Background: an optimization exercise with open tools, aiming at small area and a short achievable clock period. Do not read the settings as production practice.
RTL that was checked went through simulation tests only; none was proved equivalent to the original.
Not every run is shown, and edits may drop behaviour that the tests do not exercise.
Function not checked in runs 1 to 6: the RTL went through the layout flow alone.
No driver is modelled on the clock port, so clock power and skew are understated where the tree is cut down; a real chip needs a root buffer or a tree.

==> design/flow/design.v <==
`timescale 1ns/1ns
module ParallelFIR(input wire clk,
                   input wire signed [7:0] x,
                   output reg signed [17:0] y);
  reg [7:0] x1, x2, x3, x4, x5, x6, x7, x8, x9, x10, x11, x12, x13, x14, x15, x16, x17;
  reg p4_0_0, p4_1_0, p4_1_1, p4_2_0, p4_2_1, p4_3_0, p4_3_1, p4_4_0, p4_4_1, p4_5_0, p4_5_1, p4_6_0, p4_6_1, p4_7_0, p4_7_1, p4_8_0, p4_8_1, p4_9_0, p4_9_1, p4_10_0, p4_10_1, p4_11_0, p4_11_1, p4_12_0, p3_0_0, p3_0_1, p3_1_0, p3_1_1, p3_2_0, p3_2_1, p3_3_0, p3_3_1, p3_4_0, p3_4_1, p3_5_0, p3_5_1, p3_6_0, p3_6_1, p3_7_0, p3_7_1, p3_8_0, p3_8_1, p3_9_0, p3_9_1, p3_10_0, p3_10_1, p3_11_0, p3_11_1, p3_12_0, p3_12_1, p3_13_0, p3_13_1, p3_14_0, p3_14_1, p2_0_0, p2_0_1, p2_1_0, p2_1_1, p2_2_0, p2_2_1, p2_3_0, p2_3_1, p2_4_0, p2_4_1, p2_5_0, p2_5_1, p2_6_0, p2_6_1, p2_7_0, p2_7_1, p2_8_0, p2_8_1, p2_9_0, p2_9_1, p2_10_0, p2_10_1, p2_11_0, p2_11_1, p2_12_0, p2_12_1, p2_13_0, p2_13_1, p2_14_0, p2_14_1, p2_15_0, p2_15_1, p2_16_0, p1_0_0, p1_0_1, p1_1_0, p1_1_1, p1_2_0, p1_2_1, p1_3_0, p1_3_1, p1_4_0, p1_4_1, p1_5_0, p1_5_1, p1_6_0, p1_6_1, p1_7_0, p1_7_1, p1_8_0, p1_8_1, p1_9_0, p1_9_1, p1_10_0, p1_10_1, p1_11_0, p1_11_1, p1_12_0, p1_12_1, p1_13_0, p1_13_1, p1_14_0, p1_14_1, p1_15_0, p1_15_1, p1_16_0, p1_16_1;
  wire [7:0] xo = {~x[7], x[6:0]};
  wire s1, c1;
  FullAdd u1 (.a(x12[2]), .b(x12[1]), .c(x15[3]), .s(s1), .co(c1));
  wire s2, c2;
  FullAdd u2 (.a(x12[3]), .b(x12[2]), .c(x12[0]), .s(s2), .co(c2));
  wire s3, c3;
  FullAdd u3 (.a(x13[1]), .b(x14[3]), .c(x14[1]), .s(s3), .co(c3));
  wire s4, c4;
  FullAdd u4 (.a(x12[4]), .b(x12[3]), .c(x12[1]), .s(s4), .co(c4));
  wire s5, c5;
  FullAdd u5 (.a(x13[2]), .b(x14[4]), .c(x14[2]), .s(s5), .co(c5));
  wire s6 = x15[5] ^ x16[4];
  wire c6 = x15[5] & x16[4];
  wire s7, c7;
  FullAdd u7 (.a(x12[5]), .b(x12[4]), .c(x12[2]), .s(s7), .co(c7));
  wire s8, c8;
  FullAdd u8 (.a(x13[3]), .b(x14[5]), .c(x14[3]), .s(s8), .co(c8));
  wire n9 = ~x17[5];
  wire s10, c10;
  FullAdd u10 (.a(x15[6]), .b(x16[5]), .c(n9), .s(s10), .co(c10));
  wire s11, c11;
  FullAdd u11 (.a(x12[6]), .b(x12[5]), .c(x12[3]), .s(s11), .co(c11));
  wire s12, c12;
  FullAdd u12 (.a(x13[4]), .b(x14[6]), .c(x14[4]), .s(s12), .co(c12));
  wire n13 = ~x17[6];
  wire s14, c14;
  FullAdd u14 (.a(x15[7]), .b(x16[6]), .c(n13), .s(s14), .co(c14));
  wire s15, c15;
  FullAdd u15 (.a(x12[7]), .b(x12[6]), .c(x12[4]), .s(s15), .co(c15));
  wire s16, c16;
  FullAdd u16 (.a(x13[5]), .b(x14[7]), .c(x14[5]), .s(s16), .co(c16));
  wire n17 = ~x17[7];
  wire s18 = x16[7] ^ n17;
  wire c18 = x16[7] & n17;
  wire s19 = x12[7] ^ x12[5];
  wire c19 = x12[7] & x12[5];
  wire s20 = x12[0] ^ x15[1];
  wire c20 = x12[0] & x15[1];
  wire s21, c21;
  FullAdd u21 (.a(x12[1]), .b(x12[0]), .c(x15[2]), .s(s21), .co(c21));
  wire n22 = ~x14[1];
  wire s23 = n22 ^ x16[1];
  wire c23 = n22 & x16[1];
  wire s24, c24;
  FullAdd u24 (.a(x13[0]), .b(x14[2]), .c(x14[0]), .s(s24), .co(c24));
  wire n25 = ~x17[2];
  wire s26, c26;
  FullAdd u26 (.a(x16[2]), .b(n25), .c(s1), .s(s26), .co(c26));
  wire s27, c27;
  FullAdd u27 (.a(x15[4]), .b(x16[3]), .c(c1), .s(s27), .co(c27));
  wire n28 = ~s2;
  wire s29, c29;
  FullAdd u29 (.a(x17[3]), .b(n28), .c(s3), .s(s29), .co(c29));
  wire s30, c30;
  FullAdd u30 (.a(s6), .b(c2), .c(s4), .s(s30), .co(c30));
  wire s31, c31;
  FullAdd u31 (.a(x17[4]), .b(c3), .c(s5), .s(s31), .co(c31));
  wire s32, c32;
  FullAdd u32 (.a(c6), .b(c4), .c(s7), .s(s32), .co(c32));
  wire n33 = ~s10;
  wire s34, c34;
  FullAdd u34 (.a(c5), .b(s8), .c(n33), .s(s34), .co(c34));
  wire s35, c35;
  FullAdd u35 (.a(c7), .b(c10), .c(s11), .s(s35), .co(c35));
  wire n36 = ~s14;
  wire s37, c37;
  FullAdd u37 (.a(c8), .b(s12), .c(n36), .s(s37), .co(c37));
  wire s38, c38;
  FullAdd u38 (.a(s18), .b(c11), .c(c14), .s(s38), .co(c38));
  wire n39 = ~s15;
  wire s40, c40;
  FullAdd u40 (.a(c12), .b(n39), .c(s16), .s(s40), .co(c40));
  wire s41, c41;
  FullAdd u41 (.a(s19), .b(c18), .c(c15), .s(s41), .co(c41));
  wire s42, c42;
  FullAdd u42 (.a(x13[6]), .b(x14[6]), .c(c16), .s(s42), .co(c42));
  wire n43 = ~x12[6];
  wire s44, c44;
  FullAdd u44 (.a(n43), .b(x13[7]), .c(x14[7]), .s(s44), .co(c44));
  wire s45 = x16[0] ^ s20;
  wire c45 = x16[0] & s20;
  wire s46, c46;
  FullAdd u46 (.a(c20), .b(s23), .c(s21), .s(s46), .co(c46));
  wire s47, c47;
  FullAdd u47 (.a(c23), .b(c21), .c(s26), .s(s47), .co(c47));
  wire n48 = ~c24;
  wire s49, c49;
  FullAdd u49 (.a(n48), .b(c26), .c(s27), .s(s49), .co(c49));
  wire n50 = ~s31;
  wire s51, c51;
  FullAdd u51 (.a(c27), .b(s30), .c(n50), .s(s51), .co(c51));
  wire n52 = ~c31;
  wire s53, c53;
  FullAdd u53 (.a(c30), .b(n52), .c(s32), .s(s53), .co(c53));
  wire n54 = ~c34;
  wire s55, c55;
  FullAdd u55 (.a(c32), .b(s35), .c(n54), .s(s55), .co(c55));
  wire n56 = ~c37;
  wire s57, c57;
  FullAdd u57 (.a(c35), .b(s38), .c(n56), .s(s57), .co(c57));
  wire n58 = ~s42;
  wire s59, c59;
  FullAdd u59 (.a(c38), .b(s41), .c(n58), .s(s59), .co(c59));
  wire n60 = ~s44;
  wire s61, c61;
  FullAdd u61 (.a(c19), .b(n60), .c(c41), .s(s61), .co(c61));
  wire n62 = ~x14[0];
  wire n63 = ~x17[0];
  wire s64 = n62 ^ n63;
  wire c64 = n62 & n63;
  wire n65 = ~x17[1];
  wire s66, c66;
  FullAdd u66 (.a(n65), .b(c45), .c(s46), .s(s66), .co(c66));
  wire n67 = ~s24;
  wire s68, c68;
  FullAdd u68 (.a(n67), .b(c46), .c(s47), .s(s68), .co(c68));
  wire n69 = ~s29;
  wire s70, c70;
  FullAdd u70 (.a(n69), .b(c47), .c(s49), .s(s70), .co(c70));
  wire n71 = ~c29;
  wire s72, c72;
  FullAdd u72 (.a(n71), .b(c49), .c(s51), .s(s72), .co(c72));
  wire n73 = ~s34;
  wire s74, c74;
  FullAdd u74 (.a(n73), .b(c51), .c(s53), .s(s74), .co(c74));
  wire n75 = ~s37;
  wire s76, c76;
  FullAdd u76 (.a(n75), .b(c53), .c(s55), .s(s76), .co(c76));
  wire n77 = ~s40;
  wire s78, c78;
  FullAdd u78 (.a(n77), .b(c55), .c(s57), .s(s78), .co(c78));
  wire n79 = ~c40;
  wire s80, c80;
  FullAdd u80 (.a(n79), .b(s59), .c(c57), .s(s80), .co(c80));
  wire n81 = ~c42;
  wire s82, c82;
  FullAdd u82 (.a(n81), .b(s61), .c(c59), .s(s82), .co(c82));
  wire n83 = ~c44;
  wire s84, c84;
  FullAdd u84 (.a(x12[7]), .b(n83), .c(c61), .s(s84), .co(c84));
  wire s85 = p4_4_0 ^ p4_4_1;
  wire c85 = p4_4_0 & p4_4_1;
  wire s86, c86;
  FullAdd u86 (.a(p4_5_0), .b(p4_5_1), .c(x9[4]), .s(s86), .co(c86));
  wire s87, c87;
  FullAdd u87 (.a(x9[1]), .b(x9[0]), .c(x10[2]), .s(s87), .co(c87));
  wire s88, c88;
  FullAdd u88 (.a(p4_6_0), .b(p4_6_1), .c(x9[5]), .s(s88), .co(c88));
  wire s89, c89;
  FullAdd u89 (.a(x9[2]), .b(x9[1]), .c(x10[3]), .s(s89), .co(c89));
  wire s90, c90;
  FullAdd u90 (.a(x11[6]), .b(x11[5]), .c(x11[3]), .s(s90), .co(c90));
  wire s91, c91;
  FullAdd u91 (.a(p4_7_0), .b(p4_7_1), .c(x9[6]), .s(s91), .co(c91));
  wire s92, c92;
  FullAdd u92 (.a(x9[3]), .b(x9[2]), .c(x10[4]), .s(s92), .co(c92));
  wire s93, c93;
  FullAdd u93 (.a(x11[7]), .b(x11[6]), .c(x11[4]), .s(s93), .co(c93));
  wire s94 = x11[2] ^ x12[5];
  wire c94 = x11[2] & x12[5];
  wire s95, c95;
  FullAdd u95 (.a(p4_8_0), .b(p4_8_1), .c(x9[7]), .s(s95), .co(c95));
  wire s96, c96;
  FullAdd u96 (.a(x9[4]), .b(x9[3]), .c(x10[5]), .s(s96), .co(c96));
  wire s97, c97;
  FullAdd u97 (.a(x11[7]), .b(x11[5]), .c(x11[3]), .s(s97), .co(c97));
  wire s98 = x12[6] ^ x12[4];
  wire c98 = x12[6] & x12[4];
  wire s99, c99;
  FullAdd u99 (.a(p4_9_0), .b(p4_9_1), .c(x9[5]), .s(s99), .co(c99));
  wire s100, c100;
  FullAdd u100 (.a(x9[4]), .b(x10[6]), .c(x11[6]), .s(s100), .co(c100));
  wire s101 = x11[4] ^ x12[7];
  wire c101 = x11[4] & x12[7];
  wire s102, c102;
  FullAdd u102 (.a(p4_10_0), .b(p4_10_1), .c(x9[6]), .s(s102), .co(c102));
  wire s103 = x9[5] ^ x10[7];
  wire c103 = x9[5] & x10[7];
  wire s104, c104;
  FullAdd u104 (.a(p4_3_0), .b(p4_3_1), .c(x9[2]), .s(s104), .co(c104));
  wire s105, c105;
  FullAdd u105 (.a(x9[3]), .b(x9[0]), .c(x10[1]), .s(s105), .co(c105));
  wire s106, c106;
  FullAdd u106 (.a(x11[4]), .b(x11[3]), .c(x11[1]), .s(s106), .co(c106));
  wire s107, c107;
  FullAdd u107 (.a(x11[5]), .b(x11[4]), .c(x11[2]), .s(s107), .co(c107));
  wire s108, c108;
  FullAdd u108 (.a(x11[0]), .b(x12[3]), .c(x12[1]), .s(s108), .co(c108));
  wire s109 = c85 ^ s86;
  wire c109 = c85 & s86;
  wire s110, c110;
  FullAdd u110 (.a(x11[1]), .b(x12[4]), .c(x12[2]), .s(s110), .co(c110));
  wire s111, c111;
  FullAdd u111 (.a(c86), .b(c87), .c(s88), .s(s111), .co(c111));
  wire n112 = ~x10[0];
  wire s113, c113;
  FullAdd u113 (.a(n112), .b(s89), .c(s90), .s(s113), .co(c113));
  wire s114, c114;
  FullAdd u114 (.a(x12[3]), .b(s94), .c(c88), .s(s114), .co(c114));
  wire s115, c115;
  FullAdd u115 (.a(c89), .b(c90), .c(s91), .s(s115), .co(c115));
  wire n116 = ~x10[1];
  wire s117, c117;
  FullAdd u117 (.a(n116), .b(s92), .c(s93), .s(s117), .co(c117));
  wire s118, c118;
  FullAdd u118 (.a(c94), .b(s98), .c(c91), .s(s118), .co(c118));
  wire s119, c119;
  FullAdd u119 (.a(c92), .b(c93), .c(s95), .s(s119), .co(c119));
  wire n120 = ~x10[2];
  wire s121, c121;
  FullAdd u121 (.a(n120), .b(s96), .c(s97), .s(s121), .co(c121));
  wire s122, c122;
  FullAdd u122 (.a(x12[5]), .b(c98), .c(s101), .s(s122), .co(c122));
  wire s123, c123;
  FullAdd u123 (.a(c95), .b(c96), .c(c97), .s(s123), .co(c123));
  wire n124 = ~x10[3];
  wire s125, c125;
  FullAdd u125 (.a(n124), .b(s99), .c(s100), .s(s125), .co(c125));
  wire s126, c126;
  FullAdd u126 (.a(x11[7]), .b(x11[5]), .c(x12[6]), .s(s126), .co(c126));
  wire s127, c127;
  FullAdd u127 (.a(c101), .b(s103), .c(c99), .s(s127), .co(c127));
  wire n128 = ~x10[4];
  wire s129, c129;
  FullAdd u129 (.a(n128), .b(c100), .c(s102), .s(s129), .co(c129));
  wire s130, c130;
  FullAdd u130 (.a(p4_11_0), .b(p4_11_1), .c(x9[7]), .s(s130), .co(c130));
  wire s131, c131;
  FullAdd u131 (.a(x9[6]), .b(x11[6]), .c(x12[7]), .s(s131), .co(c131));
  wire n132 = ~x10[5];
  wire s133, c133;
  FullAdd u133 (.a(n132), .b(c103), .c(c102), .s(s133), .co(c133));
  wire s134 = p4_12_0 ^ x9[7];
  wire c134 = p4_12_0 & x9[7];
  wire s135 = p4_1_0 ^ p4_1_1;
  wire c135 = p4_1_0 & p4_1_1;
  wire s136, c136;
  FullAdd u136 (.a(p4_2_0), .b(p4_2_1), .c(x9[1]), .s(s136), .co(c136));
  wire s137 = x11[2] ^ x11[1];
  wire c137 = x11[2] & x11[1];
  wire s138, c138;
  FullAdd u138 (.a(x10[0]), .b(x11[3]), .c(x11[2]), .s(s138), .co(c138));
  wire s139, c139;
  FullAdd u139 (.a(x11[0]), .b(x12[1]), .c(s104), .s(s139), .co(c139));
  wire s140, c140;
  FullAdd u140 (.a(x12[2]), .b(x12[0]), .c(s85), .s(s140), .co(c140));
  wire s141, c141;
  FullAdd u141 (.a(c104), .b(s105), .c(s106), .s(s141), .co(c141));
  wire s142, c142;
  FullAdd u142 (.a(c105), .b(c106), .c(s107), .s(s142), .co(c142));
  wire s143, c143;
  FullAdd u143 (.a(s108), .b(s87), .c(s109), .s(s143), .co(c143));
  wire s144, c144;
  FullAdd u144 (.a(c107), .b(c108), .c(s110), .s(s144), .co(c144));
  wire s145, c145;
  FullAdd u145 (.a(c109), .b(s111), .c(s113), .s(s145), .co(c145));
  wire s146, c146;
  FullAdd u146 (.a(c110), .b(c111), .c(c113), .s(s146), .co(c146));
  wire s147, c147;
  FullAdd u147 (.a(s114), .b(s115), .c(s117), .s(s147), .co(c147));
  wire s148, c148;
  FullAdd u148 (.a(c114), .b(c115), .c(c117), .s(s148), .co(c148));
  wire s149, c149;
  FullAdd u149 (.a(s118), .b(s119), .c(s121), .s(s149), .co(c149));
  wire s150, c150;
  FullAdd u150 (.a(s122), .b(c118), .c(c119), .s(s150), .co(c150));
  wire s151, c151;
  FullAdd u151 (.a(c121), .b(s123), .c(s125), .s(s151), .co(c151));
  wire s152, c152;
  FullAdd u152 (.a(s126), .b(c122), .c(c123), .s(s152), .co(c152));
  wire s153, c153;
  FullAdd u153 (.a(c125), .b(s127), .c(s129), .s(s153), .co(c153));
  wire s154, c154;
  FullAdd u154 (.a(c126), .b(s130), .c(s131), .s(s154), .co(c154));
  wire s155, c155;
  FullAdd u155 (.a(c127), .b(c129), .c(s133), .s(s155), .co(c155));
  wire s156, c156;
  FullAdd u156 (.a(x11[7]), .b(s134), .c(c130), .s(s156), .co(c156));
  wire n157 = ~x10[6];
  wire s158, c158;
  FullAdd u158 (.a(n157), .b(c131), .c(c133), .s(s158), .co(c158));
  wire s159 = x9[0] ^ x11[1];
  wire c159 = x9[0] & x11[1];
  wire s160, c160;
  FullAdd u160 (.a(x12[0]), .b(c135), .c(s137), .s(s160), .co(c160));
  wire s161, c161;
  FullAdd u161 (.a(c137), .b(c136), .c(s138), .s(s161), .co(c161));
  wire s162, c162;
  FullAdd u162 (.a(c138), .b(s140), .c(c139), .s(s162), .co(c162));
  wire s163, c163;
  FullAdd u163 (.a(c140), .b(c141), .c(s142), .s(s163), .co(c163));
  wire s164, c164;
  FullAdd u164 (.a(c142), .b(s144), .c(c143), .s(s164), .co(c164));
  wire s165, c165;
  FullAdd u165 (.a(c144), .b(c145), .c(s146), .s(s165), .co(c165));
  wire s166, c166;
  FullAdd u166 (.a(c146), .b(c147), .c(s148), .s(s166), .co(c166));
  wire s167, c167;
  FullAdd u167 (.a(c148), .b(c149), .c(s150), .s(s167), .co(c167));
  wire s168, c168;
  FullAdd u168 (.a(c150), .b(s152), .c(c151), .s(s168), .co(c168));
  wire s169, c169;
  FullAdd u169 (.a(s154), .b(c152), .c(c153), .s(s169), .co(c169));
  wire s170, c170;
  FullAdd u170 (.a(c154), .b(s156), .c(c155), .s(s170), .co(c170));
  wire s171, c171;
  FullAdd u171 (.a(c134), .b(c156), .c(c158), .s(s171), .co(c171));
  wire s172 = x11[0] ^ s159;
  wire c172 = x11[0] & s159;
  wire s173, c173;
  FullAdd u173 (.a(c159), .b(s136), .c(s160), .s(s173), .co(c173));
  wire s174, c174;
  FullAdd u174 (.a(c160), .b(s161), .c(s139), .s(s174), .co(c174));
  wire s175, c175;
  FullAdd u175 (.a(c161), .b(s141), .c(s162), .s(s175), .co(c175));
  wire s176, c176;
  FullAdd u176 (.a(s143), .b(c162), .c(s163), .s(s176), .co(c176));
  wire s177, c177;
  FullAdd u177 (.a(c163), .b(s145), .c(s164), .s(s177), .co(c177));
  wire s178, c178;
  FullAdd u178 (.a(s147), .b(c164), .c(s165), .s(s178), .co(c178));
  wire s179, c179;
  FullAdd u179 (.a(s149), .b(c165), .c(s166), .s(s179), .co(c179));
  wire s180, c180;
  FullAdd u180 (.a(s151), .b(c166), .c(s167), .s(s180), .co(c180));
  wire s181, c181;
  FullAdd u181 (.a(s153), .b(c167), .c(s168), .s(s181), .co(c181));
  wire s182, c182;
  FullAdd u182 (.a(s155), .b(c168), .c(s169), .s(s182), .co(c182));
  wire s183, c183;
  FullAdd u183 (.a(s158), .b(c169), .c(s170), .s(s183), .co(c183));
  wire n184 = ~x10[7];
  wire s185, c185;
  FullAdd u185 (.a(n184), .b(c170), .c(s171), .s(s185), .co(c185));
  wire s186 = 1'b1 ^ p3_4_0;
  wire c186 = 1'b1 & p3_4_0;
  wire s187 = 1'b1 ^ p3_5_0 ^ p3_5_1;
  wire c187 = (1'b1 & p3_5_0) | (1'b1 & p3_5_1) | (p3_5_0 & p3_5_1);
  wire s188, c188;
  FullAdd u188 (.a(x6[5]), .b(x6[4]), .c(x6[2]), .s(s188), .co(c188));
  wire s189 = 1'b1 ^ p3_6_0 ^ p3_6_1;
  wire c189 = (1'b1 & p3_6_0) | (1'b1 & p3_6_1) | (p3_6_0 & p3_6_1);
  wire s190, c190;
  FullAdd u190 (.a(x6[6]), .b(x6[5]), .c(x6[3]), .s(s190), .co(c190));
  wire s191, c191;
  FullAdd u191 (.a(x6[1]), .b(x7[3]), .c(x8[5]), .s(s191), .co(c191));
  wire s192, c192;
  FullAdd u192 (.a(p3_7_0), .b(p3_7_1), .c(x6[7]), .s(s192), .co(c192));
  wire s193, c193;
  FullAdd u193 (.a(x6[6]), .b(x6[4]), .c(x6[2]), .s(s193), .co(c193));
  wire s194, c194;
  FullAdd u194 (.a(x7[4]), .b(x8[6]), .c(x8[3]), .s(s194), .co(c194));
  wire s195 = x8[2] ^ x9[0];
  wire c195 = x8[2] & x9[0];
  wire s196, c196;
  FullAdd u196 (.a(p3_8_0), .b(p3_8_1), .c(x6[7]), .s(s196), .co(c196));
  wire s197, c197;
  FullAdd u197 (.a(x6[5]), .b(x6[3]), .c(x7[5]), .s(s197), .co(c197));
  wire s198, c198;
  FullAdd u198 (.a(x8[7]), .b(x8[4]), .c(x8[3]), .s(s198), .co(c198));
  wire s199 = 1'b1 ^ p3_9_0 ^ p3_9_1;
  wire c199 = (1'b1 & p3_9_0) | (1'b1 & p3_9_1) | (p3_9_0 & p3_9_1);
  wire s200, c200;
  FullAdd u200 (.a(x6[6]), .b(x6[4]), .c(x7[6]), .s(s200), .co(c200));
  wire s201, c201;
  FullAdd u201 (.a(p3_10_0), .b(p3_10_1), .c(x6[7]), .s(s201), .co(c201));
  wire s202 = 1'b1 ^ p3_1_0;
  wire c202 = 1'b1 & p3_1_0;
  wire s203 = 1'b1 ^ p3_2_0 ^ p3_2_1;
  wire c203 = (1'b1 & p3_2_0) | (1'b1 & p3_2_1) | (p3_2_0 & p3_2_1);
  wire s204 = 1'b1 ^ p3_3_0 ^ p3_3_1;
  wire c204 = (1'b1 & p3_3_0) | (1'b1 & p3_3_1) | (p3_3_0 & p3_3_1);
  wire s205, c205;
  FullAdd u205 (.a(x6[3]), .b(x6[2]), .c(x6[0]), .s(s205), .co(c205));
  wire s206, c206;
  FullAdd u206 (.a(p3_4_1), .b(x6[4]), .c(x6[3]), .s(s206), .co(c206));
  wire s207, c207;
  FullAdd u207 (.a(x6[1]), .b(x7[1]), .c(x8[3]), .s(s207), .co(c207));
  wire s208 = x8[0] ^ s186;
  wire c208 = x8[0] & s186;
  wire s209, c209;
  FullAdd u209 (.a(x6[0]), .b(x7[2]), .c(x8[4]), .s(s209), .co(c209));
  wire s210, c210;
  FullAdd u210 (.a(x8[1]), .b(x8[0]), .c(c186), .s(s210), .co(c210));
  wire n211 = ~x9[5];
  wire s212, c212;
  FullAdd u212 (.a(n211), .b(s187), .c(s188), .s(s212), .co(c212));
  wire s213, c213;
  FullAdd u213 (.a(x8[2]), .b(x8[1]), .c(c187), .s(s213), .co(c213));
  wire s214, c214;
  FullAdd u214 (.a(c188), .b(s189), .c(s190), .s(s214), .co(c214));
  wire n215 = ~s191;
  wire s216, c216;
  FullAdd u216 (.a(x7[0]), .b(x9[6]), .c(n215), .s(s216), .co(c216));
  wire s217, c217;
  FullAdd u217 (.a(s195), .b(c189), .c(c190), .s(s217), .co(c217));
  wire s218, c218;
  FullAdd u218 (.a(c191), .b(s192), .c(s193), .s(s218), .co(c218));
  wire n219 = ~s194;
  wire s220, c220;
  FullAdd u220 (.a(x7[1]), .b(x9[7]), .c(n219), .s(s220), .co(c220));
  wire s221, c221;
  FullAdd u221 (.a(x9[1]), .b(c195), .c(c192), .s(s221), .co(c221));
  wire s222, c222;
  FullAdd u222 (.a(c193), .b(c194), .c(s196), .s(s222), .co(c222));
  wire n223 = ~x7[2];
  wire s224, c224;
  FullAdd u224 (.a(n223), .b(s197), .c(s198), .s(s224), .co(c224));
  wire s225, c225;
  FullAdd u225 (.a(x8[5]), .b(x8[4]), .c(x9[2]), .s(s225), .co(c225));
  wire s226, c226;
  FullAdd u226 (.a(c196), .b(c197), .c(c198), .s(s226), .co(c226));
  wire n227 = ~x7[3];
  wire s228, c228;
  FullAdd u228 (.a(n227), .b(s199), .c(s200), .s(s228), .co(c228));
  wire s229, c229;
  FullAdd u229 (.a(x6[5]), .b(x7[7]), .c(x8[6]), .s(s229), .co(c229));
  wire s230, c230;
  FullAdd u230 (.a(x8[5]), .b(x9[3]), .c(c199), .s(s230), .co(c230));
  wire n231 = ~x7[4];
  wire s232, c232;
  FullAdd u232 (.a(n231), .b(c200), .c(s201), .s(s232), .co(c232));
  wire s233 = 1'b1 ^ p3_11_0 ^ p3_11_1;
  wire c233 = (1'b1 & p3_11_0) | (1'b1 & p3_11_1) | (p3_11_0 & p3_11_1);
  wire s234, c234;
  FullAdd u234 (.a(x6[6]), .b(x8[7]), .c(x8[6]), .s(s234), .co(c234));
  wire n235 = ~x7[5];
  wire s236, c236;
  FullAdd u236 (.a(n235), .b(x9[4]), .c(c201), .s(s236), .co(c236));
  wire s237 = 1'b1 ^ p3_12_0 ^ p3_12_1;
  wire c237 = (1'b1 & p3_12_0) | (1'b1 & p3_12_1) | (p3_12_0 & p3_12_1);
  wire s238, c238;
  FullAdd u238 (.a(x6[7]), .b(x8[7]), .c(x9[5]), .s(s238), .co(c238));
  wire s239 = 1'b1 ^ p3_0_0;
  wire c239 = 1'b1 & p3_0_0;
  wire s240, c240;
  FullAdd u240 (.a(p3_1_1), .b(x6[1]), .c(x6[0]), .s(s240), .co(c240));
  wire s241 = x8[0] ^ s202;
  wire c241 = x8[0] & s202;
  wire s242, c242;
  FullAdd u242 (.a(x6[2]), .b(x6[1]), .c(x8[1]), .s(s242), .co(c242));
  wire n243 = ~x9[2];
  wire s244, c244;
  FullAdd u244 (.a(n243), .b(c202), .c(s203), .s(s244), .co(c244));
  wire s245, c245;
  FullAdd u245 (.a(x7[0]), .b(x8[2]), .c(c203), .s(s245), .co(c245));
  wire n246 = ~x9[3];
  wire s247, c247;
  FullAdd u247 (.a(n246), .b(s204), .c(s205), .s(s247), .co(c247));
  wire s248, c248;
  FullAdd u248 (.a(c204), .b(c205), .c(s206), .s(s248), .co(c248));
  wire n249 = ~x9[4];
  wire s250, c250;
  FullAdd u250 (.a(n249), .b(s207), .c(s208), .s(s250), .co(c250));
  wire s251, c251;
  FullAdd u251 (.a(c206), .b(c207), .c(s209), .s(s251), .co(c251));
  wire s252, c252;
  FullAdd u252 (.a(c208), .b(s210), .c(s212), .s(s252), .co(c252));
  wire s253, c253;
  FullAdd u253 (.a(c209), .b(c210), .c(c212), .s(s253), .co(c253));
  wire n254 = ~s216;
  wire s255, c255;
  FullAdd u255 (.a(s213), .b(s214), .c(n254), .s(s255), .co(c255));
  wire s256, c256;
  FullAdd u256 (.a(c213), .b(c214), .c(s217), .s(s256), .co(c256));
  wire n257 = ~s218;
  wire s258, c258;
  FullAdd u258 (.a(n257), .b(c216), .c(s220), .s(s258), .co(c258));
  wire s259, c259;
  FullAdd u259 (.a(c217), .b(c218), .c(s221), .s(s259), .co(c259));
  wire n260 = ~c220;
  wire s261, c261;
  FullAdd u261 (.a(s222), .b(s224), .c(n260), .s(s261), .co(c261));
  wire s262, c262;
  FullAdd u262 (.a(s225), .b(c221), .c(c222), .s(s262), .co(c262));
  wire s263, c263;
  FullAdd u263 (.a(c224), .b(s226), .c(s228), .s(s263), .co(c263));
  wire s264, c264;
  FullAdd u264 (.a(c225), .b(s229), .c(c226), .s(s264), .co(c264));
  wire s265, c265;
  FullAdd u265 (.a(c228), .b(s230), .c(s232), .s(s265), .co(c265));
  wire s266, c266;
  FullAdd u266 (.a(c229), .b(s233), .c(s234), .s(s266), .co(c266));
  wire s267, c267;
  FullAdd u267 (.a(c230), .b(c232), .c(s236), .s(s267), .co(c267));
  wire s268, c268;
  FullAdd u268 (.a(c233), .b(c234), .c(s237), .s(s268), .co(c268));
  wire n269 = ~x7[6];
  wire s270, c270;
  FullAdd u270 (.a(n269), .b(s238), .c(c236), .s(s270), .co(c270));
  wire s271, c271;
  FullAdd u271 (.a(p3_13_0), .b(p3_13_1), .c(x9[6]), .s(s271), .co(c271));
  wire n272 = ~x7[7];
  wire s273, c273;
  FullAdd u273 (.a(n272), .b(c237), .c(c238), .s(s273), .co(c273));
  wire s274 = 1'b1 ^ p3_14_0 ^ p3_14_1;
  wire c274 = (1'b1 & p3_14_0) | (1'b1 & p3_14_1) | (p3_14_0 & p3_14_1);
  wire s275 = p3_0_1 ^ x6[0];
  wire c275 = p3_0_1 & x6[0];
  wire s276, c276;
  FullAdd u276 (.a(c239), .b(s240), .c(s241), .s(s276), .co(c276));
  wire s277, c277;
  FullAdd u277 (.a(c240), .b(s242), .c(c241), .s(s277), .co(c277));
  wire s278, c278;
  FullAdd u278 (.a(c242), .b(c244), .c(s245), .s(s278), .co(c278));
  wire s279, c279;
  FullAdd u279 (.a(c245), .b(c247), .c(s248), .s(s279), .co(c279));
  wire s280, c280;
  FullAdd u280 (.a(c248), .b(s251), .c(c250), .s(s280), .co(c280));
  wire s281, c281;
  FullAdd u281 (.a(c251), .b(c252), .c(s253), .s(s281), .co(c281));
  wire s282, c282;
  FullAdd u282 (.a(c253), .b(s256), .c(c255), .s(s282), .co(c282));
  wire s283, c283;
  FullAdd u283 (.a(c256), .b(s259), .c(s261), .s(s283), .co(c283));
  wire s284, c284;
  FullAdd u284 (.a(c259), .b(s262), .c(s263), .s(s284), .co(c284));
  wire s285, c285;
  FullAdd u285 (.a(c262), .b(s264), .c(c263), .s(s285), .co(c285));
  wire s286, c286;
  FullAdd u286 (.a(s266), .b(c264), .c(c265), .s(s286), .co(c286));
  wire s287, c287;
  FullAdd u287 (.a(c266), .b(s268), .c(c267), .s(s287), .co(c287));
  wire s288, c288;
  FullAdd u288 (.a(s271), .b(c268), .c(s273), .s(s288), .co(c288));
  wire s289, c289;
  FullAdd u289 (.a(x9[7]), .b(c271), .c(s274), .s(s289), .co(c289));
  wire s290 = s275 ^ s239;
  wire c290 = s275 & s239;
  wire n291 = ~x9[1];
  wire s292, c292;
  FullAdd u292 (.a(n291), .b(c275), .c(s276), .s(s292), .co(c292));
  wire s293, c293;
  FullAdd u293 (.a(s244), .b(c276), .c(s277), .s(s293), .co(c293));
  wire s294, c294;
  FullAdd u294 (.a(s247), .b(c277), .c(s278), .s(s294), .co(c294));
  wire s295, c295;
  FullAdd u295 (.a(s250), .b(c278), .c(s279), .s(s295), .co(c295));
  wire s296, c296;
  FullAdd u296 (.a(c279), .b(s252), .c(s280), .s(s296), .co(c296));
  wire s297, c297;
  FullAdd u297 (.a(c280), .b(s255), .c(s281), .s(s297), .co(c297));
  wire n298 = ~s258;
  wire s299, c299;
  FullAdd u299 (.a(n298), .b(c281), .c(s282), .s(s299), .co(c299));
  wire n300 = ~c258;
  wire s301, c301;
  FullAdd u301 (.a(n300), .b(c282), .c(s283), .s(s301), .co(c301));
  wire s302, c302;
  FullAdd u302 (.a(c261), .b(s284), .c(c283), .s(s302), .co(c302));
  wire s303, c303;
  FullAdd u303 (.a(s265), .b(s285), .c(c284), .s(s303), .co(c303));
  wire s304, c304;
  FullAdd u304 (.a(s267), .b(c285), .c(s286), .s(s304), .co(c304));
  wire s305, c305;
  FullAdd u305 (.a(s270), .b(c286), .c(s287), .s(s305), .co(c305));
  wire s306, c306;
  FullAdd u306 (.a(c270), .b(s288), .c(c287), .s(s306), .co(c306));
  wire s307, c307;
  FullAdd u307 (.a(c273), .b(s289), .c(c288), .s(s307), .co(c307));
  wire s308 = 1'b1 ^ c274 ^ c289;
  wire c308 = (1'b1 & c274) | (1'b1 & c289) | (c274 & c289);
  wire s309 = p2_3_0 ^ p2_3_1;
  wire c309 = p2_3_0 & p2_3_1;
  wire s310, c310;
  FullAdd u310 (.a(p2_4_0), .b(p2_4_1), .c(x1[3]), .s(s310), .co(c310));
  wire s311, c311;
  FullAdd u311 (.a(x2[4]), .b(x5[3]), .c(x5[2]), .s(s311), .co(c311));
  wire s312, c312;
  FullAdd u312 (.a(p2_5_0), .b(p2_5_1), .c(x1[4]), .s(s312), .co(c312));
  wire s313, c313;
  FullAdd u313 (.a(x2[5]), .b(x5[4]), .c(x5[3]), .s(s313), .co(c313));
  wire n314 = ~x3[4];
  wire n315 = ~x3[2];
  wire s316 = n314 ^ n315;
  wire c316 = n314 & n315;
  wire s317, c317;
  FullAdd u317 (.a(p2_6_0), .b(p2_6_1), .c(x1[5]), .s(s317), .co(c317));
  wire s318, c318;
  FullAdd u318 (.a(x2[6]), .b(x5[5]), .c(x5[4]), .s(s318), .co(c318));
  wire s319, c319;
  FullAdd u319 (.a(x3[5]), .b(x3[3]), .c(x4[3]), .s(s319), .co(c319));
  wire s320, c320;
  FullAdd u320 (.a(p2_7_0), .b(p2_7_1), .c(x1[6]), .s(s320), .co(c320));
  wire s321, c321;
  FullAdd u321 (.a(x2[7]), .b(x5[6]), .c(x5[5]), .s(s321), .co(c321));
  wire s322, c322;
  FullAdd u322 (.a(x3[6]), .b(x3[4]), .c(x4[4]), .s(s322), .co(c322));
  wire s323, c323;
  FullAdd u323 (.a(p2_8_0), .b(p2_8_1), .c(x1[7]), .s(s323), .co(c323));
  wire s324, c324;
  FullAdd u324 (.a(x5[7]), .b(x5[6]), .c(x5[4]), .s(s324), .co(c324));
  wire n325 = ~x3[7];
  wire n326 = ~x3[5];
  wire s327 = n325 ^ n326;
  wire c327 = n325 & n326;
  wire s328, c328;
  FullAdd u328 (.a(p2_9_0), .b(p2_9_1), .c(x5[7]), .s(s328), .co(c328));
  wire s329, c329;
  FullAdd u329 (.a(p2_2_0), .b(p2_2_1), .c(x1[1]), .s(s329), .co(c329));
  wire s330, c330;
  FullAdd u330 (.a(x1[2]), .b(x2[3]), .c(x5[2]), .s(s330), .co(c330));
  wire s331, c331;
  FullAdd u331 (.a(x3[2]), .b(x3[0]), .c(x4[0]), .s(s331), .co(c331));
  wire s332, c332;
  FullAdd u332 (.a(x3[3]), .b(x3[1]), .c(x4[1]), .s(s332), .co(c332));
  wire s333, c333;
  FullAdd u333 (.a(x5[0]), .b(c309), .c(s310), .s(s333), .co(c333));
  wire n334 = ~x6[2];
  wire n335 = ~x6[0];
  wire s336 = n334 ^ n335;
  wire c336 = n334 & n335;
  wire s337, c337;
  FullAdd u337 (.a(x4[2]), .b(x6[3]), .c(x6[1]), .s(s337), .co(c337));
  wire s338, c338;
  FullAdd u338 (.a(x5[1]), .b(s316), .c(c310), .s(s338), .co(c338));
  wire s339, c339;
  FullAdd u339 (.a(c311), .b(s312), .c(s313), .s(s339), .co(c339));
  wire s340, c340;
  FullAdd u340 (.a(x5[2]), .b(c316), .c(c312), .s(s340), .co(c340));
  wire s341, c341;
  FullAdd u341 (.a(c313), .b(s317), .c(s318), .s(s341), .co(c341));
  wire s342, c342;
  FullAdd u342 (.a(x6[4]), .b(x6[2]), .c(s319), .s(s342), .co(c342));
  wire s343, c343;
  FullAdd u343 (.a(x5[3]), .b(c317), .c(c318), .s(s343), .co(c343));
  wire s344, c344;
  FullAdd u344 (.a(x6[5]), .b(x6[3]), .c(c319), .s(s344), .co(c344));
  wire n345 = ~s322;
  wire s346, c346;
  FullAdd u346 (.a(s320), .b(s321), .c(n345), .s(s346), .co(c346));
  wire s347, c347;
  FullAdd u347 (.a(x4[5]), .b(x6[6]), .c(x6[4]), .s(s347), .co(c347));
  wire s348, c348;
  FullAdd u348 (.a(s327), .b(c320), .c(c321), .s(s348), .co(c348));
  wire n349 = ~c322;
  wire s350, c350;
  FullAdd u350 (.a(n349), .b(s323), .c(s324), .s(s350), .co(c350));
  wire s351, c351;
  FullAdd u351 (.a(x3[6]), .b(x4[6]), .c(x6[7]), .s(s351), .co(c351));
  wire s352, c352;
  FullAdd u352 (.a(x5[5]), .b(c327), .c(c323), .s(s352), .co(c352));
  wire n353 = ~x6[5];
  wire s354, c354;
  FullAdd u354 (.a(n353), .b(c324), .c(s328), .s(s354), .co(c354));
  wire s355, c355;
  FullAdd u355 (.a(p2_10_0), .b(p2_10_1), .c(x5[6]), .s(s355), .co(c355));
  wire s356, c356;
  FullAdd u356 (.a(x3[7]), .b(x4[7]), .c(x6[6]), .s(s356), .co(c356));
  wire s357, c357;
  FullAdd u357 (.a(p2_1_0), .b(p2_1_1), .c(x1[0]), .s(s357), .co(c357));
  wire s358, c358;
  FullAdd u358 (.a(x2[2]), .b(x5[1]), .c(x5[0]), .s(s358), .co(c358));
  wire n359 = ~x3[1];
  wire s360 = n359 ^ n335;
  wire c360 = n359 & n335;
  wire s361, c361;
  FullAdd u361 (.a(x5[1]), .b(s309), .c(c329), .s(s361), .co(c361));
  wire n362 = ~s330;
  wire s363, c363;
  FullAdd u363 (.a(x6[1]), .b(n362), .c(s331), .s(s363), .co(c363));
  wire s364, c364;
  FullAdd u364 (.a(s336), .b(c330), .c(s311), .s(s364), .co(c364));
  wire n365 = ~s333;
  wire s366, c366;
  FullAdd u366 (.a(c331), .b(s332), .c(n365), .s(s366), .co(c366));
  wire s367, c367;
  FullAdd u367 (.a(c336), .b(c333), .c(s338), .s(s367), .co(c367));
  wire n368 = ~s339;
  wire s369, c369;
  FullAdd u369 (.a(c332), .b(s337), .c(n368), .s(s369), .co(c369));
  wire s370, c370;
  FullAdd u370 (.a(c338), .b(c339), .c(s340), .s(s370), .co(c370));
  wire n371 = ~s341;
  wire s372, c372;
  FullAdd u372 (.a(c337), .b(n371), .c(s342), .s(s372), .co(c372));
  wire s373, c373;
  FullAdd u373 (.a(c340), .b(c341), .c(s343), .s(s373), .co(c373));
  wire n374 = ~s346;
  wire s375, c375;
  FullAdd u375 (.a(c342), .b(s344), .c(n374), .s(s375), .co(c375));
  wire s376, c376;
  FullAdd u376 (.a(c343), .b(s348), .c(c346), .s(s376), .co(c376));
  wire n377 = ~s350;
  wire s378, c378;
  FullAdd u378 (.a(s347), .b(c344), .c(n377), .s(s378), .co(c378));
  wire s379, c379;
  FullAdd u379 (.a(c348), .b(c350), .c(s352), .s(s379), .co(c379));
  wire n380 = ~s354;
  wire s381, c381;
  FullAdd u381 (.a(c347), .b(s351), .c(n380), .s(s381), .co(c381));
  wire s382, c382;
  FullAdd u382 (.a(c328), .b(s355), .c(c352), .s(s382), .co(c382));
  wire n383 = ~c354;
  wire s384, c384;
  FullAdd u384 (.a(c351), .b(s356), .c(n383), .s(s384), .co(c384));
  wire s385, c385;
  FullAdd u385 (.a(p2_11_0), .b(p2_11_1), .c(x5[7]), .s(s385), .co(c385));
  wire n386 = ~c355;
  wire s387, c387;
  FullAdd u387 (.a(x6[7]), .b(n386), .c(c356), .s(s387), .co(c387));
  wire s388 = x2[1] ^ x5[0];
  wire c388 = x2[1] & x5[0];
  wire s389, c389;
  FullAdd u389 (.a(s360), .b(c357), .c(s358), .s(s389), .co(c389));
  wire s390, c390;
  FullAdd u390 (.a(c360), .b(c358), .c(s361), .s(s390), .co(c390));
  wire n391 = ~c363;
  wire s392, c392;
  FullAdd u392 (.a(c361), .b(s364), .c(n391), .s(s392), .co(c392));
  wire n393 = ~c366;
  wire s394, c394;
  FullAdd u394 (.a(c364), .b(s367), .c(n393), .s(s394), .co(c394));
  wire n395 = ~c369;
  wire s396, c396;
  FullAdd u396 (.a(c367), .b(s370), .c(n395), .s(s396), .co(c396));
  wire n397 = ~c372;
  wire s398, c398;
  FullAdd u398 (.a(c370), .b(s373), .c(n397), .s(s398), .co(c398));
  wire n399 = ~c375;
  wire s400, c400;
  FullAdd u400 (.a(c373), .b(s376), .c(n399), .s(s400), .co(c400));
  wire n401 = ~c378;
  wire s402, c402;
  FullAdd u402 (.a(c376), .b(s379), .c(n401), .s(s402), .co(c402));
  wire n403 = ~c381;
  wire s404, c404;
  FullAdd u404 (.a(c379), .b(s382), .c(n403), .s(s404), .co(c404));
  wire n405 = ~s387;
  wire s406, c406;
  FullAdd u406 (.a(s385), .b(n405), .c(c382), .s(s406), .co(c406));
  wire s407, c407;
  FullAdd u407 (.a(p2_12_0), .b(p2_12_1), .c(c385), .s(s407), .co(c407));
  wire s408 = p2_0_0 ^ x2[0];
  wire c408 = p2_0_0 & x2[0];
  wire n409 = ~x3[0];
  wire s410, c410;
  FullAdd u410 (.a(n409), .b(s388), .c(s357), .s(s410), .co(c410));
  wire s411, c411;
  FullAdd u411 (.a(c388), .b(s329), .c(s389), .s(s411), .co(c411));
  wire n412 = ~s363;
  wire s413, c413;
  FullAdd u413 (.a(c389), .b(n412), .c(s390), .s(s413), .co(c413));
  wire n414 = ~s366;
  wire s415, c415;
  FullAdd u415 (.a(c390), .b(n414), .c(s392), .s(s415), .co(c415));
  wire n416 = ~s369;
  wire s417, c417;
  FullAdd u417 (.a(c392), .b(n416), .c(s394), .s(s417), .co(c417));
  wire n418 = ~s372;
  wire s419, c419;
  FullAdd u419 (.a(n418), .b(c394), .c(s396), .s(s419), .co(c419));
  wire n420 = ~s375;
  wire s421, c421;
  FullAdd u421 (.a(n420), .b(c396), .c(s398), .s(s421), .co(c421));
  wire n422 = ~s378;
  wire s423, c423;
  FullAdd u423 (.a(n422), .b(c398), .c(s400), .s(s423), .co(c423));
  wire n424 = ~s381;
  wire s425, c425;
  FullAdd u425 (.a(n424), .b(c400), .c(s402), .s(s425), .co(c425));
  wire n426 = ~s384;
  wire s427, c427;
  FullAdd u427 (.a(n426), .b(c402), .c(s404), .s(s427), .co(c427));
  wire n428 = ~c384;
  wire s429, c429;
  FullAdd u429 (.a(n428), .b(s406), .c(c404), .s(s429), .co(c429));
  wire n430 = ~c387;
  wire s431, c431;
  FullAdd u431 (.a(s407), .b(n430), .c(c406), .s(s431), .co(c431));
  wire s432, c432;
  FullAdd u432 (.a(p2_13_0), .b(p2_13_1), .c(c407), .s(s432), .co(c432));
  wire s433 = p2_14_0 ^ p2_14_1;
  wire c433 = p2_14_0 & p2_14_1;
  wire s434 = p2_15_0 ^ p2_15_1;
  wire c434 = p2_15_0 & p2_15_1;
  wire s435 = p1_1_0 ^ p1_1_1;
  wire c435 = p1_1_0 & p1_1_1;
  wire n436 = ~x1[1];
  wire s437, c437;
  FullAdd u437 (.a(p1_2_0), .b(p1_2_1), .c(n436), .s(s437), .co(c437));
  wire n438 = ~x1[2];
  wire s439, c439;
  FullAdd u439 (.a(p1_3_0), .b(p1_3_1), .c(n438), .s(s439), .co(c439));
  wire n440 = ~x1[3];
  wire s441, c441;
  FullAdd u441 (.a(p1_4_0), .b(p1_4_1), .c(n440), .s(s441), .co(c441));
  wire n442 = ~x1[4];
  wire s443, c443;
  FullAdd u443 (.a(p1_5_0), .b(p1_5_1), .c(n442), .s(s443), .co(c443));
  wire n444 = ~x1[5];
  wire s445, c445;
  FullAdd u445 (.a(p1_6_0), .b(p1_6_1), .c(n444), .s(s445), .co(c445));
  wire n446 = ~x1[6];
  wire s447, c447;
  FullAdd u447 (.a(p1_7_0), .b(p1_7_1), .c(n446), .s(s447), .co(c447));
  wire n448 = ~x1[7];
  wire s449, c449;
  FullAdd u449 (.a(p1_8_0), .b(p1_8_1), .c(n448), .s(s449), .co(c449));
  wire s450 = p1_9_0 ^ p1_9_1;
  wire c450 = p1_9_0 & p1_9_1;
  wire s451 = p1_10_0 ^ p1_10_1;
  wire c451 = p1_10_0 & p1_10_1;
  wire s452 = p1_11_0 ^ p1_11_1;
  wire c452 = p1_11_0 & p1_11_1;
  wire s453 = p1_12_0 ^ p1_12_1;
  wire c453 = p1_12_0 & p1_12_1;
  wire s454 = p1_13_0 ^ p1_13_1;
  wire c454 = p1_13_0 & p1_13_1;
  wire s455 = p1_14_0 ^ p1_14_1;
  wire c455 = p1_14_0 & p1_14_1;
  wire s456 = p1_15_0 ^ p1_15_1;
  wire c456 = p1_15_0 & p1_15_1;
  wire s457 = p1_16_0 ^ p1_16_1;
  wire c457 = p1_16_0 & p1_16_1;
  wire [17:0] r0 = {c457, c456, c455, c454, c453, c452, c451, c450, c449, c447, c445, c443, c441, c439, c437, c435, s435, p1_0_0};
  wire [17:0] r1 = {1'b1, s457, s456, s455, s454, s453, s452, s451, s450, s449, s447, s445, s443, s441, s439, s437, ~x1[0], ~p1_0_1};
  always @(posedge clk) begin
    x1 <= xo;
    x2 <= x1;
    x3 <= x2;
    x4 <= x3;
    x5 <= x4;
    x6 <= ~x5;
    x7 <= ~x6;
    x8 <= x7;
    x9 <= x8;
    x10 <= x9;
    x11 <= ~x10;
    x12 <= ~x11;
    x13 <= x12;
    x14 <= x13;
    x15 <= x14;
    x16 <= x15;
    x17 <= x16;
    p4_0_0 <= x15[0];
    p4_1_0 <= s64;
    p4_1_1 <= s45;
    p4_2_0 <= c64;
    p4_2_1 <= s66;
    p4_3_0 <= c66;
    p4_3_1 <= s68;
    p4_4_0 <= c68;
    p4_4_1 <= s70;
    p4_5_0 <= c70;
    p4_5_1 <= s72;
    p4_6_0 <= c72;
    p4_6_1 <= s74;
    p4_7_0 <= c74;
    p4_7_1 <= s76;
    p4_8_0 <= c76;
    p4_8_1 <= s78;
    p4_9_0 <= c78;
    p4_9_1 <= s80;
    p4_10_0 <= c80;
    p4_10_1 <= s82;
    p4_11_0 <= c82;
    p4_11_1 <= s84;
    p4_12_0 <= c84;
    p3_0_0 <= p4_0_0;
    p3_0_1 <= x11[0];
    p3_1_0 <= s172;
    p3_1_1 <= s135;
    p3_2_0 <= c172;
    p3_2_1 <= s173;
    p3_3_0 <= c173;
    p3_3_1 <= s174;
    p3_4_0 <= c174;
    p3_4_1 <= s175;
    p3_5_0 <= c175;
    p3_5_1 <= s176;
    p3_6_0 <= c176;
    p3_6_1 <= s177;
    p3_7_0 <= c177;
    p3_7_1 <= s178;
    p3_8_0 <= c178;
    p3_8_1 <= s179;
    p3_9_0 <= c179;
    p3_9_1 <= s180;
    p3_10_0 <= c180;
    p3_10_1 <= s181;
    p3_11_0 <= c181;
    p3_11_1 <= s182;
    p3_12_0 <= c182;
    p3_12_1 <= s183;
    p3_13_0 <= c183;
    p3_13_1 <= s185;
    p3_14_0 <= c185;
    p3_14_1 <= c171;
    p2_0_0 <= s290;
    p2_0_1 <= x9[0];
    p2_1_0 <= c290;
    p2_1_1 <= s292;
    p2_2_0 <= c292;
    p2_2_1 <= s293;
    p2_3_0 <= c293;
    p2_3_1 <= s294;
    p2_4_0 <= c294;
    p2_4_1 <= s295;
    p2_5_0 <= c295;
    p2_5_1 <= s296;
    p2_6_0 <= c296;
    p2_6_1 <= s297;
    p2_7_0 <= c297;
    p2_7_1 <= s299;
    p2_8_0 <= c299;
    p2_8_1 <= s301;
    p2_9_0 <= c301;
    p2_9_1 <= s302;
    p2_10_0 <= c302;
    p2_10_1 <= s303;
    p2_11_0 <= c303;
    p2_11_1 <= s304;
    p2_12_0 <= c304;
    p2_12_1 <= s305;
    p2_13_0 <= c305;
    p2_13_1 <= s306;
    p2_14_0 <= c306;
    p2_14_1 <= s307;
    p2_15_0 <= c307;
    p2_15_1 <= s308;
    p2_16_0 <= c308;
    p1_0_0 <= s408;
    p1_0_1 <= p2_0_1;
    p1_1_0 <= c408;
    p1_1_1 <= s410;
    p1_2_0 <= c410;
    p1_2_1 <= s411;
    p1_3_0 <= c411;
    p1_3_1 <= s413;
    p1_4_0 <= c413;
    p1_4_1 <= s415;
    p1_5_0 <= c415;
    p1_5_1 <= s417;
    p1_6_0 <= c417;
    p1_6_1 <= s419;
    p1_7_0 <= c419;
    p1_7_1 <= s421;
    p1_8_0 <= c421;
    p1_8_1 <= s423;
    p1_9_0 <= c423;
    p1_9_1 <= s425;
    p1_10_0 <= c425;
    p1_10_1 <= s427;
    p1_11_0 <= c427;
    p1_11_1 <= s429;
    p1_12_0 <= c429;
    p1_12_1 <= s431;
    p1_13_0 <= c431;
    p1_13_1 <= s432;
    p1_14_0 <= c432;
    p1_14_1 <= s433;
    p1_15_0 <= c433;
    p1_15_1 <= s434;
    p1_16_0 <= c434;
    p1_16_1 <= p2_16_0;
    y <= r0 + r1;
  end
endmodule
module FullAdd(input wire a, input wire b, input wire c,
               output wire s, output wire co);
  assign s = a ^ b ^ c;
  assign co = (a & b) | (a & c) | (b & c);
endmodule
==> design/flow/flow/run.sh <==
#!/bin/bash
# The standard layout with three changes to how it is made (the SDC and
# its clock period are unchanged): repair_timing keeps extra setup margin, so
# that it sizes the design for a shorter achieved period; the clock tree uses
# larger clusters and no dummy loads; the port buffers are buf_2 cells.
# Each tool's output is in the ORFS logs; make's output is in standard.log.
set -e
export SETUP_SLACK_MARGIN=8.0
export CTS_ARGS="-sink_clustering_enable -repair_clock_nets -dont_use_dummy_load -buf_list sky130_fd_sc_hd__clkbuf_16 -sink_clustering_size 30 -sink_clustering_max_diameter 200"
export BUFFER_PORTS_ARGS="-buffer_cell sky130_fd_sc_hd__buf_2"
bash standard.sh > standard.log 2>&1
==> design/flow/standard.sh <==
#!/bin/bash
# synth_recipe.tcl (not shown) runs the flow's synth.tcl, then flattens the netlist and writes it again
# the make line also repeats each setting of config.mk as NAME=value (left out here)
make -C /OpenROAD-flow-scripts/flow DESIGN_CONFIG=/design/flow/config.mk WORK_HOME=/design/flow/orfs CLKGATE_MAP_FILE= SYNTH_SCRIPT=/design/flow/synth_recipe.tcl "${@:-finish}"
==> design/flow/config.mk <==
export PLATFORM = sky130hd
export DESIGN_NAME = ParallelFIR
export DESIGN_NICKNAME = ParallelFIR
export VERILOG_FILES = /design/flow/design.v
export SDC_FILE = /design/flow/constraint.sdc
export NUM_CORES = 4
export LEC_CHECK = 0
export CAP_MARGIN = 20
export CORE_MARGIN = 2
export CORE_UTILIZATION = 50
export SLEW_MARGIN = 20
export SYNTH_HIERARCHICAL = 1
export SYNTH_MINIMUM_KEEP_SIZE = 0
==> design/flow/constraint.sdc <==
create_clock -name core_clock -period 11.0 [get_ports {clk}]
set_input_delay 2.2000 -clock core_clock [delete_from_list [all_inputs] [get_ports {clk}]]
set_output_delay 2.2000 -clock core_clock [all_outputs]
set_load 0.01 [all_outputs]
==> impl_metrics.toml, run 1 <==
[outcome]
status = "finished clean"

[worst_setup_path]
r2r_end = "p2_8_1$_DFF_P_"
crit_family = "flip-flops"
crit_fanout = 1
r2r_start = "x6[5]$_DFF_P_"
worstPathRequired_ns = 8.80
crit_chain = "buf_2"
reg2reg_slack_ns = 8.04
worstSetupEndpointType = "output port"
path_class = "register to output port"
crit_path_end = "y[9]"
critPathSlowestCell = "dfxtp_1"
ff2ff_path_depth = 5
path_depth = 1
crit_path_max_incr_delay_ns = 0.33
startpoint_type = "register"
worstPathArrival_ns = 0.94
crit_path_start = "y[9]$_DFF_P_"

[timing]
worst_slack_ns = 7.86
final.setup.tns_ns = 0
hold_viol_final = 0
fmax_mhz = 318
clock_skew_ns = 0.0758
setup_viol = 0
final-max-slew-violation-count = 0
slew_headroom_pct = 67.5
fin_crit_sh_pct = 28.6
worst_pin_slew_ns = 0.485
rsz0062_at_grt = "true"
finalCriticalPeriod_ns = 3.14

[synthesis]
synthCells = 897
synth.distinct_cells = 37
ys_seq_area_share_pct = 39.9
syn_area_um2 = 13600
yosys_warnings = 7
syn_avg_cell_area_um2 = 15.2
ys_seq_elements = 272

[global_route]
antenna_found_initial = 0
top_usage_layer = "met2"
grt_use_total_pct = 17.2
grt_max_degree = 31
grt_use_met3_pct = 1.64
grt_pass1_wl_um = 37800
grt_pass1_vias = 7340
met2_usage_pct = 31.2
overflow = 0

[placement]
io_buffer_count = 26
gp_congestion = 0.810
place_hpwl_um = 18000

[final_layout]
seqCellArea_um2 = 5510
multi_input_area_um2 = 7560
final_cell_mix = "fa_1 (304), dfxtp_1 (238), inv_1 (160)"
syn_to_final_growth_pct = 7.54
final_common_cell = "fa_1"
drive_gt1_share_pct = 10.2
antennaDiodeCount = 0
layout.nets = 1325

[route]
wl_per_cell_um = 17.0
ant_nets = 0
dr.pass1.iters = 4
drt_iter0_markers = 234
drc = 0

[clock_tree]
cts_buffer_depth = 3
holdBufCountCts = 0
numClockSinks = 272
tritoncts = "yes"
clock_latency_ns = 0.49
cts_root_buffer = "clkbuf_16"
clk_pin_slew_worst_paths_ns = 0.12
cts-buffers-inserted = 13

[worst_hold_path]
hold_path_startpoint = "x15[0]$_DFF_P_"
hp-class = "register to register"

[die]
die_h_um = 169
ios = 27
die-area_um2 = 28600
die_x_um = 169
coreArea_um2 = 26900
initial_core_util_pct = 50.7

[job]
maxCapViolations = 0
run 1: routing by layer:
metal  vias up  routed length [µm]
met1      3184                9380
li1       2787                   -
met4         0                 331
met5         -                   0
met3        17                 521
met2        50               11500
run 1: metrics by stage:
stage	std cells	hold WS (ns)	utilization [%]	instance area (µm²)
2_1_floorplan	897	0.310	-	13600
3_3_place_gp	1259	0.312	52.7	14200
3_5_place_dp	1259	0.319	52.7	14200
4_1_cts	1272	0.347	54.0	14500
5_1_grt	1283	0.350	54.6	14700
6_report	1283	0.341	54.6	14700
run 1: state kept, by name, summed over array words and instances (netlist names), 8 cells and up:
| register | flops |
|---|---|
| x14 | 8 |
| x15 | 8 |
| x11 | 8 |
| y | 18 |
| x3 | 8 |
| x2 | 8 |
| x6 | 8 |
| x1 | 8 |
| x7 | 8 |
| x4 | 8 |
| x12 | 8 |
| x16 | 8 |
| x5 | 8 |
| x17 | 8 |
| x9 | 8 |
| x8 | 8 |
| x10 | 8 |
| x13 | 8 |
run 1: per-module statistics from Yosys, one instance, submodules excluded:
module | area, µm² | times used | flops+latches | cells
ParallelFIR | 7550 | 1 | 272 | 593
FullAdd | 20.0 | 304 | 0 | 1
run 1: worst min path at each step:
stage	depth (start not counted)	end	slack (ns)
3_3_place_gp	0	x16[0]$_DFF_P_	0.31
6_report	0	x16[0]$_DFF_P_	0.34
3_5_place_dp	0	x16[0]$_DFF_P_	0.32
2_1_floorplan	0	p1_16_1$_DFF_P_	0.31
4_1_cts	0	x16[0]$_DFF_P_	0.35
5_1_grt	0	x16[0]$_DFF_P_	0.35
run 1: final cells by class:
| class | count | share of cell area, % |
|---|---|---|
| tap | 341 | 2.91 |
| timing repair buffer | 37 | 1.62 |
| clock buffer | 13 | 2.22 |
| inverter | 160 | 4.10 |
| multi-input combinational | 460 | 51.6 |
| sequential | 272 | 37.6 |
run 1: kinds of logic after synthesis:
| family | after synthesis | synth area share [%] |
|---|---|---|
| AOI/OAI and AO/OA | 48 | 2.65 |
| xor gates and xnor gates | 15 | 0.964 |
| adders and majority gates | 372 | 50.9 |
| buffers and inverters | 165 | 4.63 |
| DFF | 272 | 39.9 |
| and+or+nand+nor | 25 | 0.872 |
run 1: cells in the mapped netlist:
library cell | number | area, µm²
fa_1 | 305 | 6110
dfxtp_1 | 272 | 5450
inv_1 | 160 | 601
ha_1 | 67 | 838
nand2_1 | 10 | 37.5
a21oi_1 | 9 | 45.0
xnor2_1 | 8 | 70.1
xor2_1 | 7 | 61.3
a21o_1 | 6 | 45.0
nor2_1 | 5 | 18.8
o21ai_0 | 5 | 25.0
a31oi_1 | 4 | 25.0
buf_2 | 3 | 15.0
nand3_1 | 3 | 15.0
o21a_1 | 3 | 22.5
o21ai_1 | 3 | 15.0
a211oi_1 | 2 | 15.0
a211oi_2 | 2 | 25.0
a21oi_2 | 2 | 17.5
and3_1 | 2 | 12.5
o211ai_1 | 2 | 15.0
o21ai_2 | 2 | 17.5
a21boi_1 | 1 | 7.51
a22oi_1 | 1 | 7.51
a311o_1 | 1 | 10.0
a31o_2 | 1 | 8.76
a31oi_4 | 1 | 21.3
a32oi_2 | 1 | 16.3
and2_1 | 1 | 6.26
and4_1 | 1 | 8.76
buf_6 | 1 | 11.3
clkbuf_2 | 1 | 5.00
nand4_1 | 1 | 6.26
nor3b_1 | 1 | 7.51
o21bai_1 | 1 | 7.51
o221ai_2 | 1 | 15.0
or2_2 | 1 | 6.26
run 1: timing repair:
| item | 4_1_cts | 5_1_grt |
|---|---|---|
| buffers inserted | 0 | 11 |
| endpoints found under the setup margin | 43 | 34 |
| gates cloned | 0 | 0 |
| resized for setup | 17 | 32 |
| pin swaps | 0 | 0 |
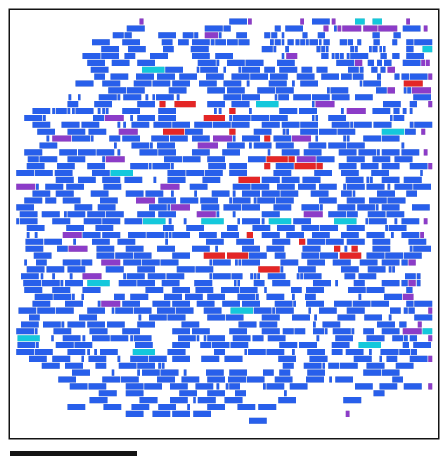
(run_1/drive_strength.png)
Bar = 50 µm.
| color | size | cells |
|---|---|---|
| red | drive 3 to 4 | 22 |
| blue | drive 1 or less | 846 |
| cyan | drive 6 and up | 17 |
| purple | drive 2 | 57 |

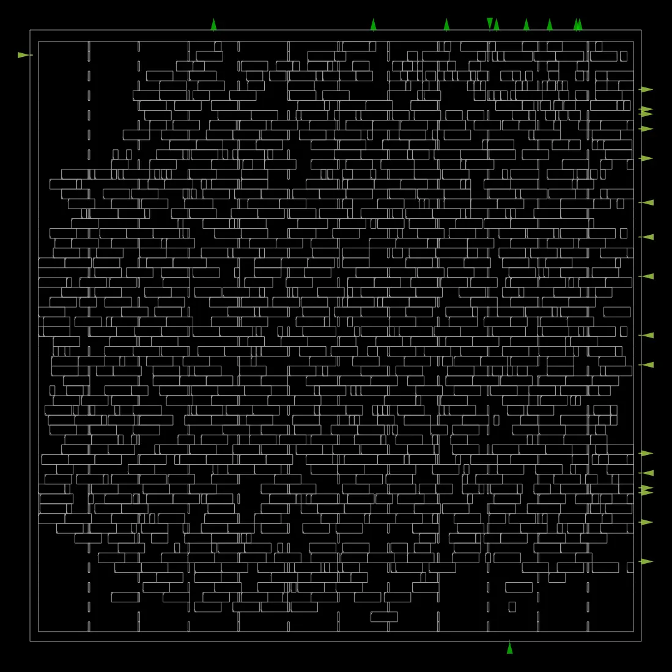
(run_1/final_placement.png)
sequential cell area share: 37.6%
# fillers: 2245
Final Util: 54.6%
Row Count: 60
Tap Cells: 341

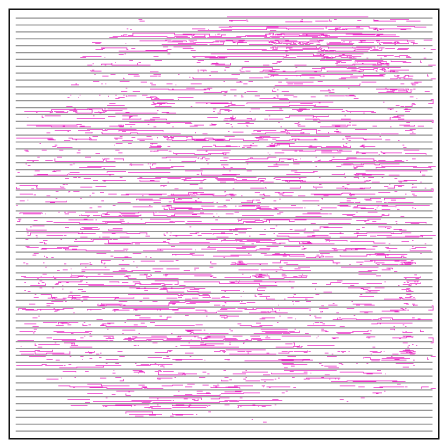
(run_1/met1.png)
Supply wires on this layer in gray.
nets with wire on the layer: 1211
wire length on this layer: 9380 µm
met1 usage: 23.1%
Routed WL: 21800 µm
DR vias: 6038

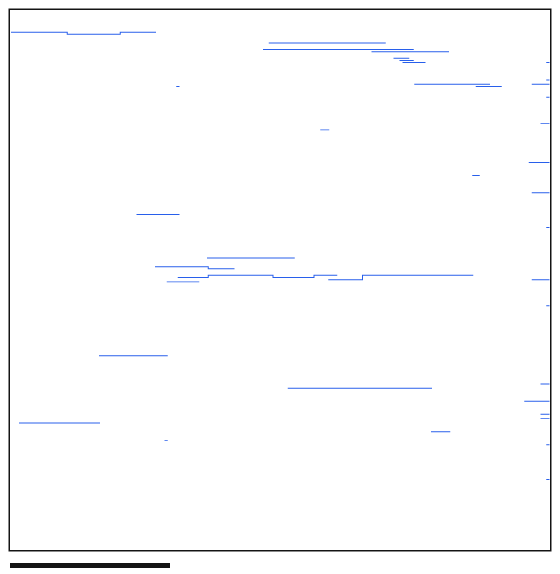
(run_1/met3.png)
Bar = 50 µm.
share of all routed wire: 2.4%
longest straight run: 46.9 µm

--- run 2 (changed files replaced; the others as in run 1) ---
==> design/flow/design.v <==
`timescale 1ns/1ns
module ParallelFIR(input wire clk,
                   input wire signed [7:0] x,
                   output reg signed [17:0] y);
  reg [7:0] x1, x2, x3, x4, x5, x6, x7, x8, x9, x10, x11, x12, x13, x14, x15, x16, x17;
  reg p4_1_0, p4_2_0, p4_3_0, p4_4_0, p4_5_0, p4_6_0, p4_7_0, p4_8_0, p3_0_0, p3_1_0, p3_1_1, p3_2_0, p3_2_1, p3_3_0, p3_3_1, p3_4_0, p3_4_1, p3_5_0, p3_5_1, p3_6_0, p3_6_1, p3_7_0, p3_7_1, p3_8_0, p3_8_1, p3_9_0, p3_9_1, p3_10_0, p3_10_1, p3_11_0, p3_11_1, p3_12_0, p2_0_0, p2_0_1, p2_1_0, p2_1_1, p2_2_0, p2_2_1, p2_3_0, p2_3_1, p2_4_0, p2_4_1, p2_5_0, p2_5_1, p2_6_0, p2_6_1, p2_7_0, p2_7_1, p2_8_0, p2_8_1, p2_9_0, p2_9_1, p2_10_0, p2_10_1, p2_11_0, p2_11_1, p2_12_0, p2_12_1, p2_13_0, p2_13_1, p2_14_0, p2_14_1, p2_15_0, p2_15_1, p1_0_0, p1_0_1, p1_1_0, p1_1_1, p1_2_0, p1_2_1, p1_3_0, p1_3_1, p1_4_0, p1_4_1, p1_5_0, p1_5_1, p1_6_0, p1_6_1, p1_7_0, p1_7_1, p1_8_0, p1_8_1, p1_9_0, p1_9_1, p1_10_0, p1_10_1, p1_11_0, p1_11_1, p1_12_0, p1_12_1, p1_13_0, p1_13_1, p1_14_0, p1_14_1, p1_15_0, p1_15_1, p1_16_0, p1_16_1;
  reg [8:0] pa7;
  reg [8:0] pa5;
  reg [8:0] pa9;
  wire [8:0] pa7_d = {1'b0, x5} + {1'b0, x11};
  wire [8:0] pa5_d = {1'b0, x4} + {1'b0, x14};
  wire [8:0] pa9_d = {1'b0, x7} + {1'b0, x9};
  wire [7:0] xo = {~x[7], x[6:0]};
  wire s1 = x12[1] ^ x16[3];
  wire c1 = x12[1] & x16[3];
  wire s2, c2;
  FullAdd u2 (.a(x12[2]), .b(x12[0]), .c(x16[4]), .s(s2), .co(c2));
  wire n3 = ~p4_4_0;
  wire n4 = ~x14[1];
  wire s5 = n3 ^ n4;
  wire c5 = n3 & n4;
  wire s6, c6;
  FullAdd u6 (.a(x12[3]), .b(x12[1]), .c(x16[5]), .s(s6), .co(c6));
  wire s7, c7;
  FullAdd u7 (.a(p4_5_0), .b(x14[2]), .c(x15[4]), .s(s7), .co(c7));
  wire s8, c8;
  FullAdd u8 (.a(x12[4]), .b(x12[2]), .c(x16[6]), .s(s8), .co(c8));
  wire s9, c9;
  FullAdd u9 (.a(p4_6_0), .b(x14[3]), .c(x15[5]), .s(s9), .co(c9));
  wire s10, c10;
  FullAdd u10 (.a(x12[5]), .b(x12[3]), .c(x16[7]), .s(s10), .co(c10));
  wire s11, c11;
  FullAdd u11 (.a(p4_7_0), .b(x14[4]), .c(x15[6]), .s(s11), .co(c11));
  wire s12, c12;
  FullAdd u12 (.a(p4_8_0), .b(x14[5]), .c(x15[7]), .s(s12), .co(c12));
  wire s13 = x12[6] ^ x12[4];
  wire c13 = x12[6] & x12[4];
  wire s14 = x12[0] ^ x16[2];
  wire c14 = x12[0] & x16[2];
  wire s15, c15;
  FullAdd u15 (.a(p4_3_0), .b(x14[0]), .c(x15[2]), .s(s15), .co(c15));
  wire s16 = x17[2] ^ s1;
  wire c16 = x17[2] & s1;
  wire s17, c17;
  FullAdd u17 (.a(x17[3]), .b(c1), .c(s5), .s(s17), .co(c17));
  wire n18 = ~s2;
  wire s19, c19;
  FullAdd u19 (.a(x15[3]), .b(x15[1]), .c(n18), .s(s19), .co(c19));
  wire s20, c20;
  FullAdd u20 (.a(x17[4]), .b(c5), .c(c2), .s(s20), .co(c20));
  wire n21 = ~s6;
  wire s22, c22;
  FullAdd u22 (.a(x15[2]), .b(n21), .c(s7), .s(s22), .co(c22));
  wire s23, c23;
  FullAdd u23 (.a(x17[5]), .b(c6), .c(s8), .s(s23), .co(c23));
  wire s24, c24;
  FullAdd u24 (.a(x15[3]), .b(c7), .c(s9), .s(s24), .co(c24));
  wire s25, c25;
  FullAdd u25 (.a(x17[6]), .b(c8), .c(s10), .s(s25), .co(c25));
  wire s26, c26;
  FullAdd u26 (.a(x15[4]), .b(c9), .c(s11), .s(s26), .co(c26));
  wire s27, c27;
  FullAdd u27 (.a(x17[7]), .b(s13), .c(c10), .s(s27), .co(c27));
  wire s28, c28;
  FullAdd u28 (.a(x15[5]), .b(c11), .c(s12), .s(s28), .co(c28));
  wire s29, c29;
  FullAdd u29 (.a(x12[7]), .b(x12[5]), .c(c13), .s(s29), .co(c29));
  wire s30, c30;
  FullAdd u30 (.a(x14[6]), .b(x15[6]), .c(c12), .s(s30), .co(c30));
  wire n31 = ~x14[7];
  wire s32 = x12[6] ^ n31;
  wire c32 = x12[6] & n31;
  wire s33 = x16[1] ^ x17[0];
  wire c33 = x16[1] & x17[0];
  wire n34 = ~x17[1];
  wire s35, c35;
  FullAdd u35 (.a(p4_2_0), .b(x15[1]), .c(n34), .s(s35), .co(c35));
  wire n36 = ~c14;
  wire s37, c37;
  FullAdd u37 (.a(x15[0]), .b(n36), .c(s15), .s(s37), .co(c37));
  wire n38 = ~c15;
  wire s39, c39;
  FullAdd u39 (.a(n38), .b(c16), .c(s17), .s(s39), .co(c39));
  wire n40 = ~c19;
  wire s41, c41;
  FullAdd u41 (.a(c17), .b(s20), .c(n40), .s(s41), .co(c41));
  wire n42 = ~s24;
  wire s43, c43;
  FullAdd u43 (.a(c20), .b(s23), .c(n42), .s(s43), .co(c43));
  wire n44 = ~c24;
  wire s45, c45;
  FullAdd u45 (.a(c23), .b(n44), .c(s25), .s(s45), .co(c45));
  wire n46 = ~c26;
  wire s47, c47;
  FullAdd u47 (.a(c25), .b(n46), .c(s27), .s(s47), .co(c47));
  wire n48 = ~c28;
  wire s49, c49;
  FullAdd u49 (.a(s29), .b(c27), .c(n48), .s(s49), .co(c49));
  wire n50 = ~x15[7];
  wire s51, c51;
  FullAdd u51 (.a(n50), .b(s32), .c(c29), .s(s51), .co(c51));
  wire n52 = ~p4_1_0;
  wire n53 = ~x15[0];
  wire s54 = n52 ^ n53;
  wire c54 = n52 & n53;
  wire n55 = ~s35;
  wire s56, c56;
  FullAdd u56 (.a(c33), .b(s14), .c(n55), .s(s56), .co(c56));
  wire n57 = ~s16;
  wire s58, c58;
  FullAdd u58 (.a(c35), .b(n57), .c(s37), .s(s58), .co(c58));
  wire n59 = ~s39;
  wire s60, c60;
  FullAdd u60 (.a(c37), .b(s19), .c(n59), .s(s60), .co(c60));
  wire n61 = ~s22;
  wire s62, c62;
  FullAdd u62 (.a(n61), .b(c39), .c(s41), .s(s62), .co(c62));
  wire n63 = ~c22;
  wire s64, c64;
  FullAdd u64 (.a(n63), .b(c41), .c(s43), .s(s64), .co(c64));
  wire n65 = ~s26;
  wire s66, c66;
  FullAdd u66 (.a(n65), .b(c43), .c(s45), .s(s66), .co(c66));
  wire n67 = ~s28;
  wire s68, c68;
  FullAdd u68 (.a(n67), .b(c45), .c(s47), .s(s68), .co(c68));
  wire n69 = ~s30;
  wire s70, c70;
  FullAdd u70 (.a(n69), .b(c47), .c(s49), .s(s70), .co(c70));
  wire n71 = ~c30;
  wire s72, c72;
  FullAdd u72 (.a(n71), .b(s51), .c(c49), .s(s72), .co(c72));
  wire s73, c73;
  FullAdd u73 (.a(x12[7]), .b(c32), .c(c51), .s(s73), .co(c73));
  wire s74, c74;
  FullAdd u74 (.a(p3_5_1), .b(pa9[4]), .c(pa9[1]), .s(s74), .co(c74));
  wire s75, c75;
  FullAdd u75 (.a(p3_6_0), .b(p3_6_1), .c(pa9[5]), .s(s75), .co(c75));
  wire s76, c76;
  FullAdd u76 (.a(pa7[6]), .b(pa7[5]), .c(pa7[3]), .s(s76), .co(c76));
  wire s77, c77;
  FullAdd u77 (.a(p3_7_0), .b(p3_7_1), .c(pa9[6]), .s(s77), .co(c77));
  wire s78, c78;
  FullAdd u78 (.a(pa9[3]), .b(pa9[2]), .c(x9[0]), .s(s78), .co(c78));
  wire s79, c79;
  FullAdd u79 (.a(pa7[7]), .b(pa7[6]), .c(pa7[4]), .s(s79), .co(c79));
  wire s80, c80;
  FullAdd u80 (.a(p3_8_0), .b(p3_8_1), .c(pa9[7]), .s(s80), .co(c80));
  wire s81, c81;
  FullAdd u81 (.a(pa7[8]), .b(pa7[7]), .c(pa7[5]), .s(s81), .co(c81));
  wire s82, c82;
  FullAdd u82 (.a(pa9[4]), .b(pa9[3]), .c(x9[1]), .s(s82), .co(c82));
  wire s83, c83;
  FullAdd u83 (.a(p3_9_0), .b(p3_9_1), .c(pa9[8]), .s(s83), .co(c83));
  wire s84, c84;
  FullAdd u84 (.a(pa9[5]), .b(pa9[4]), .c(x9[2]), .s(s84), .co(c84));
  wire n85 = ~pa7[8];
  wire n86 = ~pa7[6];
  wire s87 = n85 ^ n86;
  wire c87 = n85 & n86;
  wire s88, c88;
  FullAdd u88 (.a(p3_10_0), .b(p3_10_1), .c(pa9[6]), .s(s88), .co(c88));
  wire s89 = pa9[5] ^ x9[3];
  wire c89 = pa9[5] & x9[3];
  wire s90 = p3_11_0 ^ p3_11_1;
  wire c90 = p3_11_0 & p3_11_1;
  wire s91, c91;
  FullAdd u91 (.a(p3_3_1), .b(pa7[3]), .c(pa7[2]), .s(s91), .co(c91));
  wire s92, c92;
  FullAdd u92 (.a(p3_4_0), .b(p3_4_1), .c(pa7[4]), .s(s92), .co(c92));
  wire s93, c93;
  FullAdd u93 (.a(pa9[3]), .b(pa9[0]), .c(x11[1]), .s(s93), .co(c93));
  wire s94, c94;
  FullAdd u94 (.a(p3_5_0), .b(pa7[5]), .c(pa7[4]), .s(s94), .co(c94));
  wire s95, c95;
  FullAdd u95 (.a(pa9[0]), .b(x11[2]), .c(s74), .s(s95), .co(c95));
  wire n96 = ~pa7[2];
  wire n97 = ~pa7[0];
  wire s98 = n96 ^ n97;
  wire c98 = n96 & n97;
  wire s99, c99;
  FullAdd u99 (.a(pa9[2]), .b(pa9[1]), .c(x11[3]), .s(s99), .co(c99));
  wire s100, c100;
  FullAdd u100 (.a(pa7[1]), .b(x9[6]), .c(x11[0]), .s(s100), .co(c100));
  wire n101 = ~s76;
  wire s102, c102;
  FullAdd u102 (.a(c74), .b(s75), .c(n101), .s(s102), .co(c102));
  wire s103, c103;
  FullAdd u103 (.a(pa7[2]), .b(x9[7]), .c(x11[1]), .s(s103), .co(c103));
  wire s104, c104;
  FullAdd u104 (.a(x11[4]), .b(c75), .c(s77), .s(s104), .co(c104));
  wire n105 = ~s78;
  wire s106, c106;
  FullAdd u106 (.a(c76), .b(n105), .c(s79), .s(s106), .co(c106));
  wire s107, c107;
  FullAdd u107 (.a(x11[5]), .b(c77), .c(c78), .s(s107), .co(c107));
  wire s108, c108;
  FullAdd u108 (.a(pa7[3]), .b(x11[2]), .c(c79), .s(s108), .co(c108));
  wire n109 = ~s81;
  wire s110, c110;
  FullAdd u110 (.a(s80), .b(n109), .c(s82), .s(s110), .co(c110));
  wire s111, c111;
  FullAdd u111 (.a(x11[6]), .b(s87), .c(c80), .s(s111), .co(c111));
  wire s112, c112;
  FullAdd u112 (.a(c82), .b(s83), .c(s84), .s(s112), .co(c112));
  wire s113, c113;
  FullAdd u113 (.a(pa7[4]), .b(x11[3]), .c(c81), .s(s113), .co(c113));
  wire s114, c114;
  FullAdd u114 (.a(x11[7]), .b(s89), .c(c87), .s(s114), .co(c114));
  wire s115, c115;
  FullAdd u115 (.a(c83), .b(c84), .c(s88), .s(s115), .co(c115));
  wire s116, c116;
  FullAdd u116 (.a(pa7[7]), .b(pa7[5]), .c(x11[4]), .s(s116), .co(c116));
  wire s117, c117;
  FullAdd u117 (.a(pa9[7]), .b(pa9[6]), .c(x9[4]), .s(s117), .co(c117));
  wire s118, c118;
  FullAdd u118 (.a(c89), .b(s90), .c(c88), .s(s118), .co(c118));
  wire s119, c119;
  FullAdd u119 (.a(pa7[8]), .b(pa7[6]), .c(x11[5]), .s(s119), .co(c119));
  wire s120, c120;
  FullAdd u120 (.a(p3_12_0), .b(pa9[8]), .c(pa9[7]), .s(s120), .co(c120));
  wire n121 = ~x9[5];
  wire s122, c122;
  FullAdd u122 (.a(pa7[7]), .b(n121), .c(x11[6]), .s(s122), .co(c122));
  wire s123, c123;
  FullAdd u123 (.a(p3_1_0), .b(p3_1_1), .c(pa9[0]), .s(s123), .co(c123));
  wire s124, c124;
  FullAdd u124 (.a(p3_2_0), .b(p3_2_1), .c(pa9[1]), .s(s124), .co(c124));
  wire n125 = ~pa7[1];
  wire s126 = n96 ^ n125;
  wire c126 = n96 & n125;
  wire s127, c127;
  FullAdd u127 (.a(p3_3_0), .b(pa9[2]), .c(x11[0]), .s(s127), .co(c127));
  wire s128, c128;
  FullAdd u128 (.a(pa7[0]), .b(x9[3]), .c(s91), .s(s128), .co(c128));
  wire s129, c129;
  FullAdd u129 (.a(pa7[3]), .b(pa7[1]), .c(x9[4]), .s(s129), .co(c129));
  wire n130 = ~s93;
  wire s131, c131;
  FullAdd u131 (.a(c91), .b(s92), .c(n130), .s(s131), .co(c131));
  wire s132, c132;
  FullAdd u132 (.a(s98), .b(c93), .c(s95), .s(s132), .co(c132));
  wire s133, c133;
  FullAdd u133 (.a(x9[5]), .b(c92), .c(s94), .s(s133), .co(c133));
  wire s134, c134;
  FullAdd u134 (.a(c98), .b(s99), .c(c95), .s(s134), .co(c134));
  wire n135 = ~s102;
  wire s136, c136;
  FullAdd u136 (.a(c94), .b(s100), .c(n135), .s(s136), .co(c136));
  wire s137, c137;
  FullAdd u137 (.a(c99), .b(s104), .c(c102), .s(s137), .co(c137));
  wire s138, c138;
  FullAdd u138 (.a(c100), .b(s103), .c(s106), .s(s138), .co(c138));
  wire s139, c139;
  FullAdd u139 (.a(c104), .b(s107), .c(s110), .s(s139), .co(c139));
  wire s140, c140;
  FullAdd u140 (.a(c103), .b(s108), .c(c106), .s(s140), .co(c140));
  wire s141, c141;
  FullAdd u141 (.a(c107), .b(s111), .c(s112), .s(s141), .co(c141));
  wire n142 = ~c110;
  wire s143, c143;
  FullAdd u143 (.a(c108), .b(s113), .c(n142), .s(s143), .co(c143));
  wire s144, c144;
  FullAdd u144 (.a(s114), .b(c111), .c(c112), .s(s144), .co(c144));
  wire n145 = ~s115;
  wire s146, c146;
  FullAdd u146 (.a(s116), .b(c113), .c(n145), .s(s146), .co(c146));
  wire s147, c147;
  FullAdd u147 (.a(s117), .b(c114), .c(c115), .s(s147), .co(c147));
  wire n148 = ~s118;
  wire s149, c149;
  FullAdd u149 (.a(c116), .b(s119), .c(n148), .s(s149), .co(c149));
  wire s150, c150;
  FullAdd u150 (.a(c90), .b(c117), .c(s120), .s(s150), .co(c150));
  wire n151 = ~c118;
  wire s152, c152;
  FullAdd u152 (.a(c119), .b(s122), .c(n151), .s(s152), .co(c152));
  wire s153, c153;
  FullAdd u153 (.a(pa9[8]), .b(x9[6]), .c(c120), .s(s153), .co(c153));
  wire s154, c154;
  FullAdd u154 (.a(pa7[8]), .b(x11[7]), .c(c122), .s(s154), .co(c154));
  wire s155 = n125 ^ n97;
  wire c155 = n125 & n97;
  wire s156, c156;
  FullAdd u156 (.a(s126), .b(c123), .c(s124), .s(s156), .co(c156));
  wire s157, c157;
  FullAdd u157 (.a(c126), .b(c124), .c(s127), .s(s157), .co(c157));
  wire s158, c158;
  FullAdd u158 (.a(s129), .b(c128), .c(s131), .s(s158), .co(c158));
  wire s159, c159;
  FullAdd u159 (.a(c129), .b(s133), .c(c131), .s(s159), .co(c159));
  wire n160 = ~c133;
  wire s161, c161;
  FullAdd u161 (.a(n160), .b(c132), .c(s134), .s(s161), .co(c161));
  wire n162 = ~c136;
  wire s163, c163;
  FullAdd u163 (.a(c134), .b(s137), .c(n162), .s(s163), .co(c163));
  wire n164 = ~c137;
  wire s165, c165;
  FullAdd u165 (.a(n164), .b(c138), .c(s140), .s(s165), .co(c165));
  wire n166 = ~c140;
  wire s167, c167;
  FullAdd u167 (.a(n166), .b(s141), .c(c139), .s(s167), .co(c167));
  wire n168 = ~c143;
  wire s169, c169;
  FullAdd u169 (.a(c141), .b(s144), .c(n168), .s(s169), .co(c169));
  wire n170 = ~c146;
  wire s171, c171;
  FullAdd u171 (.a(c144), .b(s147), .c(n170), .s(s171), .co(c171));
  wire n172 = ~c149;
  wire s173, c173;
  FullAdd u173 (.a(s150), .b(c147), .c(n172), .s(s173), .co(c173));
  wire n174 = ~s154;
  wire s175, c175;
  FullAdd u175 (.a(c150), .b(s153), .c(n174), .s(s175), .co(c175));
  wire s176 = x9[7] ^ c153;
  wire c176 = x9[7] & c153;
  wire s177 = p3_0_0 ^ n97;
  wire c177 = p3_0_0 & n97;
  wire n178 = ~x9[1];
  wire s179, c179;
  FullAdd u179 (.a(n178), .b(s155), .c(s123), .s(s179), .co(c179));
  wire n180 = ~x9[2];
  wire s181, c181;
  FullAdd u181 (.a(n180), .b(c155), .c(s156), .s(s181), .co(c181));
  wire n182 = ~s128;
  wire s183, c183;
  FullAdd u183 (.a(c156), .b(s157), .c(n182), .s(s183), .co(c183));
  wire n184 = ~s158;
  wire s185, c185;
  FullAdd u185 (.a(c127), .b(c157), .c(n184), .s(s185), .co(c185));
  wire n186 = ~s132;
  wire s187, c187;
  FullAdd u187 (.a(n186), .b(c158), .c(s159), .s(s187), .co(c187));
  wire n188 = ~s161;
  wire s189, c189;
  FullAdd u189 (.a(c159), .b(s136), .c(n188), .s(s189), .co(c189));
  wire n190 = ~s138;
  wire s191, c191;
  FullAdd u191 (.a(n190), .b(c161), .c(s163), .s(s191), .co(c191));
  wire n192 = ~s165;
  wire s193, c193;
  FullAdd u193 (.a(s139), .b(n192), .c(c163), .s(s193), .co(c193));
  wire n194 = ~s167;
  wire s195, c195;
  FullAdd u195 (.a(s143), .b(c165), .c(n194), .s(s195), .co(c195));
  wire n196 = ~s146;
  wire s197, c197;
  FullAdd u197 (.a(n196), .b(c167), .c(s169), .s(s197), .co(c197));
  wire n198 = ~s149;
  wire s199, c199;
  FullAdd u199 (.a(n198), .b(c169), .c(s171), .s(s199), .co(c199));
  wire n200 = ~s152;
  wire s201, c201;
  FullAdd u201 (.a(n200), .b(c171), .c(s173), .s(s201), .co(c201));
  wire n202 = ~c152;
  wire s203, c203;
  FullAdd u203 (.a(n202), .b(s175), .c(c173), .s(s203), .co(c203));
  wire n204 = ~c154;
  wire s205, c205;
  FullAdd u205 (.a(n204), .b(s176), .c(c175), .s(s205), .co(c205));
  wire s206 = 1'b1 ^ p2_4_0 ^ p2_4_1;
  wire c206 = (1'b1 & p2_4_0) | (1'b1 & p2_4_1) | (p2_4_0 & p2_4_1);
  wire s207 = pa5[3] ^ pa5[2];
  wire c207 = pa5[3] & pa5[2];
  wire s208, c208;
  FullAdd u208 (.a(p2_5_0), .b(pa5[4]), .c(pa5[3]), .s(s208), .co(c208));
  wire s209, c209;
  FullAdd u209 (.a(pa5[1]), .b(x6[3]), .c(x6[1]), .s(s209), .co(c209));
  wire s210 = 1'b1 ^ pa5[5] ^ pa5[4];
  wire c210 = (1'b1 & pa5[5]) | (1'b1 & pa5[4]) | (pa5[5] & pa5[4]);
  wire s211, c211;
  FullAdd u211 (.a(pa5[2]), .b(x6[4]), .c(x6[2]), .s(s211), .co(c211));
  wire s212, c212;
  FullAdd u212 (.a(p2_6_0), .b(p2_6_1), .c(x3[5]), .s(s212), .co(c212));
  wire s213, c213;
  FullAdd u213 (.a(p2_7_1), .b(pa5[6]), .c(pa5[5]), .s(s213), .co(c213));
  wire s214, c214;
  FullAdd u214 (.a(p2_7_0), .b(x3[6]), .c(x3[4]), .s(s214), .co(c214));
  wire s215, c215;
  FullAdd u215 (.a(pa5[3]), .b(x6[5]), .c(x6[3]), .s(s215), .co(c215));
  wire s216, c216;
  FullAdd u216 (.a(p2_8_0), .b(p2_8_1), .c(pa5[7]), .s(s216), .co(c216));
  wire s217, c217;
  FullAdd u217 (.a(pa5[6]), .b(pa5[4]), .c(x6[6]), .s(s217), .co(c217));
  wire s218, c218;
  FullAdd u218 (.a(x3[7]), .b(x3[5]), .c(x4[5]), .s(s218), .co(c218));
  wire s219 = 1'b1 ^ p2_9_0 ^ pa5[8];
  wire c219 = (1'b1 & p2_9_0) | (1'b1 & pa5[8]) | (p2_9_0 & pa5[8]);
  wire s220, c220;
  FullAdd u220 (.a(pa5[7]), .b(pa5[5]), .c(x6[7]), .s(s220), .co(c220));
  wire s221, c221;
  FullAdd u221 (.a(p2_9_1), .b(x3[6]), .c(x4[6]), .s(s221), .co(c221));
  wire s222, c222;
  FullAdd u222 (.a(p2_10_1), .b(pa5[8]), .c(pa5[6]), .s(s222), .co(c222));
  wire s223 = x6[6] ^ x8[7];
  wire c223 = x6[6] & x8[7];
  wire s224 = 1'b1 ^ p2_2_0;
  wire c224 = 1'b1 & p2_2_0;
  wire s225, c225;
  FullAdd u225 (.a(p2_3_0), .b(p2_3_1), .c(pa5[2]), .s(s225), .co(c225));
  wire s226, c226;
  FullAdd u226 (.a(pa5[1]), .b(x6[1]), .c(x8[0]), .s(s226), .co(c226));
  wire s227, c227;
  FullAdd u227 (.a(pa5[0]), .b(x6[2]), .c(x6[0]), .s(s227), .co(c227));
  wire s228, c228;
  FullAdd u228 (.a(x8[1]), .b(s207), .c(s206), .s(s228), .co(c228));
  wire n229 = ~x3[3];
  wire n230 = ~x3[1];
  wire s231 = n229 ^ n230;
  wire c231 = n229 & n230;
  wire s232, c232;
  FullAdd u232 (.a(x8[2]), .b(c207), .c(c206), .s(s232), .co(c232));
  wire s233, c233;
  FullAdd u233 (.a(p2_5_1), .b(x3[4]), .c(x3[2]), .s(s233), .co(c233));
  wire n234 = ~x4[2];
  wire s235, c235;
  FullAdd u235 (.a(n234), .b(s208), .c(s209), .s(s235), .co(c235));
  wire s236, c236;
  FullAdd u236 (.a(x8[3]), .b(c208), .c(c209), .s(s236), .co(c236));
  wire s237, c237;
  FullAdd u237 (.a(x3[3]), .b(x4[3]), .c(x8[0]), .s(s237), .co(c237));
  wire n238 = ~s212;
  wire s239, c239;
  FullAdd u239 (.a(s210), .b(s211), .c(n238), .s(s239), .co(c239));
  wire s240, c240;
  FullAdd u240 (.a(x8[4]), .b(c210), .c(c211), .s(s240), .co(c240));
  wire s241, c241;
  FullAdd u241 (.a(x4[4]), .b(x8[1]), .c(c212), .s(s241), .co(c241));
  wire n242 = ~s214;
  wire s243, c243;
  FullAdd u243 (.a(s213), .b(n242), .c(s215), .s(s243), .co(c243));
  wire s244, c244;
  FullAdd u244 (.a(x6[4]), .b(x8[5]), .c(c213), .s(s244), .co(c244));
  wire s245, c245;
  FullAdd u245 (.a(c215), .b(s216), .c(s217), .s(s245), .co(c245));
  wire s246, c246;
  FullAdd u246 (.a(x8[2]), .b(c214), .c(s218), .s(s246), .co(c246));
  wire s247, c247;
  FullAdd u247 (.a(x6[5]), .b(x8[6]), .c(c216), .s(s247), .co(c247));
  wire s248, c248;
  FullAdd u248 (.a(c217), .b(s219), .c(s220), .s(s248), .co(c248));
  wire s249, c249;
  FullAdd u249 (.a(x8[3]), .b(c218), .c(s221), .s(s249), .co(c249));
  wire s250, c250;
  FullAdd u250 (.a(p2_10_0), .b(x3[7]), .c(x4[7]), .s(s250), .co(c250));
  wire s251, c251;
  FullAdd u251 (.a(s223), .b(c219), .c(c220), .s(s251), .co(c251));
  wire n252 = ~s222;
  wire s253, c253;
  FullAdd u253 (.a(x8[4]), .b(c221), .c(n252), .s(s253), .co(c253));
  wire s254 = 1'b1 ^ p2_11_0 ^ p2_11_1;
  wire c254 = (1'b1 & p2_11_0) | (1'b1 & p2_11_1) | (p2_11_0 & p2_11_1);
  wire s255, c255;
  FullAdd u255 (.a(pa5[7]), .b(x6[7]), .c(c223), .s(s255), .co(c255));
  wire n256 = ~x8[5];
  wire s257 = n256 ^ c222;
  wire c257 = n256 & c222;
  wire s258 = 1'b1 ^ p2_12_0 ^ p2_12_1;
  wire c258 = (1'b1 & p2_12_0) | (1'b1 & p2_12_1) | (p2_12_0 & p2_12_1);
  wire s259, c259;
  FullAdd u259 (.a(p2_2_1), .b(pa5[1]), .c(pa5[0]), .s(s259), .co(c259));
  wire s260, c260;
  FullAdd u260 (.a(c224), .b(s225), .c(s226), .s(s260), .co(c260));
  wire n261 = ~x3[2];
  wire n262 = ~x3[0];
  wire s263 = n261 ^ n262;
  wire c263 = n261 & n262;
  wire s264, c264;
  FullAdd u264 (.a(s231), .b(c225), .c(c226), .s(s264), .co(c264));
  wire n265 = ~x4[1];
  wire s266, c266;
  FullAdd u266 (.a(n265), .b(s227), .c(s228), .s(s266), .co(c266));
  wire s267, c267;
  FullAdd u267 (.a(c231), .b(c227), .c(c228), .s(s267), .co(c267));
  wire n268 = ~s233;
  wire s269, c269;
  FullAdd u269 (.a(n268), .b(s232), .c(s235), .s(s269), .co(c269));
  wire s270, c270;
  FullAdd u270 (.a(c232), .b(c235), .c(s236), .s(s270), .co(c270));
  wire n271 = ~s239;
  wire s272, c272;
  FullAdd u272 (.a(c233), .b(s237), .c(n271), .s(s272), .co(c272));
  wire s273, c273;
  FullAdd u273 (.a(c236), .b(s240), .c(c239), .s(s273), .co(c273));
  wire n274 = ~s243;
  wire s275, c275;
  FullAdd u275 (.a(c237), .b(s241), .c(n274), .s(s275), .co(c275));
  wire s276, c276;
  FullAdd u276 (.a(c240), .b(s244), .c(s245), .s(s276), .co(c276));
  wire n277 = ~c243;
  wire s278, c278;
  FullAdd u278 (.a(c241), .b(s246), .c(n277), .s(s278), .co(c278));
  wire s279, c279;
  FullAdd u279 (.a(c244), .b(c245), .c(s247), .s(s279), .co(c279));
  wire n280 = ~s248;
  wire s281, c281;
  FullAdd u281 (.a(c246), .b(n280), .c(s249), .s(s281), .co(c281));
  wire s282, c282;
  FullAdd u282 (.a(c247), .b(c248), .c(s251), .s(s282), .co(c282));
  wire s283, c283;
  FullAdd u283 (.a(s250), .b(c249), .c(s253), .s(s283), .co(c283));
  wire s284, c284;
  FullAdd u284 (.a(s254), .b(s257), .c(s255), .s(s284), .co(c284));
  wire n285 = ~c251;
  wire s286, c286;
  FullAdd u286 (.a(c250), .b(n285), .c(c253), .s(s286), .co(c286));
  wire s287, c287;
  FullAdd u287 (.a(pa5[8]), .b(c254), .c(s258), .s(s287), .co(c287));
  wire n288 = ~x8[6];
  wire s289, c289;
  FullAdd u289 (.a(n288), .b(c255), .c(c257), .s(s289), .co(c289));
  wire s290, c290;
  FullAdd u290 (.a(p2_13_0), .b(p2_13_1), .c(c258), .s(s290), .co(c290));
  wire s291 = p2_1_0 ^ p2_1_1;
  wire c291 = p2_1_0 & p2_1_1;
  wire s292, c292;
  FullAdd u292 (.a(x6[0]), .b(s224), .c(s259), .s(s292), .co(c292));
  wire s293, c293;
  FullAdd u293 (.a(s263), .b(c259), .c(s260), .s(s293), .co(c293));
  wire s294, c294;
  FullAdd u294 (.a(c263), .b(c260), .c(s264), .s(s294), .co(c294));
  wire s295, c295;
  FullAdd u295 (.a(c264), .b(c266), .c(s267), .s(s295), .co(c295));
  wire s296, c296;
  FullAdd u296 (.a(c267), .b(c269), .c(s270), .s(s296), .co(c296));
  wire n297 = ~c272;
  wire s298, c298;
  FullAdd u298 (.a(c270), .b(s273), .c(n297), .s(s298), .co(c298));
  wire n299 = ~c275;
  wire s300, c300;
  FullAdd u300 (.a(c273), .b(s276), .c(n299), .s(s300), .co(c300));
  wire n301 = ~c278;
  wire s302, c302;
  FullAdd u302 (.a(c276), .b(s279), .c(n301), .s(s302), .co(c302));
  wire n303 = ~c281;
  wire s304, c304;
  FullAdd u304 (.a(c279), .b(s282), .c(n303), .s(s304), .co(c304));
  wire n305 = ~c283;
  wire s306, c306;
  FullAdd u306 (.a(s284), .b(c282), .c(n305), .s(s306), .co(c306));
  wire s307, c307;
  FullAdd u307 (.a(s287), .b(c284), .c(s289), .s(s307), .co(c307));
  wire s308, c308;
  FullAdd u308 (.a(c287), .b(s290), .c(c289), .s(s308), .co(c308));
  wire s309 = 1'b1 ^ p2_14_0 ^ p2_14_1;
  wire c309 = (1'b1 & p2_14_0) | (1'b1 & p2_14_1) | (p2_14_0 & p2_14_1);
  wire s310 = 1'b1 ^ p2_15_0;
  wire c310 = 1'b1 & p2_15_0;
  wire s311 = pa5[0] ^ s291;
  wire c311 = pa5[0] & s291;
  wire s312, c312;
  FullAdd u312 (.a(n230), .b(c291), .c(s292), .s(s312), .co(c312));
  wire n313 = ~x4[0];
  wire s314, c314;
  FullAdd u314 (.a(n313), .b(c292), .c(s293), .s(s314), .co(c314));
  wire s315, c315;
  FullAdd u315 (.a(c293), .b(s294), .c(s266), .s(s315), .co(c315));
  wire s316, c316;
  FullAdd u316 (.a(c294), .b(s269), .c(s295), .s(s316), .co(c316));
  wire n317 = ~s272;
  wire s318, c318;
  FullAdd u318 (.a(n317), .b(c295), .c(s296), .s(s318), .co(c318));
  wire n319 = ~s275;
  wire s320, c320;
  FullAdd u320 (.a(n319), .b(c296), .c(s298), .s(s320), .co(c320));
  wire n321 = ~s278;
  wire s322, c322;
  FullAdd u322 (.a(n321), .b(c298), .c(s300), .s(s322), .co(c322));
  wire n323 = ~s281;
  wire s324, c324;
  FullAdd u324 (.a(n323), .b(c300), .c(s302), .s(s324), .co(c324));
  wire n325 = ~s283;
  wire s326, c326;
  FullAdd u326 (.a(n325), .b(c302), .c(s304), .s(s326), .co(c326));
  wire n327 = ~s286;
  wire s328, c328;
  FullAdd u328 (.a(n327), .b(c304), .c(s306), .s(s328), .co(c328));
  wire n329 = ~c286;
  wire s330, c330;
  FullAdd u330 (.a(n329), .b(s307), .c(c306), .s(s330), .co(c330));
  wire n331 = ~x8[7];
  wire s332, c332;
  FullAdd u332 (.a(n331), .b(c307), .c(s308), .s(s332), .co(c332));
  wire s333, c333;
  FullAdd u333 (.a(s309), .b(c290), .c(c308), .s(s333), .co(c333));
  wire s334, c334;
  FullAdd u334 (.a(p2_15_1), .b(s310), .c(c309), .s(s334), .co(c334));
  wire s335 = p1_1_0 ^ x2[0];
  wire c335 = p1_1_0 & x2[0];
  wire s336, c336;
  FullAdd u336 (.a(p1_2_0), .b(p1_2_1), .c(x2[1]), .s(s336), .co(c336));
  wire s337, c337;
  FullAdd u337 (.a(p1_3_0), .b(p1_3_1), .c(x2[2]), .s(s337), .co(c337));
  wire s338, c338;
  FullAdd u338 (.a(p1_4_0), .b(p1_4_1), .c(x2[3]), .s(s338), .co(c338));
  wire s339, c339;
  FullAdd u339 (.a(p1_5_0), .b(p1_5_1), .c(x2[4]), .s(s339), .co(c339));
  wire s340, c340;
  FullAdd u340 (.a(p1_6_0), .b(p1_6_1), .c(x2[5]), .s(s340), .co(c340));
  wire s341, c341;
  FullAdd u341 (.a(p1_7_0), .b(p1_7_1), .c(x2[6]), .s(s341), .co(c341));
  wire s342 = p1_8_0 ^ p1_8_1;
  wire c342 = p1_8_0 & p1_8_1;
  wire s343 = x3[1] ^ s335;
  wire c343 = x3[1] & s335;
  wire s344, c344;
  FullAdd u344 (.a(x3[2]), .b(c335), .c(s336), .s(s344), .co(c344));
  wire s345, c345;
  FullAdd u345 (.a(x3[3]), .b(c336), .c(s337), .s(s345), .co(c345));
  wire s346, c346;
  FullAdd u346 (.a(x3[4]), .b(c337), .c(s338), .s(s346), .co(c346));
  wire s347, c347;
  FullAdd u347 (.a(x3[5]), .b(c338), .c(s339), .s(s347), .co(c347));
  wire s348, c348;
  FullAdd u348 (.a(x3[6]), .b(c339), .c(s340), .s(s348), .co(c348));
  wire s349, c349;
  FullAdd u349 (.a(x3[7]), .b(c340), .c(s341), .s(s349), .co(c349));
  wire s350, c350;
  FullAdd u350 (.a(x2[7]), .b(s342), .c(c341), .s(s350), .co(c350));
  wire s351 = p1_9_0 ^ p1_9_1;
  wire c351 = p1_9_0 & p1_9_1;
  wire s352 = p1_0_0 ^ x3[0];
  wire c352 = p1_0_0 & x3[0];
  wire n353 = ~s343;
  wire s354, c354;
  FullAdd u354 (.a(p1_1_1), .b(x1[0]), .c(n353), .s(s354), .co(c354));
  wire n355 = ~x1[1];
  wire s356, c356;
  FullAdd u356 (.a(n355), .b(c343), .c(s344), .s(s356), .co(c356));
  wire n357 = ~x1[2];
  wire s358, c358;
  FullAdd u358 (.a(n357), .b(c344), .c(s345), .s(s358), .co(c358));
  wire n359 = ~x1[3];
  wire s360, c360;
  FullAdd u360 (.a(n359), .b(c345), .c(s346), .s(s360), .co(c360));
  wire n361 = ~x1[4];
  wire s362, c362;
  FullAdd u362 (.a(n361), .b(c346), .c(s347), .s(s362), .co(c362));
  wire n363 = ~x1[5];
  wire s364, c364;
  FullAdd u364 (.a(n363), .b(c347), .c(s348), .s(s364), .co(c364));
  wire n365 = ~x1[6];
  wire s366, c366;
  FullAdd u366 (.a(n365), .b(c348), .c(s349), .s(s366), .co(c366));
  wire n367 = ~x1[7];
  wire s368, c368;
  FullAdd u368 (.a(n367), .b(c349), .c(s350), .s(s368), .co(c368));
  wire s369, c369;
  FullAdd u369 (.a(s351), .b(c342), .c(c350), .s(s369), .co(c369));
  wire s370, c370;
  FullAdd u370 (.a(p1_10_0), .b(p1_10_1), .c(c351), .s(s370), .co(c370));
  wire s371 = p1_11_0 ^ p1_11_1;
  wire c371 = p1_11_0 & p1_11_1;
  wire s372 = p1_12_0 ^ p1_12_1;
  wire c372 = p1_12_0 & p1_12_1;
  wire s373 = p1_13_0 ^ p1_13_1;
  wire c373 = p1_13_0 & p1_13_1;
  wire s374 = p1_14_0 ^ p1_14_1;
  wire c374 = p1_14_0 & p1_14_1;
  wire s375 = p1_15_0 ^ p1_15_1;
  wire c375 = p1_15_0 & p1_15_1;
  wire s376 = p1_16_0 ^ p1_16_1;
  wire c376 = p1_16_0 & p1_16_1;
  wire [17:0] r0 = {c376, c375, c374, c373, c372, c371, c370, c369, c368, c366, c364, c362, c360, c358, c356, ~c354, c352, s352};
  wire [17:0] r1 = {1'b1, s376, s375, s374, s373, s372, s371, s370, s369, s368, s366, s364, s362, s360, s358, s356, ~s354, ~p1_0_1};
  wire [17:0] gp = r0 & r1;
  wire [17:0] pp = r0 ^ r1;
  wire g377 = gp[1] | (pp[1] & gp[0]);
  wire g378 = gp[3] | (pp[3] & gp[2]);
  wire q378 = pp[3] & pp[2];
  wire g379 = gp[5] | (pp[5] & gp[4]);
  wire q379 = pp[5] & pp[4];
  wire g380 = gp[7] | (pp[7] & gp[6]);
  wire q380 = pp[7] & pp[6];
  wire g381 = gp[9] | (pp[9] & gp[8]);
  wire q381 = pp[9] & pp[8];
  wire g382 = gp[11] | (pp[11] & gp[10]);
  wire q382 = pp[11] & pp[10];
  wire g383 = gp[13] | (pp[13] & gp[12]);
  wire q383 = pp[13] & pp[12];
  wire g384 = gp[15] | (pp[15] & gp[14]);
  wire q384 = pp[15] & pp[14];
  wire g385 = gp[17] | (pp[17] & gp[16]);
  wire q385 = pp[17] & pp[16];
  wire g386 = g378 | (q378 & g377);
  wire g387 = g380 | (q380 & g379);
  wire q387 = q380 & q379;
  wire g388 = g382 | (q382 & g381);
  wire q388 = q382 & q381;
  wire g389 = g384 | (q384 & g383);
  wire q389 = q384 & q383;
  wire g390 = g387 | (q387 & g386);
  wire g391 = g389 | (q389 & g388);
  wire q391 = q389 & q388;
  wire g392 = g391 | (q391 & g390);
  wire g393 = g388 | (q388 & g390);
  wire g394 = g379 | (q379 & g386);
  wire g395 = g381 | (q381 & g390);
  wire g396 = g383 | (q383 & g393);
  wire g397 = g385 | (q385 & g392);
  wire g398 = gp[2] | (pp[2] & g377);
  wire g399 = gp[4] | (pp[4] & g386);
  wire g400 = gp[6] | (pp[6] & g394);
  wire g401 = gp[8] | (pp[8] & g390);
  wire g402 = gp[10] | (pp[10] & g395);
  wire g403 = gp[12] | (pp[12] & g393);
  wire g404 = gp[14] | (pp[14] & g396);
  wire g405 = gp[16] | (pp[16] & g392);
  wire [17:0] cy = {g405, g392, g404, g396, g403, g393, g402, g395, g401, g390, g400, g394, g399, g386, g398, g377, gp[0], 1'b0};
  wire [17:0] sum = pp ^ cy;
  always @(posedge clk) begin
    x1 <= xo;
    x2 <= x1;
    x3 <= x2;
    x4 <= x3;
    x5 <= x4;
    x6 <= x5;
    x7 <= x6;
    x8 <= x7;
    x9 <= x8;
    x10 <= x9;
    x11 <= x10;
    x12 <= x11;
    x13 <= x12;
    x14 <= x13;
    x15 <= x14;
    x16 <= x15;
    x17 <= x16;
    p4_1_0 <= x17[0];
    p4_2_0 <= x17[1];
    p4_3_0 <= x17[2];
    p4_4_0 <= x17[3];
    p4_5_0 <= x17[4];
    p4_6_0 <= x17[5];
    p4_7_0 <= x17[6];
    p4_8_0 <= x17[7];
    p3_0_0 <= x16[0];
    p3_1_0 <= s54;
    p3_1_1 <= s33;
    p3_2_0 <= c54;
    p3_2_1 <= s56;
    p3_3_0 <= c56;
    p3_3_1 <= s58;
    p3_4_0 <= c58;
    p3_4_1 <= s60;
    p3_5_0 <= c60;
    p3_5_1 <= s62;
    p3_6_0 <= c62;
    p3_6_1 <= s64;
    p3_7_0 <= c64;
    p3_7_1 <= s66;
    p3_8_0 <= c66;
    p3_8_1 <= s68;
    p3_9_0 <= c68;
    p3_9_1 <= s70;
    p3_10_0 <= c70;
    p3_10_1 <= s72;
    p3_11_0 <= c72;
    p3_11_1 <= s73;
    p3_12_0 <= c73;
    p2_0_0 <= s177;
    p2_0_1 <= x9[0];
    p2_1_0 <= c177;
    p2_1_1 <= s179;
    p2_2_0 <= c179;
    p2_2_1 <= s181;
    p2_3_0 <= c181;
    p2_3_1 <= s183;
    p2_4_0 <= c183;
    p2_4_1 <= s185;
    p2_5_0 <= c185;
    p2_5_1 <= s187;
    p2_6_0 <= c187;
    p2_6_1 <= s189;
    p2_7_0 <= c189;
    p2_7_1 <= s191;
    p2_8_0 <= c191;
    p2_8_1 <= s193;
    p2_9_0 <= c193;
    p2_9_1 <= s195;
    p2_10_0 <= c195;
    p2_10_1 <= s197;
    p2_11_0 <= c197;
    p2_11_1 <= s199;
    p2_12_0 <= c199;
    p2_12_1 <= s201;
    p2_13_0 <= c201;
    p2_13_1 <= s203;
    p2_14_0 <= c203;
    p2_14_1 <= s205;
    p2_15_0 <= c205;
    p2_15_1 <= c176;
    p1_0_0 <= p2_0_0;
    p1_0_1 <= p2_0_1;
    p1_1_0 <= s311;
    p1_1_1 <= x3[0];
    p1_2_0 <= c311;
    p1_2_1 <= s312;
    p1_3_0 <= c312;
    p1_3_1 <= s314;
    p1_4_0 <= c314;
    p1_4_1 <= s315;
    p1_5_0 <= c315;
    p1_5_1 <= s316;
    p1_6_0 <= c316;
    p1_6_1 <= s318;
    p1_7_0 <= c318;
    p1_7_1 <= s320;
    p1_8_0 <= c320;
    p1_8_1 <= s322;
    p1_9_0 <= c322;
    p1_9_1 <= s324;
    p1_10_0 <= c324;
    p1_10_1 <= s326;
    p1_11_0 <= c326;
    p1_11_1 <= s328;
    p1_12_0 <= c328;
    p1_12_1 <= s330;
    p1_13_0 <= c330;
    p1_13_1 <= s332;
    p1_14_0 <= c332;
    p1_14_1 <= s333;
    p1_15_0 <= c333;
    p1_15_1 <= s334;
    p1_16_0 <= c334;
    p1_16_1 <= c310;
    pa7 <= pa7_d;
    pa5 <= pa5_d;
    pa9 <= pa9_d;
    y <= sum;
  end
endmodule
module FullAdd(input wire a, input wire b, input wire c,
               output wire s, output wire co);
  assign s = a ^ b ^ c;
  assign co = (a & b) | (a & c) | (b & c);
endmodule
==> design/flow/flow/run.sh <==
#!/bin/bash
# The standard layout with these changes to how it is made (the SDC and
# its clock period are unchanged):
#  - repair_timing keeps extra setup margin, so that it sizes the design for a
#    shorter achieved period;
#  - the clock tree uses larger sink clusters and no dummy loads, and after CTS
#    its branch level is removed and the root split in four (flatten_clock.tcl),
#    so every register is clocked through one root buffer and one leaf buffer;
#  - the port buffers are buf_2 cells.
# Each tool's full output is in the ORFS logs; make's output is in
# standard_cts.log and standard.log, the clock edit's in flatten_clock.log.
set -e
export SETUP_SLACK_MARGIN=7.95
export CTS_ARGS="-sink_clustering_enable -repair_clock_nets -dont_use_dummy_load -buf_list sky130_fd_sc_hd__clkbuf_16 -sink_clustering_size 30 -sink_clustering_max_diameter 200"
export BUFFER_PORTS_ARGS="-buffer_cell sky130_fd_sc_hd__buf_2"
bash standard.sh cts > standard_cts.log 2>&1
CLK_ROOTS=4 CTS_ODB=$PWD/orfs/results/$FLOW_PLATFORM/ParallelFIR/base/4_cts.odb openroad -no_init -exit flow/flatten_clock.tcl > flatten_clock.log 2>&1
bash standard.sh > standard.log 2>&1
==> design/flow/flow/flatten_clock.tcl <==
# Make the clock tree two levels deep: the leaf buffers that CTS hung below
# intermediate branch buffers are moved onto the root, and the branch buffers
# removed; then the leaves are split between CLK_ROOTS root buffers (2: west and
# east halves, 4: quarters), each placed at the middle of its leaves.  Every register keeps the
# same structure (one root buffer + one leaf buffer) between the clock port and
# its clock pin.
set odb_file $::env(CTS_ODB)
read_db $odb_file
set block [ord::get_db_block]
set clk [$block findNet clk]
set roots {}
foreach it [$clk getITerms] { lappend roots [$it getInst] }
if {[llength $roots] != 1} { puts "root count [llength $roots], nothing done"; exit 0 }
set root [lindex $roots 0]
set rootnet [[$root findITerm X] getNet]
puts "root [$root getName] ([[$root getMaster] getName]) net [$rootnet getName]"
set mids {}
foreach it [$rootnet getITerms] {
  set inst [$it getInst]
  if {$inst eq $root} continue
  set m [[$inst getMaster] getName]
  if {![string match "sky130_fd_sc_hd__clkbuf_*" $m]} { puts "non-buffer load [$inst getName] $m, nothing done"; exit 0 }
  lappend mids $inst
}
set moved 0
foreach mid $mids {
  set out [[$mid findITerm X] getNet]
  set loads {}
  foreach it [$out getITerms] {
    if {[$it getInst] ne $mid} { lappend loads $it }
  }
  set ok 1
  foreach it $loads {
    if {![string match "sky130_fd_sc_hd__clkbuf_*" [[[$it getInst] getMaster] getName]]} { set ok 0 }
  }
  if {!$ok} { puts "[$mid getName] drives registers, kept"; continue }
  foreach it $loads {
    $it disconnect
    $it connect $rootnet
    incr moved
  }
  puts "removed [$mid getName] ([llength $loads] leaves)"
  odb::dbInst_destroy $mid
  odb::dbNet_destroy $out
}
puts "moved $moved leaf buffers onto [$rootnet getName]"

set nroots 1
if {[info exists ::env(CLK_ROOTS)]} { set nroots $::env(CLK_ROOTS) }
if {$nroots > 1} {
  set leaves {}
  foreach it [$rootnet getITerms] {
    if {[$it getInst] ne $root} { lappend leaves $it }
  }
  if {[llength $leaves] >= 2 * $nroots} {
    # split the leaves into nroots groups of neighbours: by x, then each
    # half by y when there are four
    set xs {}
    foreach it $leaves { lappend xs [list [lindex [[$it getInst] getLocation] 0] [lindex [[$it getInst] getLocation] 1] $it] }
    set xs [lsort -integer -index 0 $xs]
    set half [expr {[llength $xs] / 2}]
    set groups [list [lrange $xs 0 [expr {$half - 1}]] [lrange $xs $half end]]
    if {$nroots == 4} {
      set g4 {}
      foreach g $groups {
        set g [lsort -integer -index 1 $g]
        set h [expr {[llength $g] / 2}]
        lappend g4 [lrange $g 0 [expr {$h - 1}]] [lrange $g $h end]
      }
      set groups $g4
    }
    set master [$root getMaster]
    set k 0
    foreach g $groups {
      if {$k == 0} {
        set inst $root
      } else {
        set inst [odb::dbInst_create $block $master "clkbuf_0_${k}_clk"]
        set net [odb::dbNet_create $block "clknet_0_${k}_clk"]
        $net setSigType CLOCK
        [$inst findITerm A] connect $clk
        [$inst findITerm X] connect $net
        foreach e $g {
          set it [lindex $e 2]
          $it disconnect
          $it connect $net
        }
      }
      set sx 0; set sy 0; set n 0
      foreach e $g { incr sx [lindex $e 0]; incr sy [lindex $e 1]; incr n }
      $inst setLocation [expr {$sx / $n}] [expr {$sy / $n}]
      $inst setPlacementStatus PLACED
      incr k
    }
    puts "$nroots roots: [join [lmap g $groups {llength $g}] { }] leaves"
    detailed_placement
    check_placement
  }
}
write_db $odb_file
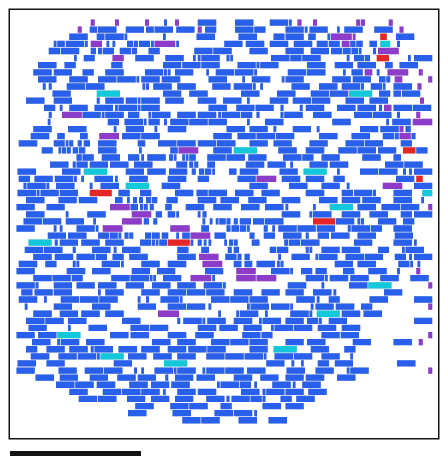
(run_2/drive_strength.png)
Bar = 50 µm.
| color | size | cells |
|---|---|---|
| purple | drive 2 | 56 |
| red | drive 3 to 4 | 7 |
| cyan | drive 6 and up | 16 |
| blue | drive 1 or less | 850 |
fin worst setup slack: 7.24 ns
Buffers excl. clock: 32
Post-Layout Inst Area: 13800 µm²
Area Growth Syn to Fin: 7.88%

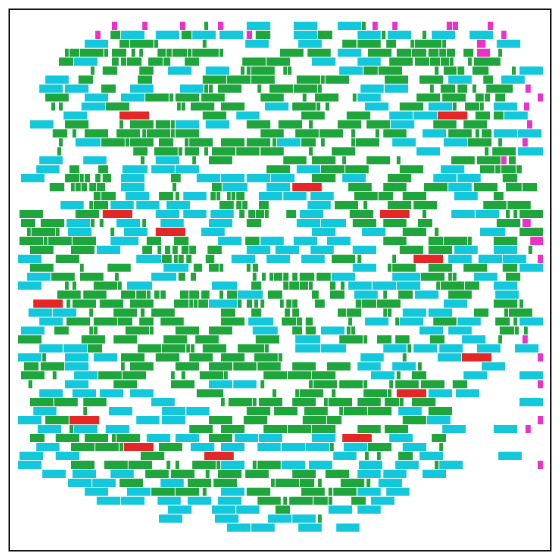
(run_2/cell_classes.png)
| color | class | cells |
|---|---|---|
| magenta | other buffers and delay cells | 29 |
| red | cells driving clock nets | 14 |
| cyan | flip-flops | 275 |
| green | all other logic | 611 |
Row Count: 58
Final Util: 54.8%
core area: 25200 µm²

==> run 2 against run 1 <==
  * Non-clock buffer count shrank 5
  * Worst setup slack worse by 0.61 ns
  * Sequential share of layout area rose by 2.5 points
  * Clock-buffer cell count down 2
  * Register-to-register slack got worse by 0.80 ns
  * Largest cell class unchanged
  * Synthesized cell count shrank 1.2%
  * Still clean on timing, DRC and antenna
==> impl_metrics.toml, run 2 <==
[outcome]
status = "finished clean"

[worst_setup_path]
crit_path_end = "y[14]$_DFF_P_"
worstPathRequired_ns = 11.28
reg2reg_slack_ns = 7.24
startpoint_type = "register"
r2r_start = "p1_2_0$_DFF_P_"
ff2ff_path_depth = 11
critPathSlowestCell = "fa_1"
crit_path_start = "p1_2_0$_DFF_P_"
worstPathArrival_ns = 4.04
crit_fanout = 3
r2r_end = "y[14]$_DFF_P_"
crit_path_max_incr_delay_ns = 0.55
crit_chain = "fa_1 > fa_1 > fa_1 > ha_1 > nor2b_4 > o211ai_2 > a21oi_2 > a2111o_1 > a31oi_2 > fa_1 > inv_1"

[clock_tree]
clock_latency_ns = 0.32
clk_pin_slew_worst_paths_ns = 0.12

[route]
drc = 0
routed_wl_um = 21300
ant_nets = 0
wl_per_cell_um = 16.9
dr.pass1.iters = 4

[synthesis]
ys_seq_elements = 275
syn_avg_cell_area_um2 = 14.4
synth_top_family_by_area = "adder cells"
synth_adder_area_share_pct = 46.1
postSynth.asyncResetShare_pct = 0
synth_edf_count = 0
synth_xor_area_share_pct = 1.78
syn_area_um2 = 12800
synth_top_area_cell = "dfxtp_1"
yosysTopAreaCellShare_pct = 43.0
ys_seq_area_share_pct = 43.0
synthSimpleGateAreaFrac_pct = 2.17
synth-main-ff-cell = "dfxtp_1"

[global_route]
grt_max_degree = 31
grt_use_total_pct = 18.2
overflow = 0

[die]
initial_core_util_pct = 50.8
die_x_um = 164

[timing]
final.setup.tns_ns = 0
setup_viol = 0
worst_pin_slew_ns = 0.444
fin_crit_sh_pct = 34.2
clock_skew_ns = 0.0724

[final_layout]
final_common_cell = "dfxtp_1"
largest_reg_flops = 18
final_cell_mix = "dfxtp_1 (255), fa_1 (239), inv_1 (166)"
drive_gt1_share_pct = 8.50
largest_register = "y"

[placement]
io_buffer_count = 26
gp_congestion = 0.771

[job]
maxCapViolations = 0

[worst_hold_path]
hp-class = "register to register"
[run 2: cell types whose count changed after synthesis, sizes merged, moves of 5 or more]
cell,before,now
o21ai,10,5
fa,305,245
ha,67,79
nor2b,0,8
inv,160,167
xnor2,8,16
nor3,0,11
nor2,5,10
[run 2: final cells by class]
cell class / count / area (µm²)
inverters: 167 / 627
flip-flops and latches: 275 / 5540
multi-input cells: 444 / 6710
fillers: 2119 / 11400
well taps: 330 / 413
repair buffers: 29 / 163
clock buffers: 11 / 275
plain buffers: 3 / 75.1
[run 2: routing by layer]
layer	vias to the layer above	share of wire, %	GRT usage [%]
met5	-	0	0
met4	0	1.5	4.35
met3	18	1.7	2.17
met2	50	52	32.5
met1	3030	44	23.8
li1	2764	-	-
[run 2: modules after synthesis (local to each module, per instance)]
module       area, µm²  flops+latches  times used
FullAdd           20.0              0         233
ParallelFIR       8130            275           1
[run 2: worst min path at each step]
stage                                end  cells after the start            from
after floorplan           p1_0_0$_DFF_P_                      0  p2_0_0$_DFF_P_
after global placement    x11[4]$_DFF_P_                      0  x10[4]$_DFF_P_
after detailed placement  x11[1]$_DFF_P_                      0  x10[1]$_DFF_P_
after CTS                 x11[6]$_DFF_P_                      0  x10[6]$_DFF_P_
after global routing      x11[3]$_DFF_P_                      0  x10[3]$_DFF_P_
final                     x11[6]$_DFF_P_                      0  x10[6]$_DFF_P_
[run 2: worst reg2reg max path, delay by kind of cell (launching register included)]
family / cells / cell delay, ns
compound gates: 4 / 1.03
fa+ha+maj: 5 / 2.16
buf+inv: 1 / 0.05
flops: 1 / 0.34
simple gates: 1 / 0.13
[run 2: repair_timing]
action / in CTS / in global routing
hold buffers: 0 / 0
pin swaps: 1 / 4
endpoints found under the setup margin: 36 / 22
cloned: 0 / 0
endpoints found under the hold margin: 0 / 0
buffers inserted: 0 / 3
gates resized for setup: 17 / 17
[run 2: cells by family after synthesis]
family / count (synthesis)
flops: 275
xor+xnor: 26
simple gates: 56
buf+inv: 167
fa+ha+maj: 324
compound gates: 38
[run 2: through the flow]
| step | worst slack [ns] | instance area (µm²) | instances | hold slack, ns |
|---|---|---|---|---|
| 6_report | 7.24 | 13800 | 1259 | 0.322 |
| 2_1_floorplan | 7.54 | 12800 | 886 | 0.310 |
| 4_1_cts | 7.25 | 13700 | 1255 | 0.321 |
| 5_1_grt | 7.09 | 13800 | 1259 | 0.337 |
| 3_5_place_dp | 7.27 | 13400 | 1242 | 0.312 |
| 3_3_place_gp | 7.30 | 13400 | 1242 | 0.310 |
==> run 3: a larger rewrite; changed files in full <==
==> design/flow/design.v <==
`timescale 1ns/1ns
module ParallelFIR(input wire clk,
                   input wire signed [7:0] x,
                   output reg signed [17:0] y);
  reg [7:0] x1, x2, x3, x4, x5, x6, x7, x8, x9, x10, x11, x12, x13, x14, x15, x16, x17;
  reg p4_1_0, p4_2_0, p4_3_0, p4_4_0, p4_5_0, p4_6_0, p4_7_0, p4_8_0, p3_0_0, p3_1_0, p3_1_1, p3_2_0, p3_2_1, p3_3_0, p3_3_1, p3_4_0, p3_4_1, p3_5_0, p3_5_1, p3_6_0, p3_6_1, p3_7_0, p3_7_1, p3_8_0, p3_8_1, p3_9_0, p3_9_1, p3_10_0, p3_10_1, p3_11_0, p3_11_1, p3_12_0, p3_12_1, p3_13_0, p2_0_0, p2_0_1, p2_1_0, p2_1_1, p2_2_0, p2_2_1, p2_3_0, p2_3_1, p2_4_0, p2_4_1, p2_5_0, p2_5_1, p2_6_0, p2_6_1, p2_7_0, p2_7_1, p2_8_0, p2_8_1, p2_9_0, p2_9_1, p2_10_0, p2_10_1, p2_11_0, p2_11_1, p2_12_0, p2_12_1, p2_13_0, p2_13_1, p2_14_0, p2_14_1, p2_15_0, p1_0_0, p1_0_1, p1_1_0, p1_1_1, p1_2_0, p1_2_1, p1_3_0, p1_3_1, p1_4_0, p1_4_1, p1_5_0, p1_5_1, p1_6_0, p1_6_1, p1_7_0, p1_7_1, p1_8_0, p1_8_1, p1_9_0, p1_9_1, p1_10_0, p1_10_1, p1_11_0, p1_11_1, p1_12_0, p1_12_1, p1_13_0, p1_13_1, p1_14_0, p1_14_1, p1_15_0, p1_15_1, p1_16_0, p1_16_1;
  reg [8:0] pa7;
  reg [8:0] pa5;
  reg [8:0] pa9;
  wire [7:0] pa7_a = x5;
  wire [7:0] pa7_b = x11;
  wire [7:0] pa7_gp = pa7_a & pa7_b;
  wire [7:0] pa7_pp = pa7_a ^ pa7_b;
  wire g1 = pa7_gp[1] | (pa7_pp[1] & pa7_gp[0]);
  wire g2 = pa7_gp[3] | (pa7_pp[3] & pa7_gp[2]);
  wire q2 = pa7_pp[3] & pa7_pp[2];
  wire g3 = pa7_gp[5] | (pa7_pp[5] & pa7_gp[4]);
  wire q3 = pa7_pp[5] & pa7_pp[4];
  wire g4 = pa7_gp[7] | (pa7_pp[7] & pa7_gp[6]);
  wire q4 = pa7_pp[7] & pa7_pp[6];
  wire g5 = g2 | (q2 & g1);
  wire g6 = g4 | (q4 & g3);
  wire q6 = q4 & q3;
  wire g7 = g6 | (q6 & g5);
  wire g8 = g3 | (q3 & g5);
  wire g9 = pa7_gp[2] | (pa7_pp[2] & g1);
  wire g10 = pa7_gp[4] | (pa7_pp[4] & g5);
  wire g11 = pa7_gp[6] | (pa7_pp[6] & g8);
  wire [7:0] pa7_cy = {g11, g8, g10, g5, g9, g1, pa7_gp[0], 1'b0};
  wire [8:0] pa7_d = {g7, pa7_pp ^ pa7_cy};
  wire [7:0] pa5_a = x2;
  wire [7:0] pa5_b = x12;
  wire [7:0] pa5_gp = pa5_a & pa5_b;
  wire [7:0] pa5_pp = pa5_a ^ pa5_b;
  wire g12 = pa5_gp[1] | (pa5_pp[1] & pa5_gp[0]);
  wire g13 = pa5_gp[3] | (pa5_pp[3] & pa5_gp[2]);
  wire q13 = pa5_pp[3] & pa5_pp[2];
  wire g14 = pa5_gp[5] | (pa5_pp[5] & pa5_gp[4]);
  wire q14 = pa5_pp[5] & pa5_pp[4];
  wire g15 = pa5_gp[7] | (pa5_pp[7] & pa5_gp[6]);
  wire q15 = pa5_pp[7] & pa5_pp[6];
  wire g16 = g13 | (q13 & g12);
  wire g17 = g15 | (q15 & g14);
  wire q17 = q15 & q14;
  wire g18 = g17 | (q17 & g16);
  wire g19 = g14 | (q14 & g16);
  wire g20 = pa5_gp[2] | (pa5_pp[2] & g12);
  wire g21 = pa5_gp[4] | (pa5_pp[4] & g16);
  wire g22 = pa5_gp[6] | (pa5_pp[6] & g19);
  wire [7:0] pa5_cy = {g22, g19, g21, g16, g20, g12, pa5_gp[0], 1'b0};
  wire [8:0] pa5_d = {g18, pa5_pp ^ pa5_cy};
  wire [7:0] pa9_a = x7;
  wire [7:0] pa9_b = x9;
  wire [7:0] pa9_gp = pa9_a & pa9_b;
  wire [7:0] pa9_pp = pa9_a ^ pa9_b;
  wire g23 = pa9_gp[1] | (pa9_pp[1] & pa9_gp[0]);
  wire g24 = pa9_gp[3] | (pa9_pp[3] & pa9_gp[2]);
  wire q24 = pa9_pp[3] & pa9_pp[2];
  wire g25 = pa9_gp[5] | (pa9_pp[5] & pa9_gp[4]);
  wire q25 = pa9_pp[5] & pa9_pp[4];
  wire g26 = pa9_gp[7] | (pa9_pp[7] & pa9_gp[6]);
  wire q26 = pa9_pp[7] & pa9_pp[6];
  wire g27 = g24 | (q24 & g23);
  wire g28 = g26 | (q26 & g25);
  wire q28 = q26 & q25;
  wire g29 = g28 | (q28 & g27);
  wire g30 = g25 | (q25 & g27);
  wire g31 = pa9_gp[2] | (pa9_pp[2] & g23);
  wire g32 = pa9_gp[4] | (pa9_pp[4] & g27);
  wire g33 = pa9_gp[6] | (pa9_pp[6] & g30);
  wire [7:0] pa9_cy = {g33, g30, g32, g27, g31, g23, pa9_gp[0], 1'b0};
  wire [8:0] pa9_d = {g29, pa9_pp ^ pa9_cy};
  wire [7:0] xo = {~x[7], x[6:0]};
  wire s34, c34;
  FullAdd u34 (.a(pa5[2]), .b(pa5[1]), .c(x16[3]), .s(s34), .co(c34));
  wire s35, c35;
  FullAdd u35 (.a(pa5[3]), .b(pa5[2]), .c(pa5[0]), .s(s35), .co(c35));
  wire s36, c36;
  FullAdd u36 (.a(p4_4_0), .b(x14[1]), .c(x15[3]), .s(s36), .co(c36));
  wire s37, c37;
  FullAdd u37 (.a(pa5[4]), .b(pa5[3]), .c(pa5[1]), .s(s37), .co(c37));
  wire s38, c38;
  FullAdd u38 (.a(p4_5_0), .b(x14[2]), .c(x15[4]), .s(s38), .co(c38));
  wire s39 = x16[5] ^ x17[4];
  wire c39 = x16[5] & x17[4];
  wire s40, c40;
  FullAdd u40 (.a(pa5[5]), .b(pa5[4]), .c(pa5[2]), .s(s40), .co(c40));
  wire s41, c41;
  FullAdd u41 (.a(p4_6_0), .b(x14[3]), .c(x15[5]), .s(s41), .co(c41));
  wire n42 = ~x15[3];
  wire s43, c43;
  FullAdd u43 (.a(n42), .b(x16[6]), .c(x17[5]), .s(s43), .co(c43));
  wire s44, c44;
  FullAdd u44 (.a(pa5[6]), .b(pa5[5]), .c(pa5[3]), .s(s44), .co(c44));
  wire s45, c45;
  FullAdd u45 (.a(p4_7_0), .b(x14[4]), .c(x15[6]), .s(s45), .co(c45));
  wire n46 = ~x15[4];
  wire s47, c47;
  FullAdd u47 (.a(n46), .b(x16[7]), .c(x17[6]), .s(s47), .co(c47));
  wire s48, c48;
  FullAdd u48 (.a(pa5[7]), .b(pa5[6]), .c(pa5[4]), .s(s48), .co(c48));
  wire s49, c49;
  FullAdd u49 (.a(p4_8_0), .b(x14[5]), .c(x15[7]), .s(s49), .co(c49));
  wire n50 = ~x15[5];
  wire s51 = n50 ^ x17[7];
  wire c51 = n50 & x17[7];
  wire s52, c52;
  FullAdd u52 (.a(pa5[8]), .b(pa5[7]), .c(pa5[5]), .s(s52), .co(c52));
  wire s53 = pa5[0] ^ x16[1];
  wire c53 = pa5[0] & x16[1];
  wire s54, c54;
  FullAdd u54 (.a(pa5[1]), .b(pa5[0]), .c(x16[2]), .s(s54), .co(c54));
  wire n55 = ~p4_2_0;
  wire n56 = ~x15[1];
  wire s57 = n55 ^ n56;
  wire c57 = n55 & n56;
  wire s58, c58;
  FullAdd u58 (.a(p4_3_0), .b(x14[0]), .c(x15[2]), .s(s58), .co(c58));
  wire n59 = ~x15[0];
  wire s60, c60;
  FullAdd u60 (.a(n59), .b(x17[2]), .c(s34), .s(s60), .co(c60));
  wire s61, c61;
  FullAdd u61 (.a(x16[4]), .b(x17[3]), .c(c34), .s(s61), .co(c61));
  wire n62 = ~s35;
  wire s63, c63;
  FullAdd u63 (.a(x15[1]), .b(n62), .c(s36), .s(s63), .co(c63));
  wire s64, c64;
  FullAdd u64 (.a(s39), .b(c35), .c(s37), .s(s64), .co(c64));
  wire s65, c65;
  FullAdd u65 (.a(x15[2]), .b(c36), .c(s38), .s(s65), .co(c65));
  wire s66, c66;
  FullAdd u66 (.a(c39), .b(c37), .c(s40), .s(s66), .co(c66));
  wire n67 = ~s43;
  wire s68, c68;
  FullAdd u68 (.a(c38), .b(s41), .c(n67), .s(s68), .co(c68));
  wire s69, c69;
  FullAdd u69 (.a(c40), .b(c43), .c(s44), .s(s69), .co(c69));
  wire n70 = ~s47;
  wire s71, c71;
  FullAdd u71 (.a(c41), .b(s45), .c(n70), .s(s71), .co(c71));
  wire s72, c72;
  FullAdd u72 (.a(s51), .b(c44), .c(c47), .s(s72), .co(c72));
  wire n73 = ~s48;
  wire s74, c74;
  FullAdd u74 (.a(c45), .b(n73), .c(s49), .s(s74), .co(c74));
  wire s75, c75;
  FullAdd u75 (.a(c51), .b(c48), .c(s52), .s(s75), .co(c75));
  wire s76, c76;
  FullAdd u76 (.a(x14[6]), .b(x15[6]), .c(c49), .s(s76), .co(c76));
  wire s77, c77;
  FullAdd u77 (.a(pa5[8]), .b(pa5[6]), .c(c52), .s(s77), .co(c77));
  wire n78 = ~x14[7];
  wire n79 = ~x15[7];
  wire s80 = n78 ^ n79;
  wire c80 = n78 & n79;
  wire s81 = x17[0] ^ s53;
  wire c81 = x17[0] & s53;
  wire s82, c82;
  FullAdd u82 (.a(x17[1]), .b(c53), .c(s57), .s(s82), .co(c82));
  wire s83, c83;
  FullAdd u83 (.a(c57), .b(c54), .c(s60), .s(s83), .co(c83));
  wire n84 = ~c58;
  wire s85, c85;
  FullAdd u85 (.a(n84), .b(c60), .c(s61), .s(s85), .co(c85));
  wire n86 = ~s65;
  wire s87, c87;
  FullAdd u87 (.a(c61), .b(s64), .c(n86), .s(s87), .co(c87));
  wire n88 = ~c65;
  wire s89, c89;
  FullAdd u89 (.a(c64), .b(n88), .c(s66), .s(s89), .co(c89));
  wire n90 = ~c68;
  wire s91, c91;
  FullAdd u91 (.a(c66), .b(s69), .c(n90), .s(s91), .co(c91));
  wire n92 = ~c71;
  wire s93, c93;
  FullAdd u93 (.a(c69), .b(s72), .c(n92), .s(s93), .co(c93));
  wire n94 = ~s76;
  wire s95, c95;
  FullAdd u95 (.a(c72), .b(n94), .c(s75), .s(s95), .co(c95));
  wire s96, c96;
  FullAdd u96 (.a(s80), .b(c75), .c(s77), .s(s96), .co(c96));
  wire s97 = pa5[7] ^ c80;
  wire c97 = pa5[7] & c80;
  wire n98 = ~p4_1_0;
  wire s99 = n98 ^ n59;
  wire c99 = n98 & n59;
  wire s100, c100;
  FullAdd u100 (.a(s54), .b(c81), .c(s82), .s(s100), .co(c100));
  wire n101 = ~s58;
  wire s102, c102;
  FullAdd u102 (.a(n101), .b(c82), .c(s83), .s(s102), .co(c102));
  wire n103 = ~s63;
  wire s104, c104;
  FullAdd u104 (.a(n103), .b(c83), .c(s85), .s(s104), .co(c104));
  wire n105 = ~c63;
  wire s106, c106;
  FullAdd u106 (.a(n105), .b(c85), .c(s87), .s(s106), .co(c106));
  wire n107 = ~s68;
  wire s108, c108;
  FullAdd u108 (.a(n107), .b(c87), .c(s89), .s(s108), .co(c108));
  wire n109 = ~s71;
  wire s110, c110;
  FullAdd u110 (.a(n109), .b(c89), .c(s91), .s(s110), .co(c110));
  wire n111 = ~s74;
  wire s112, c112;
  FullAdd u112 (.a(n111), .b(c91), .c(s93), .s(s112), .co(c112));
  wire n113 = ~c74;
  wire s114, c114;
  FullAdd u114 (.a(n113), .b(s95), .c(c93), .s(s114), .co(c114));
  wire n115 = ~c76;
  wire s116, c116;
  FullAdd u116 (.a(n115), .b(c95), .c(s96), .s(s116), .co(c116));
  wire s117, c117;
  FullAdd u117 (.a(s97), .b(c77), .c(c96), .s(s117), .co(c117));
  wire s118 = pa5[8] ^ c97;
  wire c118 = pa5[8] & c97;
  wire s119 = p3_4_0 ^ p3_4_1;
  wire c119 = p3_4_0 & p3_4_1;
  wire s120, c120;
  FullAdd u120 (.a(p3_5_0), .b(p3_5_1), .c(pa9[4]), .s(s120), .co(c120));
  wire s121, c121;
  FullAdd u121 (.a(pa9[1]), .b(pa9[0]), .c(x11[2]), .s(s121), .co(c121));
  wire s122, c122;
  FullAdd u122 (.a(p3_6_0), .b(p3_6_1), .c(pa9[5]), .s(s122), .co(c122));
  wire s123, c123;
  FullAdd u123 (.a(pa9[2]), .b(pa9[1]), .c(x11[3]), .s(s123), .co(c123));
  wire s124, c124;
  FullAdd u124 (.a(pa7[6]), .b(pa7[5]), .c(pa7[3]), .s(s124), .co(c124));
  wire s125, c125;
  FullAdd u125 (.a(p3_7_0), .b(p3_7_1), .c(pa9[6]), .s(s125), .co(c125));
  wire s126, c126;
  FullAdd u126 (.a(pa9[3]), .b(pa9[2]), .c(x11[4]), .s(s126), .co(c126));
  wire s127, c127;
  FullAdd u127 (.a(pa7[7]), .b(pa7[6]), .c(pa7[4]), .s(s127), .co(c127));
  wire s128 = x13[5] ^ x13[3];
  wire c128 = x13[5] & x13[3];
  wire s129, c129;
  FullAdd u129 (.a(p3_8_0), .b(p3_8_1), .c(pa9[7]), .s(s129), .co(c129));
  wire s130, c130;
  FullAdd u130 (.a(pa9[4]), .b(pa9[3]), .c(x11[5]), .s(s130), .co(c130));
  wire s131, c131;
  FullAdd u131 (.a(pa7[8]), .b(pa7[7]), .c(pa7[5]), .s(s131), .co(c131));
  wire n132 = ~x13[6];
  wire s133, c133;
  FullAdd u133 (.a(pa7[3]), .b(x11[2]), .c(n132), .s(s133), .co(c133));
  wire s134, c134;
  FullAdd u134 (.a(p3_9_0), .b(p3_9_1), .c(pa9[8]), .s(s134), .co(c134));
  wire s135, c135;
  FullAdd u135 (.a(pa9[5]), .b(pa9[4]), .c(x11[6]), .s(s135), .co(c135));
  wire s136, c136;
  FullAdd u136 (.a(pa7[8]), .b(pa7[6]), .c(pa7[4]), .s(s136), .co(c136));
  wire s137 = x13[7] ^ x13[5];
  wire c137 = x13[7] & x13[5];
  wire s138, c138;
  FullAdd u138 (.a(p3_10_0), .b(p3_10_1), .c(pa9[6]), .s(s138), .co(c138));
  wire s139, c139;
  FullAdd u139 (.a(pa9[5]), .b(x11[7]), .c(x13[6]), .s(s139), .co(c139));
  wire s140 = p3_11_0 ^ p3_11_1;
  wire c140 = p3_11_0 & p3_11_1;
  wire s141, c141;
  FullAdd u141 (.a(p3_3_0), .b(p3_3_1), .c(pa9[2]), .s(s141), .co(c141));
  wire s142, c142;
  FullAdd u142 (.a(pa9[3]), .b(pa9[0]), .c(x11[1]), .s(s142), .co(c142));
  wire s143, c143;
  FullAdd u143 (.a(x13[2]), .b(x13[0]), .c(s119), .s(s143), .co(c143));
  wire s144, c144;
  FullAdd u144 (.a(x13[3]), .b(x13[1]), .c(c119), .s(s144), .co(c144));
  wire s145, c145;
  FullAdd u145 (.a(pa7[5]), .b(pa7[4]), .c(pa7[2]), .s(s145), .co(c145));
  wire s146 = s120 ^ s121;
  wire c146 = s120 & s121;
  wire s147, c147;
  FullAdd u147 (.a(x13[4]), .b(x13[2]), .c(c120), .s(s147), .co(c147));
  wire s148, c148;
  FullAdd u148 (.a(c121), .b(s122), .c(s123), .s(s148), .co(c148));
  wire s149, c149;
  FullAdd u149 (.a(pa7[1]), .b(x11[0]), .c(s124), .s(s149), .co(c149));
  wire s150, c150;
  FullAdd u150 (.a(s128), .b(c122), .c(c123), .s(s150), .co(c150));
  wire s151, c151;
  FullAdd u151 (.a(pa7[2]), .b(x11[1]), .c(c124), .s(s151), .co(c151));
  wire n152 = ~s127;
  wire s153, c153;
  FullAdd u153 (.a(s125), .b(s126), .c(n152), .s(s153), .co(c153));
  wire s154, c154;
  FullAdd u154 (.a(x13[4]), .b(c128), .c(c125), .s(s154), .co(c154));
  wire s155, c155;
  FullAdd u155 (.a(c126), .b(s129), .c(s130), .s(s155), .co(c155));
  wire s156, c156;
  FullAdd u156 (.a(c127), .b(s131), .c(s133), .s(s156), .co(c156));
  wire s157, c157;
  FullAdd u157 (.a(s137), .b(c129), .c(c130), .s(s157), .co(c157));
  wire s158, c158;
  FullAdd u158 (.a(x11[3]), .b(c131), .c(c133), .s(s158), .co(c158));
  wire n159 = ~s136;
  wire s160, c160;
  FullAdd u160 (.a(s134), .b(s135), .c(n159), .s(s160), .co(c160));
  wire s161, c161;
  FullAdd u161 (.a(c137), .b(c134), .c(c135), .s(s161), .co(c161));
  wire s162, c162;
  FullAdd u162 (.a(pa7[7]), .b(pa7[5]), .c(x11[4]), .s(s162), .co(c162));
  wire n163 = ~c136;
  wire s164, c164;
  FullAdd u164 (.a(n163), .b(s138), .c(s139), .s(s164), .co(c164));
  wire s165, c165;
  FullAdd u165 (.a(pa9[7]), .b(pa9[6]), .c(x13[7]), .s(s165), .co(c165));
  wire s166, c166;
  FullAdd u166 (.a(s140), .b(c138), .c(c139), .s(s166), .co(c166));
  wire s167, c167;
  FullAdd u167 (.a(pa7[8]), .b(pa7[6]), .c(x11[5]), .s(s167), .co(c167));
  wire s168, c168;
  FullAdd u168 (.a(p3_12_0), .b(p3_12_1), .c(pa9[8]), .s(s168), .co(c168));
  wire n169 = ~pa9[7];
  wire s170, c170;
  FullAdd u170 (.a(pa7[7]), .b(n169), .c(x11[6]), .s(s170), .co(c170));
  wire s171 = p3_1_0 ^ p3_1_1;
  wire c171 = p3_1_0 & p3_1_1;
  wire s172, c172;
  FullAdd u172 (.a(p3_2_0), .b(p3_2_1), .c(pa9[1]), .s(s172), .co(c172));
  wire n173 = ~pa7[2];
  wire n174 = ~pa7[1];
  wire s175 = n173 ^ n174;
  wire c175 = n173 & n174;
  wire s176, c176;
  FullAdd u176 (.a(x11[0]), .b(x13[1]), .c(s141), .s(s176), .co(c176));
  wire s177, c177;
  FullAdd u177 (.a(pa7[3]), .b(pa7[2]), .c(pa7[0]), .s(s177), .co(c177));
  wire s178, c178;
  FullAdd u178 (.a(c141), .b(s142), .c(s143), .s(s178), .co(c178));
  wire s179, c179;
  FullAdd u179 (.a(pa7[4]), .b(pa7[3]), .c(pa7[1]), .s(s179), .co(c179));
  wire s180, c180;
  FullAdd u180 (.a(c142), .b(c143), .c(s144), .s(s180), .co(c180));
  wire n181 = ~s146;
  wire s182, c182;
  FullAdd u182 (.a(pa7[0]), .b(s145), .c(n181), .s(s182), .co(c182));
  wire s183, c183;
  FullAdd u183 (.a(c144), .b(c146), .c(s147), .s(s183), .co(c183));
  wire n184 = ~s148;
  wire s185, c185;
  FullAdd u185 (.a(c145), .b(n184), .c(s149), .s(s185), .co(c185));
  wire s186, c186;
  FullAdd u186 (.a(c147), .b(c148), .c(s150), .s(s186), .co(c186));
  wire n187 = ~s153;
  wire s188, c188;
  FullAdd u188 (.a(c149), .b(s151), .c(n187), .s(s188), .co(c188));
  wire s189, c189;
  FullAdd u189 (.a(c150), .b(s154), .c(s155), .s(s189), .co(c189));
  wire n190 = ~c153;
  wire s191, c191;
  FullAdd u191 (.a(c151), .b(n190), .c(s156), .s(s191), .co(c191));
  wire s192, c192;
  FullAdd u192 (.a(c154), .b(c155), .c(s157), .s(s192), .co(c192));
  wire n193 = ~s160;
  wire s194, c194;
  FullAdd u194 (.a(c156), .b(s158), .c(n193), .s(s194), .co(c194));
  wire s195, c195;
  FullAdd u195 (.a(c157), .b(s161), .c(c160), .s(s195), .co(c195));
  wire n196 = ~s164;
  wire s197, c197;
  FullAdd u197 (.a(s162), .b(c158), .c(n196), .s(s197), .co(c197));
  wire s198, c198;
  FullAdd u198 (.a(s165), .b(c161), .c(c164), .s(s198), .co(c198));
  wire n199 = ~s166;
  wire s200, c200;
  FullAdd u200 (.a(c162), .b(s167), .c(n199), .s(s200), .co(c200));
  wire s201, c201;
  FullAdd u201 (.a(c140), .b(c165), .c(s168), .s(s201), .co(c201));
  wire n202 = ~c166;
  wire s203, c203;
  FullAdd u203 (.a(c167), .b(s170), .c(n202), .s(s203), .co(c203));
  wire s204, c204;
  FullAdd u204 (.a(p3_13_0), .b(pa9[8]), .c(c168), .s(s204), .co(c204));
  wire s205, c205;
  FullAdd u205 (.a(pa7[8]), .b(x11[7]), .c(c170), .s(s205), .co(c205));
  wire s206 = pa9[0] ^ s171;
  wire c206 = pa9[0] & s171;
  wire s207, c207;
  FullAdd u207 (.a(x13[0]), .b(c171), .c(s175), .s(s207), .co(c207));
  wire s208, c208;
  FullAdd u208 (.a(c175), .b(c172), .c(s176), .s(s208), .co(c208));
  wire n209 = ~c176;
  wire s210, c210;
  FullAdd u210 (.a(c177), .b(s179), .c(n209), .s(s210), .co(c210));
  wire n211 = ~c179;
  wire s212, c212;
  FullAdd u212 (.a(n211), .b(c178), .c(s180), .s(s212), .co(c212));
  wire n213 = ~c182;
  wire s214, c214;
  FullAdd u214 (.a(c180), .b(n213), .c(s183), .s(s214), .co(c214));
  wire n215 = ~c185;
  wire s216, c216;
  FullAdd u216 (.a(c183), .b(s186), .c(n215), .s(s216), .co(c216));
  wire n217 = ~c188;
  wire s218, c218;
  FullAdd u218 (.a(c186), .b(s189), .c(n217), .s(s218), .co(c218));
  wire n219 = ~c191;
  wire s220, c220;
  FullAdd u220 (.a(c189), .b(s192), .c(n219), .s(s220), .co(c220));
  wire n221 = ~c194;
  wire s222, c222;
  FullAdd u222 (.a(c192), .b(s195), .c(n221), .s(s222), .co(c222));
  wire n223 = ~c197;
  wire s224, c224;
  FullAdd u224 (.a(c195), .b(s198), .c(n223), .s(s224), .co(c224));
  wire n225 = ~c200;
  wire s226, c226;
  FullAdd u226 (.a(s201), .b(c198), .c(n225), .s(s226), .co(c226));
  wire n227 = ~s205;
  wire s228, c228;
  FullAdd u228 (.a(c201), .b(s204), .c(n227), .s(s228), .co(c228));
  wire n229 = ~pa7[0];
  wire s230 = n174 ^ n229;
  wire c230 = n174 & n229;
  wire s231, c231;
  FullAdd u231 (.a(s172), .b(c206), .c(s207), .s(s231), .co(c231));
  wire n232 = ~s177;
  wire s233, c233;
  FullAdd u233 (.a(n232), .b(c207), .c(s208), .s(s233), .co(c233));
  wire n234 = ~s210;
  wire s235, c235;
  FullAdd u235 (.a(s178), .b(c208), .c(n234), .s(s235), .co(c235));
  wire n236 = ~s212;
  wire s237, c237;
  FullAdd u237 (.a(s182), .b(c210), .c(n236), .s(s237), .co(c237));
  wire n238 = ~s185;
  wire s239, c239;
  FullAdd u239 (.a(n238), .b(c212), .c(s214), .s(s239), .co(c239));
  wire n240 = ~s188;
  wire s241, c241;
  FullAdd u241 (.a(n240), .b(c214), .c(s216), .s(s241), .co(c241));
  wire n242 = ~s191;
  wire s243, c243;
  FullAdd u243 (.a(n242), .b(c216), .c(s218), .s(s243), .co(c243));
  wire n244 = ~s194;
  wire s245, c245;
  FullAdd u245 (.a(n244), .b(c218), .c(s220), .s(s245), .co(c245));
  wire n246 = ~s197;
  wire s247, c247;
  FullAdd u247 (.a(n246), .b(c220), .c(s222), .s(s247), .co(c247));
  wire n248 = ~s200;
  wire s249, c249;
  FullAdd u249 (.a(n248), .b(c222), .c(s224), .s(s249), .co(c249));
  wire n250 = ~s203;
  wire s251, c251;
  FullAdd u251 (.a(n250), .b(c224), .c(s226), .s(s251), .co(c251));
  wire n252 = ~c203;
  wire s253, c253;
  FullAdd u253 (.a(n252), .b(s228), .c(c226), .s(s253), .co(c253));
  wire n254 = ~c205;
  wire s255, c255;
  FullAdd u255 (.a(c204), .b(n254), .c(c228), .s(s255), .co(c255));
  wire s256 = p2_3_0 ^ p2_3_1;
  wire c256 = p2_3_0 & p2_3_1;
  wire s257 = 1'b1 ^ p2_4_0 ^ p2_4_1;
  wire c257 = (1'b1 & p2_4_0) | (1'b1 & p2_4_1) | (p2_4_0 & p2_4_1);
  wire s258, c258;
  FullAdd u258 (.a(x1[3]), .b(x2[4]), .c(x6[2]), .s(s258), .co(c258));
  wire s259, c259;
  FullAdd u259 (.a(p2_5_1), .b(x3[4]), .c(x3[2]), .s(s259), .co(c259));
  wire s260, c260;
  FullAdd u260 (.a(p2_5_0), .b(x1[4]), .c(x2[5]), .s(s260), .co(c260));
  wire s261 = 1'b1 ^ p2_6_1 ^ x1[5];
  wire c261 = (1'b1 & p2_6_1) | (1'b1 & x1[5]) | (p2_6_1 & x1[5]);
  wire s262, c262;
  FullAdd u262 (.a(x2[6]), .b(x6[4]), .c(x6[2]), .s(s262), .co(c262));
  wire s263, c263;
  FullAdd u263 (.a(p2_6_0), .b(x3[5]), .c(x3[3]), .s(s263), .co(c263));
  wire s264, c264;
  FullAdd u264 (.a(p2_7_0), .b(p2_7_1), .c(x1[6]), .s(s264), .co(c264));
  wire s265, c265;
  FullAdd u265 (.a(x2[7]), .b(x6[5]), .c(x6[3]), .s(s265), .co(c265));
  wire s266, c266;
  FullAdd u266 (.a(x3[6]), .b(x3[4]), .c(x4[4]), .s(s266), .co(c266));
  wire s267 = x8[4] ^ x10[0];
  wire c267 = x8[4] & x10[0];
  wire s268, c268;
  FullAdd u268 (.a(p2_8_0), .b(p2_8_1), .c(x1[7]), .s(s268), .co(c268));
  wire s269, c269;
  FullAdd u269 (.a(x6[6]), .b(x6[4]), .c(x8[5]), .s(s269), .co(c269));
  wire s270, c270;
  FullAdd u270 (.a(x3[7]), .b(x3[5]), .c(x4[5]), .s(s270), .co(c270));
  wire s271 = 1'b1 ^ p2_9_0 ^ p2_9_1;
  wire c271 = (1'b1 & p2_9_0) | (1'b1 & p2_9_1) | (p2_9_0 & p2_9_1);
  wire s272, c272;
  FullAdd u272 (.a(x6[7]), .b(x6[5]), .c(x8[6]), .s(s272), .co(c272));
  wire s273 = p2_10_0 ^ p2_10_1;
  wire c273 = p2_10_0 & p2_10_1;
  wire s274 = 1'b1 ^ p2_2_0 ^ p2_2_1;
  wire c274 = (1'b1 & p2_2_0) | (1'b1 & p2_2_1) | (p2_2_0 & p2_2_1);
  wire s275, c275;
  FullAdd u275 (.a(x1[2]), .b(x2[3]), .c(x6[1]), .s(s275), .co(c275));
  wire s276, c276;
  FullAdd u276 (.a(x3[2]), .b(x3[0]), .c(x4[0]), .s(s276), .co(c276));
  wire s277, c277;
  FullAdd u277 (.a(x6[0]), .b(x8[1]), .c(c256), .s(s277), .co(c277));
  wire s278, c278;
  FullAdd u278 (.a(x3[3]), .b(x3[1]), .c(x4[1]), .s(s278), .co(c278));
  wire s279 = s257 ^ s258;
  wire c279 = s257 & s258;
  wire s280, c280;
  FullAdd u280 (.a(x6[3]), .b(x6[1]), .c(x8[2]), .s(s280), .co(c280));
  wire s281, c281;
  FullAdd u281 (.a(c257), .b(c258), .c(s260), .s(s281), .co(c281));
  wire s282, c282;
  FullAdd u282 (.a(x4[2]), .b(x10[5]), .c(s259), .s(s282), .co(c282));
  wire s283, c283;
  FullAdd u283 (.a(x4[3]), .b(x8[0]), .c(x10[6]), .s(s283), .co(c283));
  wire s284, c284;
  FullAdd u284 (.a(x8[3]), .b(c260), .c(s261), .s(s284), .co(c284));
  wire n285 = ~s262;
  wire s286, c286;
  FullAdd u286 (.a(c259), .b(n285), .c(s263), .s(s286), .co(c286));
  wire s287, c287;
  FullAdd u287 (.a(s267), .b(c261), .c(c262), .s(s287), .co(c287));
  wire s288, c288;
  FullAdd u288 (.a(x8[1]), .b(x10[7]), .c(c263), .s(s288), .co(c288));
  wire n289 = ~s266;
  wire s290, c290;
  FullAdd u290 (.a(s264), .b(s265), .c(n289), .s(s290), .co(c290));
  wire s291, c291;
  FullAdd u291 (.a(x10[1]), .b(c267), .c(c264), .s(s291), .co(c291));
  wire s292, c292;
  FullAdd u292 (.a(c265), .b(s268), .c(s269), .s(s292), .co(c292));
  wire s293, c293;
  FullAdd u293 (.a(x8[2]), .b(c266), .c(s270), .s(s293), .co(c293));
  wire s294, c294;
  FullAdd u294 (.a(x10[2]), .b(c268), .c(c269), .s(s294), .co(c294));
  wire s295, c295;
  FullAdd u295 (.a(x3[6]), .b(x4[6]), .c(x8[3]), .s(s295), .co(c295));
  wire n296 = ~c270;
  wire s297, c297;
  FullAdd u297 (.a(n296), .b(s271), .c(s272), .s(s297), .co(c297));
  wire s298, c298;
  FullAdd u298 (.a(x6[6]), .b(x8[7]), .c(x10[3]), .s(s298), .co(c298));
  wire s299, c299;
  FullAdd u299 (.a(s273), .b(c271), .c(c272), .s(s299), .co(c299));
  wire s300, c300;
  FullAdd u300 (.a(x3[7]), .b(x4[7]), .c(x8[4]), .s(s300), .co(c300));
  wire s301 = 1'b1 ^ p2_11_0 ^ p2_11_1;
  wire c301 = (1'b1 & p2_11_0) | (1'b1 & p2_11_1) | (p2_11_0 & p2_11_1);
  wire s302, c302;
  FullAdd u302 (.a(x6[7]), .b(x10[4]), .c(c273), .s(s302), .co(c302));
  wire s303 = 1'b1 ^ p2_12_0;
  wire c303 = 1'b1 & p2_12_0;
  wire s304, c304;
  FullAdd u304 (.a(p2_1_0), .b(p2_1_1), .c(x1[0]), .s(s304), .co(c304));
  wire s305, c305;
  FullAdd u305 (.a(x1[1]), .b(x2[2]), .c(x6[0]), .s(s305), .co(c305));
  wire n306 = ~x3[1];
  wire n307 = ~x10[2];
  wire s308 = n306 ^ n307;
  wire c308 = n306 & n307;
  wire s309, c309;
  FullAdd u309 (.a(x8[0]), .b(s256), .c(c274), .s(s309), .co(c309));
  wire n310 = ~s275;
  wire s311, c311;
  FullAdd u311 (.a(x10[3]), .b(n310), .c(s276), .s(s311), .co(c311));
  wire s312, c312;
  FullAdd u312 (.a(c275), .b(s277), .c(s279), .s(s312), .co(c312));
  wire s313, c313;
  FullAdd u313 (.a(x10[4]), .b(c276), .c(s278), .s(s313), .co(c313));
  wire s314, c314;
  FullAdd u314 (.a(s280), .b(c277), .c(c279), .s(s314), .co(c314));
  wire n315 = ~s281;
  wire s316, c316;
  FullAdd u316 (.a(c278), .b(n315), .c(s282), .s(s316), .co(c316));
  wire s317, c317;
  FullAdd u317 (.a(c280), .b(c281), .c(s284), .s(s317), .co(c317));
  wire s318, c318;
  FullAdd u318 (.a(s283), .b(c282), .c(s286), .s(s318), .co(c318));
  wire s319, c319;
  FullAdd u319 (.a(c284), .b(s287), .c(s290), .s(s319), .co(c319));
  wire s320, c320;
  FullAdd u320 (.a(c283), .b(s288), .c(c286), .s(s320), .co(c320));
  wire s321, c321;
  FullAdd u321 (.a(c287), .b(s291), .c(s292), .s(s321), .co(c321));
  wire n322 = ~c290;
  wire s323, c323;
  FullAdd u323 (.a(c288), .b(s293), .c(n322), .s(s323), .co(c323));
  wire s324, c324;
  FullAdd u324 (.a(c291), .b(c292), .c(s294), .s(s324), .co(c324));
  wire n325 = ~s297;
  wire s326, c326;
  FullAdd u326 (.a(s295), .b(c293), .c(n325), .s(s326), .co(c326));
  wire s327, c327;
  FullAdd u327 (.a(s298), .b(c294), .c(c297), .s(s327), .co(c327));
  wire n328 = ~s299;
  wire s329, c329;
  FullAdd u329 (.a(c295), .b(s300), .c(n328), .s(s329), .co(c329));
  wire s330, c330;
  FullAdd u330 (.a(c298), .b(s301), .c(s302), .s(s330), .co(c330));
  wire n331 = ~c299;
  wire s332, c332;
  FullAdd u332 (.a(x8[5]), .b(c300), .c(n331), .s(s332), .co(c332));
  wire s333, c333;
  FullAdd u333 (.a(p2_12_1), .b(x10[5]), .c(s303), .s(s333), .co(c333));
  wire n334 = ~x8[6];
  wire s335, c335;
  FullAdd u335 (.a(n334), .b(c301), .c(c302), .s(s335), .co(c335));
  wire s336, c336;
  FullAdd u336 (.a(p2_13_0), .b(p2_13_1), .c(x10[6]), .s(s336), .co(c336));
  wire n337 = ~x8[7];
  wire s338 = n337 ^ c303;
  wire c338 = n337 & c303;
  wire s339 = 1'b1 ^ p2_14_0 ^ p2_14_1;
  wire c339 = (1'b1 & p2_14_0) | (1'b1 & p2_14_1) | (p2_14_0 & p2_14_1);
  wire s340 = p2_0_0 ^ x2[0];
  wire c340 = p2_0_0 & x2[0];
  wire n341 = ~x2[1];
  wire s342, c342;
  FullAdd u342 (.a(n341), .b(x3[0]), .c(x10[1]), .s(s342), .co(c342));
  wire s343, c343;
  FullAdd u343 (.a(s308), .b(c304), .c(s305), .s(s343), .co(c343));
  wire s344, c344;
  FullAdd u344 (.a(c308), .b(c305), .c(s309), .s(s344), .co(c344));
  wire n345 = ~c309;
  wire s346, c346;
  FullAdd u346 (.a(n345), .b(s313), .c(c311), .s(s346), .co(c346));
  wire n347 = ~c313;
  wire s348, c348;
  FullAdd u348 (.a(n347), .b(c312), .c(s314), .s(s348), .co(c348));
  wire n349 = ~c316;
  wire s350, c350;
  FullAdd u350 (.a(c314), .b(n349), .c(s317), .s(s350), .co(c350));
  wire n351 = ~c317;
  wire s352, c352;
  FullAdd u352 (.a(n351), .b(c318), .c(s320), .s(s352), .co(c352));
  wire n353 = ~c320;
  wire s354, c354;
  FullAdd u354 (.a(n353), .b(s321), .c(c319), .s(s354), .co(c354));
  wire n355 = ~c323;
  wire s356, c356;
  FullAdd u356 (.a(c321), .b(s324), .c(n355), .s(s356), .co(c356));
  wire n357 = ~c326;
  wire s358, c358;
  FullAdd u358 (.a(c324), .b(s327), .c(n357), .s(s358), .co(c358));
  wire n359 = ~c329;
  wire s360, c360;
  FullAdd u360 (.a(s330), .b(c327), .c(n359), .s(s360), .co(c360));
  wire s361, c361;
  FullAdd u361 (.a(s333), .b(c330), .c(s335), .s(s361), .co(c361));
  wire s362, c362;
  FullAdd u362 (.a(s336), .b(s338), .c(c333), .s(s362), .co(c362));
  wire s363, c363;
  FullAdd u363 (.a(x10[7]), .b(c336), .c(s339), .s(s363), .co(c363));
  wire s364 = 1'b1 ^ p2_15_0;
  wire c364 = 1'b1 & p2_15_0;
  wire n365 = ~p2_0_1;
  wire n366 = ~x10[0];
  wire s367 = n365 ^ n366;
  wire c367 = n365 & n366;
  wire n368 = ~s342;
  wire s369, c369;
  FullAdd u369 (.a(c340), .b(s304), .c(n368), .s(s369), .co(c369));
  wire n370 = ~c342;
  wire s371, c371;
  FullAdd u371 (.a(n370), .b(s274), .c(s343), .s(s371), .co(c371));
  wire n372 = ~s311;
  wire s373, c373;
  FullAdd u373 (.a(c343), .b(n372), .c(s344), .s(s373), .co(c373));
  wire n374 = ~s346;
  wire s375, c375;
  FullAdd u375 (.a(s312), .b(c344), .c(n374), .s(s375), .co(c375));
  wire n376 = ~s348;
  wire s377, c377;
  FullAdd u377 (.a(c346), .b(s316), .c(n376), .s(s377), .co(c377));
  wire n378 = ~s318;
  wire s379, c379;
  FullAdd u379 (.a(n378), .b(c348), .c(s350), .s(s379), .co(c379));
  wire n380 = ~s352;
  wire s381, c381;
  FullAdd u381 (.a(s319), .b(c350), .c(n380), .s(s381), .co(c381));
  wire n382 = ~s354;
  wire s383, c383;
  FullAdd u383 (.a(s323), .b(c352), .c(n382), .s(s383), .co(c383));
  wire n384 = ~s326;
  wire s385, c385;
  FullAdd u385 (.a(n384), .b(c354), .c(s356), .s(s385), .co(c385));
  wire n386 = ~s329;
  wire s387, c387;
  FullAdd u387 (.a(n386), .b(c356), .c(s358), .s(s387), .co(c387));
  wire n388 = ~s332;
  wire s389, c389;
  FullAdd u389 (.a(n388), .b(c358), .c(s360), .s(s389), .co(c389));
  wire n390 = ~c332;
  wire s391, c391;
  FullAdd u391 (.a(n390), .b(s361), .c(c360), .s(s391), .co(c391));
  wire s392, c392;
  FullAdd u392 (.a(c335), .b(s362), .c(c361), .s(s392), .co(c392));
  wire s393, c393;
  FullAdd u393 (.a(c338), .b(s363), .c(c362), .s(s393), .co(c393));
  wire s394, c394;
  FullAdd u394 (.a(s364), .b(c339), .c(c363), .s(s394), .co(c394));
  wire s395 = p1_1_0 ^ p1_1_1;
  wire c395 = p1_1_0 & p1_1_1;
  wire n396 = ~x1[1];
  wire s397, c397;
  FullAdd u397 (.a(p1_2_0), .b(p1_2_1), .c(n396), .s(s397), .co(c397));
  wire n398 = ~x1[2];
  wire s399, c399;
  FullAdd u399 (.a(p1_3_0), .b(p1_3_1), .c(n398), .s(s399), .co(c399));
  wire n400 = ~x1[3];
  wire s401, c401;
  FullAdd u401 (.a(p1_4_0), .b(p1_4_1), .c(n400), .s(s401), .co(c401));
  wire n402 = ~p1_5_0;
  wire s403, c403;
  FullAdd u403 (.a(n402), .b(p1_5_1), .c(x1[4]), .s(s403), .co(c403));
  wire n404 = ~p1_6_1;
  wire s405, c405;
  FullAdd u405 (.a(p1_6_0), .b(n404), .c(x1[5]), .s(s405), .co(c405));
  wire n406 = ~x1[6];
  wire s407, c407;
  FullAdd u407 (.a(p1_7_0), .b(p1_7_1), .c(n406), .s(s407), .co(c407));
  wire n408 = ~p1_8_0;
  wire s409, c409;
  FullAdd u409 (.a(n408), .b(p1_8_1), .c(x1[7]), .s(s409), .co(c409));
  wire n410 = ~p1_9_0;
  wire s411 = n410 ^ p1_9_1;
  wire c411 = n410 & p1_9_1;
  wire s412 = p1_10_0 ^ p1_10_1;
  wire c412 = p1_10_0 & p1_10_1;
  wire s413 = p1_11_0 ^ p1_11_1;
  wire c413 = p1_11_0 & p1_11_1;
  wire s414 = p1_12_0 ^ p1_12_1;
  wire c414 = p1_12_0 & p1_12_1;
  wire s415 = p1_13_0 ^ p1_13_1;
  wire c415 = p1_13_0 & p1_13_1;
  wire s416 = p1_14_0 ^ p1_14_1;
  wire c416 = p1_14_0 & p1_14_1;
  wire s417 = p1_15_0 ^ p1_15_1;
  wire c417 = p1_15_0 & p1_15_1;
  wire s418 = p1_16_0 ^ p1_16_1;
  wire c418 = p1_16_0 & p1_16_1;
  wire [17:0] r0 = {c418, c417, c416, c415, c414, c413, c412, c411, ~c409, c407, ~c405, ~c403, c401, c399, c397, c395, s395, p1_0_0};
  wire [17:0] r1 = {1'b1, s418, s417, s416, s415, s414, s413, s412, s411, ~s409, s407, ~s405, ~s403, s401, s399, s397, ~x1[0], p1_0_1};
  wire [17:0] gp = r0 & r1;
  wire [17:0] pp = r0 ^ r1;
  wire g419 = gp[1] | (pp[1] & gp[0]);
  wire g420 = gp[3] | (pp[3] & gp[2]);
  wire q420 = pp[3] & pp[2];
  wire g421 = gp[5] | (pp[5] & gp[4]);
  wire q421 = pp[5] & pp[4];
  wire g422 = gp[7] | (pp[7] & gp[6]);
  wire q422 = pp[7] & pp[6];
  wire g423 = gp[9] | (pp[9] & gp[8]);
  wire q423 = pp[9] & pp[8];
  wire g424 = gp[11] | (pp[11] & gp[10]);
  wire q424 = pp[11] & pp[10];
  wire g425 = gp[13] | (pp[13] & gp[12]);
  wire q425 = pp[13] & pp[12];
  wire g426 = gp[15] | (pp[15] & gp[14]);
  wire q426 = pp[15] & pp[14];
  wire g427 = g420 | (q420 & g419);
  wire g428 = g422 | (q422 & g421);
  wire q428 = q422 & q421;
  wire g429 = g424 | (q424 & g423);
  wire q429 = q424 & q423;
  wire g430 = g426 | (q426 & g425);
  wire q430 = q426 & q425;
  wire g431 = g428 | (q428 & g427);
  wire g432 = g430 | (q430 & g429);
  wire q432 = q430 & q429;
  wire g433 = g432 | (q432 & g431);
  wire g434 = g429 | (q429 & g431);
  wire g435 = g421 | (q421 & g427);
  wire g436 = g423 | (q423 & g431);
  wire g437 = g425 | (q425 & g434);
  wire g438 = gp[2] | (pp[2] & g419);
  wire g439 = gp[4] | (pp[4] & g427);
  wire g440 = gp[6] | (pp[6] & g435);
  wire g441 = gp[8] | (pp[8] & g431);
  wire g442 = gp[10] | (pp[10] & g436);
  wire g443 = gp[12] | (pp[12] & g434);
  wire g444 = gp[14] | (pp[14] & g437);
  wire g445 = gp[16] | (pp[16] & g433);
  wire [17:0] cy = {g445, g433, g444, g437, g443, g434, g442, g436, g441, g431, g440, g435, g439, g427, g438, g419, gp[0], 1'b0};
  wire [17:0] sum = pp ^ cy;
  always @(posedge clk) begin
    x1 <= xo;
    x2 <= x1;
    x3 <= x2;
    x4 <= x3;
    x5 <= x4;
    x6 <= x5;
    x7 <= x6;
    x8 <= x7;
    x9 <= x8;
    x10 <= x9;
    x11 <= x10;
    x12 <= x11;
    x13 <= x12;
    x14 <= x13;
    x15 <= x14;
    x16 <= x15;
    x17 <= x16;
    p4_1_0 <= x17[0];
    p4_2_0 <= x17[1];
    p4_3_0 <= x17[2];
    p4_4_0 <= x17[3];
    p4_5_0 <= x17[4];
    p4_6_0 <= x17[5];
    p4_7_0 <= x17[6];
    p4_8_0 <= x17[7];
    p3_0_0 <= x16[0];
    p3_1_0 <= s99;
    p3_1_1 <= s81;
    p3_2_0 <= c99;
    p3_2_1 <= s100;
    p3_3_0 <= c100;
    p3_3_1 <= s102;
    p3_4_0 <= c102;
    p3_4_1 <= s104;
    p3_5_0 <= c104;
    p3_5_1 <= s106;
    p3_6_0 <= c106;
    p3_6_1 <= s108;
    p3_7_0 <= c108;
    p3_7_1 <= s110;
    p3_8_0 <= c110;
    p3_8_1 <= s112;
    p3_9_0 <= c112;
    p3_9_1 <= s114;
    p3_10_0 <= c114;
    p3_10_1 <= s116;
    p3_11_0 <= c116;
    p3_11_1 <= s117;
    p3_12_0 <= c117;
    p3_12_1 <= s118;
    p3_13_0 <= c118;
    p2_0_0 <= p3_0_0;
    p2_0_1 <= pa7[0];
    p2_1_0 <= s230;
    p2_1_1 <= s206;
    p2_2_0 <= c230;
    p2_2_1 <= s231;
    p2_3_0 <= c231;
    p2_3_1 <= s233;
    p2_4_0 <= c233;
    p2_4_1 <= s235;
    p2_5_0 <= c235;
    p2_5_1 <= s237;
    p2_6_0 <= c237;
    p2_6_1 <= s239;
    p2_7_0 <= c239;
    p2_7_1 <= s241;
    p2_8_0 <= c241;
    p2_8_1 <= s243;
    p2_9_0 <= c243;
    p2_9_1 <= s245;
    p2_10_0 <= c245;
    p2_10_1 <= s247;
    p2_11_0 <= c247;
    p2_11_1 <= s249;
    p2_12_0 <= c249;
    p2_12_1 <= s251;
    p2_13_0 <= c251;
    p2_13_1 <= s253;
    p2_14_0 <= c253;
    p2_14_1 <= s255;
    p2_15_0 <= c255;
    p1_0_0 <= s367;
    p1_0_1 <= s340;
    p1_1_0 <= c367;
    p1_1_1 <= s369;
    p1_2_0 <= c369;
    p1_2_1 <= s371;
    p1_3_0 <= c371;
    p1_3_1 <= s373;
    p1_4_0 <= c373;
    p1_4_1 <= s375;
    p1_5_0 <= c375;
    p1_5_1 <= s377;
    p1_6_0 <= c377;
    p1_6_1 <= s379;
    p1_7_0 <= c379;
    p1_7_1 <= s381;
    p1_8_0 <= c381;
    p1_8_1 <= s383;
    p1_9_0 <= c383;
    p1_9_1 <= s385;
    p1_10_0 <= c385;
    p1_10_1 <= s387;
    p1_11_0 <= c387;
    p1_11_1 <= s389;
    p1_12_0 <= c389;
    p1_12_1 <= s391;
    p1_13_0 <= c391;
    p1_13_1 <= s392;
    p1_14_0 <= c392;
    p1_14_1 <= s393;
    p1_15_0 <= c393;
    p1_15_1 <= s394;
    p1_16_0 <= c394;
    p1_16_1 <= c364;
    pa7 <= pa7_d;
    pa5 <= pa5_d;
    pa9 <= pa9_d;
    y <= sum;
  end
endmodule
module FullAdd(input wire a, input wire b, input wire c,
               output wire s, output wire co);
  assign s = a ^ b ^ c;
  assign co = (a & b) | (a & c) | (b & c);
endmodule
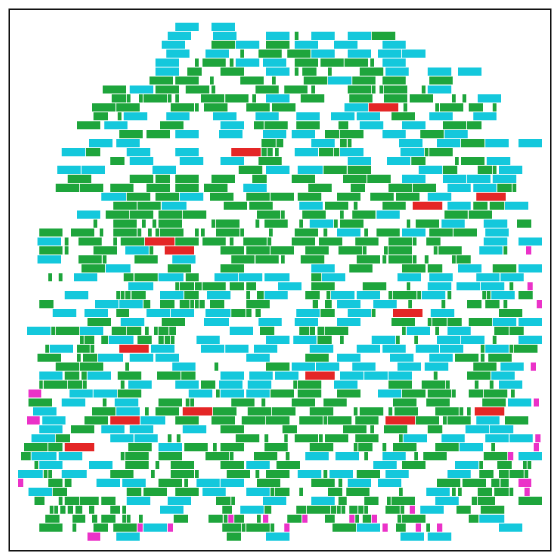
(run_3/cell_classes.png)
| color | class | cells |
|---|---|---|
| red | cells driving clock nets | 14 |
| green | all other logic | 586 |
| magenta | other buffers and delay cells | 26 |
| cyan | flip-flops | 278 |
Final Util: 54.7%
sequential cell area share: 40.5%
Post-Layout Inst Area: 13800 µm²

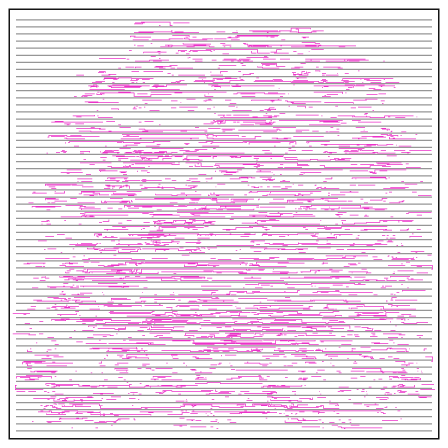
(run_3/met1.png)
Supply wires on this layer in gray.
longest straight run: 47.4 µm
wire length on this layer: 9750 µm
share of all routed wire: 45%
main direction: horizontal

==> run 3 against run 2 <==
  * Final cell count down 2.0%
  * Final area about the same
  * Synthesized area up 0.39%
  * Maximum frequency up 24%
  * Critical path depth down 6
  * Wire length up 1.4%
  * Utilization about the same
  * Largest cell class unchanged
==> impl_metrics.toml, run 3 <==
[synthesis]
syn_area_um2 = 12800
synth_top_area_cell = "dfxtp_1"
postSynth.asyncResetShare_pct = 0
ys_seq_elements = 278
synth.cells.most_frequent = "dfxtp_1 (278), fa_1 (254), inv_1 (176)"
synth_area_leaders = "dfxtp_1 (43%), fa_1 (40%), ha_1 (7.5%), inv_1 (5.1%), xor2_1 (0.75%)"
synth.distinct_cells = 28
synth.most_common_cell = "dfxtp_1"
synthCells = 864
synth_edf_count = 0
synth-main-ff-cell = "dfxtp_1"
ys_seq_area_share_pct = 43.3
yosys_warnings = 7
yosysTopAreaCellShare_pct = 43.3
syn_avg_cell_area_um2 = 14.9

[worst_setup_path]
worstPathRequired_ns = 11.18
worstSetupEndpointType = "register"
ff2ff_path_depth = 5
path_class = "register to register"
worstPathArrival_ns = 3.22
crit_fanout = 3
startpoint_type = "register"

[final_layout]
syn_to_final_growth_pct = 7.37
seqCellArea_um2 = 5590
layout.nets = 1246
antennaDiodeCount = 0
largest_register = "y"
n_fill_cell = 2087
final_common_cell = "dfxtp_1"
largest_reg_flops = 18
drive_gt1_share_pct = 7.63
final_cell_mix = "dfxtp_1 (262), fa_1 (254), inv_1 (176)"
multi_input_area_um2 = 6620

[placement]
gp_congestion = 0.871
io_buffer_count = 26
dp_slack_ns = 7.93
place_hpwl_um = 18500

[global_route]
grt_pass1_wl_um = 36900
antenna_found_initial = 0
grt_max_degree = 31
overflow = 0
grt_use_total_pct = 18.4
grt_pass1_vias = 6849

[die]
die_h_um = 164
coreArea_um2 = 25200
ios = 27
initial_core_util_pct = 51.0
die_x_um = 164
die-area_um2 = 27000
num_rows = 58

[timing]
worst_slack_ns = 7.96
finalCriticalPeriod_ns = 3.04
setup_viol = 0
fmax_mhz = 329
final.setup.tns_ns = 0
worst_pin_slew_ns = 0.434
rsz0062_at_grt = "true"
clock_skew_ns = 0.0822
fin_crit_sh_pct = 27.7
hold_viol_final = 0
final-max-slew-violation-count = 0
slew_headroom_pct = 70.7

[route]
drc = 0
via_per_inst = 4.64
ant_nets = 0
routed_wl_um = 21600
vias = 5726
drt_iter0_markers = 243
dr.pass1.iters = 4
wl_per_cell_um = 17.5

[worst_hold_path]
whs_path_depth = 0
hp-class = "register to register"

[clock_tree]
clk_pin_slew_worst_paths_ns = 0.12
clock_latency_ns = 0.32
post_cts_buffers = 0
numClockSinks = 278

[job]
maxCapViolations = 0

[outcome]
status = "finished clean"
## run 3: metal layers
metal	wire, µm	track usage, %
met5	0	0
met4	323	4.43
met3	487	2.40
met2	11000	30.9
met1	9750	25.6
## run 3: cells by family (layout without fill, tap and decap cells)
| group | count (synthesis) | in the layout | share of synthesized area (%) |
|---|---|---|---|
| fa+ha+maj | 331 | 331 | 47.1 |
| flops | 278 | 278 | 43.3 |
| buf+inv | 176 | 216 | 5.15 |
| simple gates | 29 | 29 | 1.17 |
| compound gates | 33 | 33 | 2.08 |
| xor+xnor | 17 | 17 | 1.16 |
## run 3: repair_timing
item,4_1_cts,5_1_grt
gates resized for setup,14,7
hold buffers,0,0
pin swaps,0,0
endpoints found under the setup margin,19,6
## run 3: worst paths after layout
path | to | from | slack (ns)
setup reg to reg | p2_8_1$_DFF_P_ | pa9[4]$_DFF_P_ | 7.96
setup / recovery | p2_8_1$_DFF_P_ | pa9[4]$_DFF_P_ | 7.96
hold / removal | x17[0]$_DFF_P_ | x16[0]$_DFF_P_ | 0.34
hold reg to reg | x17[0]$_DFF_P_ | x16[0]$_DFF_P_ | 0.34
## run 3: Yosys stat by module (local to each module, per instance)
module       copies in the design  flip-flops and latches  cells  cell area (µm²)
ParallelFIR                     1                     278    631             8180
FullAdd                       233                       0      1             20.0
## run 3: area by class of cell
class,count,area share (%)
inverters,176,4.79
well taps,330,3.00
repair buffers,26,1.13
multi-input cells,410,48.0
flip-flops and latches,278,40.5
clock buffers,11,2.00
plain buffers,3,0.545
## run 3: critical path: stages, from the launching register on
cell and delay (ns):
dfxtp_1 0.50, fa_1 0.46, fa_1 0.51, fa_1 0.44, fa_1 0.54, fa_1 0.45
## run 3: through the flow
stage                     utilization (%)  hold WS (ns)  std cells  cell area, µm²
after floorplan                         -         0.310        864           12800
final                                54.7         0.339       1234           13800
after detailed placement             53.1         0.316       1220           13400
after global placement               53.1         0.314       1220           13400
after CTS                            54.6         0.342       1233           13700
after global routing                 54.7         0.364       1234           13800
## Run 4: large edit since run 3, in outline
design/flow/design.v: 906 -> 1029 lines; modules unchanged: 1
  ParallelFIR: edited, 900 -> 1023 lines
==> design/flow/flow/run.sh (replaced) <==
#!/bin/bash
# The standard layout, with repair_timing asked to keep extra setup margin
# (the SDC and its clock period are unchanged) so that it sizes the design for
# a shorter achieved period.  Each tool's output is in the ORFS logs; make's
# output is in standard.log.
set -e
export SETUP_SLACK_MARGIN=7.7
bash standard.sh > standard.log 2>&1
removed: design/flow/flow/flatten_clock.tcl
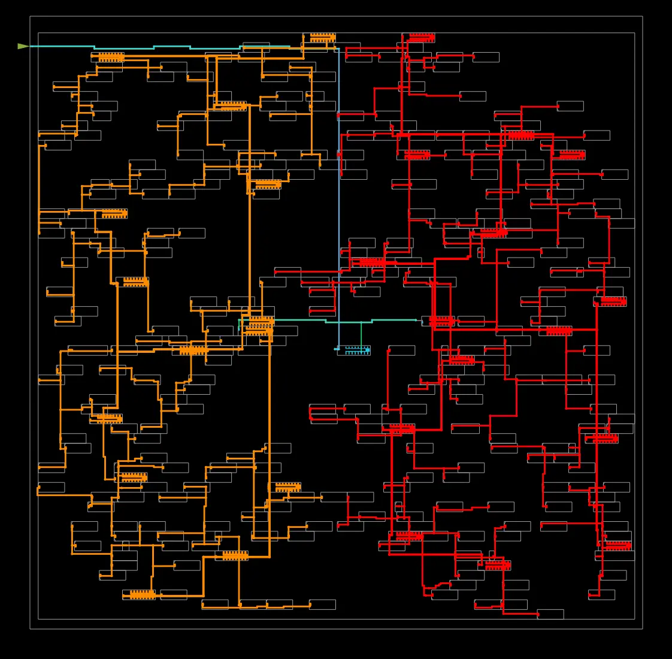
(run_4/cts_layout.png)
H-tree Lvls: 1
TritonCTS buffer count: 30

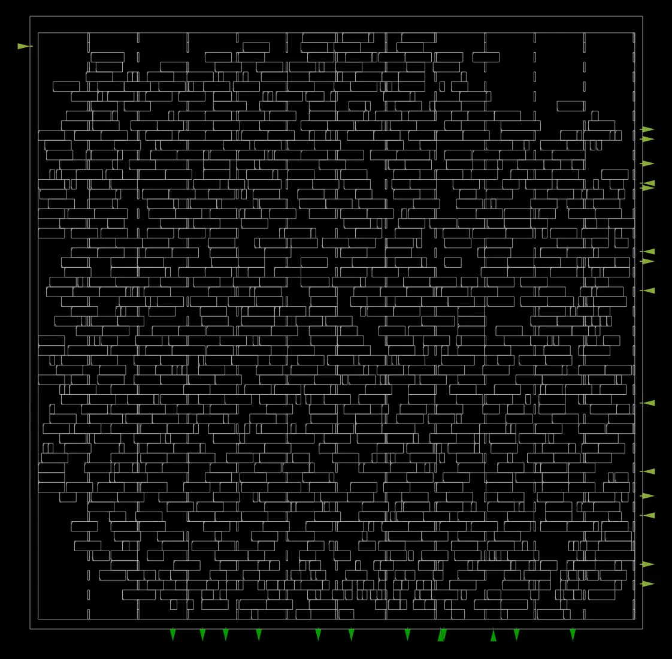
(run_4/final_placement.png)
Tap Cells: 372
Row Count: 60
# fillers: 2227
Seq cells: 276

==> run 4 against run 3 <==
  * Non-clock buffer count fell by 3
  * Die area rose by 7.8%
  * Highest routed layer unchanged
  * Via count rose by 10%
  * Critical path type is now register to output port
  * Wire length rose by 5.2%
  * First-iteration DRC count fell by 20%
  * Synthesized area rose by 8.0%
  * Still clean
  * Utilization rose by 2.7 points
  * Maximum frequency fell by 6.7%
  * Worst setup slack got worse by 0.22 ns
  * Register-to-register slack got worse by 0.16 ns
==> impl_metrics.toml, run 4 <==
[timing]
holdWs_ns = 0.330
slew_headroom_pct = 63.1
fin_crit_sh_pct = 29.6
final-max-slew-violation-count = 0
setup_viol = 0
worst_pin_slew_ns = 0.553
worst_slack_ns = 7.74
fmax_mhz = 307
clock_skew_ns = 0.0145
final.setup.tns_ns = 0
hold_viol_final = 0
rsz0062_at_grt = "false"
finalCriticalPeriod_ns = 3.26

[worst_setup_path]
path_class = "register to output port"
worstPathRequired_ns = 8.80
crit_family = "flip-flops"
startpoint_type = "register"
worstPathArrival_ns = 1.06
critPathSlowestCell = "dfxtp_1"
ff2ff_path_depth = 5
crit_chain = "clkdlybuf4s15_2"
crit_fanout = 1
path_depth = 1
worstSetupEndpointType = "output port"
crit_path_max_incr_delay_ns = 0.31
cp_num_buf_inv = 1

[placement]
dpl.cell_count = 1304
dpl_cell_area_um2 = 14600
place_hpwl_um = 18400
gp_congestion = 0.777
dp_slack_ns = 7.73
io_buffer_count = 26

[synthesis]
synthCells = 904
synth_area_leaders = "fa_1 (45%), dfxtp_1 (40%), ha_1 (6.2%), inv_1 (4.0%), xnor2_1 (0.88%)"
ys_seq_elements = 276
postSynth.asyncResetShare_pct = 0
ys_seq_area_share_pct = 39.8
yosys_warnings = 7
yosysTopAreaCellShare_pct = 45.0
synth-main-ff-cell = "dfxtp_1"
syn_avg_cell_area_um2 = 15.3
synth_edf_count = 0
synth_top_area_cell = "fa_1"
synth.cells.most_frequent = "fa_1 (312), dfxtp_1 (276), inv_1 (149)"
syn_area_um2 = 13900
synth.distinct_cells = 39
synth.most_common_cell = "fa_1"

[final_layout]
seqCellArea_um2 = 5530
drive_gt1_share_pct = 8.92
syn_to_final_growth_pct = 12.3
layout.nets = 1354
largest_register = "y"
largest_reg_flops = 18
layoutNonFillerInstCount = 1359
multi_input_area_um2 = 7770
final_cell_mix = "fa_1 (312), dfxtp_1 (271), inv_1 (149)"
post-route-util_pct = 57.5
antennaDiodeCount = 0
fin_area_um2 = 15600
final_common_cell = "fa_1"

[global_route]
grt_use_total_pct = 17.6
antenna_found_initial = 0
grt_pass1_wl_um = 38700
overflow = 0
grt_max_degree = 15
grt_pass1_vias = 7319

[route]
drt_iter0_markers = 195
ant_nets = 0
dr.pass1.iters = 4
wl_per_cell_um = 16.7
drc = 0
via_per_inst = 4.65
vias = 6326
routed_wl_um = 22700

[outcome]
status = "finished clean"

[die]
coreArea_um2 = 27100
ios = 27
initial_core_util_pct = 51.2
die_x_um = 171
die-area_um2 = 29100
die_h_um = 171

[clock_tree]
numClockSinks = 276
clk_pin_slew_worst_paths_ns = 0.06
tritoncts = "yes"
cts_buffer_depth = 3
post_cts_buffers = 0
holdBufCountCts = 0
clock_latency_ns = 0.55
cts_root_buffer = "clkbuf_16"

[job]
maxCapViolations = 0

[worst_hold_path]
hp-class = "register to register"
whs_path_depth = 0
run 4: cell count changes after synthesis, sizes merged, moves of 6 or more:
cell | before | now
inv | 176 | 149
ha | 77 | 69
nand3 | 0 | 6
xor2 | 11 | 2
xnor2 | 6 | 14
fa | 254 | 312
run 4: final timing paths:
kind / startpoint / end / slack [ns]
max reg2reg: x9[7]$_DFF_P_ / p3_8_1$_DFF_P_ / 7.80
max: y[4]$_DFF_P_ / y[4] / 7.74
min reg2reg: x15[0]$_DFF_P_ / x16[0]$_DFF_P_ / 0.33
min: x15[0]$_DFF_P_ / x16[0]$_DFF_P_ / 0.33
run 4: timing repair:
action	in CTS	in global routing
gates resized for setup	50	19
cloned	0	0
endpoints found under the setup margin	18	22
run 4: cell type report:
type / instances / area share, %
Clock buffer: 42 / 5.76
Sequential cell: 276 / 35.5
Multi-Input combinational cell: 481 / 49.9
Clock inverter: 13 / 1.06
Inverter: 149 / 3.59
Tap cell: 372 / 2.99
Timing Repair Buffer: 26 / 1.21
run 4: per-module statistics from Yosys (local to each module, per instance):
| module | cells inside | flip-flops and latches | copies in the design |
|---|---|---|---|
| FullAdd | 1 | 0 | 311 |
| ParallelFIR | 593 | 276 | 1 |
run 4: kinds of logic (layout without fill, tap and decap cells):
family,count (synthesis),in the layout,share of synthesized area (%)
compound gates,41,41,2.27
xor+xnor,16,16,1.01
fa+ha+maj,381,381,51.3
buf+inv,154,230,4.30
flops,276,276,39.8
other cells,1,8,0.0270
simple gates,35,35,1.28
run 4: metal layers:
| metal | up-vias | track usage, % | routed length [µm] |
|---|---|---|---|
| met5 | - | 0 | 0 |
| met4 | 0 | 3.98 | 451 |
| met3 | 31 | 2.57 | 742 |
| met2 | 71 | 28.6 | 11300 |
| met1 | 3363 | 25.3 | 10200 |
| li1 | 2861 | - | - |
==> run 5, diff against run 4 <==
==> design/flow/flow/run.sh (replaced) <==
#!/bin/bash
# The standard layout, with repair_timing asked to keep extra setup margin
# (the SDC and its clock period are unchanged) so that it sizes the design for
# a shorter achieved period, and a clock tree without dummy loads.  Each tool's
# output is in the ORFS logs; make's output is in standard.log.
set -e
export SETUP_SLACK_MARGIN=7.7
export CTS_ARGS="-sink_clustering_enable -repair_clock_nets -dont_use_dummy_load"
bash standard.sh > standard.log 2>&1
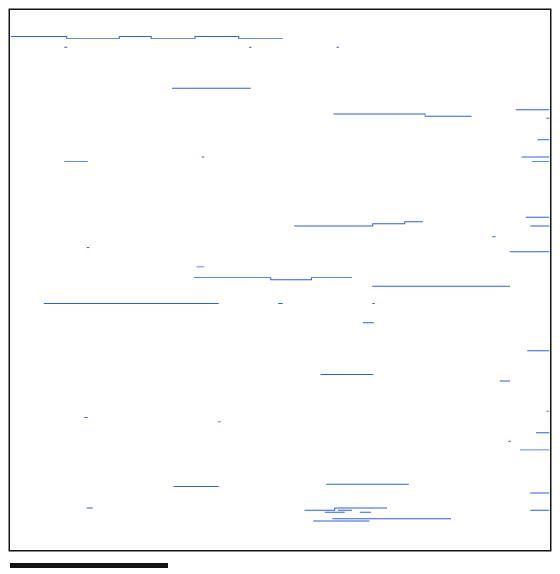
(run_5/met3.png)
Bar = 50 µm.
main direction: horizontal
share of all routed wire: 2.7%
longest straight run: 55.0 µm
GRT met3 Usage: 2.17%
DR vias: 6232
Routed WL: 22600 µm

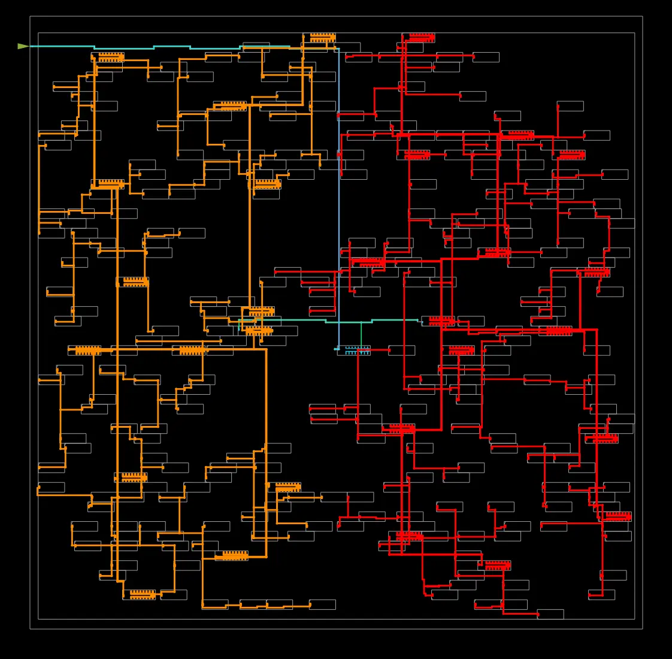
(run_5/cts_layout.png)
clk root buf: clkbuf_16
Clock Sink Count: 276

==> run 5 against run 4 <==
  * Wire length fell by 0.53%
  * Utilization fell by 1.1 points
  * Via count fell by 1.5%
  * Synthesized area did not move
  * Global-route usage fell by 0.076 points
  * Maximum frequency barely moved
  * Critical endpoint is now y[14]
  * Largest cell class unchanged
==> impl_metrics.toml, run 5 <==
[route]
drc = 0
via_per_inst = 4.67
dr.pass1.iters = 4
drt_iter0_markers = 199
ant_nets = 0
wl_per_cell_um = 16.9

[placement]
dp_slack_ns = 7.73
dpl_cell_area_um2 = 14600
dpl.cell_count = 1304
place_hpwl_um = 18400
gp_congestion = 0.777

[synthesis]
syn_area_um2 = 13900
ys_seq_elements = 276
synth.most_common_cell = "fa_1"
synth-main-ff-cell = "dfxtp_1"
synthCells = 904
synth.cells.most_frequent = "fa_1 (312), dfxtp_1 (276), inv_1 (149)"
postSynth.asyncResetShare_pct = 0
synth_top_area_cell = "fa_1"
syn_avg_cell_area_um2 = 15.3
yosysTopAreaCellShare_pct = 45.0
synth_area_leaders = "fa_1 (45%), dfxtp_1 (40%), ha_1 (6.2%), inv_1 (4.0%), xnor2_1 (0.88%)"
synth_edf_count = 0
yosys_warnings = 7

[worst_setup_path]
crit_fanout = 1
worstPathArrival_ns = 1.06
worstPathRequired_ns = 8.80
crit_family = "flip-flops"
cp_num_buf_inv = 1
path_class = "register to output port"
critPathSlowestCell = "dfxtp_1"
startpoint_type = "register"
crit_chain = "clkdlybuf4s15_1"
worstSetupEndpointType = "output port"

[clock_tree]
holdBufCountCts = 0
cts-buffers-inserted = 30
h-tree-depth = 1
clock_latency_ns = 0.55
clk_pin_slew_worst_paths_ns = 0.06
tritoncts = "yes"

[final_layout]
final_cell_mix = "fa_1 (312), dfxtp_1 (271), inv_1 (149)"
seqCellArea_um2 = 5530
layout.nets = 1354
largest_reg_flops = 18
layoutNonFillerInstCount = 1334
final_common_cell = "fa_1"
syn_to_final_growth_pct = 10.1
fin_area_um2 = 15300
n_fill_cell = 2247
drive_gt1_share_pct = 6.55
post-route-util_pct = 56.3
antennaDiodeCount = 0
multi_input_area_um2 = 7770

[global_route]
grt_max_degree = 15
grt_pass1_vias = 7310
grt_pass1_wl_um = 38500
overflow = 0
grt_use_total_pct = 17.5
antenna_found_initial = 0

[die]
initial_core_util_pct = 51.2
die_x_um = 171
num_rows = 60
coreArea_um2 = 27100
die-area_um2 = 29100

[outcome]
status = "finished clean"

[timing]
fin_crit_sh_pct = 29.6
finalCriticalPeriod_ns = 3.26
setup_viol = 0
hold_viol_final = 0
worst_slack_ns = 7.74
final-max-slew-violation-count = 0
worst_pin_slew_ns = 0.530
holdWs_ns = 0.329
fmax_mhz = 307
clock_skew_ns = 0.0214
final.setup.tns_ns = 0
slew_headroom_pct = 64.6

[job]
maxCapViolations = 0

[worst_hold_path]
hp-class = "register to register"
[run 5: modules after synthesis (local to each module, per instance)]
module / copies in the design / cells inside / flip-flops and latches / area (µm²)
FullAdd: 311 / 1 / 0 / 20.0
ParallelFIR: 1 / 593 / 276 / 7640
[run 5: repair_timing]
item / in CTS / in global routing
endpoints found under the setup margin: 18 / 21
buffers inserted: 0 / 0
resized for setup: 42 / 20
pin swaps: 0 / 0
[run 5: final cells by class]
type | instances | share of cell area (%)
timing repair buffer | 26 | 1.25
inverter | 149 | 3.66
sequential | 276 | 36.2
multi-input combinational | 481 | 50.9
clock buffer | 30 | 4.92
tap | 372 | 3.05
[run 5: cell families after synthesis]
group,share of synthesized area [%]
other,0.0270
XOR/XNOR,1.01
buffers and inverters,4.30
AND/OR/NAND/NOR,1.28
adder cells (fa/ha/maj),51.3
flip-flops,39.8
AO/OA/AOI/OAI,2.27
[run 5: per-layer routing]
layer / global-route usage [%] / vias up / routed length (µm)
met5: 0 / - / 0
met4: 4.38 / 0 / 558
met3: 2.17 / 32 / 605
met2: 28.7 / 61 / 11300
met1: 25.1 / 3306 / 10100
li1: - / 2833 / -
[run 5: worst reg2reg max path, stage by stage (launching register included)]
cell     delay, ns
dfxtp_1       0.62
fa_1          0.51
fa_1          0.57
fa_1          0.44
fa_1          0.52
fa_1          0.41
[run 5: final timing paths]
path                  startpoint  slack, ns             end  depth (start not counted)
hold reg to reg   x15[0]$_DFF_P_       0.33  x16[0]$_DFF_P_                          0
hold / removal    x15[0]$_DFF_P_       0.33  x16[0]$_DFF_P_                          0
setup / recovery   y[14]$_DFF_P_       7.74           y[14]                          1
setup reg to reg   x9[7]$_DFF_P_       7.80  p3_8_1$_DFF_P_                          5
==> run 6, diff against run 5 <==
==> design/flow/flow/run.sh (replaced) <==
#!/bin/bash
# The standard layout, with repair_timing asked to keep extra setup margin
# (the SDC and its clock period are unchanged) so that it sizes the design for
# a shorter achieved period, and a clock tree of smaller buffers without dummy
# loads.  Each tool's output is in the ORFS logs; make's output is in standard.log.
set -e
export SETUP_SLACK_MARGIN=7.7
export CTS_ARGS="-sink_clustering_enable -repair_clock_nets -dont_use_dummy_load -buf_list {sky130_fd_sc_hd__clkbuf_4 sky130_fd_sc_hd__clkbuf_8} -sink_clustering_size 25"
bash standard.sh > standard.log 2>&1
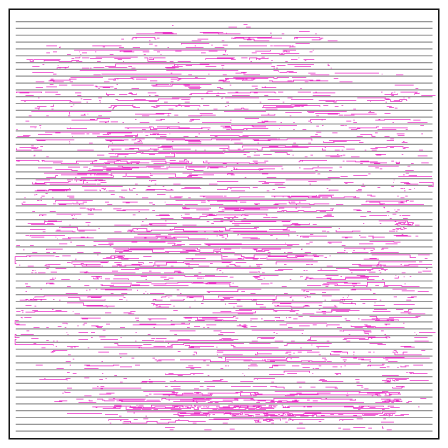
(run_6/met1.png)
Supply wires on this layer in gray.
share of all routed wire: 44%
wire length on this layer: 9930 µm
main direction: horizontal
Routed WL: 22600 µm
met1 usage: 24.9%

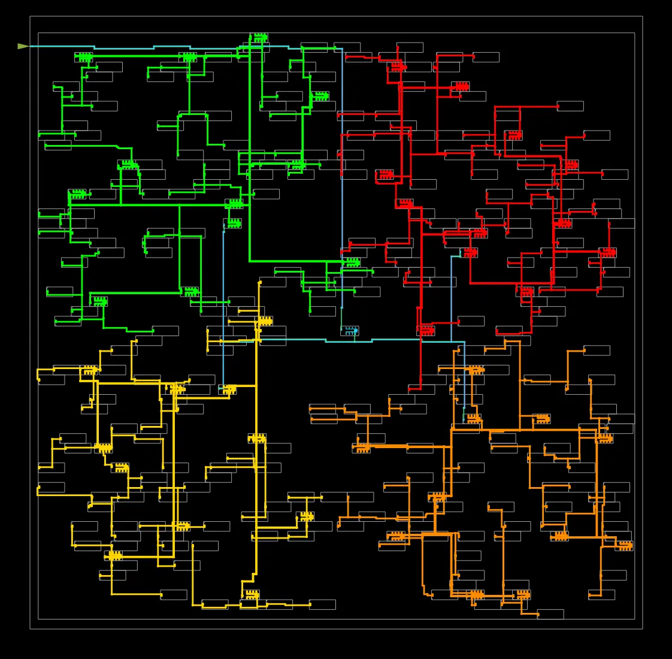
(run_6/cts_layout.png)
clk root buf: clkbuf_8
H-tree Lvls: 2
TritonCTS buffer count: 47

==> run 6 against run 5 <==
  * First-iteration DRC count increased by 3.0%
  * Critical path type unchanged
  * Non-clock buffer count is the same
  * Worst setup slack improved by 0.0091 ns
  * Synthesized cell count did not move
  * Highest routed layer unchanged
  * Register-to-register slack improved by 0.02 ns
  * Critical endpoint unchanged
==> impl_metrics.toml, run 6 <==
[route]
wl_met2_um = 11300
vias = 6362
wl_met1_um = 9930
ant_nets = 0
drt_iter0_markers = 205
wl_per_cell_um = 16.7
via_per_inst = 4.71
dr.pass1.iters = 4

[timing]
worst_slack_ns = 7.75
slew_headroom_pct = 64.0
setup_viol = 0
fmax_mhz = 308
final-max-slew-violation-count = 0
rsz0062_at_grt = "false"
clock_skew_ns = 0.0326
worst_pin_slew_ns = 0.540
finalCriticalPeriod_ns = 3.25
final.setup.tns_ns = 0
fin_crit_sh_pct = 29.6
hold_viol_final = 0

[synthesis]
synth_edf_count = 0
synth_top_area_cell = "fa_1"
ys_seq_area_share_pct = 39.8
synth-main-ff-cell = "dfxtp_1"
synth.cells.most_frequent = "fa_1 (312), dfxtp_1 (276), inv_1 (149)"
muxShareOfSynthArea_pct = 0
synthSimpleGateAreaFrac_pct = 1.28
syn_avg_cell_area_um2 = 15.3
synth_area_leaders = "fa_1 (45%), dfxtp_1 (40%), ha_1 (6.2%), inv_1 (4.0%), xnor2_1 (0.88%)"
synth.distinct_cells = 39

[worst_setup_path]
reg2reg_slack_ns = 7.82
worstPathRequired_ns = 8.80
path_class = "register to output port"
r2r_start = "x9[7]$_DFF_P_"
worstSetupEndpointType = "output port"
ff2ff_path_depth = 5
crit_family = "flip-flops"
crit_fanout = 1

[placement]
io_buffer_count = 26
place_hpwl_um = 18400

[final_layout]
final_common_cell = "fa_1"
drive_gt1_share_pct = 8.17
largest_register = "y"
final_cell_mix = "fa_1 (312), dfxtp_1 (271), inv_1 (149)"
largest_reg_flops = 18
post-route-util_pct = 56.0
layout.nets = 1371
layoutNonFillerInstCount = 1351
antennaDiodeCount = 0

[worst_hold_path]
hp-class = "register to register"
holdPathEnd = "x16[0]$_DFF_P_"
hold_path_startpoint = "x15[0]$_DFF_P_"

[global_route]
overflow = 0
grt_pass1_wl_um = 38600
antenna_found_initial = 0
grt_use_total_pct = 17.7
grt_max_degree = 12
grt_pass1_vias = 7380

[die]
die-area_um2 = 29100
die_x_um = 171
die_h_um = 171
num_rows = 60

[clock_tree]
holdBufCountCts = 0
post_cts_buffers = 0

[job]
maxCapViolations = 0

[outcome]
status = "finished clean"
==> run 6: cell families (layout without fill, tap and decap cells) <==
kind of cell / Yosys count / after routing
adder cells (fa/ha/maj): 381 / 381
flip-flops: 276 / 276
buffers and inverters: 154 / 222
AO/OA/AOI/OAI: 41 / 41
AND/OR/NAND/NOR: 35 / 35
XOR/XNOR: 16 / 16
other: 1 / 8
==> run 6: routing by layer <==
metal / vias to the layer above / track usage, %
li1: 2871 / -
met1: 3356 / 24.9
met2: 87 / 28.4
met3: 48 / 3.22
met4: 0 / 5.24
met5: - / 0
==> run 6: what timing repair did <==
action,CTS,global route
endpoints found under the setup margin,18,17
hold endpoints to repair,0,0
gates resized for setup,52,15
==> run 6: per-module statistics from Yosys, one instance, submodules excluded <==
| module | area (µm²) | flip-flops and latches |
|---|---|---|
| ParallelFIR | 7640 | 276 |
| FullAdd | 20.0 | 0 |
==> run 6: final cells by class <==
class                   count  area, µm²
clock buffers              47        647
fillers                  2272      11900
inverters                 149        559
multi-input cells         481       7770
flip-flops and latches    276       5530
well taps                 372        465
repair buffers             26        191
==> run 6: worst max path at each step <==
stage                       start             end  cells after the start
floorplan           x9[2]$_DFF_P_  p3_8_1$_DFF_P_                      5
global placement    x9[2]$_DFF_P_  p3_8_1$_DFF_P_                      5
detailed placement  x9[4]$_DFF_P_  p3_8_1$_DFF_P_                      6
CTS                  y[2]$_DFF_P_            y[2]                      1
global route        y[14]$_DFF_P_           y[14]                      1
finish              y[14]$_DFF_P_           y[14]                      1
==> run 6: stage by stage <==
stage          hold slack, ns  instance area [µm²]
3_5_place_dp            0.316                14600
3_3_place_gp            0.312                14600
2_1_floorplan           0.310                13900
6_report                0.327                15200
5_1_grt                 0.356                15200
4_1_cts                 0.329                15200
==> run 7, diff against run 6 <==
--- a/design/flow/design.v
+++ b/design/flow/design.v
@@ -8,14 +8,14 @@
   wire s1 = 1'b1 ^ x12[1];
   wire c1 = 1'b1 & x12[1];
-  wire s2, c2;
-  FullAdd u2 (.a(1'b1), .b(x12[2]), .c(x15[7]), .s(s2), .co(c2));
-  wire s3, c3;
-  FullAdd u3 (.a(1'b1), .b(x15[3]), .c(x16[2]), .s(s3), .co(c3));
+  wire s2 = 1'b1 ^ x12[2] ^ x15[7];
+  wire c2 = (1'b1 & x12[2]) | (1'b1 & x15[7]) | (x12[2] & x15[7]);
+  wire s3 = 1'b1 ^ x15[3] ^ x16[2];
+  wire c3 = (1'b1 & x15[3]) | (1'b1 & x16[2]) | (x15[3] & x16[2]);
   wire n4 = ~x12[2];
   wire n5 = ~x12[0];
   wire s6 = n4 ^ n5;
   wire c6 = n4 & n5;
-  wire s7, c7;
-  FullAdd u7 (.a(1'b1), .b(x15[4]), .c(x16[3]), .s(s7), .co(c7));
+  wire s7 = 1'b1 ^ x15[4] ^ x16[3];
+  wire c7 = (1'b1 & x15[4]) | (1'b1 & x16[3]) | (x15[4] & x16[3]);
   wire s8, c8;
   FullAdd u8 (.a(x12[3]), .b(x12[1]), .c(x13[1]), .s(s8), .co(c8));
@@ -53,6 +53,6 @@
   wire s26 = x15[1] ^ x16[0];
   wire c26 = x15[1] & x16[0];
-  wire s27, c27;
-  FullAdd u27 (.a(1'b1), .b(x15[2]), .c(x16[1]), .s(s27), .co(c27));
+  wire s27 = 1'b1 ^ x15[2] ^ x16[1];
+  wire c27 = (1'b1 & x15[2]) | (1'b1 & x16[1]) | (x15[2] & x16[1]);
   wire n28 = ~x12[1];
   wire s29 = n28 ^ n10;
@@ -94,6 +94,6 @@
   wire s50, c50;
   FullAdd u50 (.a(x12[7]), .b(x13[7]), .c(x14[7]), .s(s50), .co(c50));
-  wire s51, c51;
-  FullAdd u51 (.a(1'b1), .b(x12[5]), .c(c25), .s(s51), .co(c51));
+  wire s51 = 1'b1 ^ x12[5] ^ c25;
+  wire c51 = (1'b1 & x12[5]) | (1'b1 & c25) | (x12[5] & c25);
   wire n52 = ~x14[0];
   wire s53 = n5 ^ n52;
@@ -124,6 +124,6 @@
   wire s69, c69;
   FullAdd u69 (.a(s50), .b(n68), .c(c47), .s(s69), .co(c69));
-  wire s70, c70;
-  FullAdd u70 (.a(1'b1), .b(x12[6]), .c(c51), .s(s70), .co(c70));
+  wire s70 = 1'b1 ^ x12[6] ^ c51;
+  wire c70 = (1'b1 & x12[6]) | (1'b1 & c51) | (x12[6] & c51);
   wire s71 = s26 ^ s53;
   wire c71 = s26 & s53;
@@ -158,6 +158,6 @@
   wire s91, c91;
   FullAdd u91 (.a(c50), .b(n90), .c(c69), .s(s91), .co(c91));
-  wire s92, c92;
-  FullAdd u92 (.a(1'b1), .b(x12[7]), .c(c70), .s(s92), .co(c92));
+  wire s92 = 1'b1 ^ x12[7] ^ c70;
+  wire c92 = (1'b1 & x12[7]) | (1'b1 & c70) | (x12[7] & c70);
   wire s93 = p4_4_0 ^ p4_4_1;
   wire c93 = p4_4_0 & p4_4_1;
@@ -345,6 +345,6 @@
   wire s195, c195;
   FullAdd u195 (.a(s178), .b(n194), .c(c176), .s(s195), .co(c195));
-  wire s196, c196;
-  FullAdd u196 (.a(1'b1), .b(c149), .c(c178), .s(s196), .co(c196));
+  wire s196 = 1'b1 ^ c149 ^ c178;
+  wire c196 = (1'b1 & c149) | (1'b1 & c178) | (c149 & c178);
   wire s197 = 1'b1 ^ p4_0_0;
   wire c197 = 1'b1 & p4_0_0;
==> design/flow/flow/run.sh (replaced) <==
#!/bin/bash
# The standard layout, with repair_timing asked to keep extra setup margin
# (the SDC and its clock period are unchanged) so that it sizes the design for
# a shorter achieved period, and a smaller clock tree without dummy loads.
# Each tool's output is in the ORFS logs; make's output is in standard.log.
set -e
export SETUP_SLACK_MARGIN=7.7
export CTS_ARGS="-sink_clustering_enable -repair_clock_nets -dont_use_dummy_load -buf_list sky130_fd_sc_hd__clkbuf_16 -sink_clustering_size 30 -sink_clustering_max_diameter 200"
bash standard.sh > standard.log 2>&1
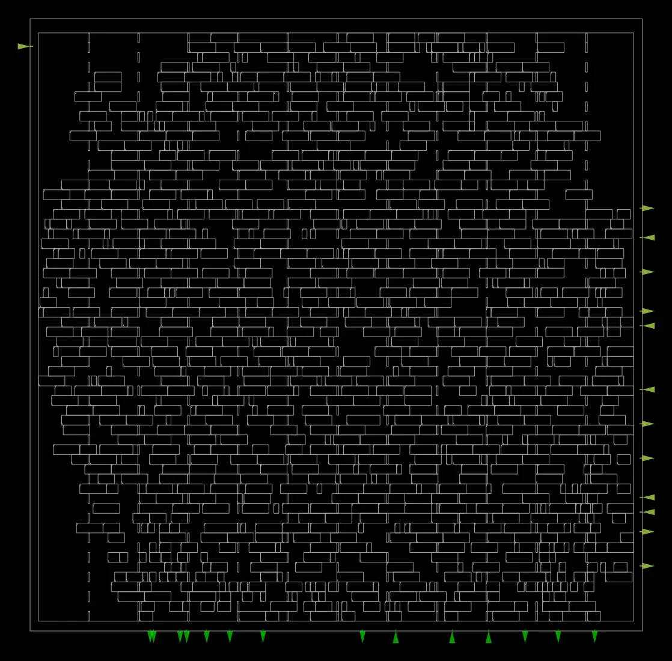
(run_7/final_placement.png)
Final Util: 54.8%
Non-Filler Instances: 1288

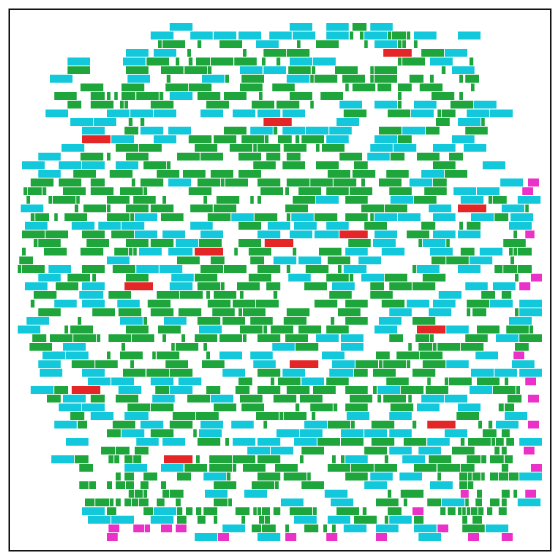
(run_7/cell_classes.png)
| color | class | cells |
|---|---|---|
| magenta | other buffers and delay cells | 27 |
| green | all other logic | 631 |
| red | cells driving clock nets | 13 |
| cyan | flip-flops | 276 |
sequential cell area share: 37.4%
Post-Layout Inst Area: 14800 µm²
core area: 27000 µm²

==> run 7 against run 6 <==
  * Via count shrank 4.3%
  * Sequential share of layout area grew 0.96 points
==> impl_metrics.toml, run 7 <==
[outcome]
status = "finished clean"

[synthesis]
synth-main-ff-cell = "dfxtp_1"
ys_seq_area_share_pct = 40.2
ys_seq_elements = 276
muxShareOfSynthArea_pct = 0
synth_top_area_cell = "fa_1"
yosys_warnings = 7
synth_compound_area_share_pct = 2.12
yosysTopAreaCellShare_pct = 44.2
synth_xor_area_share_pct = 0.955
synth_edf_count = 0
synth.cells.most_frequent = "fa_1 (304), dfxtp_1 (276), inv_1 (170)"
syn_area_um2 = 13800
synth.distinct_cells = 31
synth.most_common_cell = "fa_1"
synth_adder_area_share_pct = 51.2
synthCells = 908
synth_top_family_by_area = "adder cells"
postSynth.asyncResetShare_pct = 0
synth_area_leaders = "fa_1 (44%), dfxtp_1 (40%), ha_1 (7.0%), inv_1 (4.6%), xnor2_1 (0.70%)"
syn_avg_cell_area_um2 = 15.1
synthSimpleGateAreaFrac_pct = 0.837

[timing]
final-max-slew-violation-count = 0
worst_pin_slew_ns = 0.533
fmax_mhz = 305
clock_skew_ns = 0.0646
finalCriticalPeriod_ns = 3.27
setup_viol = 0
hold_viol_final = 0
fin_crit_sh_pct = 29.8
final.setup.tns_ns = 0
rsz0062_at_grt = "true"

[worst_setup_path]
path_depth = 11
critPathSlowestCell = "fa_1"
reg2reg_slack_ns = 7.73
r2r_start = "p1_2_1$_DFF_P_"
path_class = "register to register"
ff2ff_path_depth = 11
crit_path_end = "y[16]$_DFF_P_"
cp_num_buf_inv = 2
crit_path_max_incr_delay_ns = 0.49
worstPathArrival_ns = 3.65
startpoint_type = "register"
crit_path_start = "p1_2_1$_DFF_P_"
crit_chain = "inv_1 > fa_1 > inv_1 > fa_1 > ha_1 > and2b_1 > o31ai_2 > a211oi_4 > a31oi_1 > o31ai_2 > xor2_1"
crit_family = "adder cells"
worstPathRequired_ns = 11.38
worstSetupEndpointType = "register"
crit_fanout = 4
r2r_end = "y[16]$_DFF_P_"

[placement]
io_buffer_count = 26
gp_congestion = 0.764
dpl.cell_count = 1274
place_hpwl_um = 18100

[die]
ios = 27
num_rows = 60
initial_core_util_pct = 51.0
die_x_um = 170
die-area_um2 = 28900
die_h_um = 170

[clock_tree]
h-tree-depth = 1
tritoncts = "yes"
numClockSinks = 276
cts_buffer_depth = 3
clk_pin_slew_worst_paths_ns = 0.11
holdBufCountCts = 0
cts-buffers-inserted = 13
cts_root_buffer = "clkbuf_16"
clock_latency_ns = 0.49

[route]
ant_nets = 0
routed_wl_um = 21600
drt_iter0_markers = 182
dr.pass1.iters = 4
vias = 6089
wl_per_cell_um = 16.8
via_per_inst = 4.73
drc = 0

[final_layout]
syn_to_final_growth_pct = 7.43
largest_reg_flops = 18
antennaDiodeCount = 0
drive_gt1_share_pct = 2.64
final_common_cell = "fa_1"
largest_register = "y"
layout.nets = 1339

[global_route]
grt_use_total_pct = 17.0
overflow = 0
grt_pass1_wl_um = 37100
antenna_found_initial = 0
grt_pass1_vias = 7007

[worst_hold_path]
hold_path_startpoint = "x15[0]$_DFF_P_"
hp-class = "register to register"

[job]
maxCapViolations = 0
run 7: cell types whose count changed in the layout (fill, tap and decap cells not counted), moves of 10 or more:
cell             previous run  this run
clkdlybuf4s15_1             3        16
clkbuf_8                   47         0
buf_2                      10         0
inv_1                     149       170
clkbuf_16                   0        13
run 7: kinds of logic after synthesis:
logic type / count (synthesis)
adders and majority gates: 381
DFF: 276
buffers and inverters: 171
AOI/OAI and AO/OA: 43
and+or+nand+nor: 22
xor gates and xnor gates: 15
run 7: worst min-delay path by stage:
stage                     end  slack, ns  cells after the start
2_1_floorplan  x16[0]$_DFF_P_       0.31                      0
3_3_place_gp   x16[0]$_DFF_P_       0.31                      0
3_5_place_dp   x16[0]$_DFF_P_       0.32                      0
4_1_cts        x16[0]$_DFF_P_       0.34                      0
5_1_grt        x16[0]$_DFF_P_       0.36                      0
6_report       x16[0]$_DFF_P_       0.34                      0
run 7: what timing repair did:
item,CTS,global route
resized for setup,18,24
pin swaps,0,1
setup endpoints to repair,18,24
setup buffers,0,1
run 7: cell type report:
cell class / count / area [µm²]
Timing Repair Buffer: 27 / 262
Inverter: 170 / 638
Tap cell: 341 / 427
Clock buffer: 13 / 325
Fill cell: 2246 / 12200
Multi-Input combinational cell: 461 / 7590
Sequential cell: 276 / 5530
run 7: per-module statistics from Yosys (local to each module, per instance):
| module | cells | flops+latches | area, µm² |
|---|---|---|---|
| FullAdd | 1 | 0 | 20.0 |
| ParallelFIR | 605 | 276 | 7690 |
run 7: per-stage QoR:
step / hold WS (ns) / setup WS [ns] / cell area, µm²
CTS: 0.341 / 7.68 / 14700
detailed placement: 0.319 / 7.75 / 14400
floorplan: 0.310 / 8.04 / 13800
global route: 0.358 / 7.59 / 14800
global placement: 0.310 / 7.76 / 14400
finish: 0.338 / 7.73 / 14800
run 7: layer usage:
layer / track usage [%] / wire [µm]
met1: 25.8 / 10100
met2: 27.3 / 10700
met3: 1.77 / 456
met4: 2.86 / 337
met5: 0 / 0
--- run 8: outline of the changes from run 7 ---
design/flow/design.v: 1029 -> 1015 lines; modules unchanged: 1
  ParallelFIR: edited, 1023 -> 1009 lines
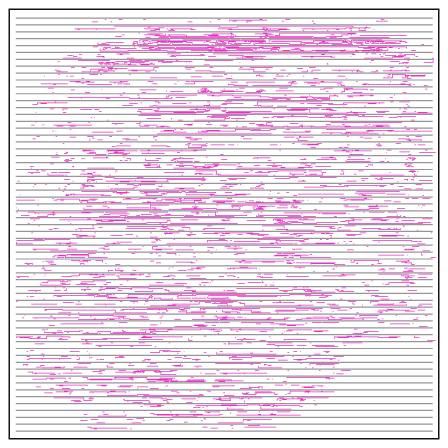
(run_8/met1.png)
Supply wires on this layer in gray.
nets with wire on the layer: 1240
share of all routed wire: 45%
longest straight run: 55.7 µm
wire length on this layer: 9400 µm
main direction: horizontal

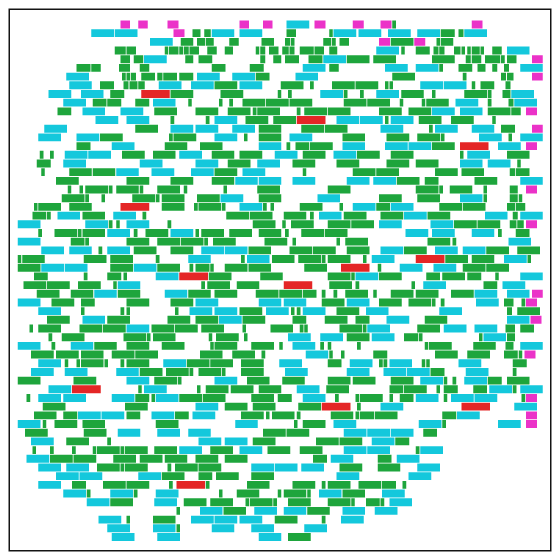
(run_8/cell_classes.png)
| color | class | cells |
|---|---|---|
| green | all other logic | 642 |
| cyan | flip-flops | 270 |
| red | cells driving clock nets | 12 |
| magenta | other buffers and delay cells | 26 |

==> run 8 against run 7 <==
  * Utilization is 0.47 points lower
  * Critical endpoint is now y[9]
  * Clock skew is 0.034 ns lower
  * Still clean on timing, DRC and antenna
  * Via count is 1.2% higher
  * Highest routed layer unchanged
  * Critical path depth is 10 lower
  * First-iteration DRC count is 12% higher
  * Register-to-register slack better by 0.12 ns
  * Non-clock buffer count is 1 lower
  * Synthesized area is 0.93% lower
  * Sequential share of layout area is 0.44 points lower
  * Final cell count is 0.23% higher
  * Synthesized cell count is 0.44% higher
==> impl_metrics.toml, run 8 <==
[outcome]
status = "finished clean"

[final_layout]
syn_to_final_growth_pct = 7.21
layoutNonFillerInstCount = 1291
largest_reg_flops = 18
drive_gt1_share_pct = 2.00
fin_area_um2 = 14600

[synthesis]
yosysTopAreaCellShare_pct = 44.8
synth_adder_area_share_pct = 51.0
syn_area_um2 = 13600
synth_top_area_cell = "fa_1"
postSynth.asyncResetShare_pct = 0
synth-main-ff-cell = "dfxtp_1"
synth.most_common_cell = "fa_1"
synth.cells.most_frequent = "fa_1 (305), dfxtp_1 (270), inv_1 (188)"
synthSimpleGateAreaFrac_pct = 1.11
synthCells = 912
synth_area_leaders = "fa_1 (45%), dfxtp_1 (40%), ha_1 (6.2%), inv_1 (5.2%), xnor2_1 (0.58%)"
synth_top_family_by_area = "adder cells"
muxShareOfSynthArea_pct = 0.0734
synth_edf_count = 0
ys_seq_elements = 270
synth.distinct_cells = 36

[die]
coreArea_um2 = 26900
num_rows = 60
ios = 27
die_x_um = 169
die_h_um = 169
die-area_um2 = 28600

[timing]
final-max-slew-violation-count = 0
slew_headroom_pct = 51.7
hold_viol_final = 0
worst_pin_slew_ns = 0.717
holdWs_ns = 0.340
rsz0062_at_grt = "false"
clock_skew_ns = 0.0307
fin_crit_sh_pct = 29.5
setup_viol = 0
finalCriticalPeriod_ns = 3.24

[global_route]
grt_pass1_vias = 7572
grt_max_degree = 31
overflow = 0

[worst_setup_path]
critPathSlowestCell = "dfxtp_1"
worstSetupEndpointType = "output port"
crit_path_max_incr_delay_ns = 0.33
cp_num_buf_inv = 1
crit_family = "flip-flops"
reg2reg_slack_ns = 7.85
worstPathRequired_ns = 8.80
crit_fanout = 1
r2r_start = "x9[4]$_DFF_P_"
worstPathArrival_ns = 1.04
ff2ff_path_depth = 5

[route]
drt_iter0_markers = 203
routed_wl_um = 21100
ant_nets = 0
wl_per_cell_um = 16.4
vias = 6160
via_per_inst = 4.77

[clock_tree]
tritoncts = "yes"
h-tree-depth = 1
cts_root_buffer = "clkbuf_16"
holdBufCountCts = 0
clk_pin_slew_worst_paths_ns = 0.12
cts-buffers-inserted = 12

[placement]
io_buffer_count = 26
place_hpwl_um = 17900
gp_congestion = 0.780
dp_slack_ns = 7.82
dpl.cell_count = 1279

[worst_hold_path]
whs_path_depth = 0
hold_path_startpoint = "x15[0]$_DFF_P_"
holdPathEnd = "x16[0]$_DFF_P_"
hp-class = "register to register"

[job]
maxCapViolations = 0
[run 8: per-module statistics from Yosys, one instance, submodules excluded]
module | cells inside | flip-flops and latches
ParallelFIR | 608 | 270
FullAdd | 1 | 0
[run 8: routing by layer]
metal	global-route usage, %	part of all wire, %	vias up
li1	-	-	2793
met1	24.6	45	3294
met2	30.5	51	52
met3	1.89	2.1	21
met4	3.49	2.2	0
met5	0	0	-
[run 8: worst max-delay path by stage]
stage,start,end,slack (ns),cells after the start
floorplan,x9[3]$_DFF_P_,p3_8_1$_DFF_P_,8.06,5
global placement,x9[6]$_DFF_P_,p3_8_1$_DFF_P_,7.85,7
detailed placement,x9[6]$_DFF_P_,p3_8_1$_DFF_P_,7.82,7
CTS,y[5]$_DFF_P_,y[5],7.70,1
global route,y[17]$_DFF_P_,y[17],7.70,1
finish,y[9]$_DFF_P_,y[9],7.76,1
[run 8: timing repair]
item,in CTS,in global routing
gates cloned,0,0
resized for setup,18,14
endpoints found under the setup margin,18,14
[run 8: logic make-up after synthesis]
group,after synthesis
multiplexers,1
buffers and inverters,188
flip-flops,270
AND/OR/NAND/NOR,25
XOR/XNOR,13
AO/OA/AOI/OAI,43
adder cells (fa/ha/maj),372
[run 8: cell type report]
class	instances	area, µm²
Sequential cell	270	5410
Tap cell	341	427
Timing Repair Buffer	26	255
Inverter	188	706
Multi-Input combinational cell	454	7520
Fill cell	2232	12300
Clock buffer	12	300
==> run 9, diff against run 8 <==
==> design/flow/flow/run.sh (replaced) <==
#!/bin/bash
# The standard layout with three changes to how it is made (the SDC and
# its clock period are unchanged): repair_timing keeps extra setup margin, so
# that it sizes the design for a shorter achieved period; the clock tree uses
# larger clusters and no dummy loads; the port buffers are buf_2 cells.
# Each tool's output is in the ORFS logs; make's output is in standard.log.
set -e
export SETUP_SLACK_MARGIN=7.7
export CTS_ARGS="-sink_clustering_enable -repair_clock_nets -dont_use_dummy_load -buf_list sky130_fd_sc_hd__clkbuf_16 -sink_clustering_size 30 -sink_clustering_max_diameter 200"
export BUFFER_PORTS_ARGS="-buffer_cell sky130_fd_sc_hd__buf_2"
bash standard.sh > standard.log 2>&1
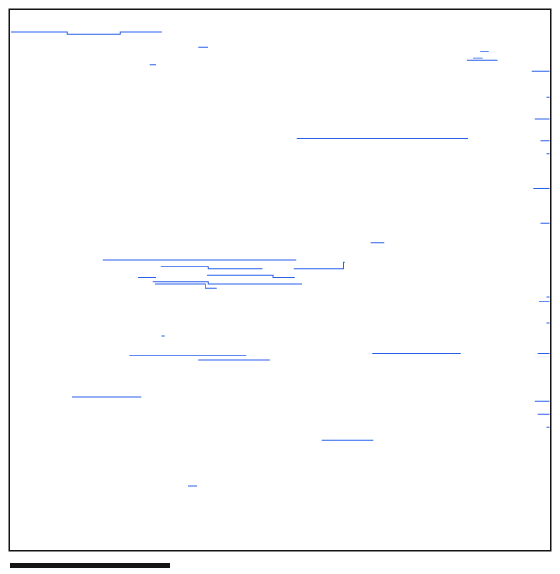
(run_9/met3.png)
Bar = 50 µm.
longest straight run: 60.3 µm
wire length on this layer: 498 µm

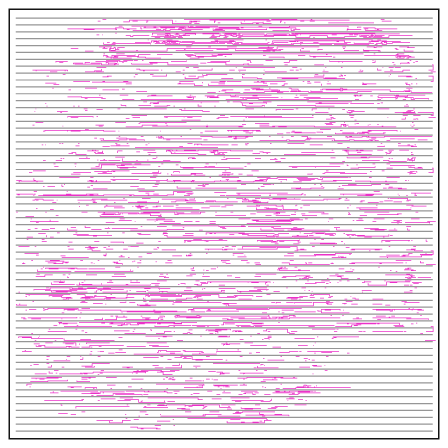
(run_9/met1.png)
Supply wires on this layer in gray.
wire length on this layer: 9490 µm
nets with wire on the layer: 1226
share of all routed wire: 45%
met1 usage: 23.9%
DR vias: 6056
Routed WL: 20900 µm

==> run 9 against run 8 <==
  * Synthesized cell count is the same
  * Critical endpoint is now p3_8_1$_DFF_P_
  * Final cell count is the same
  * Register-to-register slack is essentially flat
  * Clock skew shrank 0.022 ns
  * Die area is the same
  * Worst setup slack gained 0.089 ns
  * Via count shrank 1.7%
==> impl_metrics.toml, run 9 <==
[outcome]
status = "finished clean"

[synthesis]
synth_area_leaders = "fa_1 (45%), dfxtp_1 (40%), ha_1 (6.2%), inv_1 (5.2%), xnor2_1 (0.58%)"
ys_seq_area_share_pct = 39.7
synth.most_common_cell = "fa_1"
yosys_warnings = 7
yosysTopAreaCellShare_pct = 44.8
synthCells = 912
synth_top_area_cell = "fa_1"

[timing]
setup_viol = 0
final-max-slew-violation-count = 0
slew_headroom_pct = 55.3
hold_viol_final = 0
final.setup.tns_ns = 0

[route]
drt_iter0_markers = 234
drc = 0
wl_per_cell_um = 16.2
dr.pass1.iters = 4

[clock_tree]
cts-buffers-inserted = 12
h-tree-depth = 1
clock_latency_ns = 0.48
tritoncts = "yes"

[worst_setup_path]
path_class = "register to register"
cp_common_cell = "fa_1"
crit_fanout = 6
crit_path_max_incr_delay_ns = 0.65
crit_chain = "fa_1 > fa_1 > fa_1 > fa_1 > fa_1"

[die]
die_h_um = 169
die_x_um = 169
die-area_um2 = 28600
initial_core_util_pct = 50.7

[final_layout]
final_common_cell = "fa_1"
largest_register = "y"
n_fill_cell = 2260
layout.nets = 1333
multi_input_area_um2 = 7520
seqCellArea_um2 = 5410

[placement]
gp_congestion = 0.764

[global_route]
grt_use_met3_pct = 2.13
grt_pass1_wl_um = 37700
grt_use_total_pct = 17.2
==> run 9: worst max path at each step <==
stage | from | endpoint | slack (ns) | depth (start not counted)
floorplan | x9[3]$_DFF_P_ | p3_8_1$_DFF_P_ | 8.06 | 5
global placement | x9[4]$_DFF_P_ | p3_8_1$_DFF_P_ | 7.88 | 5
detailed placement | x9[5]$_DFF_P_ | p3_7_1$_DFF_P_ | 7.83 | 5
CTS | x9[5]$_DFF_P_ | p3_7_1$_DFF_P_ | 7.79 | 5
global route | x6[2]$_DFF_P_ | p2_7_1$_DFF_P_ | 7.72 | 7
finish | x9[3]$_DFF_P_ | p3_8_1$_DFF_P_ | 7.85 | 5
==> run 9: final cells by class <==
| cell class | count | share of cell area [%] |
|---|---|---|
| repair buffers | 26 | 0.898 |
| clock buffers | 12 | 2.07 |
| multi-input cells | 454 | 51.9 |
| flip-flops and latches | 270 | 37.3 |
| well taps | 341 | 2.95 |
| inverters | 188 | 4.87 |
==> run 9: stage by stage <==
stage | hold WS (ns) | setup slack [ns] | cells | cell area [µm²]
after global routing | 0.357 | 7.72 | 1291 | 14500
final | 0.339 | 7.85 | 1291 | 14500
after CTS | 0.342 | 7.79 | 1291 | 14500
after global placement | 0.312 | 7.88 | 1279 | 14200
after floorplan | 0.310 | 8.06 | 912 | 13600
after detailed placement | 0.314 | 7.83 | 1279 | 14200
==> run 9: cell families (layout without fill, tap and decap cells) <==
| family | after synthesis | in the layout | share of synthesized area (%) |
|---|---|---|---|
| buffers and inverters | 188 | 226 | 5.18 |
| xor gates and xnor gates | 13 | 13 | 0.835 |
| AOI/OAI and AO/OA | 43 | 43 | 2.19 |
| and+or+nand+nor | 25 | 25 | 1.11 |
| DFF | 270 | 270 | 39.7 |
| muxes | 1 | 1 | 0.0735 |
| adders and majority gates | 372 | 372 | 51.0 |
==> run 9: worst reg2reg max path: stages (launching register included) <==
cell	delay (ns)
dfxtp_1	0.65
fa_1	0.52
fa_1	0.51
fa_1	0.43
fa_1	0.53
fa_1	0.40
==> run 9: per-layer routing <==
layer  wire length, µm  up-vias
met3               498       15
met1              9490     3205
met4               354        0
met2             10600       49
li1                  -     2787
met5                 0        -
==> run 9: Yosys stat by module, one instance, submodules excluded <==
module,cells,cell area [µm²],flip-flops and latches,times used
FullAdd,1,20.0,0,304
ParallelFIR,608,7540,270,1
==> run 10, diff against run 9 <==
--- a/design/flow/config.mk
+++ b/design/flow/config.mk
@@ -8,5 +8,5 @@
 export CAP_MARGIN = 20
 export CORE_MARGIN = 2
-export CORE_UTILIZATION = 50
+export CORE_UTILIZATION = 65
 export SLEW_MARGIN = 20
 export SYNTH_HIERARCHICAL = 1
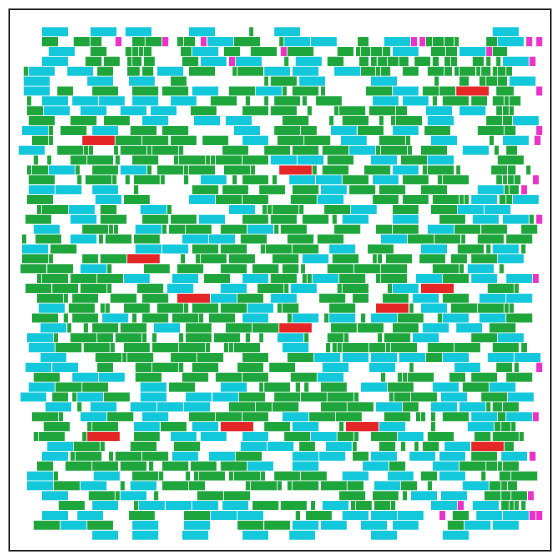
(run_10/cell_classes.png)
| color | class | cells |
|---|---|---|
| red | cells driving clock nets | 12 |
| green | all other logic | 642 |
| magenta | other buffers and delay cells | 26 |
| cyan | flip-flops | 270 |

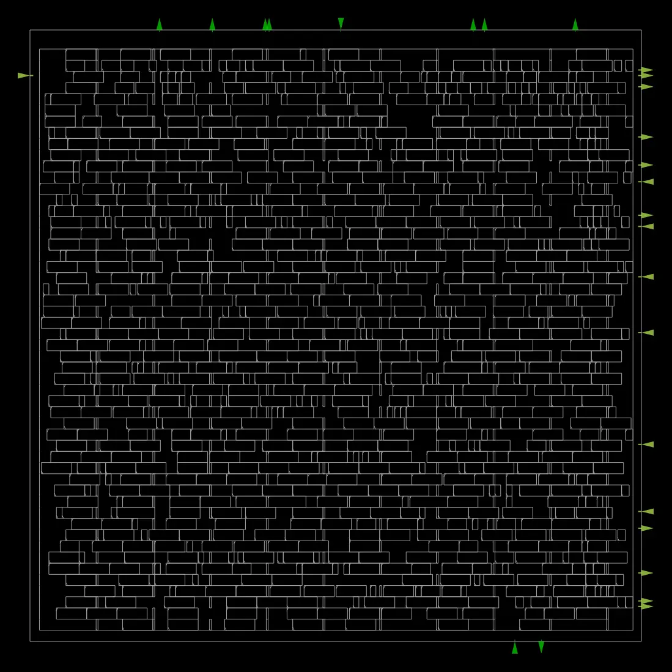
(run_10/final_placement.png)
sequential cell area share: 37.5%
Final Util: 70.5%
Tap Cells: 270
Row Count: 52
Non-Filler Instances: 1220

==> run 10 against run 9 <==
  * Worst setup slack worse by 0.044 ns
  * Non-clock buffer count unchanged
  * Maximum frequency down 1.4%
  * Wire length up 4.2%
  * Synthesized cell count unchanged
  * Worst hold slack worse by 0.0016 ns
==> impl_metrics.toml, run 10 <==
[synthesis]
synth.most_common_cell = "fa_1"
syn_avg_cell_area_um2 = 14.9
synth_area_leaders = "fa_1 (45%), dfxtp_1 (40%), ha_1 (6.2%), inv_1 (5.2%), xnor2_1 (0.58%)"
syn_area_um2 = 13600
synthCells = 912
synth.cells.most_frequent = "fa_1 (305), dfxtp_1 (270), inv_1 (188)"
ys_seq_area_share_pct = 39.7
synth_top_area_cell = "fa_1"
synth-main-ff-cell = "dfxtp_1"
yosysTopAreaCellShare_pct = 44.8
postSynth.asyncResetShare_pct = 0

[timing]
finalCriticalPeriod_ns = 3.20
worst_pin_slew_ns = 0.575
worst_slack_ns = 7.80
setup_viol = 0
fmax_mhz = 313
final.setup.tns_ns = 0
final-max-slew-violation-count = 0

[route]
routed_wl_um = 21800
wl_per_cell_um = 17.9
via_per_inst = 5.11
ant_nets = 0
vias = 6235

[worst_setup_path]
crit_chain = "fa_1 > fa_1 > fa_1 > fa_1 > fa_1"
r2r_start = "x9[4]$_DFF_P_"
startpoint_type = "register"
crit_family = "adder cells"
r2r_end = "p3_8_1$_DFF_P_"
crit_fanout = 6
crit_path_max_incr_delay_ns = 0.68
worstSetupEndpointType = "register"

[global_route]
met2_usage_pct = 41.6
grt_pass1_vias = 7603

[worst_hold_path]
hold_path_startpoint = "x15[0]$_DFF_P_"
holdPathEnd = "x16[0]$_DFF_P_"
hp-class = "register to register"

[die]
initial_core_util_pct = 66.7
die-area_um2 = 22100
coreArea_um2 = 20400

[final_layout]
final_common_cell = "fa_1"
fin_area_um2 = 14400
layout.nets = 1333
final_cell_mix = "fa_1 (305), dfxtp_1 (270), inv_1 (188)"

[clock_tree]
numClockSinks = 270
post_cts_buffers = 0
holdBufCountCts = 0

[placement]
gp_congestion = 0.854

[outcome]
status = "finished clean"
## run 10: cell counts after synthesis
No cell type changed its count.
## run 10: per-layer routing
layer	share of wire [%]	wire length (µm)	vias to the layer above
met5	0	0	-
met4	2.1	450	0
met3	2.8	608	23
met2	54	11800	74
met1	41	8980	3340
li1	-	-	2798
## run 10: layout make-up
class	count	area, µm²
Multi-Input combinational cell	454	7520
Fill cell	1418	6030
Sequential cell	270	5410
Inverter	188	706
Tap cell	270	338
Clock buffer	12	300
Timing Repair Buffer	26	130
## run 10: logic make-up after synthesis
family	synth area share [%]
fa+ha+maj	51.0
flops	39.7
buf+inv	5.18
compound gates	2.19
simple gates	1.11
xor+xnor	0.835
mux	0.0735
## run 10: how the worst max path moves through the flow
stage / to / from / cells past startpoint
global route: p3_8_1$_DFF_P_ / x9[3]$_DFF_P_ / 5
detailed placement: p3_8_1$_DFF_P_ / x9[4]$_DFF_P_ / 5
CTS: p3_8_1$_DFF_P_ / x9[4]$_DFF_P_ / 5
finish: p3_8_1$_DFF_P_ / x9[4]$_DFF_P_ / 5
floorplan: p3_8_1$_DFF_P_ / x9[3]$_DFF_P_ / 5
global placement: p3_8_1$_DFF_P_ / x9[4]$_DFF_P_ / 5
## run 10: through the flow
stage / hold slack, ns / cells / utilization (%)
3_3_place_gp: 0.312 / 1208 / 69.0
2_1_floorplan: 0.310 / 912 / -
6_report: 0.338 / 1220 / 70.5
4_1_cts: 0.339 / 1220 / 70.5
5_1_grt: 0.346 / 1220 / 70.5
3_5_place_dp: 0.314 / 1208 / 69.0
## run 10: per-module statistics from Yosys (local to each module, per instance)
module	times used	flip-flops and latches
FullAdd	304	0
ParallelFIR	1	270
==> run 11, diff against run 10 <==
--- a/design/flow/flow/run.sh
+++ b/design/flow/flow/run.sh
@@ -6,5 +6,5 @@
 # Each tool's output is in the ORFS logs; make's output is in standard.log.
 set -e
-export SETUP_SLACK_MARGIN=7.7
+export SETUP_SLACK_MARGIN=8.2
 export CTS_ARGS="-sink_clustering_enable -repair_clock_nets -dont_use_dummy_load -buf_list sky130_fd_sc_hd__clkbuf_16 -sink_clustering_size 30 -sink_clustering_max_diameter 200"
 export BUFFER_PORTS_ARGS="-buffer_cell sky130_fd_sc_hd__buf_2"
--- a/design/flow/config.mk
+++ b/design/flow/config.mk
@@ -8,5 +8,5 @@
 export CAP_MARGIN = 20
 export CORE_MARGIN = 2
-export CORE_UTILIZATION = 65
+export CORE_UTILIZATION = 50
 export SLEW_MARGIN = 20
 export SYNTH_HIERARCHICAL = 1
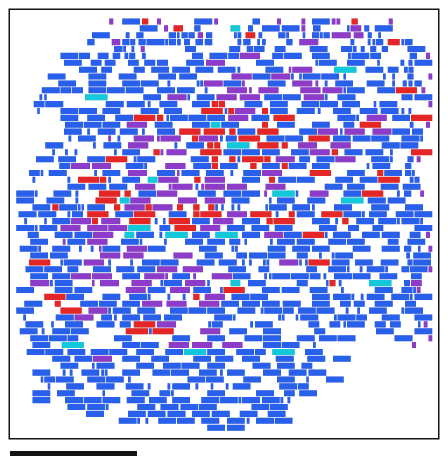
(run_11/drive_strength.png)
Bar = 50 µm.
| color | size | cells |
|---|---|---|
| blue | drive 1 or less | 754 |
| red | drive 3 to 4 | 83 |
| cyan | drive 6 and up | 18 |
| purple | drive 2 | 140 |

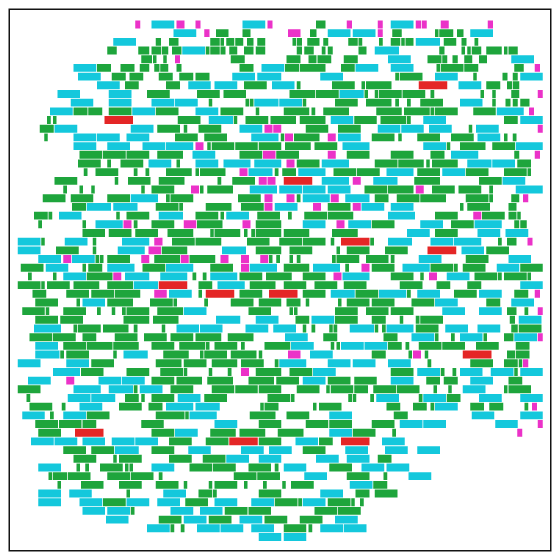
(run_11/cell_classes.png)
| color | class | cells |
|---|---|---|
| cyan | flip-flops | 270 |
| red | cells driving clock nets | 12 |
| green | all other logic | 642 |
| magenta | other buffers and delay cells | 71 |
Post-Layout Inst Area: 15200 µm²
Row Count: 60
sequential cell area share: 36.7%
core area: 26900 µm²
Final Util: 56.6%

==> run 11 against run 10 <==
  * Die area rose by 29%
  * Synthesized cell count did not move
  * Synthesized area did not move
  * Sequential share of layout area fell by 0.84 points
==> impl_metrics.toml, run 11 <==
[outcome]
status = "finished clean"

[global_route]
grt_use_total_pct = 17.7
grt_max_degree = 31
grt_pass1_wl_um = 38700
grt_pass1_vias = 7601
antenna_found_initial = 0

[placement]
gp_congestion = 0.764
place_hpwl_um = 17800
io_buffer_count = 26
dpl_cell_area_um2 = 14200
dpl.cell_count = 1279

[final_layout]
layoutNonFillerInstCount = 1336
final_cell_mix = "fa_1 (237), dfxtp_1 (205), inv_1 (172)"
drive_gt1_share_pct = 24.2
antennaDiodeCount = 0
layout.nets = 1378
largest_register = "y"
syn_to_final_growth_pct = 11.6

[worst_setup_path]
r2r_start = "x8[6]$_DFF_P_"
critPathSlowestCell = "dfxtp_2"
reg2reg_slack_ns = 8.01
r2r_end = "p2_7_1$_DFF_P_"
worstPathArrival_ns = 0.93
crit_family = "flip-flops"
crit_path_max_incr_delay_ns = 0.34
crit_chain = "buf_6"
worstPathRequired_ns = 8.80
cp_num_buf_inv = 1
crit_fanout = 1
worstSetupEndpointType = "output port"
ff2ff_path_depth = 6
path_class = "register to output port"

[route]
drt_iter0_markers = 244
drc = 0
wl_met3_um = 405
via_per_inst = 4.74
wl_per_cell_um = 16.4
dr.pass1.iters = 4
vias = 6337
routed.top_layer = "met4"
routed_wl_um = 21900
wl_met1_um = 9650
ant_nets = 0

[job]
maxCapViolations = 0

[synthesis]
synth_top_area_cell = "fa_1"
synth.cells.most_frequent = "fa_1 (305), dfxtp_1 (270), inv_1 (188)"
synth_xor_area_share_pct = 0.835
synthCells = 912
synthSimpleGateAreaFrac_pct = 1.11
synth_adder_area_share_pct = 51.0
yosys_warnings = 7
synth_area_leaders = "fa_1 (45%), dfxtp_1 (40%), ha_1 (6.2%), inv_1 (5.2%), xnor2_1 (0.58%)"
synth.most_common_cell = "fa_1"
synth-main-ff-cell = "dfxtp_1"
synth_compound_area_share_pct = 2.19
muxShareOfSynthArea_pct = 0.0734
syn_avg_cell_area_um2 = 14.9
synth.distinct_cells = 36
synth_top_family_by_area = "adder cells"
ys_seq_area_share_pct = 39.7
yosysTopAreaCellShare_pct = 44.8

[timing]
clock_skew_ns = 0.0301
hold_viol_final = 0
rsz0062_at_grt = "true"
setup_viol = 0
worst_pin_slew_ns = 0.662
final.setup.tns_ns = 0
fin_crit_sh_pct = 28.5
slew_headroom_pct = 55.4
fmax_mhz = 319
finalCriticalPeriod_ns = 3.13

[clock_tree]
cts-buffers-inserted = 12
holdBufCountCts = 0
clock_latency_ns = 0.49
cts_buffer_depth = 3
numClockSinks = 270
cts_root_buffer = "clkbuf_16"
clk_pin_slew_worst_paths_ns = 0.11

[worst_hold_path]
holdPathEnd = "p1_16_1$_DFF_P_"
whs_path_depth = 0
hp-class = "register to register"

[die]
initial_core_util_pct = 50.7
die-area_um2 = 28600
die_h_um = 169
die_x_um = 169
==> run 11: cell types whose count changed in the layout (fill, tap and decap cells not counted), moves of 6 or more <==
cell	previous run	this run
buf_4	0	40
buf_6	0	6
dfxtp_1	270	205
dfxtp_2	0	26
dfxtp_4	0	39
fa_1	305	237
fa_2	0	68
inv_1	188	172
inv_2	0	16
==> run 11: how the worst max path moves through the flow <==
stage | start | to | depth (start not counted)
2_1_floorplan | x8[6]$_DFF_P_ | p2_7_1$_DFF_P_ | 6
4_1_cts | y[7]$_DFF_P_ | y[7] | 1
5_1_grt | y[7]$_DFF_P_ | y[7] | 1
3_3_place_gp | x7[4]$_DFF_P_ | p2_7_1$_DFF_P_ | 6
3_5_place_dp | x7[4]$_DFF_P_ | p2_7_1$_DFF_P_ | 6
6_report | y[12]$_DFF_P_ | y[12] | 1
==> run 11: area by class of cell <==
cell class                 instances  area (µm²)
fill                            2213       11700
multi-input combinational        454        7700
sequential                       270        5580
inverter                         188         706
timing repair buffer              71         493
tap                              341         427
clock buffer                      12         300
==> run 11: routing by layer <==
metal | vias to the layer above | GRT usage [%]
met4 | 0 | 3.60
met2 | 51 | 30.8
met3 | 24 | 1.78
met1 | 3375 | 24.6
li1 | 2887 | -
met5 | - | 0
==> run 11: timing repair <==
item,in CTS,in global routing
pin swaps,32,39
endpoints found under the setup margin,57,56
resized for setup,119,58
buffers inserted,27,18
==> run 11: metrics by stage <==
stage | hold slack (ns) | setup slack, ns
2_1_floorplan | 0.310 | 8.15
5_1_grt | 0.353 | 7.81
6_report | 0.339 | 7.87
3_5_place_dp | 0.319 | 7.98
4_1_cts | 0.346 | 7.84
3_3_place_gp | 0.311 | 7.97
==> run 11: Yosys stat by module, one instance, submodules excluded <==
| module | flip-flops and latches | cells | cell area [µm²] |
|---|---|---|---|
| FullAdd | 0 | 1 | 20.0 |
| ParallelFIR | 270 | 608 | 7540 |
==> run 11: cells by family (layout without fill, tap and decap cells) <==
logic type,Yosys count,in the layout
adders and majority gates,372,372
DFF,270,270
buffers and inverters,188,271
AOI/OAI and AO/OA,43,43
and+or+nand+nor,25,25
xor gates and xnor gates,13,13
muxes,1,1
==> run 12, diff against run 11 <==
--- a/design/flow/flow/run.sh
+++ b/design/flow/flow/run.sh
@@ -6,5 +6,5 @@
 # Each tool's output is in the ORFS logs; make's output is in standard.log.
 set -e
-export SETUP_SLACK_MARGIN=8.2
+export SETUP_SLACK_MARGIN=8.0
 export CTS_ARGS="-sink_clustering_enable -repair_clock_nets -dont_use_dummy_load -buf_list sky130_fd_sc_hd__clkbuf_16 -sink_clustering_size 30 -sink_clustering_max_diameter 200"
 export BUFFER_PORTS_ARGS="-buffer_cell sky130_fd_sc_hd__buf_2"
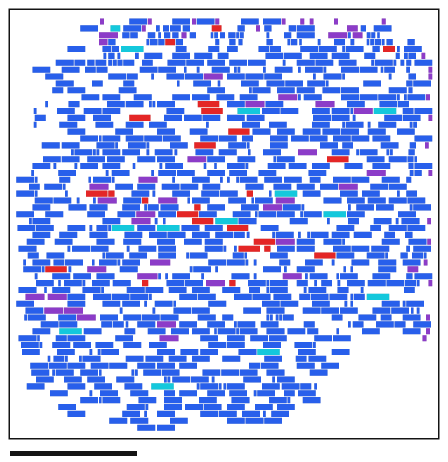
(run_12/drive_strength.png)
Bar = 50 µm.
| color | size | cells |
|---|---|---|
| red | drive 3 to 4 | 24 |
| blue | drive 1 or less | 858 |
| purple | drive 2 | 62 |
| cyan | drive 6 and up | 13 |

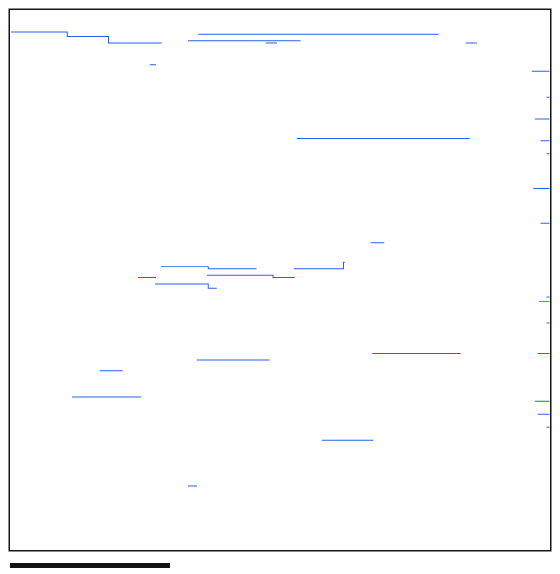
(run_12/met3.png)
Bar = 50 µm.
share of all routed wire: 2.2%
main direction: horizontal
nets with wire on the layer: 24
longest straight run: 75.0 µm

==> run 12 against run 11 <==
  * Register-to-register slack improved by 0.04 ns
  * First-iteration DRC count is 2.5% lower
  * Flip-flop and latch count stayed put
  * Synthesized area unchanged
  * Die area stayed put
  * Critical path depth stayed put
  * Utilization fell by 2.1 points
  * Maximum frequency rose by 0.29%
  * Sequential share of layout area rose by 0.82 points
==> impl_metrics.toml, run 12 <==
[outcome]
status = "finished clean"

[synthesis]
syn_area_um2 = 13600
synth_top_area_cell = "fa_1"
synth.cells.most_frequent = "fa_1 (305), dfxtp_1 (270), inv_1 (188)"
ys_seq_area_share_pct = 39.7
synth-main-ff-cell = "dfxtp_1"
synth_area_leaders = "fa_1 (45%), dfxtp_1 (40%), ha_1 (6.2%), inv_1 (5.2%), xnor2_1 (0.58%)"
yosys_warnings = 7
syn_avg_cell_area_um2 = 14.9
synth_edf_count = 0
synth.most_common_cell = "fa_1"
yosysTopAreaCellShare_pct = 44.8
synthCells = 912
postSynth.asyncResetShare_pct = 0
ys_seq_elements = 270
synth.distinct_cells = 36

[global_route]
overflow = 0
grt_pass1_vias = 7295
grt_pass1_wl_um = 37700
grt_max_degree = 31
antenna_found_initial = 0
grt_use_total_pct = 17.2

[route]
wl_per_cell_um = 16.1
ant_nets = 0
vias = 6082
drc = 0
routed_wl_um = 20900
dr.pass1.iters = 4
via_per_inst = 4.69
drt_iter0_markers = 238

[final_layout]
syn_to_final_growth_pct = 7.45
antennaDiodeCount = 0
drive_gt1_share_pct = 10.3
final_common_cell = "fa_1"
fin_area_um2 = 14600
largest_register = "y"
layout.nets = 1340
final_cell_mix = "fa_1 (303), dfxtp_1 (226), inv_1 (188)"
largest_reg_flops = 18

[clock_tree]
clock_latency_ns = 0.49
tritoncts = "yes"
numClockSinks = 270
cts_buffer_depth = 3
clk_pin_slew_worst_paths_ns = 0.11
cts-buffers-inserted = 12
holdBufCountCts = 0
h-tree-depth = 1
cts_root_buffer = "clkbuf_16"

[job]
maxCapViolations = 0

[placement]
gp_congestion = 0.764
place_hpwl_um = 17600
dpl_cell_area_um2 = 14200
io_buffer_count = 26

[die]
num_rows = 60
die_h_um = 169
initial_core_util_pct = 50.7
coreArea_um2 = 26900
ios = 27
die-area_um2 = 28600
die_x_um = 169

[worst_setup_path]
crit_path_max_incr_delay_ns = 0.32
worstPathArrival_ns = 0.93
worstPathRequired_ns = 8.80
path_class = "register to output port"
crit_fanout = 1
startpoint_type = "register"
crit_family = "flip-flops"
crit_chain = "buf_2"
cp_num_buf_inv = 1
worstSetupEndpointType = "output port"
critPathSlowestCell = "dfxtp_1"

[timing]
worst_pin_slew_ns = 0.580
final.setup.tns_ns = 0
fin_crit_sh_pct = 28.4
clock_skew_ns = 0.0108
finalCriticalPeriod_ns = 3.13
hold_viol_final = 0
fmax_mhz = 320
rsz0062_at_grt = "true"
setup_viol = 0
final-max-slew-violation-count = 0
slew_headroom_pct = 61.0

[worst_hold_path]
hp-class = "register to register"
run 12: cell types whose count changed in the layout (fill, tap and decap cells not counted), moves of 4 or more:
cell     previous run  this run
buf_4              40         7
dfxtp_4            39        14
dfxtp_1           205       226
fa_2               68         2
fa_1              237       303
buf_6               6         1
dfxtp_2            26        30
inv_1             172       188
inv_2              16         0
run 12: area by class of cell:
cell class	count	area, µm²
Timing Repair Buffer	33	189
Tap cell	341	427
Fill cell	2235	12200
Sequential cell	270	5500
Clock buffer	12	300
Multi-Input combinational cell	454	7530
Inverter	188	706
run 12: cells by family (layout without fill, tap and decap cells):
logic type	Yosys count	in the layout	share of synthesized area [%]
XOR/XNOR	13	13	0.835
adder cells (fa/ha/maj)	372	372	51.0
AND/OR/NAND/NOR	25	25	1.11
buffers and inverters	188	233	5.18
AO/OA/AOI/OAI	43	43	2.19
flip-flops	270	270	39.7
multiplexers	1	1	0.0735
run 12: Yosys stat by module, one instance, submodules excluded:
module | area (µm²) | flops+latches | cells
FullAdd | 20.0 | 0 | 1
ParallelFIR | 7540 | 270 | 608
run 12: what timing repair did:
item                                   CTS  global route
endpoints found under the hold margin    0             0
setup endpoints to repair               43            38
pin swaps                                0             0
resized for setup                       19            43
buffers inserted                         0             7
run 12: routing by layer:
metal  up-vias  wire [µm]  global-route usage (%)  part of all wire (%)
li1       2800          -                       -                     -
met1      3226       9500                    23.9                    45
met2        43      10600                    29.7                    51
met3        13        461                    2.13                   2.2
met4         0        333                    3.08                   1.6
met5         -          0                       0                     0
run 12: path summary, 6_finish.rpt:
| kind | endpoint | cells past startpoint | start | slack, ns |
|---|---|---|---|---|
| setup reg to reg | p2_7_1$_DFF_P_ | 6 | x8[6]$_DFF_P_ | 8.05 |
| setup / recovery | y[5] | 1 | y[5]$_DFF_P_ | 7.87 |
| hold / removal | x16[0]$_DFF_P_ | 0 | x15[0]$_DFF_P_ | 0.34 |
| hold reg to reg | x16[0]$_DFF_P_ | 0 | x15[0]$_DFF_P_ | 0.34 |
run 12: metrics by stage:
stage               hold WS [ns]  std cells  setup WS, ns  util, %
finish                     0.340       1298          7.87     54.5
global route               0.357       1298          7.82     54.5
CTS                        0.342       1291          7.84     54.0
detailed placement         0.314       1279          7.83     52.8
global placement           0.312       1279          7.88     52.8
floorplan                  0.310        912          8.06        -
==> run 13, diff against run 12 <==
==> design/flow/flow/run.sh (replaced) <==
#!/bin/bash
# The standard layout with these changes to how it is made (the SDC and
# its clock period are unchanged):
#  - repair_timing keeps extra setup margin, so that it sizes the design for a
#    shorter achieved period;
#  - the clock tree uses larger sink clusters and no dummy loads, and after CTS
#    its branch level is removed (flatten_clock.tcl), so every register is
#    clocked through the root buffer and one leaf buffer;
#  - the port buffers are buf_2 cells.
# Each tool's full output is in the ORFS logs; make's output is in
# standard_cts.log and standard.log, the clock edit's in flatten_clock.log.
set -e
export SETUP_SLACK_MARGIN=8.0
export CTS_ARGS="-sink_clustering_enable -repair_clock_nets -dont_use_dummy_load -buf_list sky130_fd_sc_hd__clkbuf_16 -sink_clustering_size 30 -sink_clustering_max_diameter 200"
export BUFFER_PORTS_ARGS="-buffer_cell sky130_fd_sc_hd__buf_2"
bash standard.sh cts > standard_cts.log 2>&1
CTS_ODB=$PWD/orfs/results/$FLOW_PLATFORM/ParallelFIR/base/4_cts.odb openroad -no_init -exit flow/flatten_clock.tcl > flatten_clock.log 2>&1
bash standard.sh > standard.log 2>&1
==> design/flow/flow/flatten_clock.tcl (new file) <==
# Make the clock tree two levels deep: the leaf buffers that CTS hung below
# intermediate branch buffers are moved onto the root buffer's net, and the
# branch buffers removed.  Every register keeps the same number of buffers
# (root + leaf) between the clock port and its clock pin.
set odb_file $::env(CTS_ODB)
read_db $odb_file
set block [ord::get_db_block]
set clk [$block findNet clk]
set roots {}
foreach it [$clk getITerms] { lappend roots [$it getInst] }
if {[llength $roots] != 1} { puts "root count [llength $roots], nothing done"; exit 0 }
set root [lindex $roots 0]
set rootnet [[$root findITerm X] getNet]
puts "root [$root getName] ([[$root getMaster] getName]) net [$rootnet getName]"
set mids {}
foreach it [$rootnet getITerms] {
  set inst [$it getInst]
  if {$inst eq $root} continue
  set m [[$inst getMaster] getName]
  if {![string match "sky130_fd_sc_hd__clkbuf_*" $m]} { puts "non-buffer load [$inst getName] $m, nothing done"; exit 0 }
  lappend mids $inst
}
set moved 0
foreach mid $mids {
  set out [[$mid findITerm X] getNet]
  set loads {}
  foreach it [$out getITerms] {
    if {[$it getInst] ne $mid} { lappend loads $it }
  }
  # only flatten if every load below is itself a clock buffer (a leaf)
  set ok 1
  foreach it $loads {
    if {![string match "sky130_fd_sc_hd__clkbuf_*" [[[$it getInst] getMaster] getName]]} { set ok 0 }
  }
  if {!$ok} { puts "[$mid getName] drives registers, kept"; continue }
  foreach it $loads {
    $it disconnect
    $it connect $rootnet
    incr moved
  }
  puts "removed [$mid getName] ([llength $loads] leaves)"
  odb::dbInst_destroy $mid
  odb::dbNet_destroy $out
}
puts "moved $moved leaf buffers onto [$rootnet getName]"
write_db $odb_file
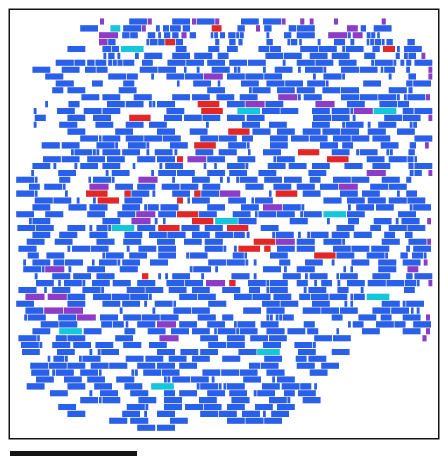
(run_13/drive_strength.png)
Bar = 50 µm.
| color | size | cells |
|---|---|---|
| cyan | drive 6 and up | 11 |
| purple | drive 2 | 56 |
| red | drive 3 to 4 | 27 |
| blue | drive 1 or less | 861 |
Buffers excl. clock: 33
Post-Layout Inst Area: 14600 µm²

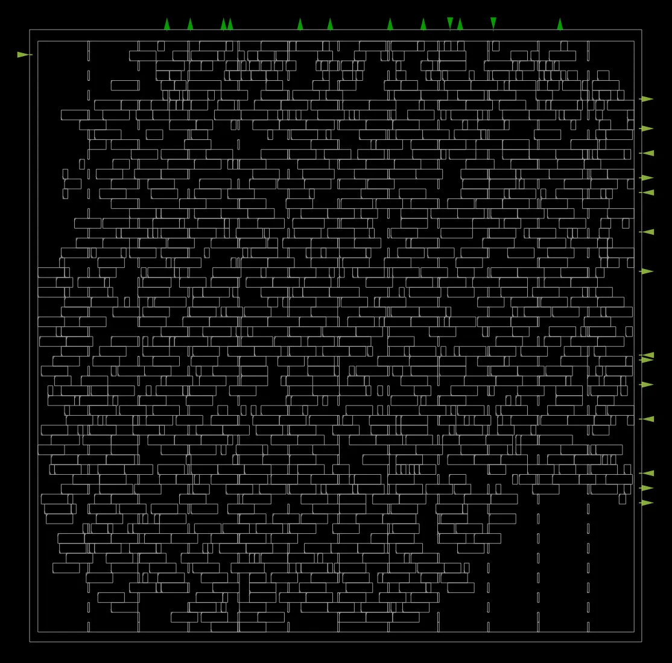
(run_13/final_placement.png)
Final Util: 54.3%
# fillers: 2243
Seq cells: 270

==> run 13 against run 12 <==
  * Register-to-register slack hardly changed
  * First-iteration DRC count up 9.2%
  * Flip-flop and latch count stayed put
  * Clock-buffer cell count shrank 2
  * Largest cell class unchanged
  * Highest routed layer unchanged
==> impl_metrics.toml, run 13 <==
[timing]
finalCriticalPeriod_ns = 3.07
fmax_mhz = 326
hold_viol_final = 0
slew_headroom_pct = 55.5
final-max-slew-violation-count = 0
fin_crit_sh_pct = 27.9
rsz0062_at_grt = "true"
worst_pin_slew_ns = 0.661
final.setup.tns_ns = 0
clock_skew_ns = 0.00777

[synthesis]
ys_seq_elements = 270
yosys_warnings = 7
synth.distinct_cells = 36
syn_avg_cell_area_um2 = 14.9
postSynth.asyncResetShare_pct = 0
synth-main-ff-cell = "dfxtp_1"
syn_area_um2 = 13600
synth_top_area_cell = "fa_1"
synthCells = 912
ys_seq_area_share_pct = 39.7
synth.most_common_cell = "fa_1"
synth_area_leaders = "fa_1 (45%), dfxtp_1 (40%), ha_1 (6.2%), inv_1 (5.2%), xnor2_1 (0.58%)"
yosysTopAreaCellShare_pct = 44.8

[worst_setup_path]
worstPathArrival_ns = 0.87
path_class = "register to output port"
crit_path_start = "y[5]$_DFF_P_"
worstSetupEndpointType = "output port"
crit_family = "flip-flops"
cp_num_buf_inv = 1
crit_fanout = 1
crit_chain = "buf_2"
r2r_start = "x8[3]$_DFF_P_"
r2r_end = "p2_7_1$_DFF_P_"
crit_path_max_incr_delay_ns = 0.32
startpoint_type = "register"
ff2ff_path_depth = 6
worstPathRequired_ns = 8.80

[global_route]
grt_pass1_wl_um = 37600
antenna_found_initial = 0
overflow = 0
grt_use_total_pct = 17.7
grt_pass1_vias = 7264
grt_max_degree = 31

[route]
drc = 0
vias = 6062
via_per_inst = 4.68
wl_per_cell_um = 16.2
dr.pass1.iters = 4
routed_wl_um = 20900
ant_nets = 0

[final_layout]
largest_register = "y"
seqCellArea_um2 = 5500
final_common_cell = "fa_1"
drive_gt1_share_pct = 9.84
layout.nets = 1338
syn_to_final_growth_pct = 7.11
multi_input_area_um2 = 7520
antennaDiodeCount = 0
final_cell_mix = "fa_1 (304), dfxtp_1 (228), inv_1 (188)"
largest_reg_flops = 18

[placement]
place_hpwl_um = 17600
io_buffer_count = 26
dpl_cell_area_um2 = 14200
gp_congestion = 0.764

[clock_tree]
holdBufCountCts = 0
numClockSinks = 270
clk_pin_slew_worst_paths_ns = 0.11
clock_latency_ns = 0.42

[worst_hold_path]
whs_path_depth = 0
hold_path_startpoint = "p2_16_0$_DFF_P_"
holdPathEnd = "p1_16_1$_DFF_P_"
hp-class = "register to register"

[die]
coreArea_um2 = 26900
num_rows = 60
initial_core_util_pct = 50.7
die-area_um2 = 28600
die_x_um = 169

[outcome]
status = "finished clean"
[run 13: layout make-up]
type                            count  share of cell area, %
Clock buffer                       10                   1.71
Timing Repair Buffer               33                   1.29
Sequential cell                   270                   37.7
Multi-Input combinational cell    454                   51.6
Tap cell                          341                   2.92
Inverter                          188                   4.83
[run 13: what timing repair did]
| action | in CTS | in global routing |
|---|---|---|
| resized for setup | 19 | 43 |
| pin swaps | 0 | 5 |
| setup buffers | 0 | 7 |
| setup endpoints to repair | 43 | 38 |
[run 13: how the worst max path moves through the flow]
stage / to / slack (ns) / cells after the start
after floorplan: p3_8_1$_DFF_P_ / 8.06 / 5
after global placement: p3_8_1$_DFF_P_ / 7.88 / 5
after detailed placement: p3_7_1$_DFF_P_ / 7.83 / 5
after CTS: y[5] / 7.84 / 1
after global routing: y[5] / 7.87 / 1
final: y[5] / 7.93 / 1
[run 13: Yosys stat by module (local to each module, per instance)]
module       area, µm²  copies in the design
ParallelFIR       7540                     1
FullAdd           20.0                   304
[run 13: per-layer routing]
layer | GRT usage [%] | share of wire [%]
met1 | 23.9 | 46
met2 | 29.7 | 51
met3 | 3.34 | 2.1
met4 | 5.13 | 1.5
met5 | 0 | 0
[run 13: cell families after synthesis]
kind of cell,after synthesis,share of synthesized area [%]
DFF,270,39.7
xor gates and xnor gates,13,0.835
and+or+nand+nor,25,1.11
AOI/OAI and AO/OA,43,2.19
muxes,1,0.0735
adders and majority gates,372,51.0
buffers and inverters,188,5.18
[run 13: per-stage QoR]
| stage | setup slack (ns) | cells | hold WS (ns) | util [%] |
|---|---|---|---|---|
| global route | 7.87 | 1296 | 0.357 | 54.3 |
| global placement | 7.88 | 1279 | 0.312 | 52.8 |
| floorplan | 8.06 | 912 | 0.310 | - |
| detailed placement | 7.83 | 1279 | 0.314 | 52.8 |
| CTS | 7.84 | 1291 | 0.342 | 54.0 |
| finish | 7.93 | 1296 | 0.339 | 54.3 |

==> notes/layouts.md <==
Pictures saved along the way, in no particular order.

Cell classes on the final placement.
image #1
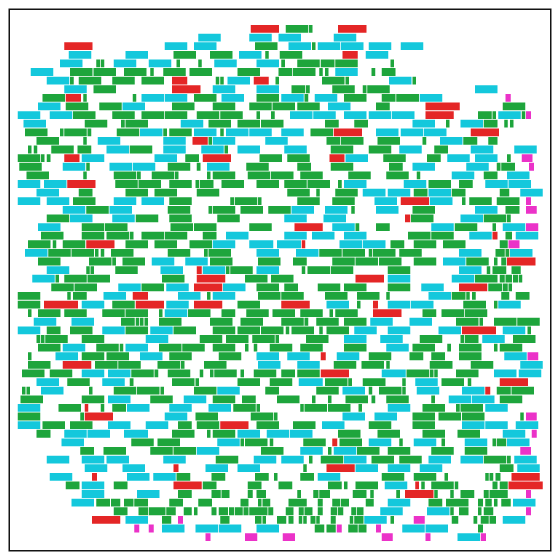
image #2
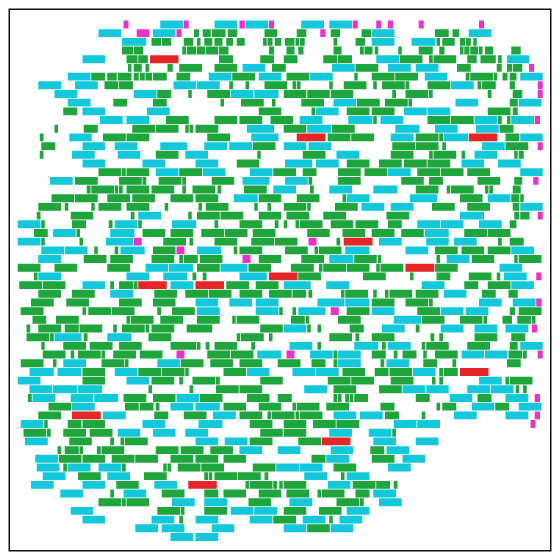
image #2: run 12
image #1: run 4

Key to image #2:
| color | class | cells |
|---|---|---|
| magenta | other buffers and delay cells | 33 |
| red | cells driving clock nets | 12 |
| cyan | flip-flops | 270 |
| green | all other logic | 642 |

[separate check: timing with driven ports]
The results above use ideal ports. As a check the final layouts listed here were re-extracted and re-timed, cells and wires unchanged. Step 1: set_driving_cell puts a clkbuf_16 on clk and a buf_2 on each other input, an assumption about the parent block. Step 2 times the ports against the registers' clock, not the clock port: input delays grow and output delays shrink by t, the midpoint of the rising clock arrivals with the driver on. Three values: no drivers, after step 1, after step 2; two values: the first two.
| run | shift t [ns] | setup WS [ns] | hold slack, ns | worst register clock-pin slew, ns |
|---|---|---|---|---|
| run 1 | 0.503 | 7.855 / 7.807 / 8.041 | 0.341 / 0.341 / 0.341 | 0.12 / 0.12 |
| run 2 | 0.385 | 7.241 / 7.241 / 7.241 | 0.322 / 0.322 / 0.322 | 0.12 / 0.12 |
| run 3 | 0.382 | 7.958 / 7.942 / 7.958 | 0.339 / 0.339 / 0.339 | 0.12 / 0.12 |
| run 4 | 0.589 | 7.740 / 7.690 / 7.799 | 0.330 / 0.330 / 0.330 | 0.06 / 0.06 |
| run 5 | 0.586 | 7.740 / 7.689 / 7.800 | 0.329 / 0.329 / 0.329 | 0.06 / 0.06 |
| run 6 | 0.583 | 7.749 / 7.705 / 7.820 | 0.327 / 0.327 / 0.327 | 0.06 / 0.06 |
| run 7 | 0.502 | 7.726 / 7.706 / 7.726 | 0.338 / 0.338 / 0.338 | 0.12 / 0.12 |
| run 8 | 0.526 | 7.759 / 7.710 / 7.845 | 0.340 / 0.340 / 0.340 | 0.12 / 0.12 |
| run 9 | 0.528 | 7.848 / 7.827 / 7.848 | 0.339 / 0.339 / 0.339 | 0.11 / 0.11 |
| run 10 | 0.519 | 7.804 / 7.804 / 7.804 | 0.338 / 0.338 / 0.338 | 0.12 / 0.12 |
| run 11 | 0.526 | 7.866 / 7.818 / 8.007 | 0.339 / 0.339 / 0.339 | 0.12 / 0.12 |
| run 12 | 0.528 | 7.874 / 7.827 / 8.053 | 0.340 / 0.340 / 0.340 | 0.11 / 0.11 |
| run 13 | 0.469 | 7.934 / 7.887 / 8.043 | 0.339 / 0.339 / 0.339 | 0.11 / 0.11 |
After both steps every run listed still meets setup and hold.
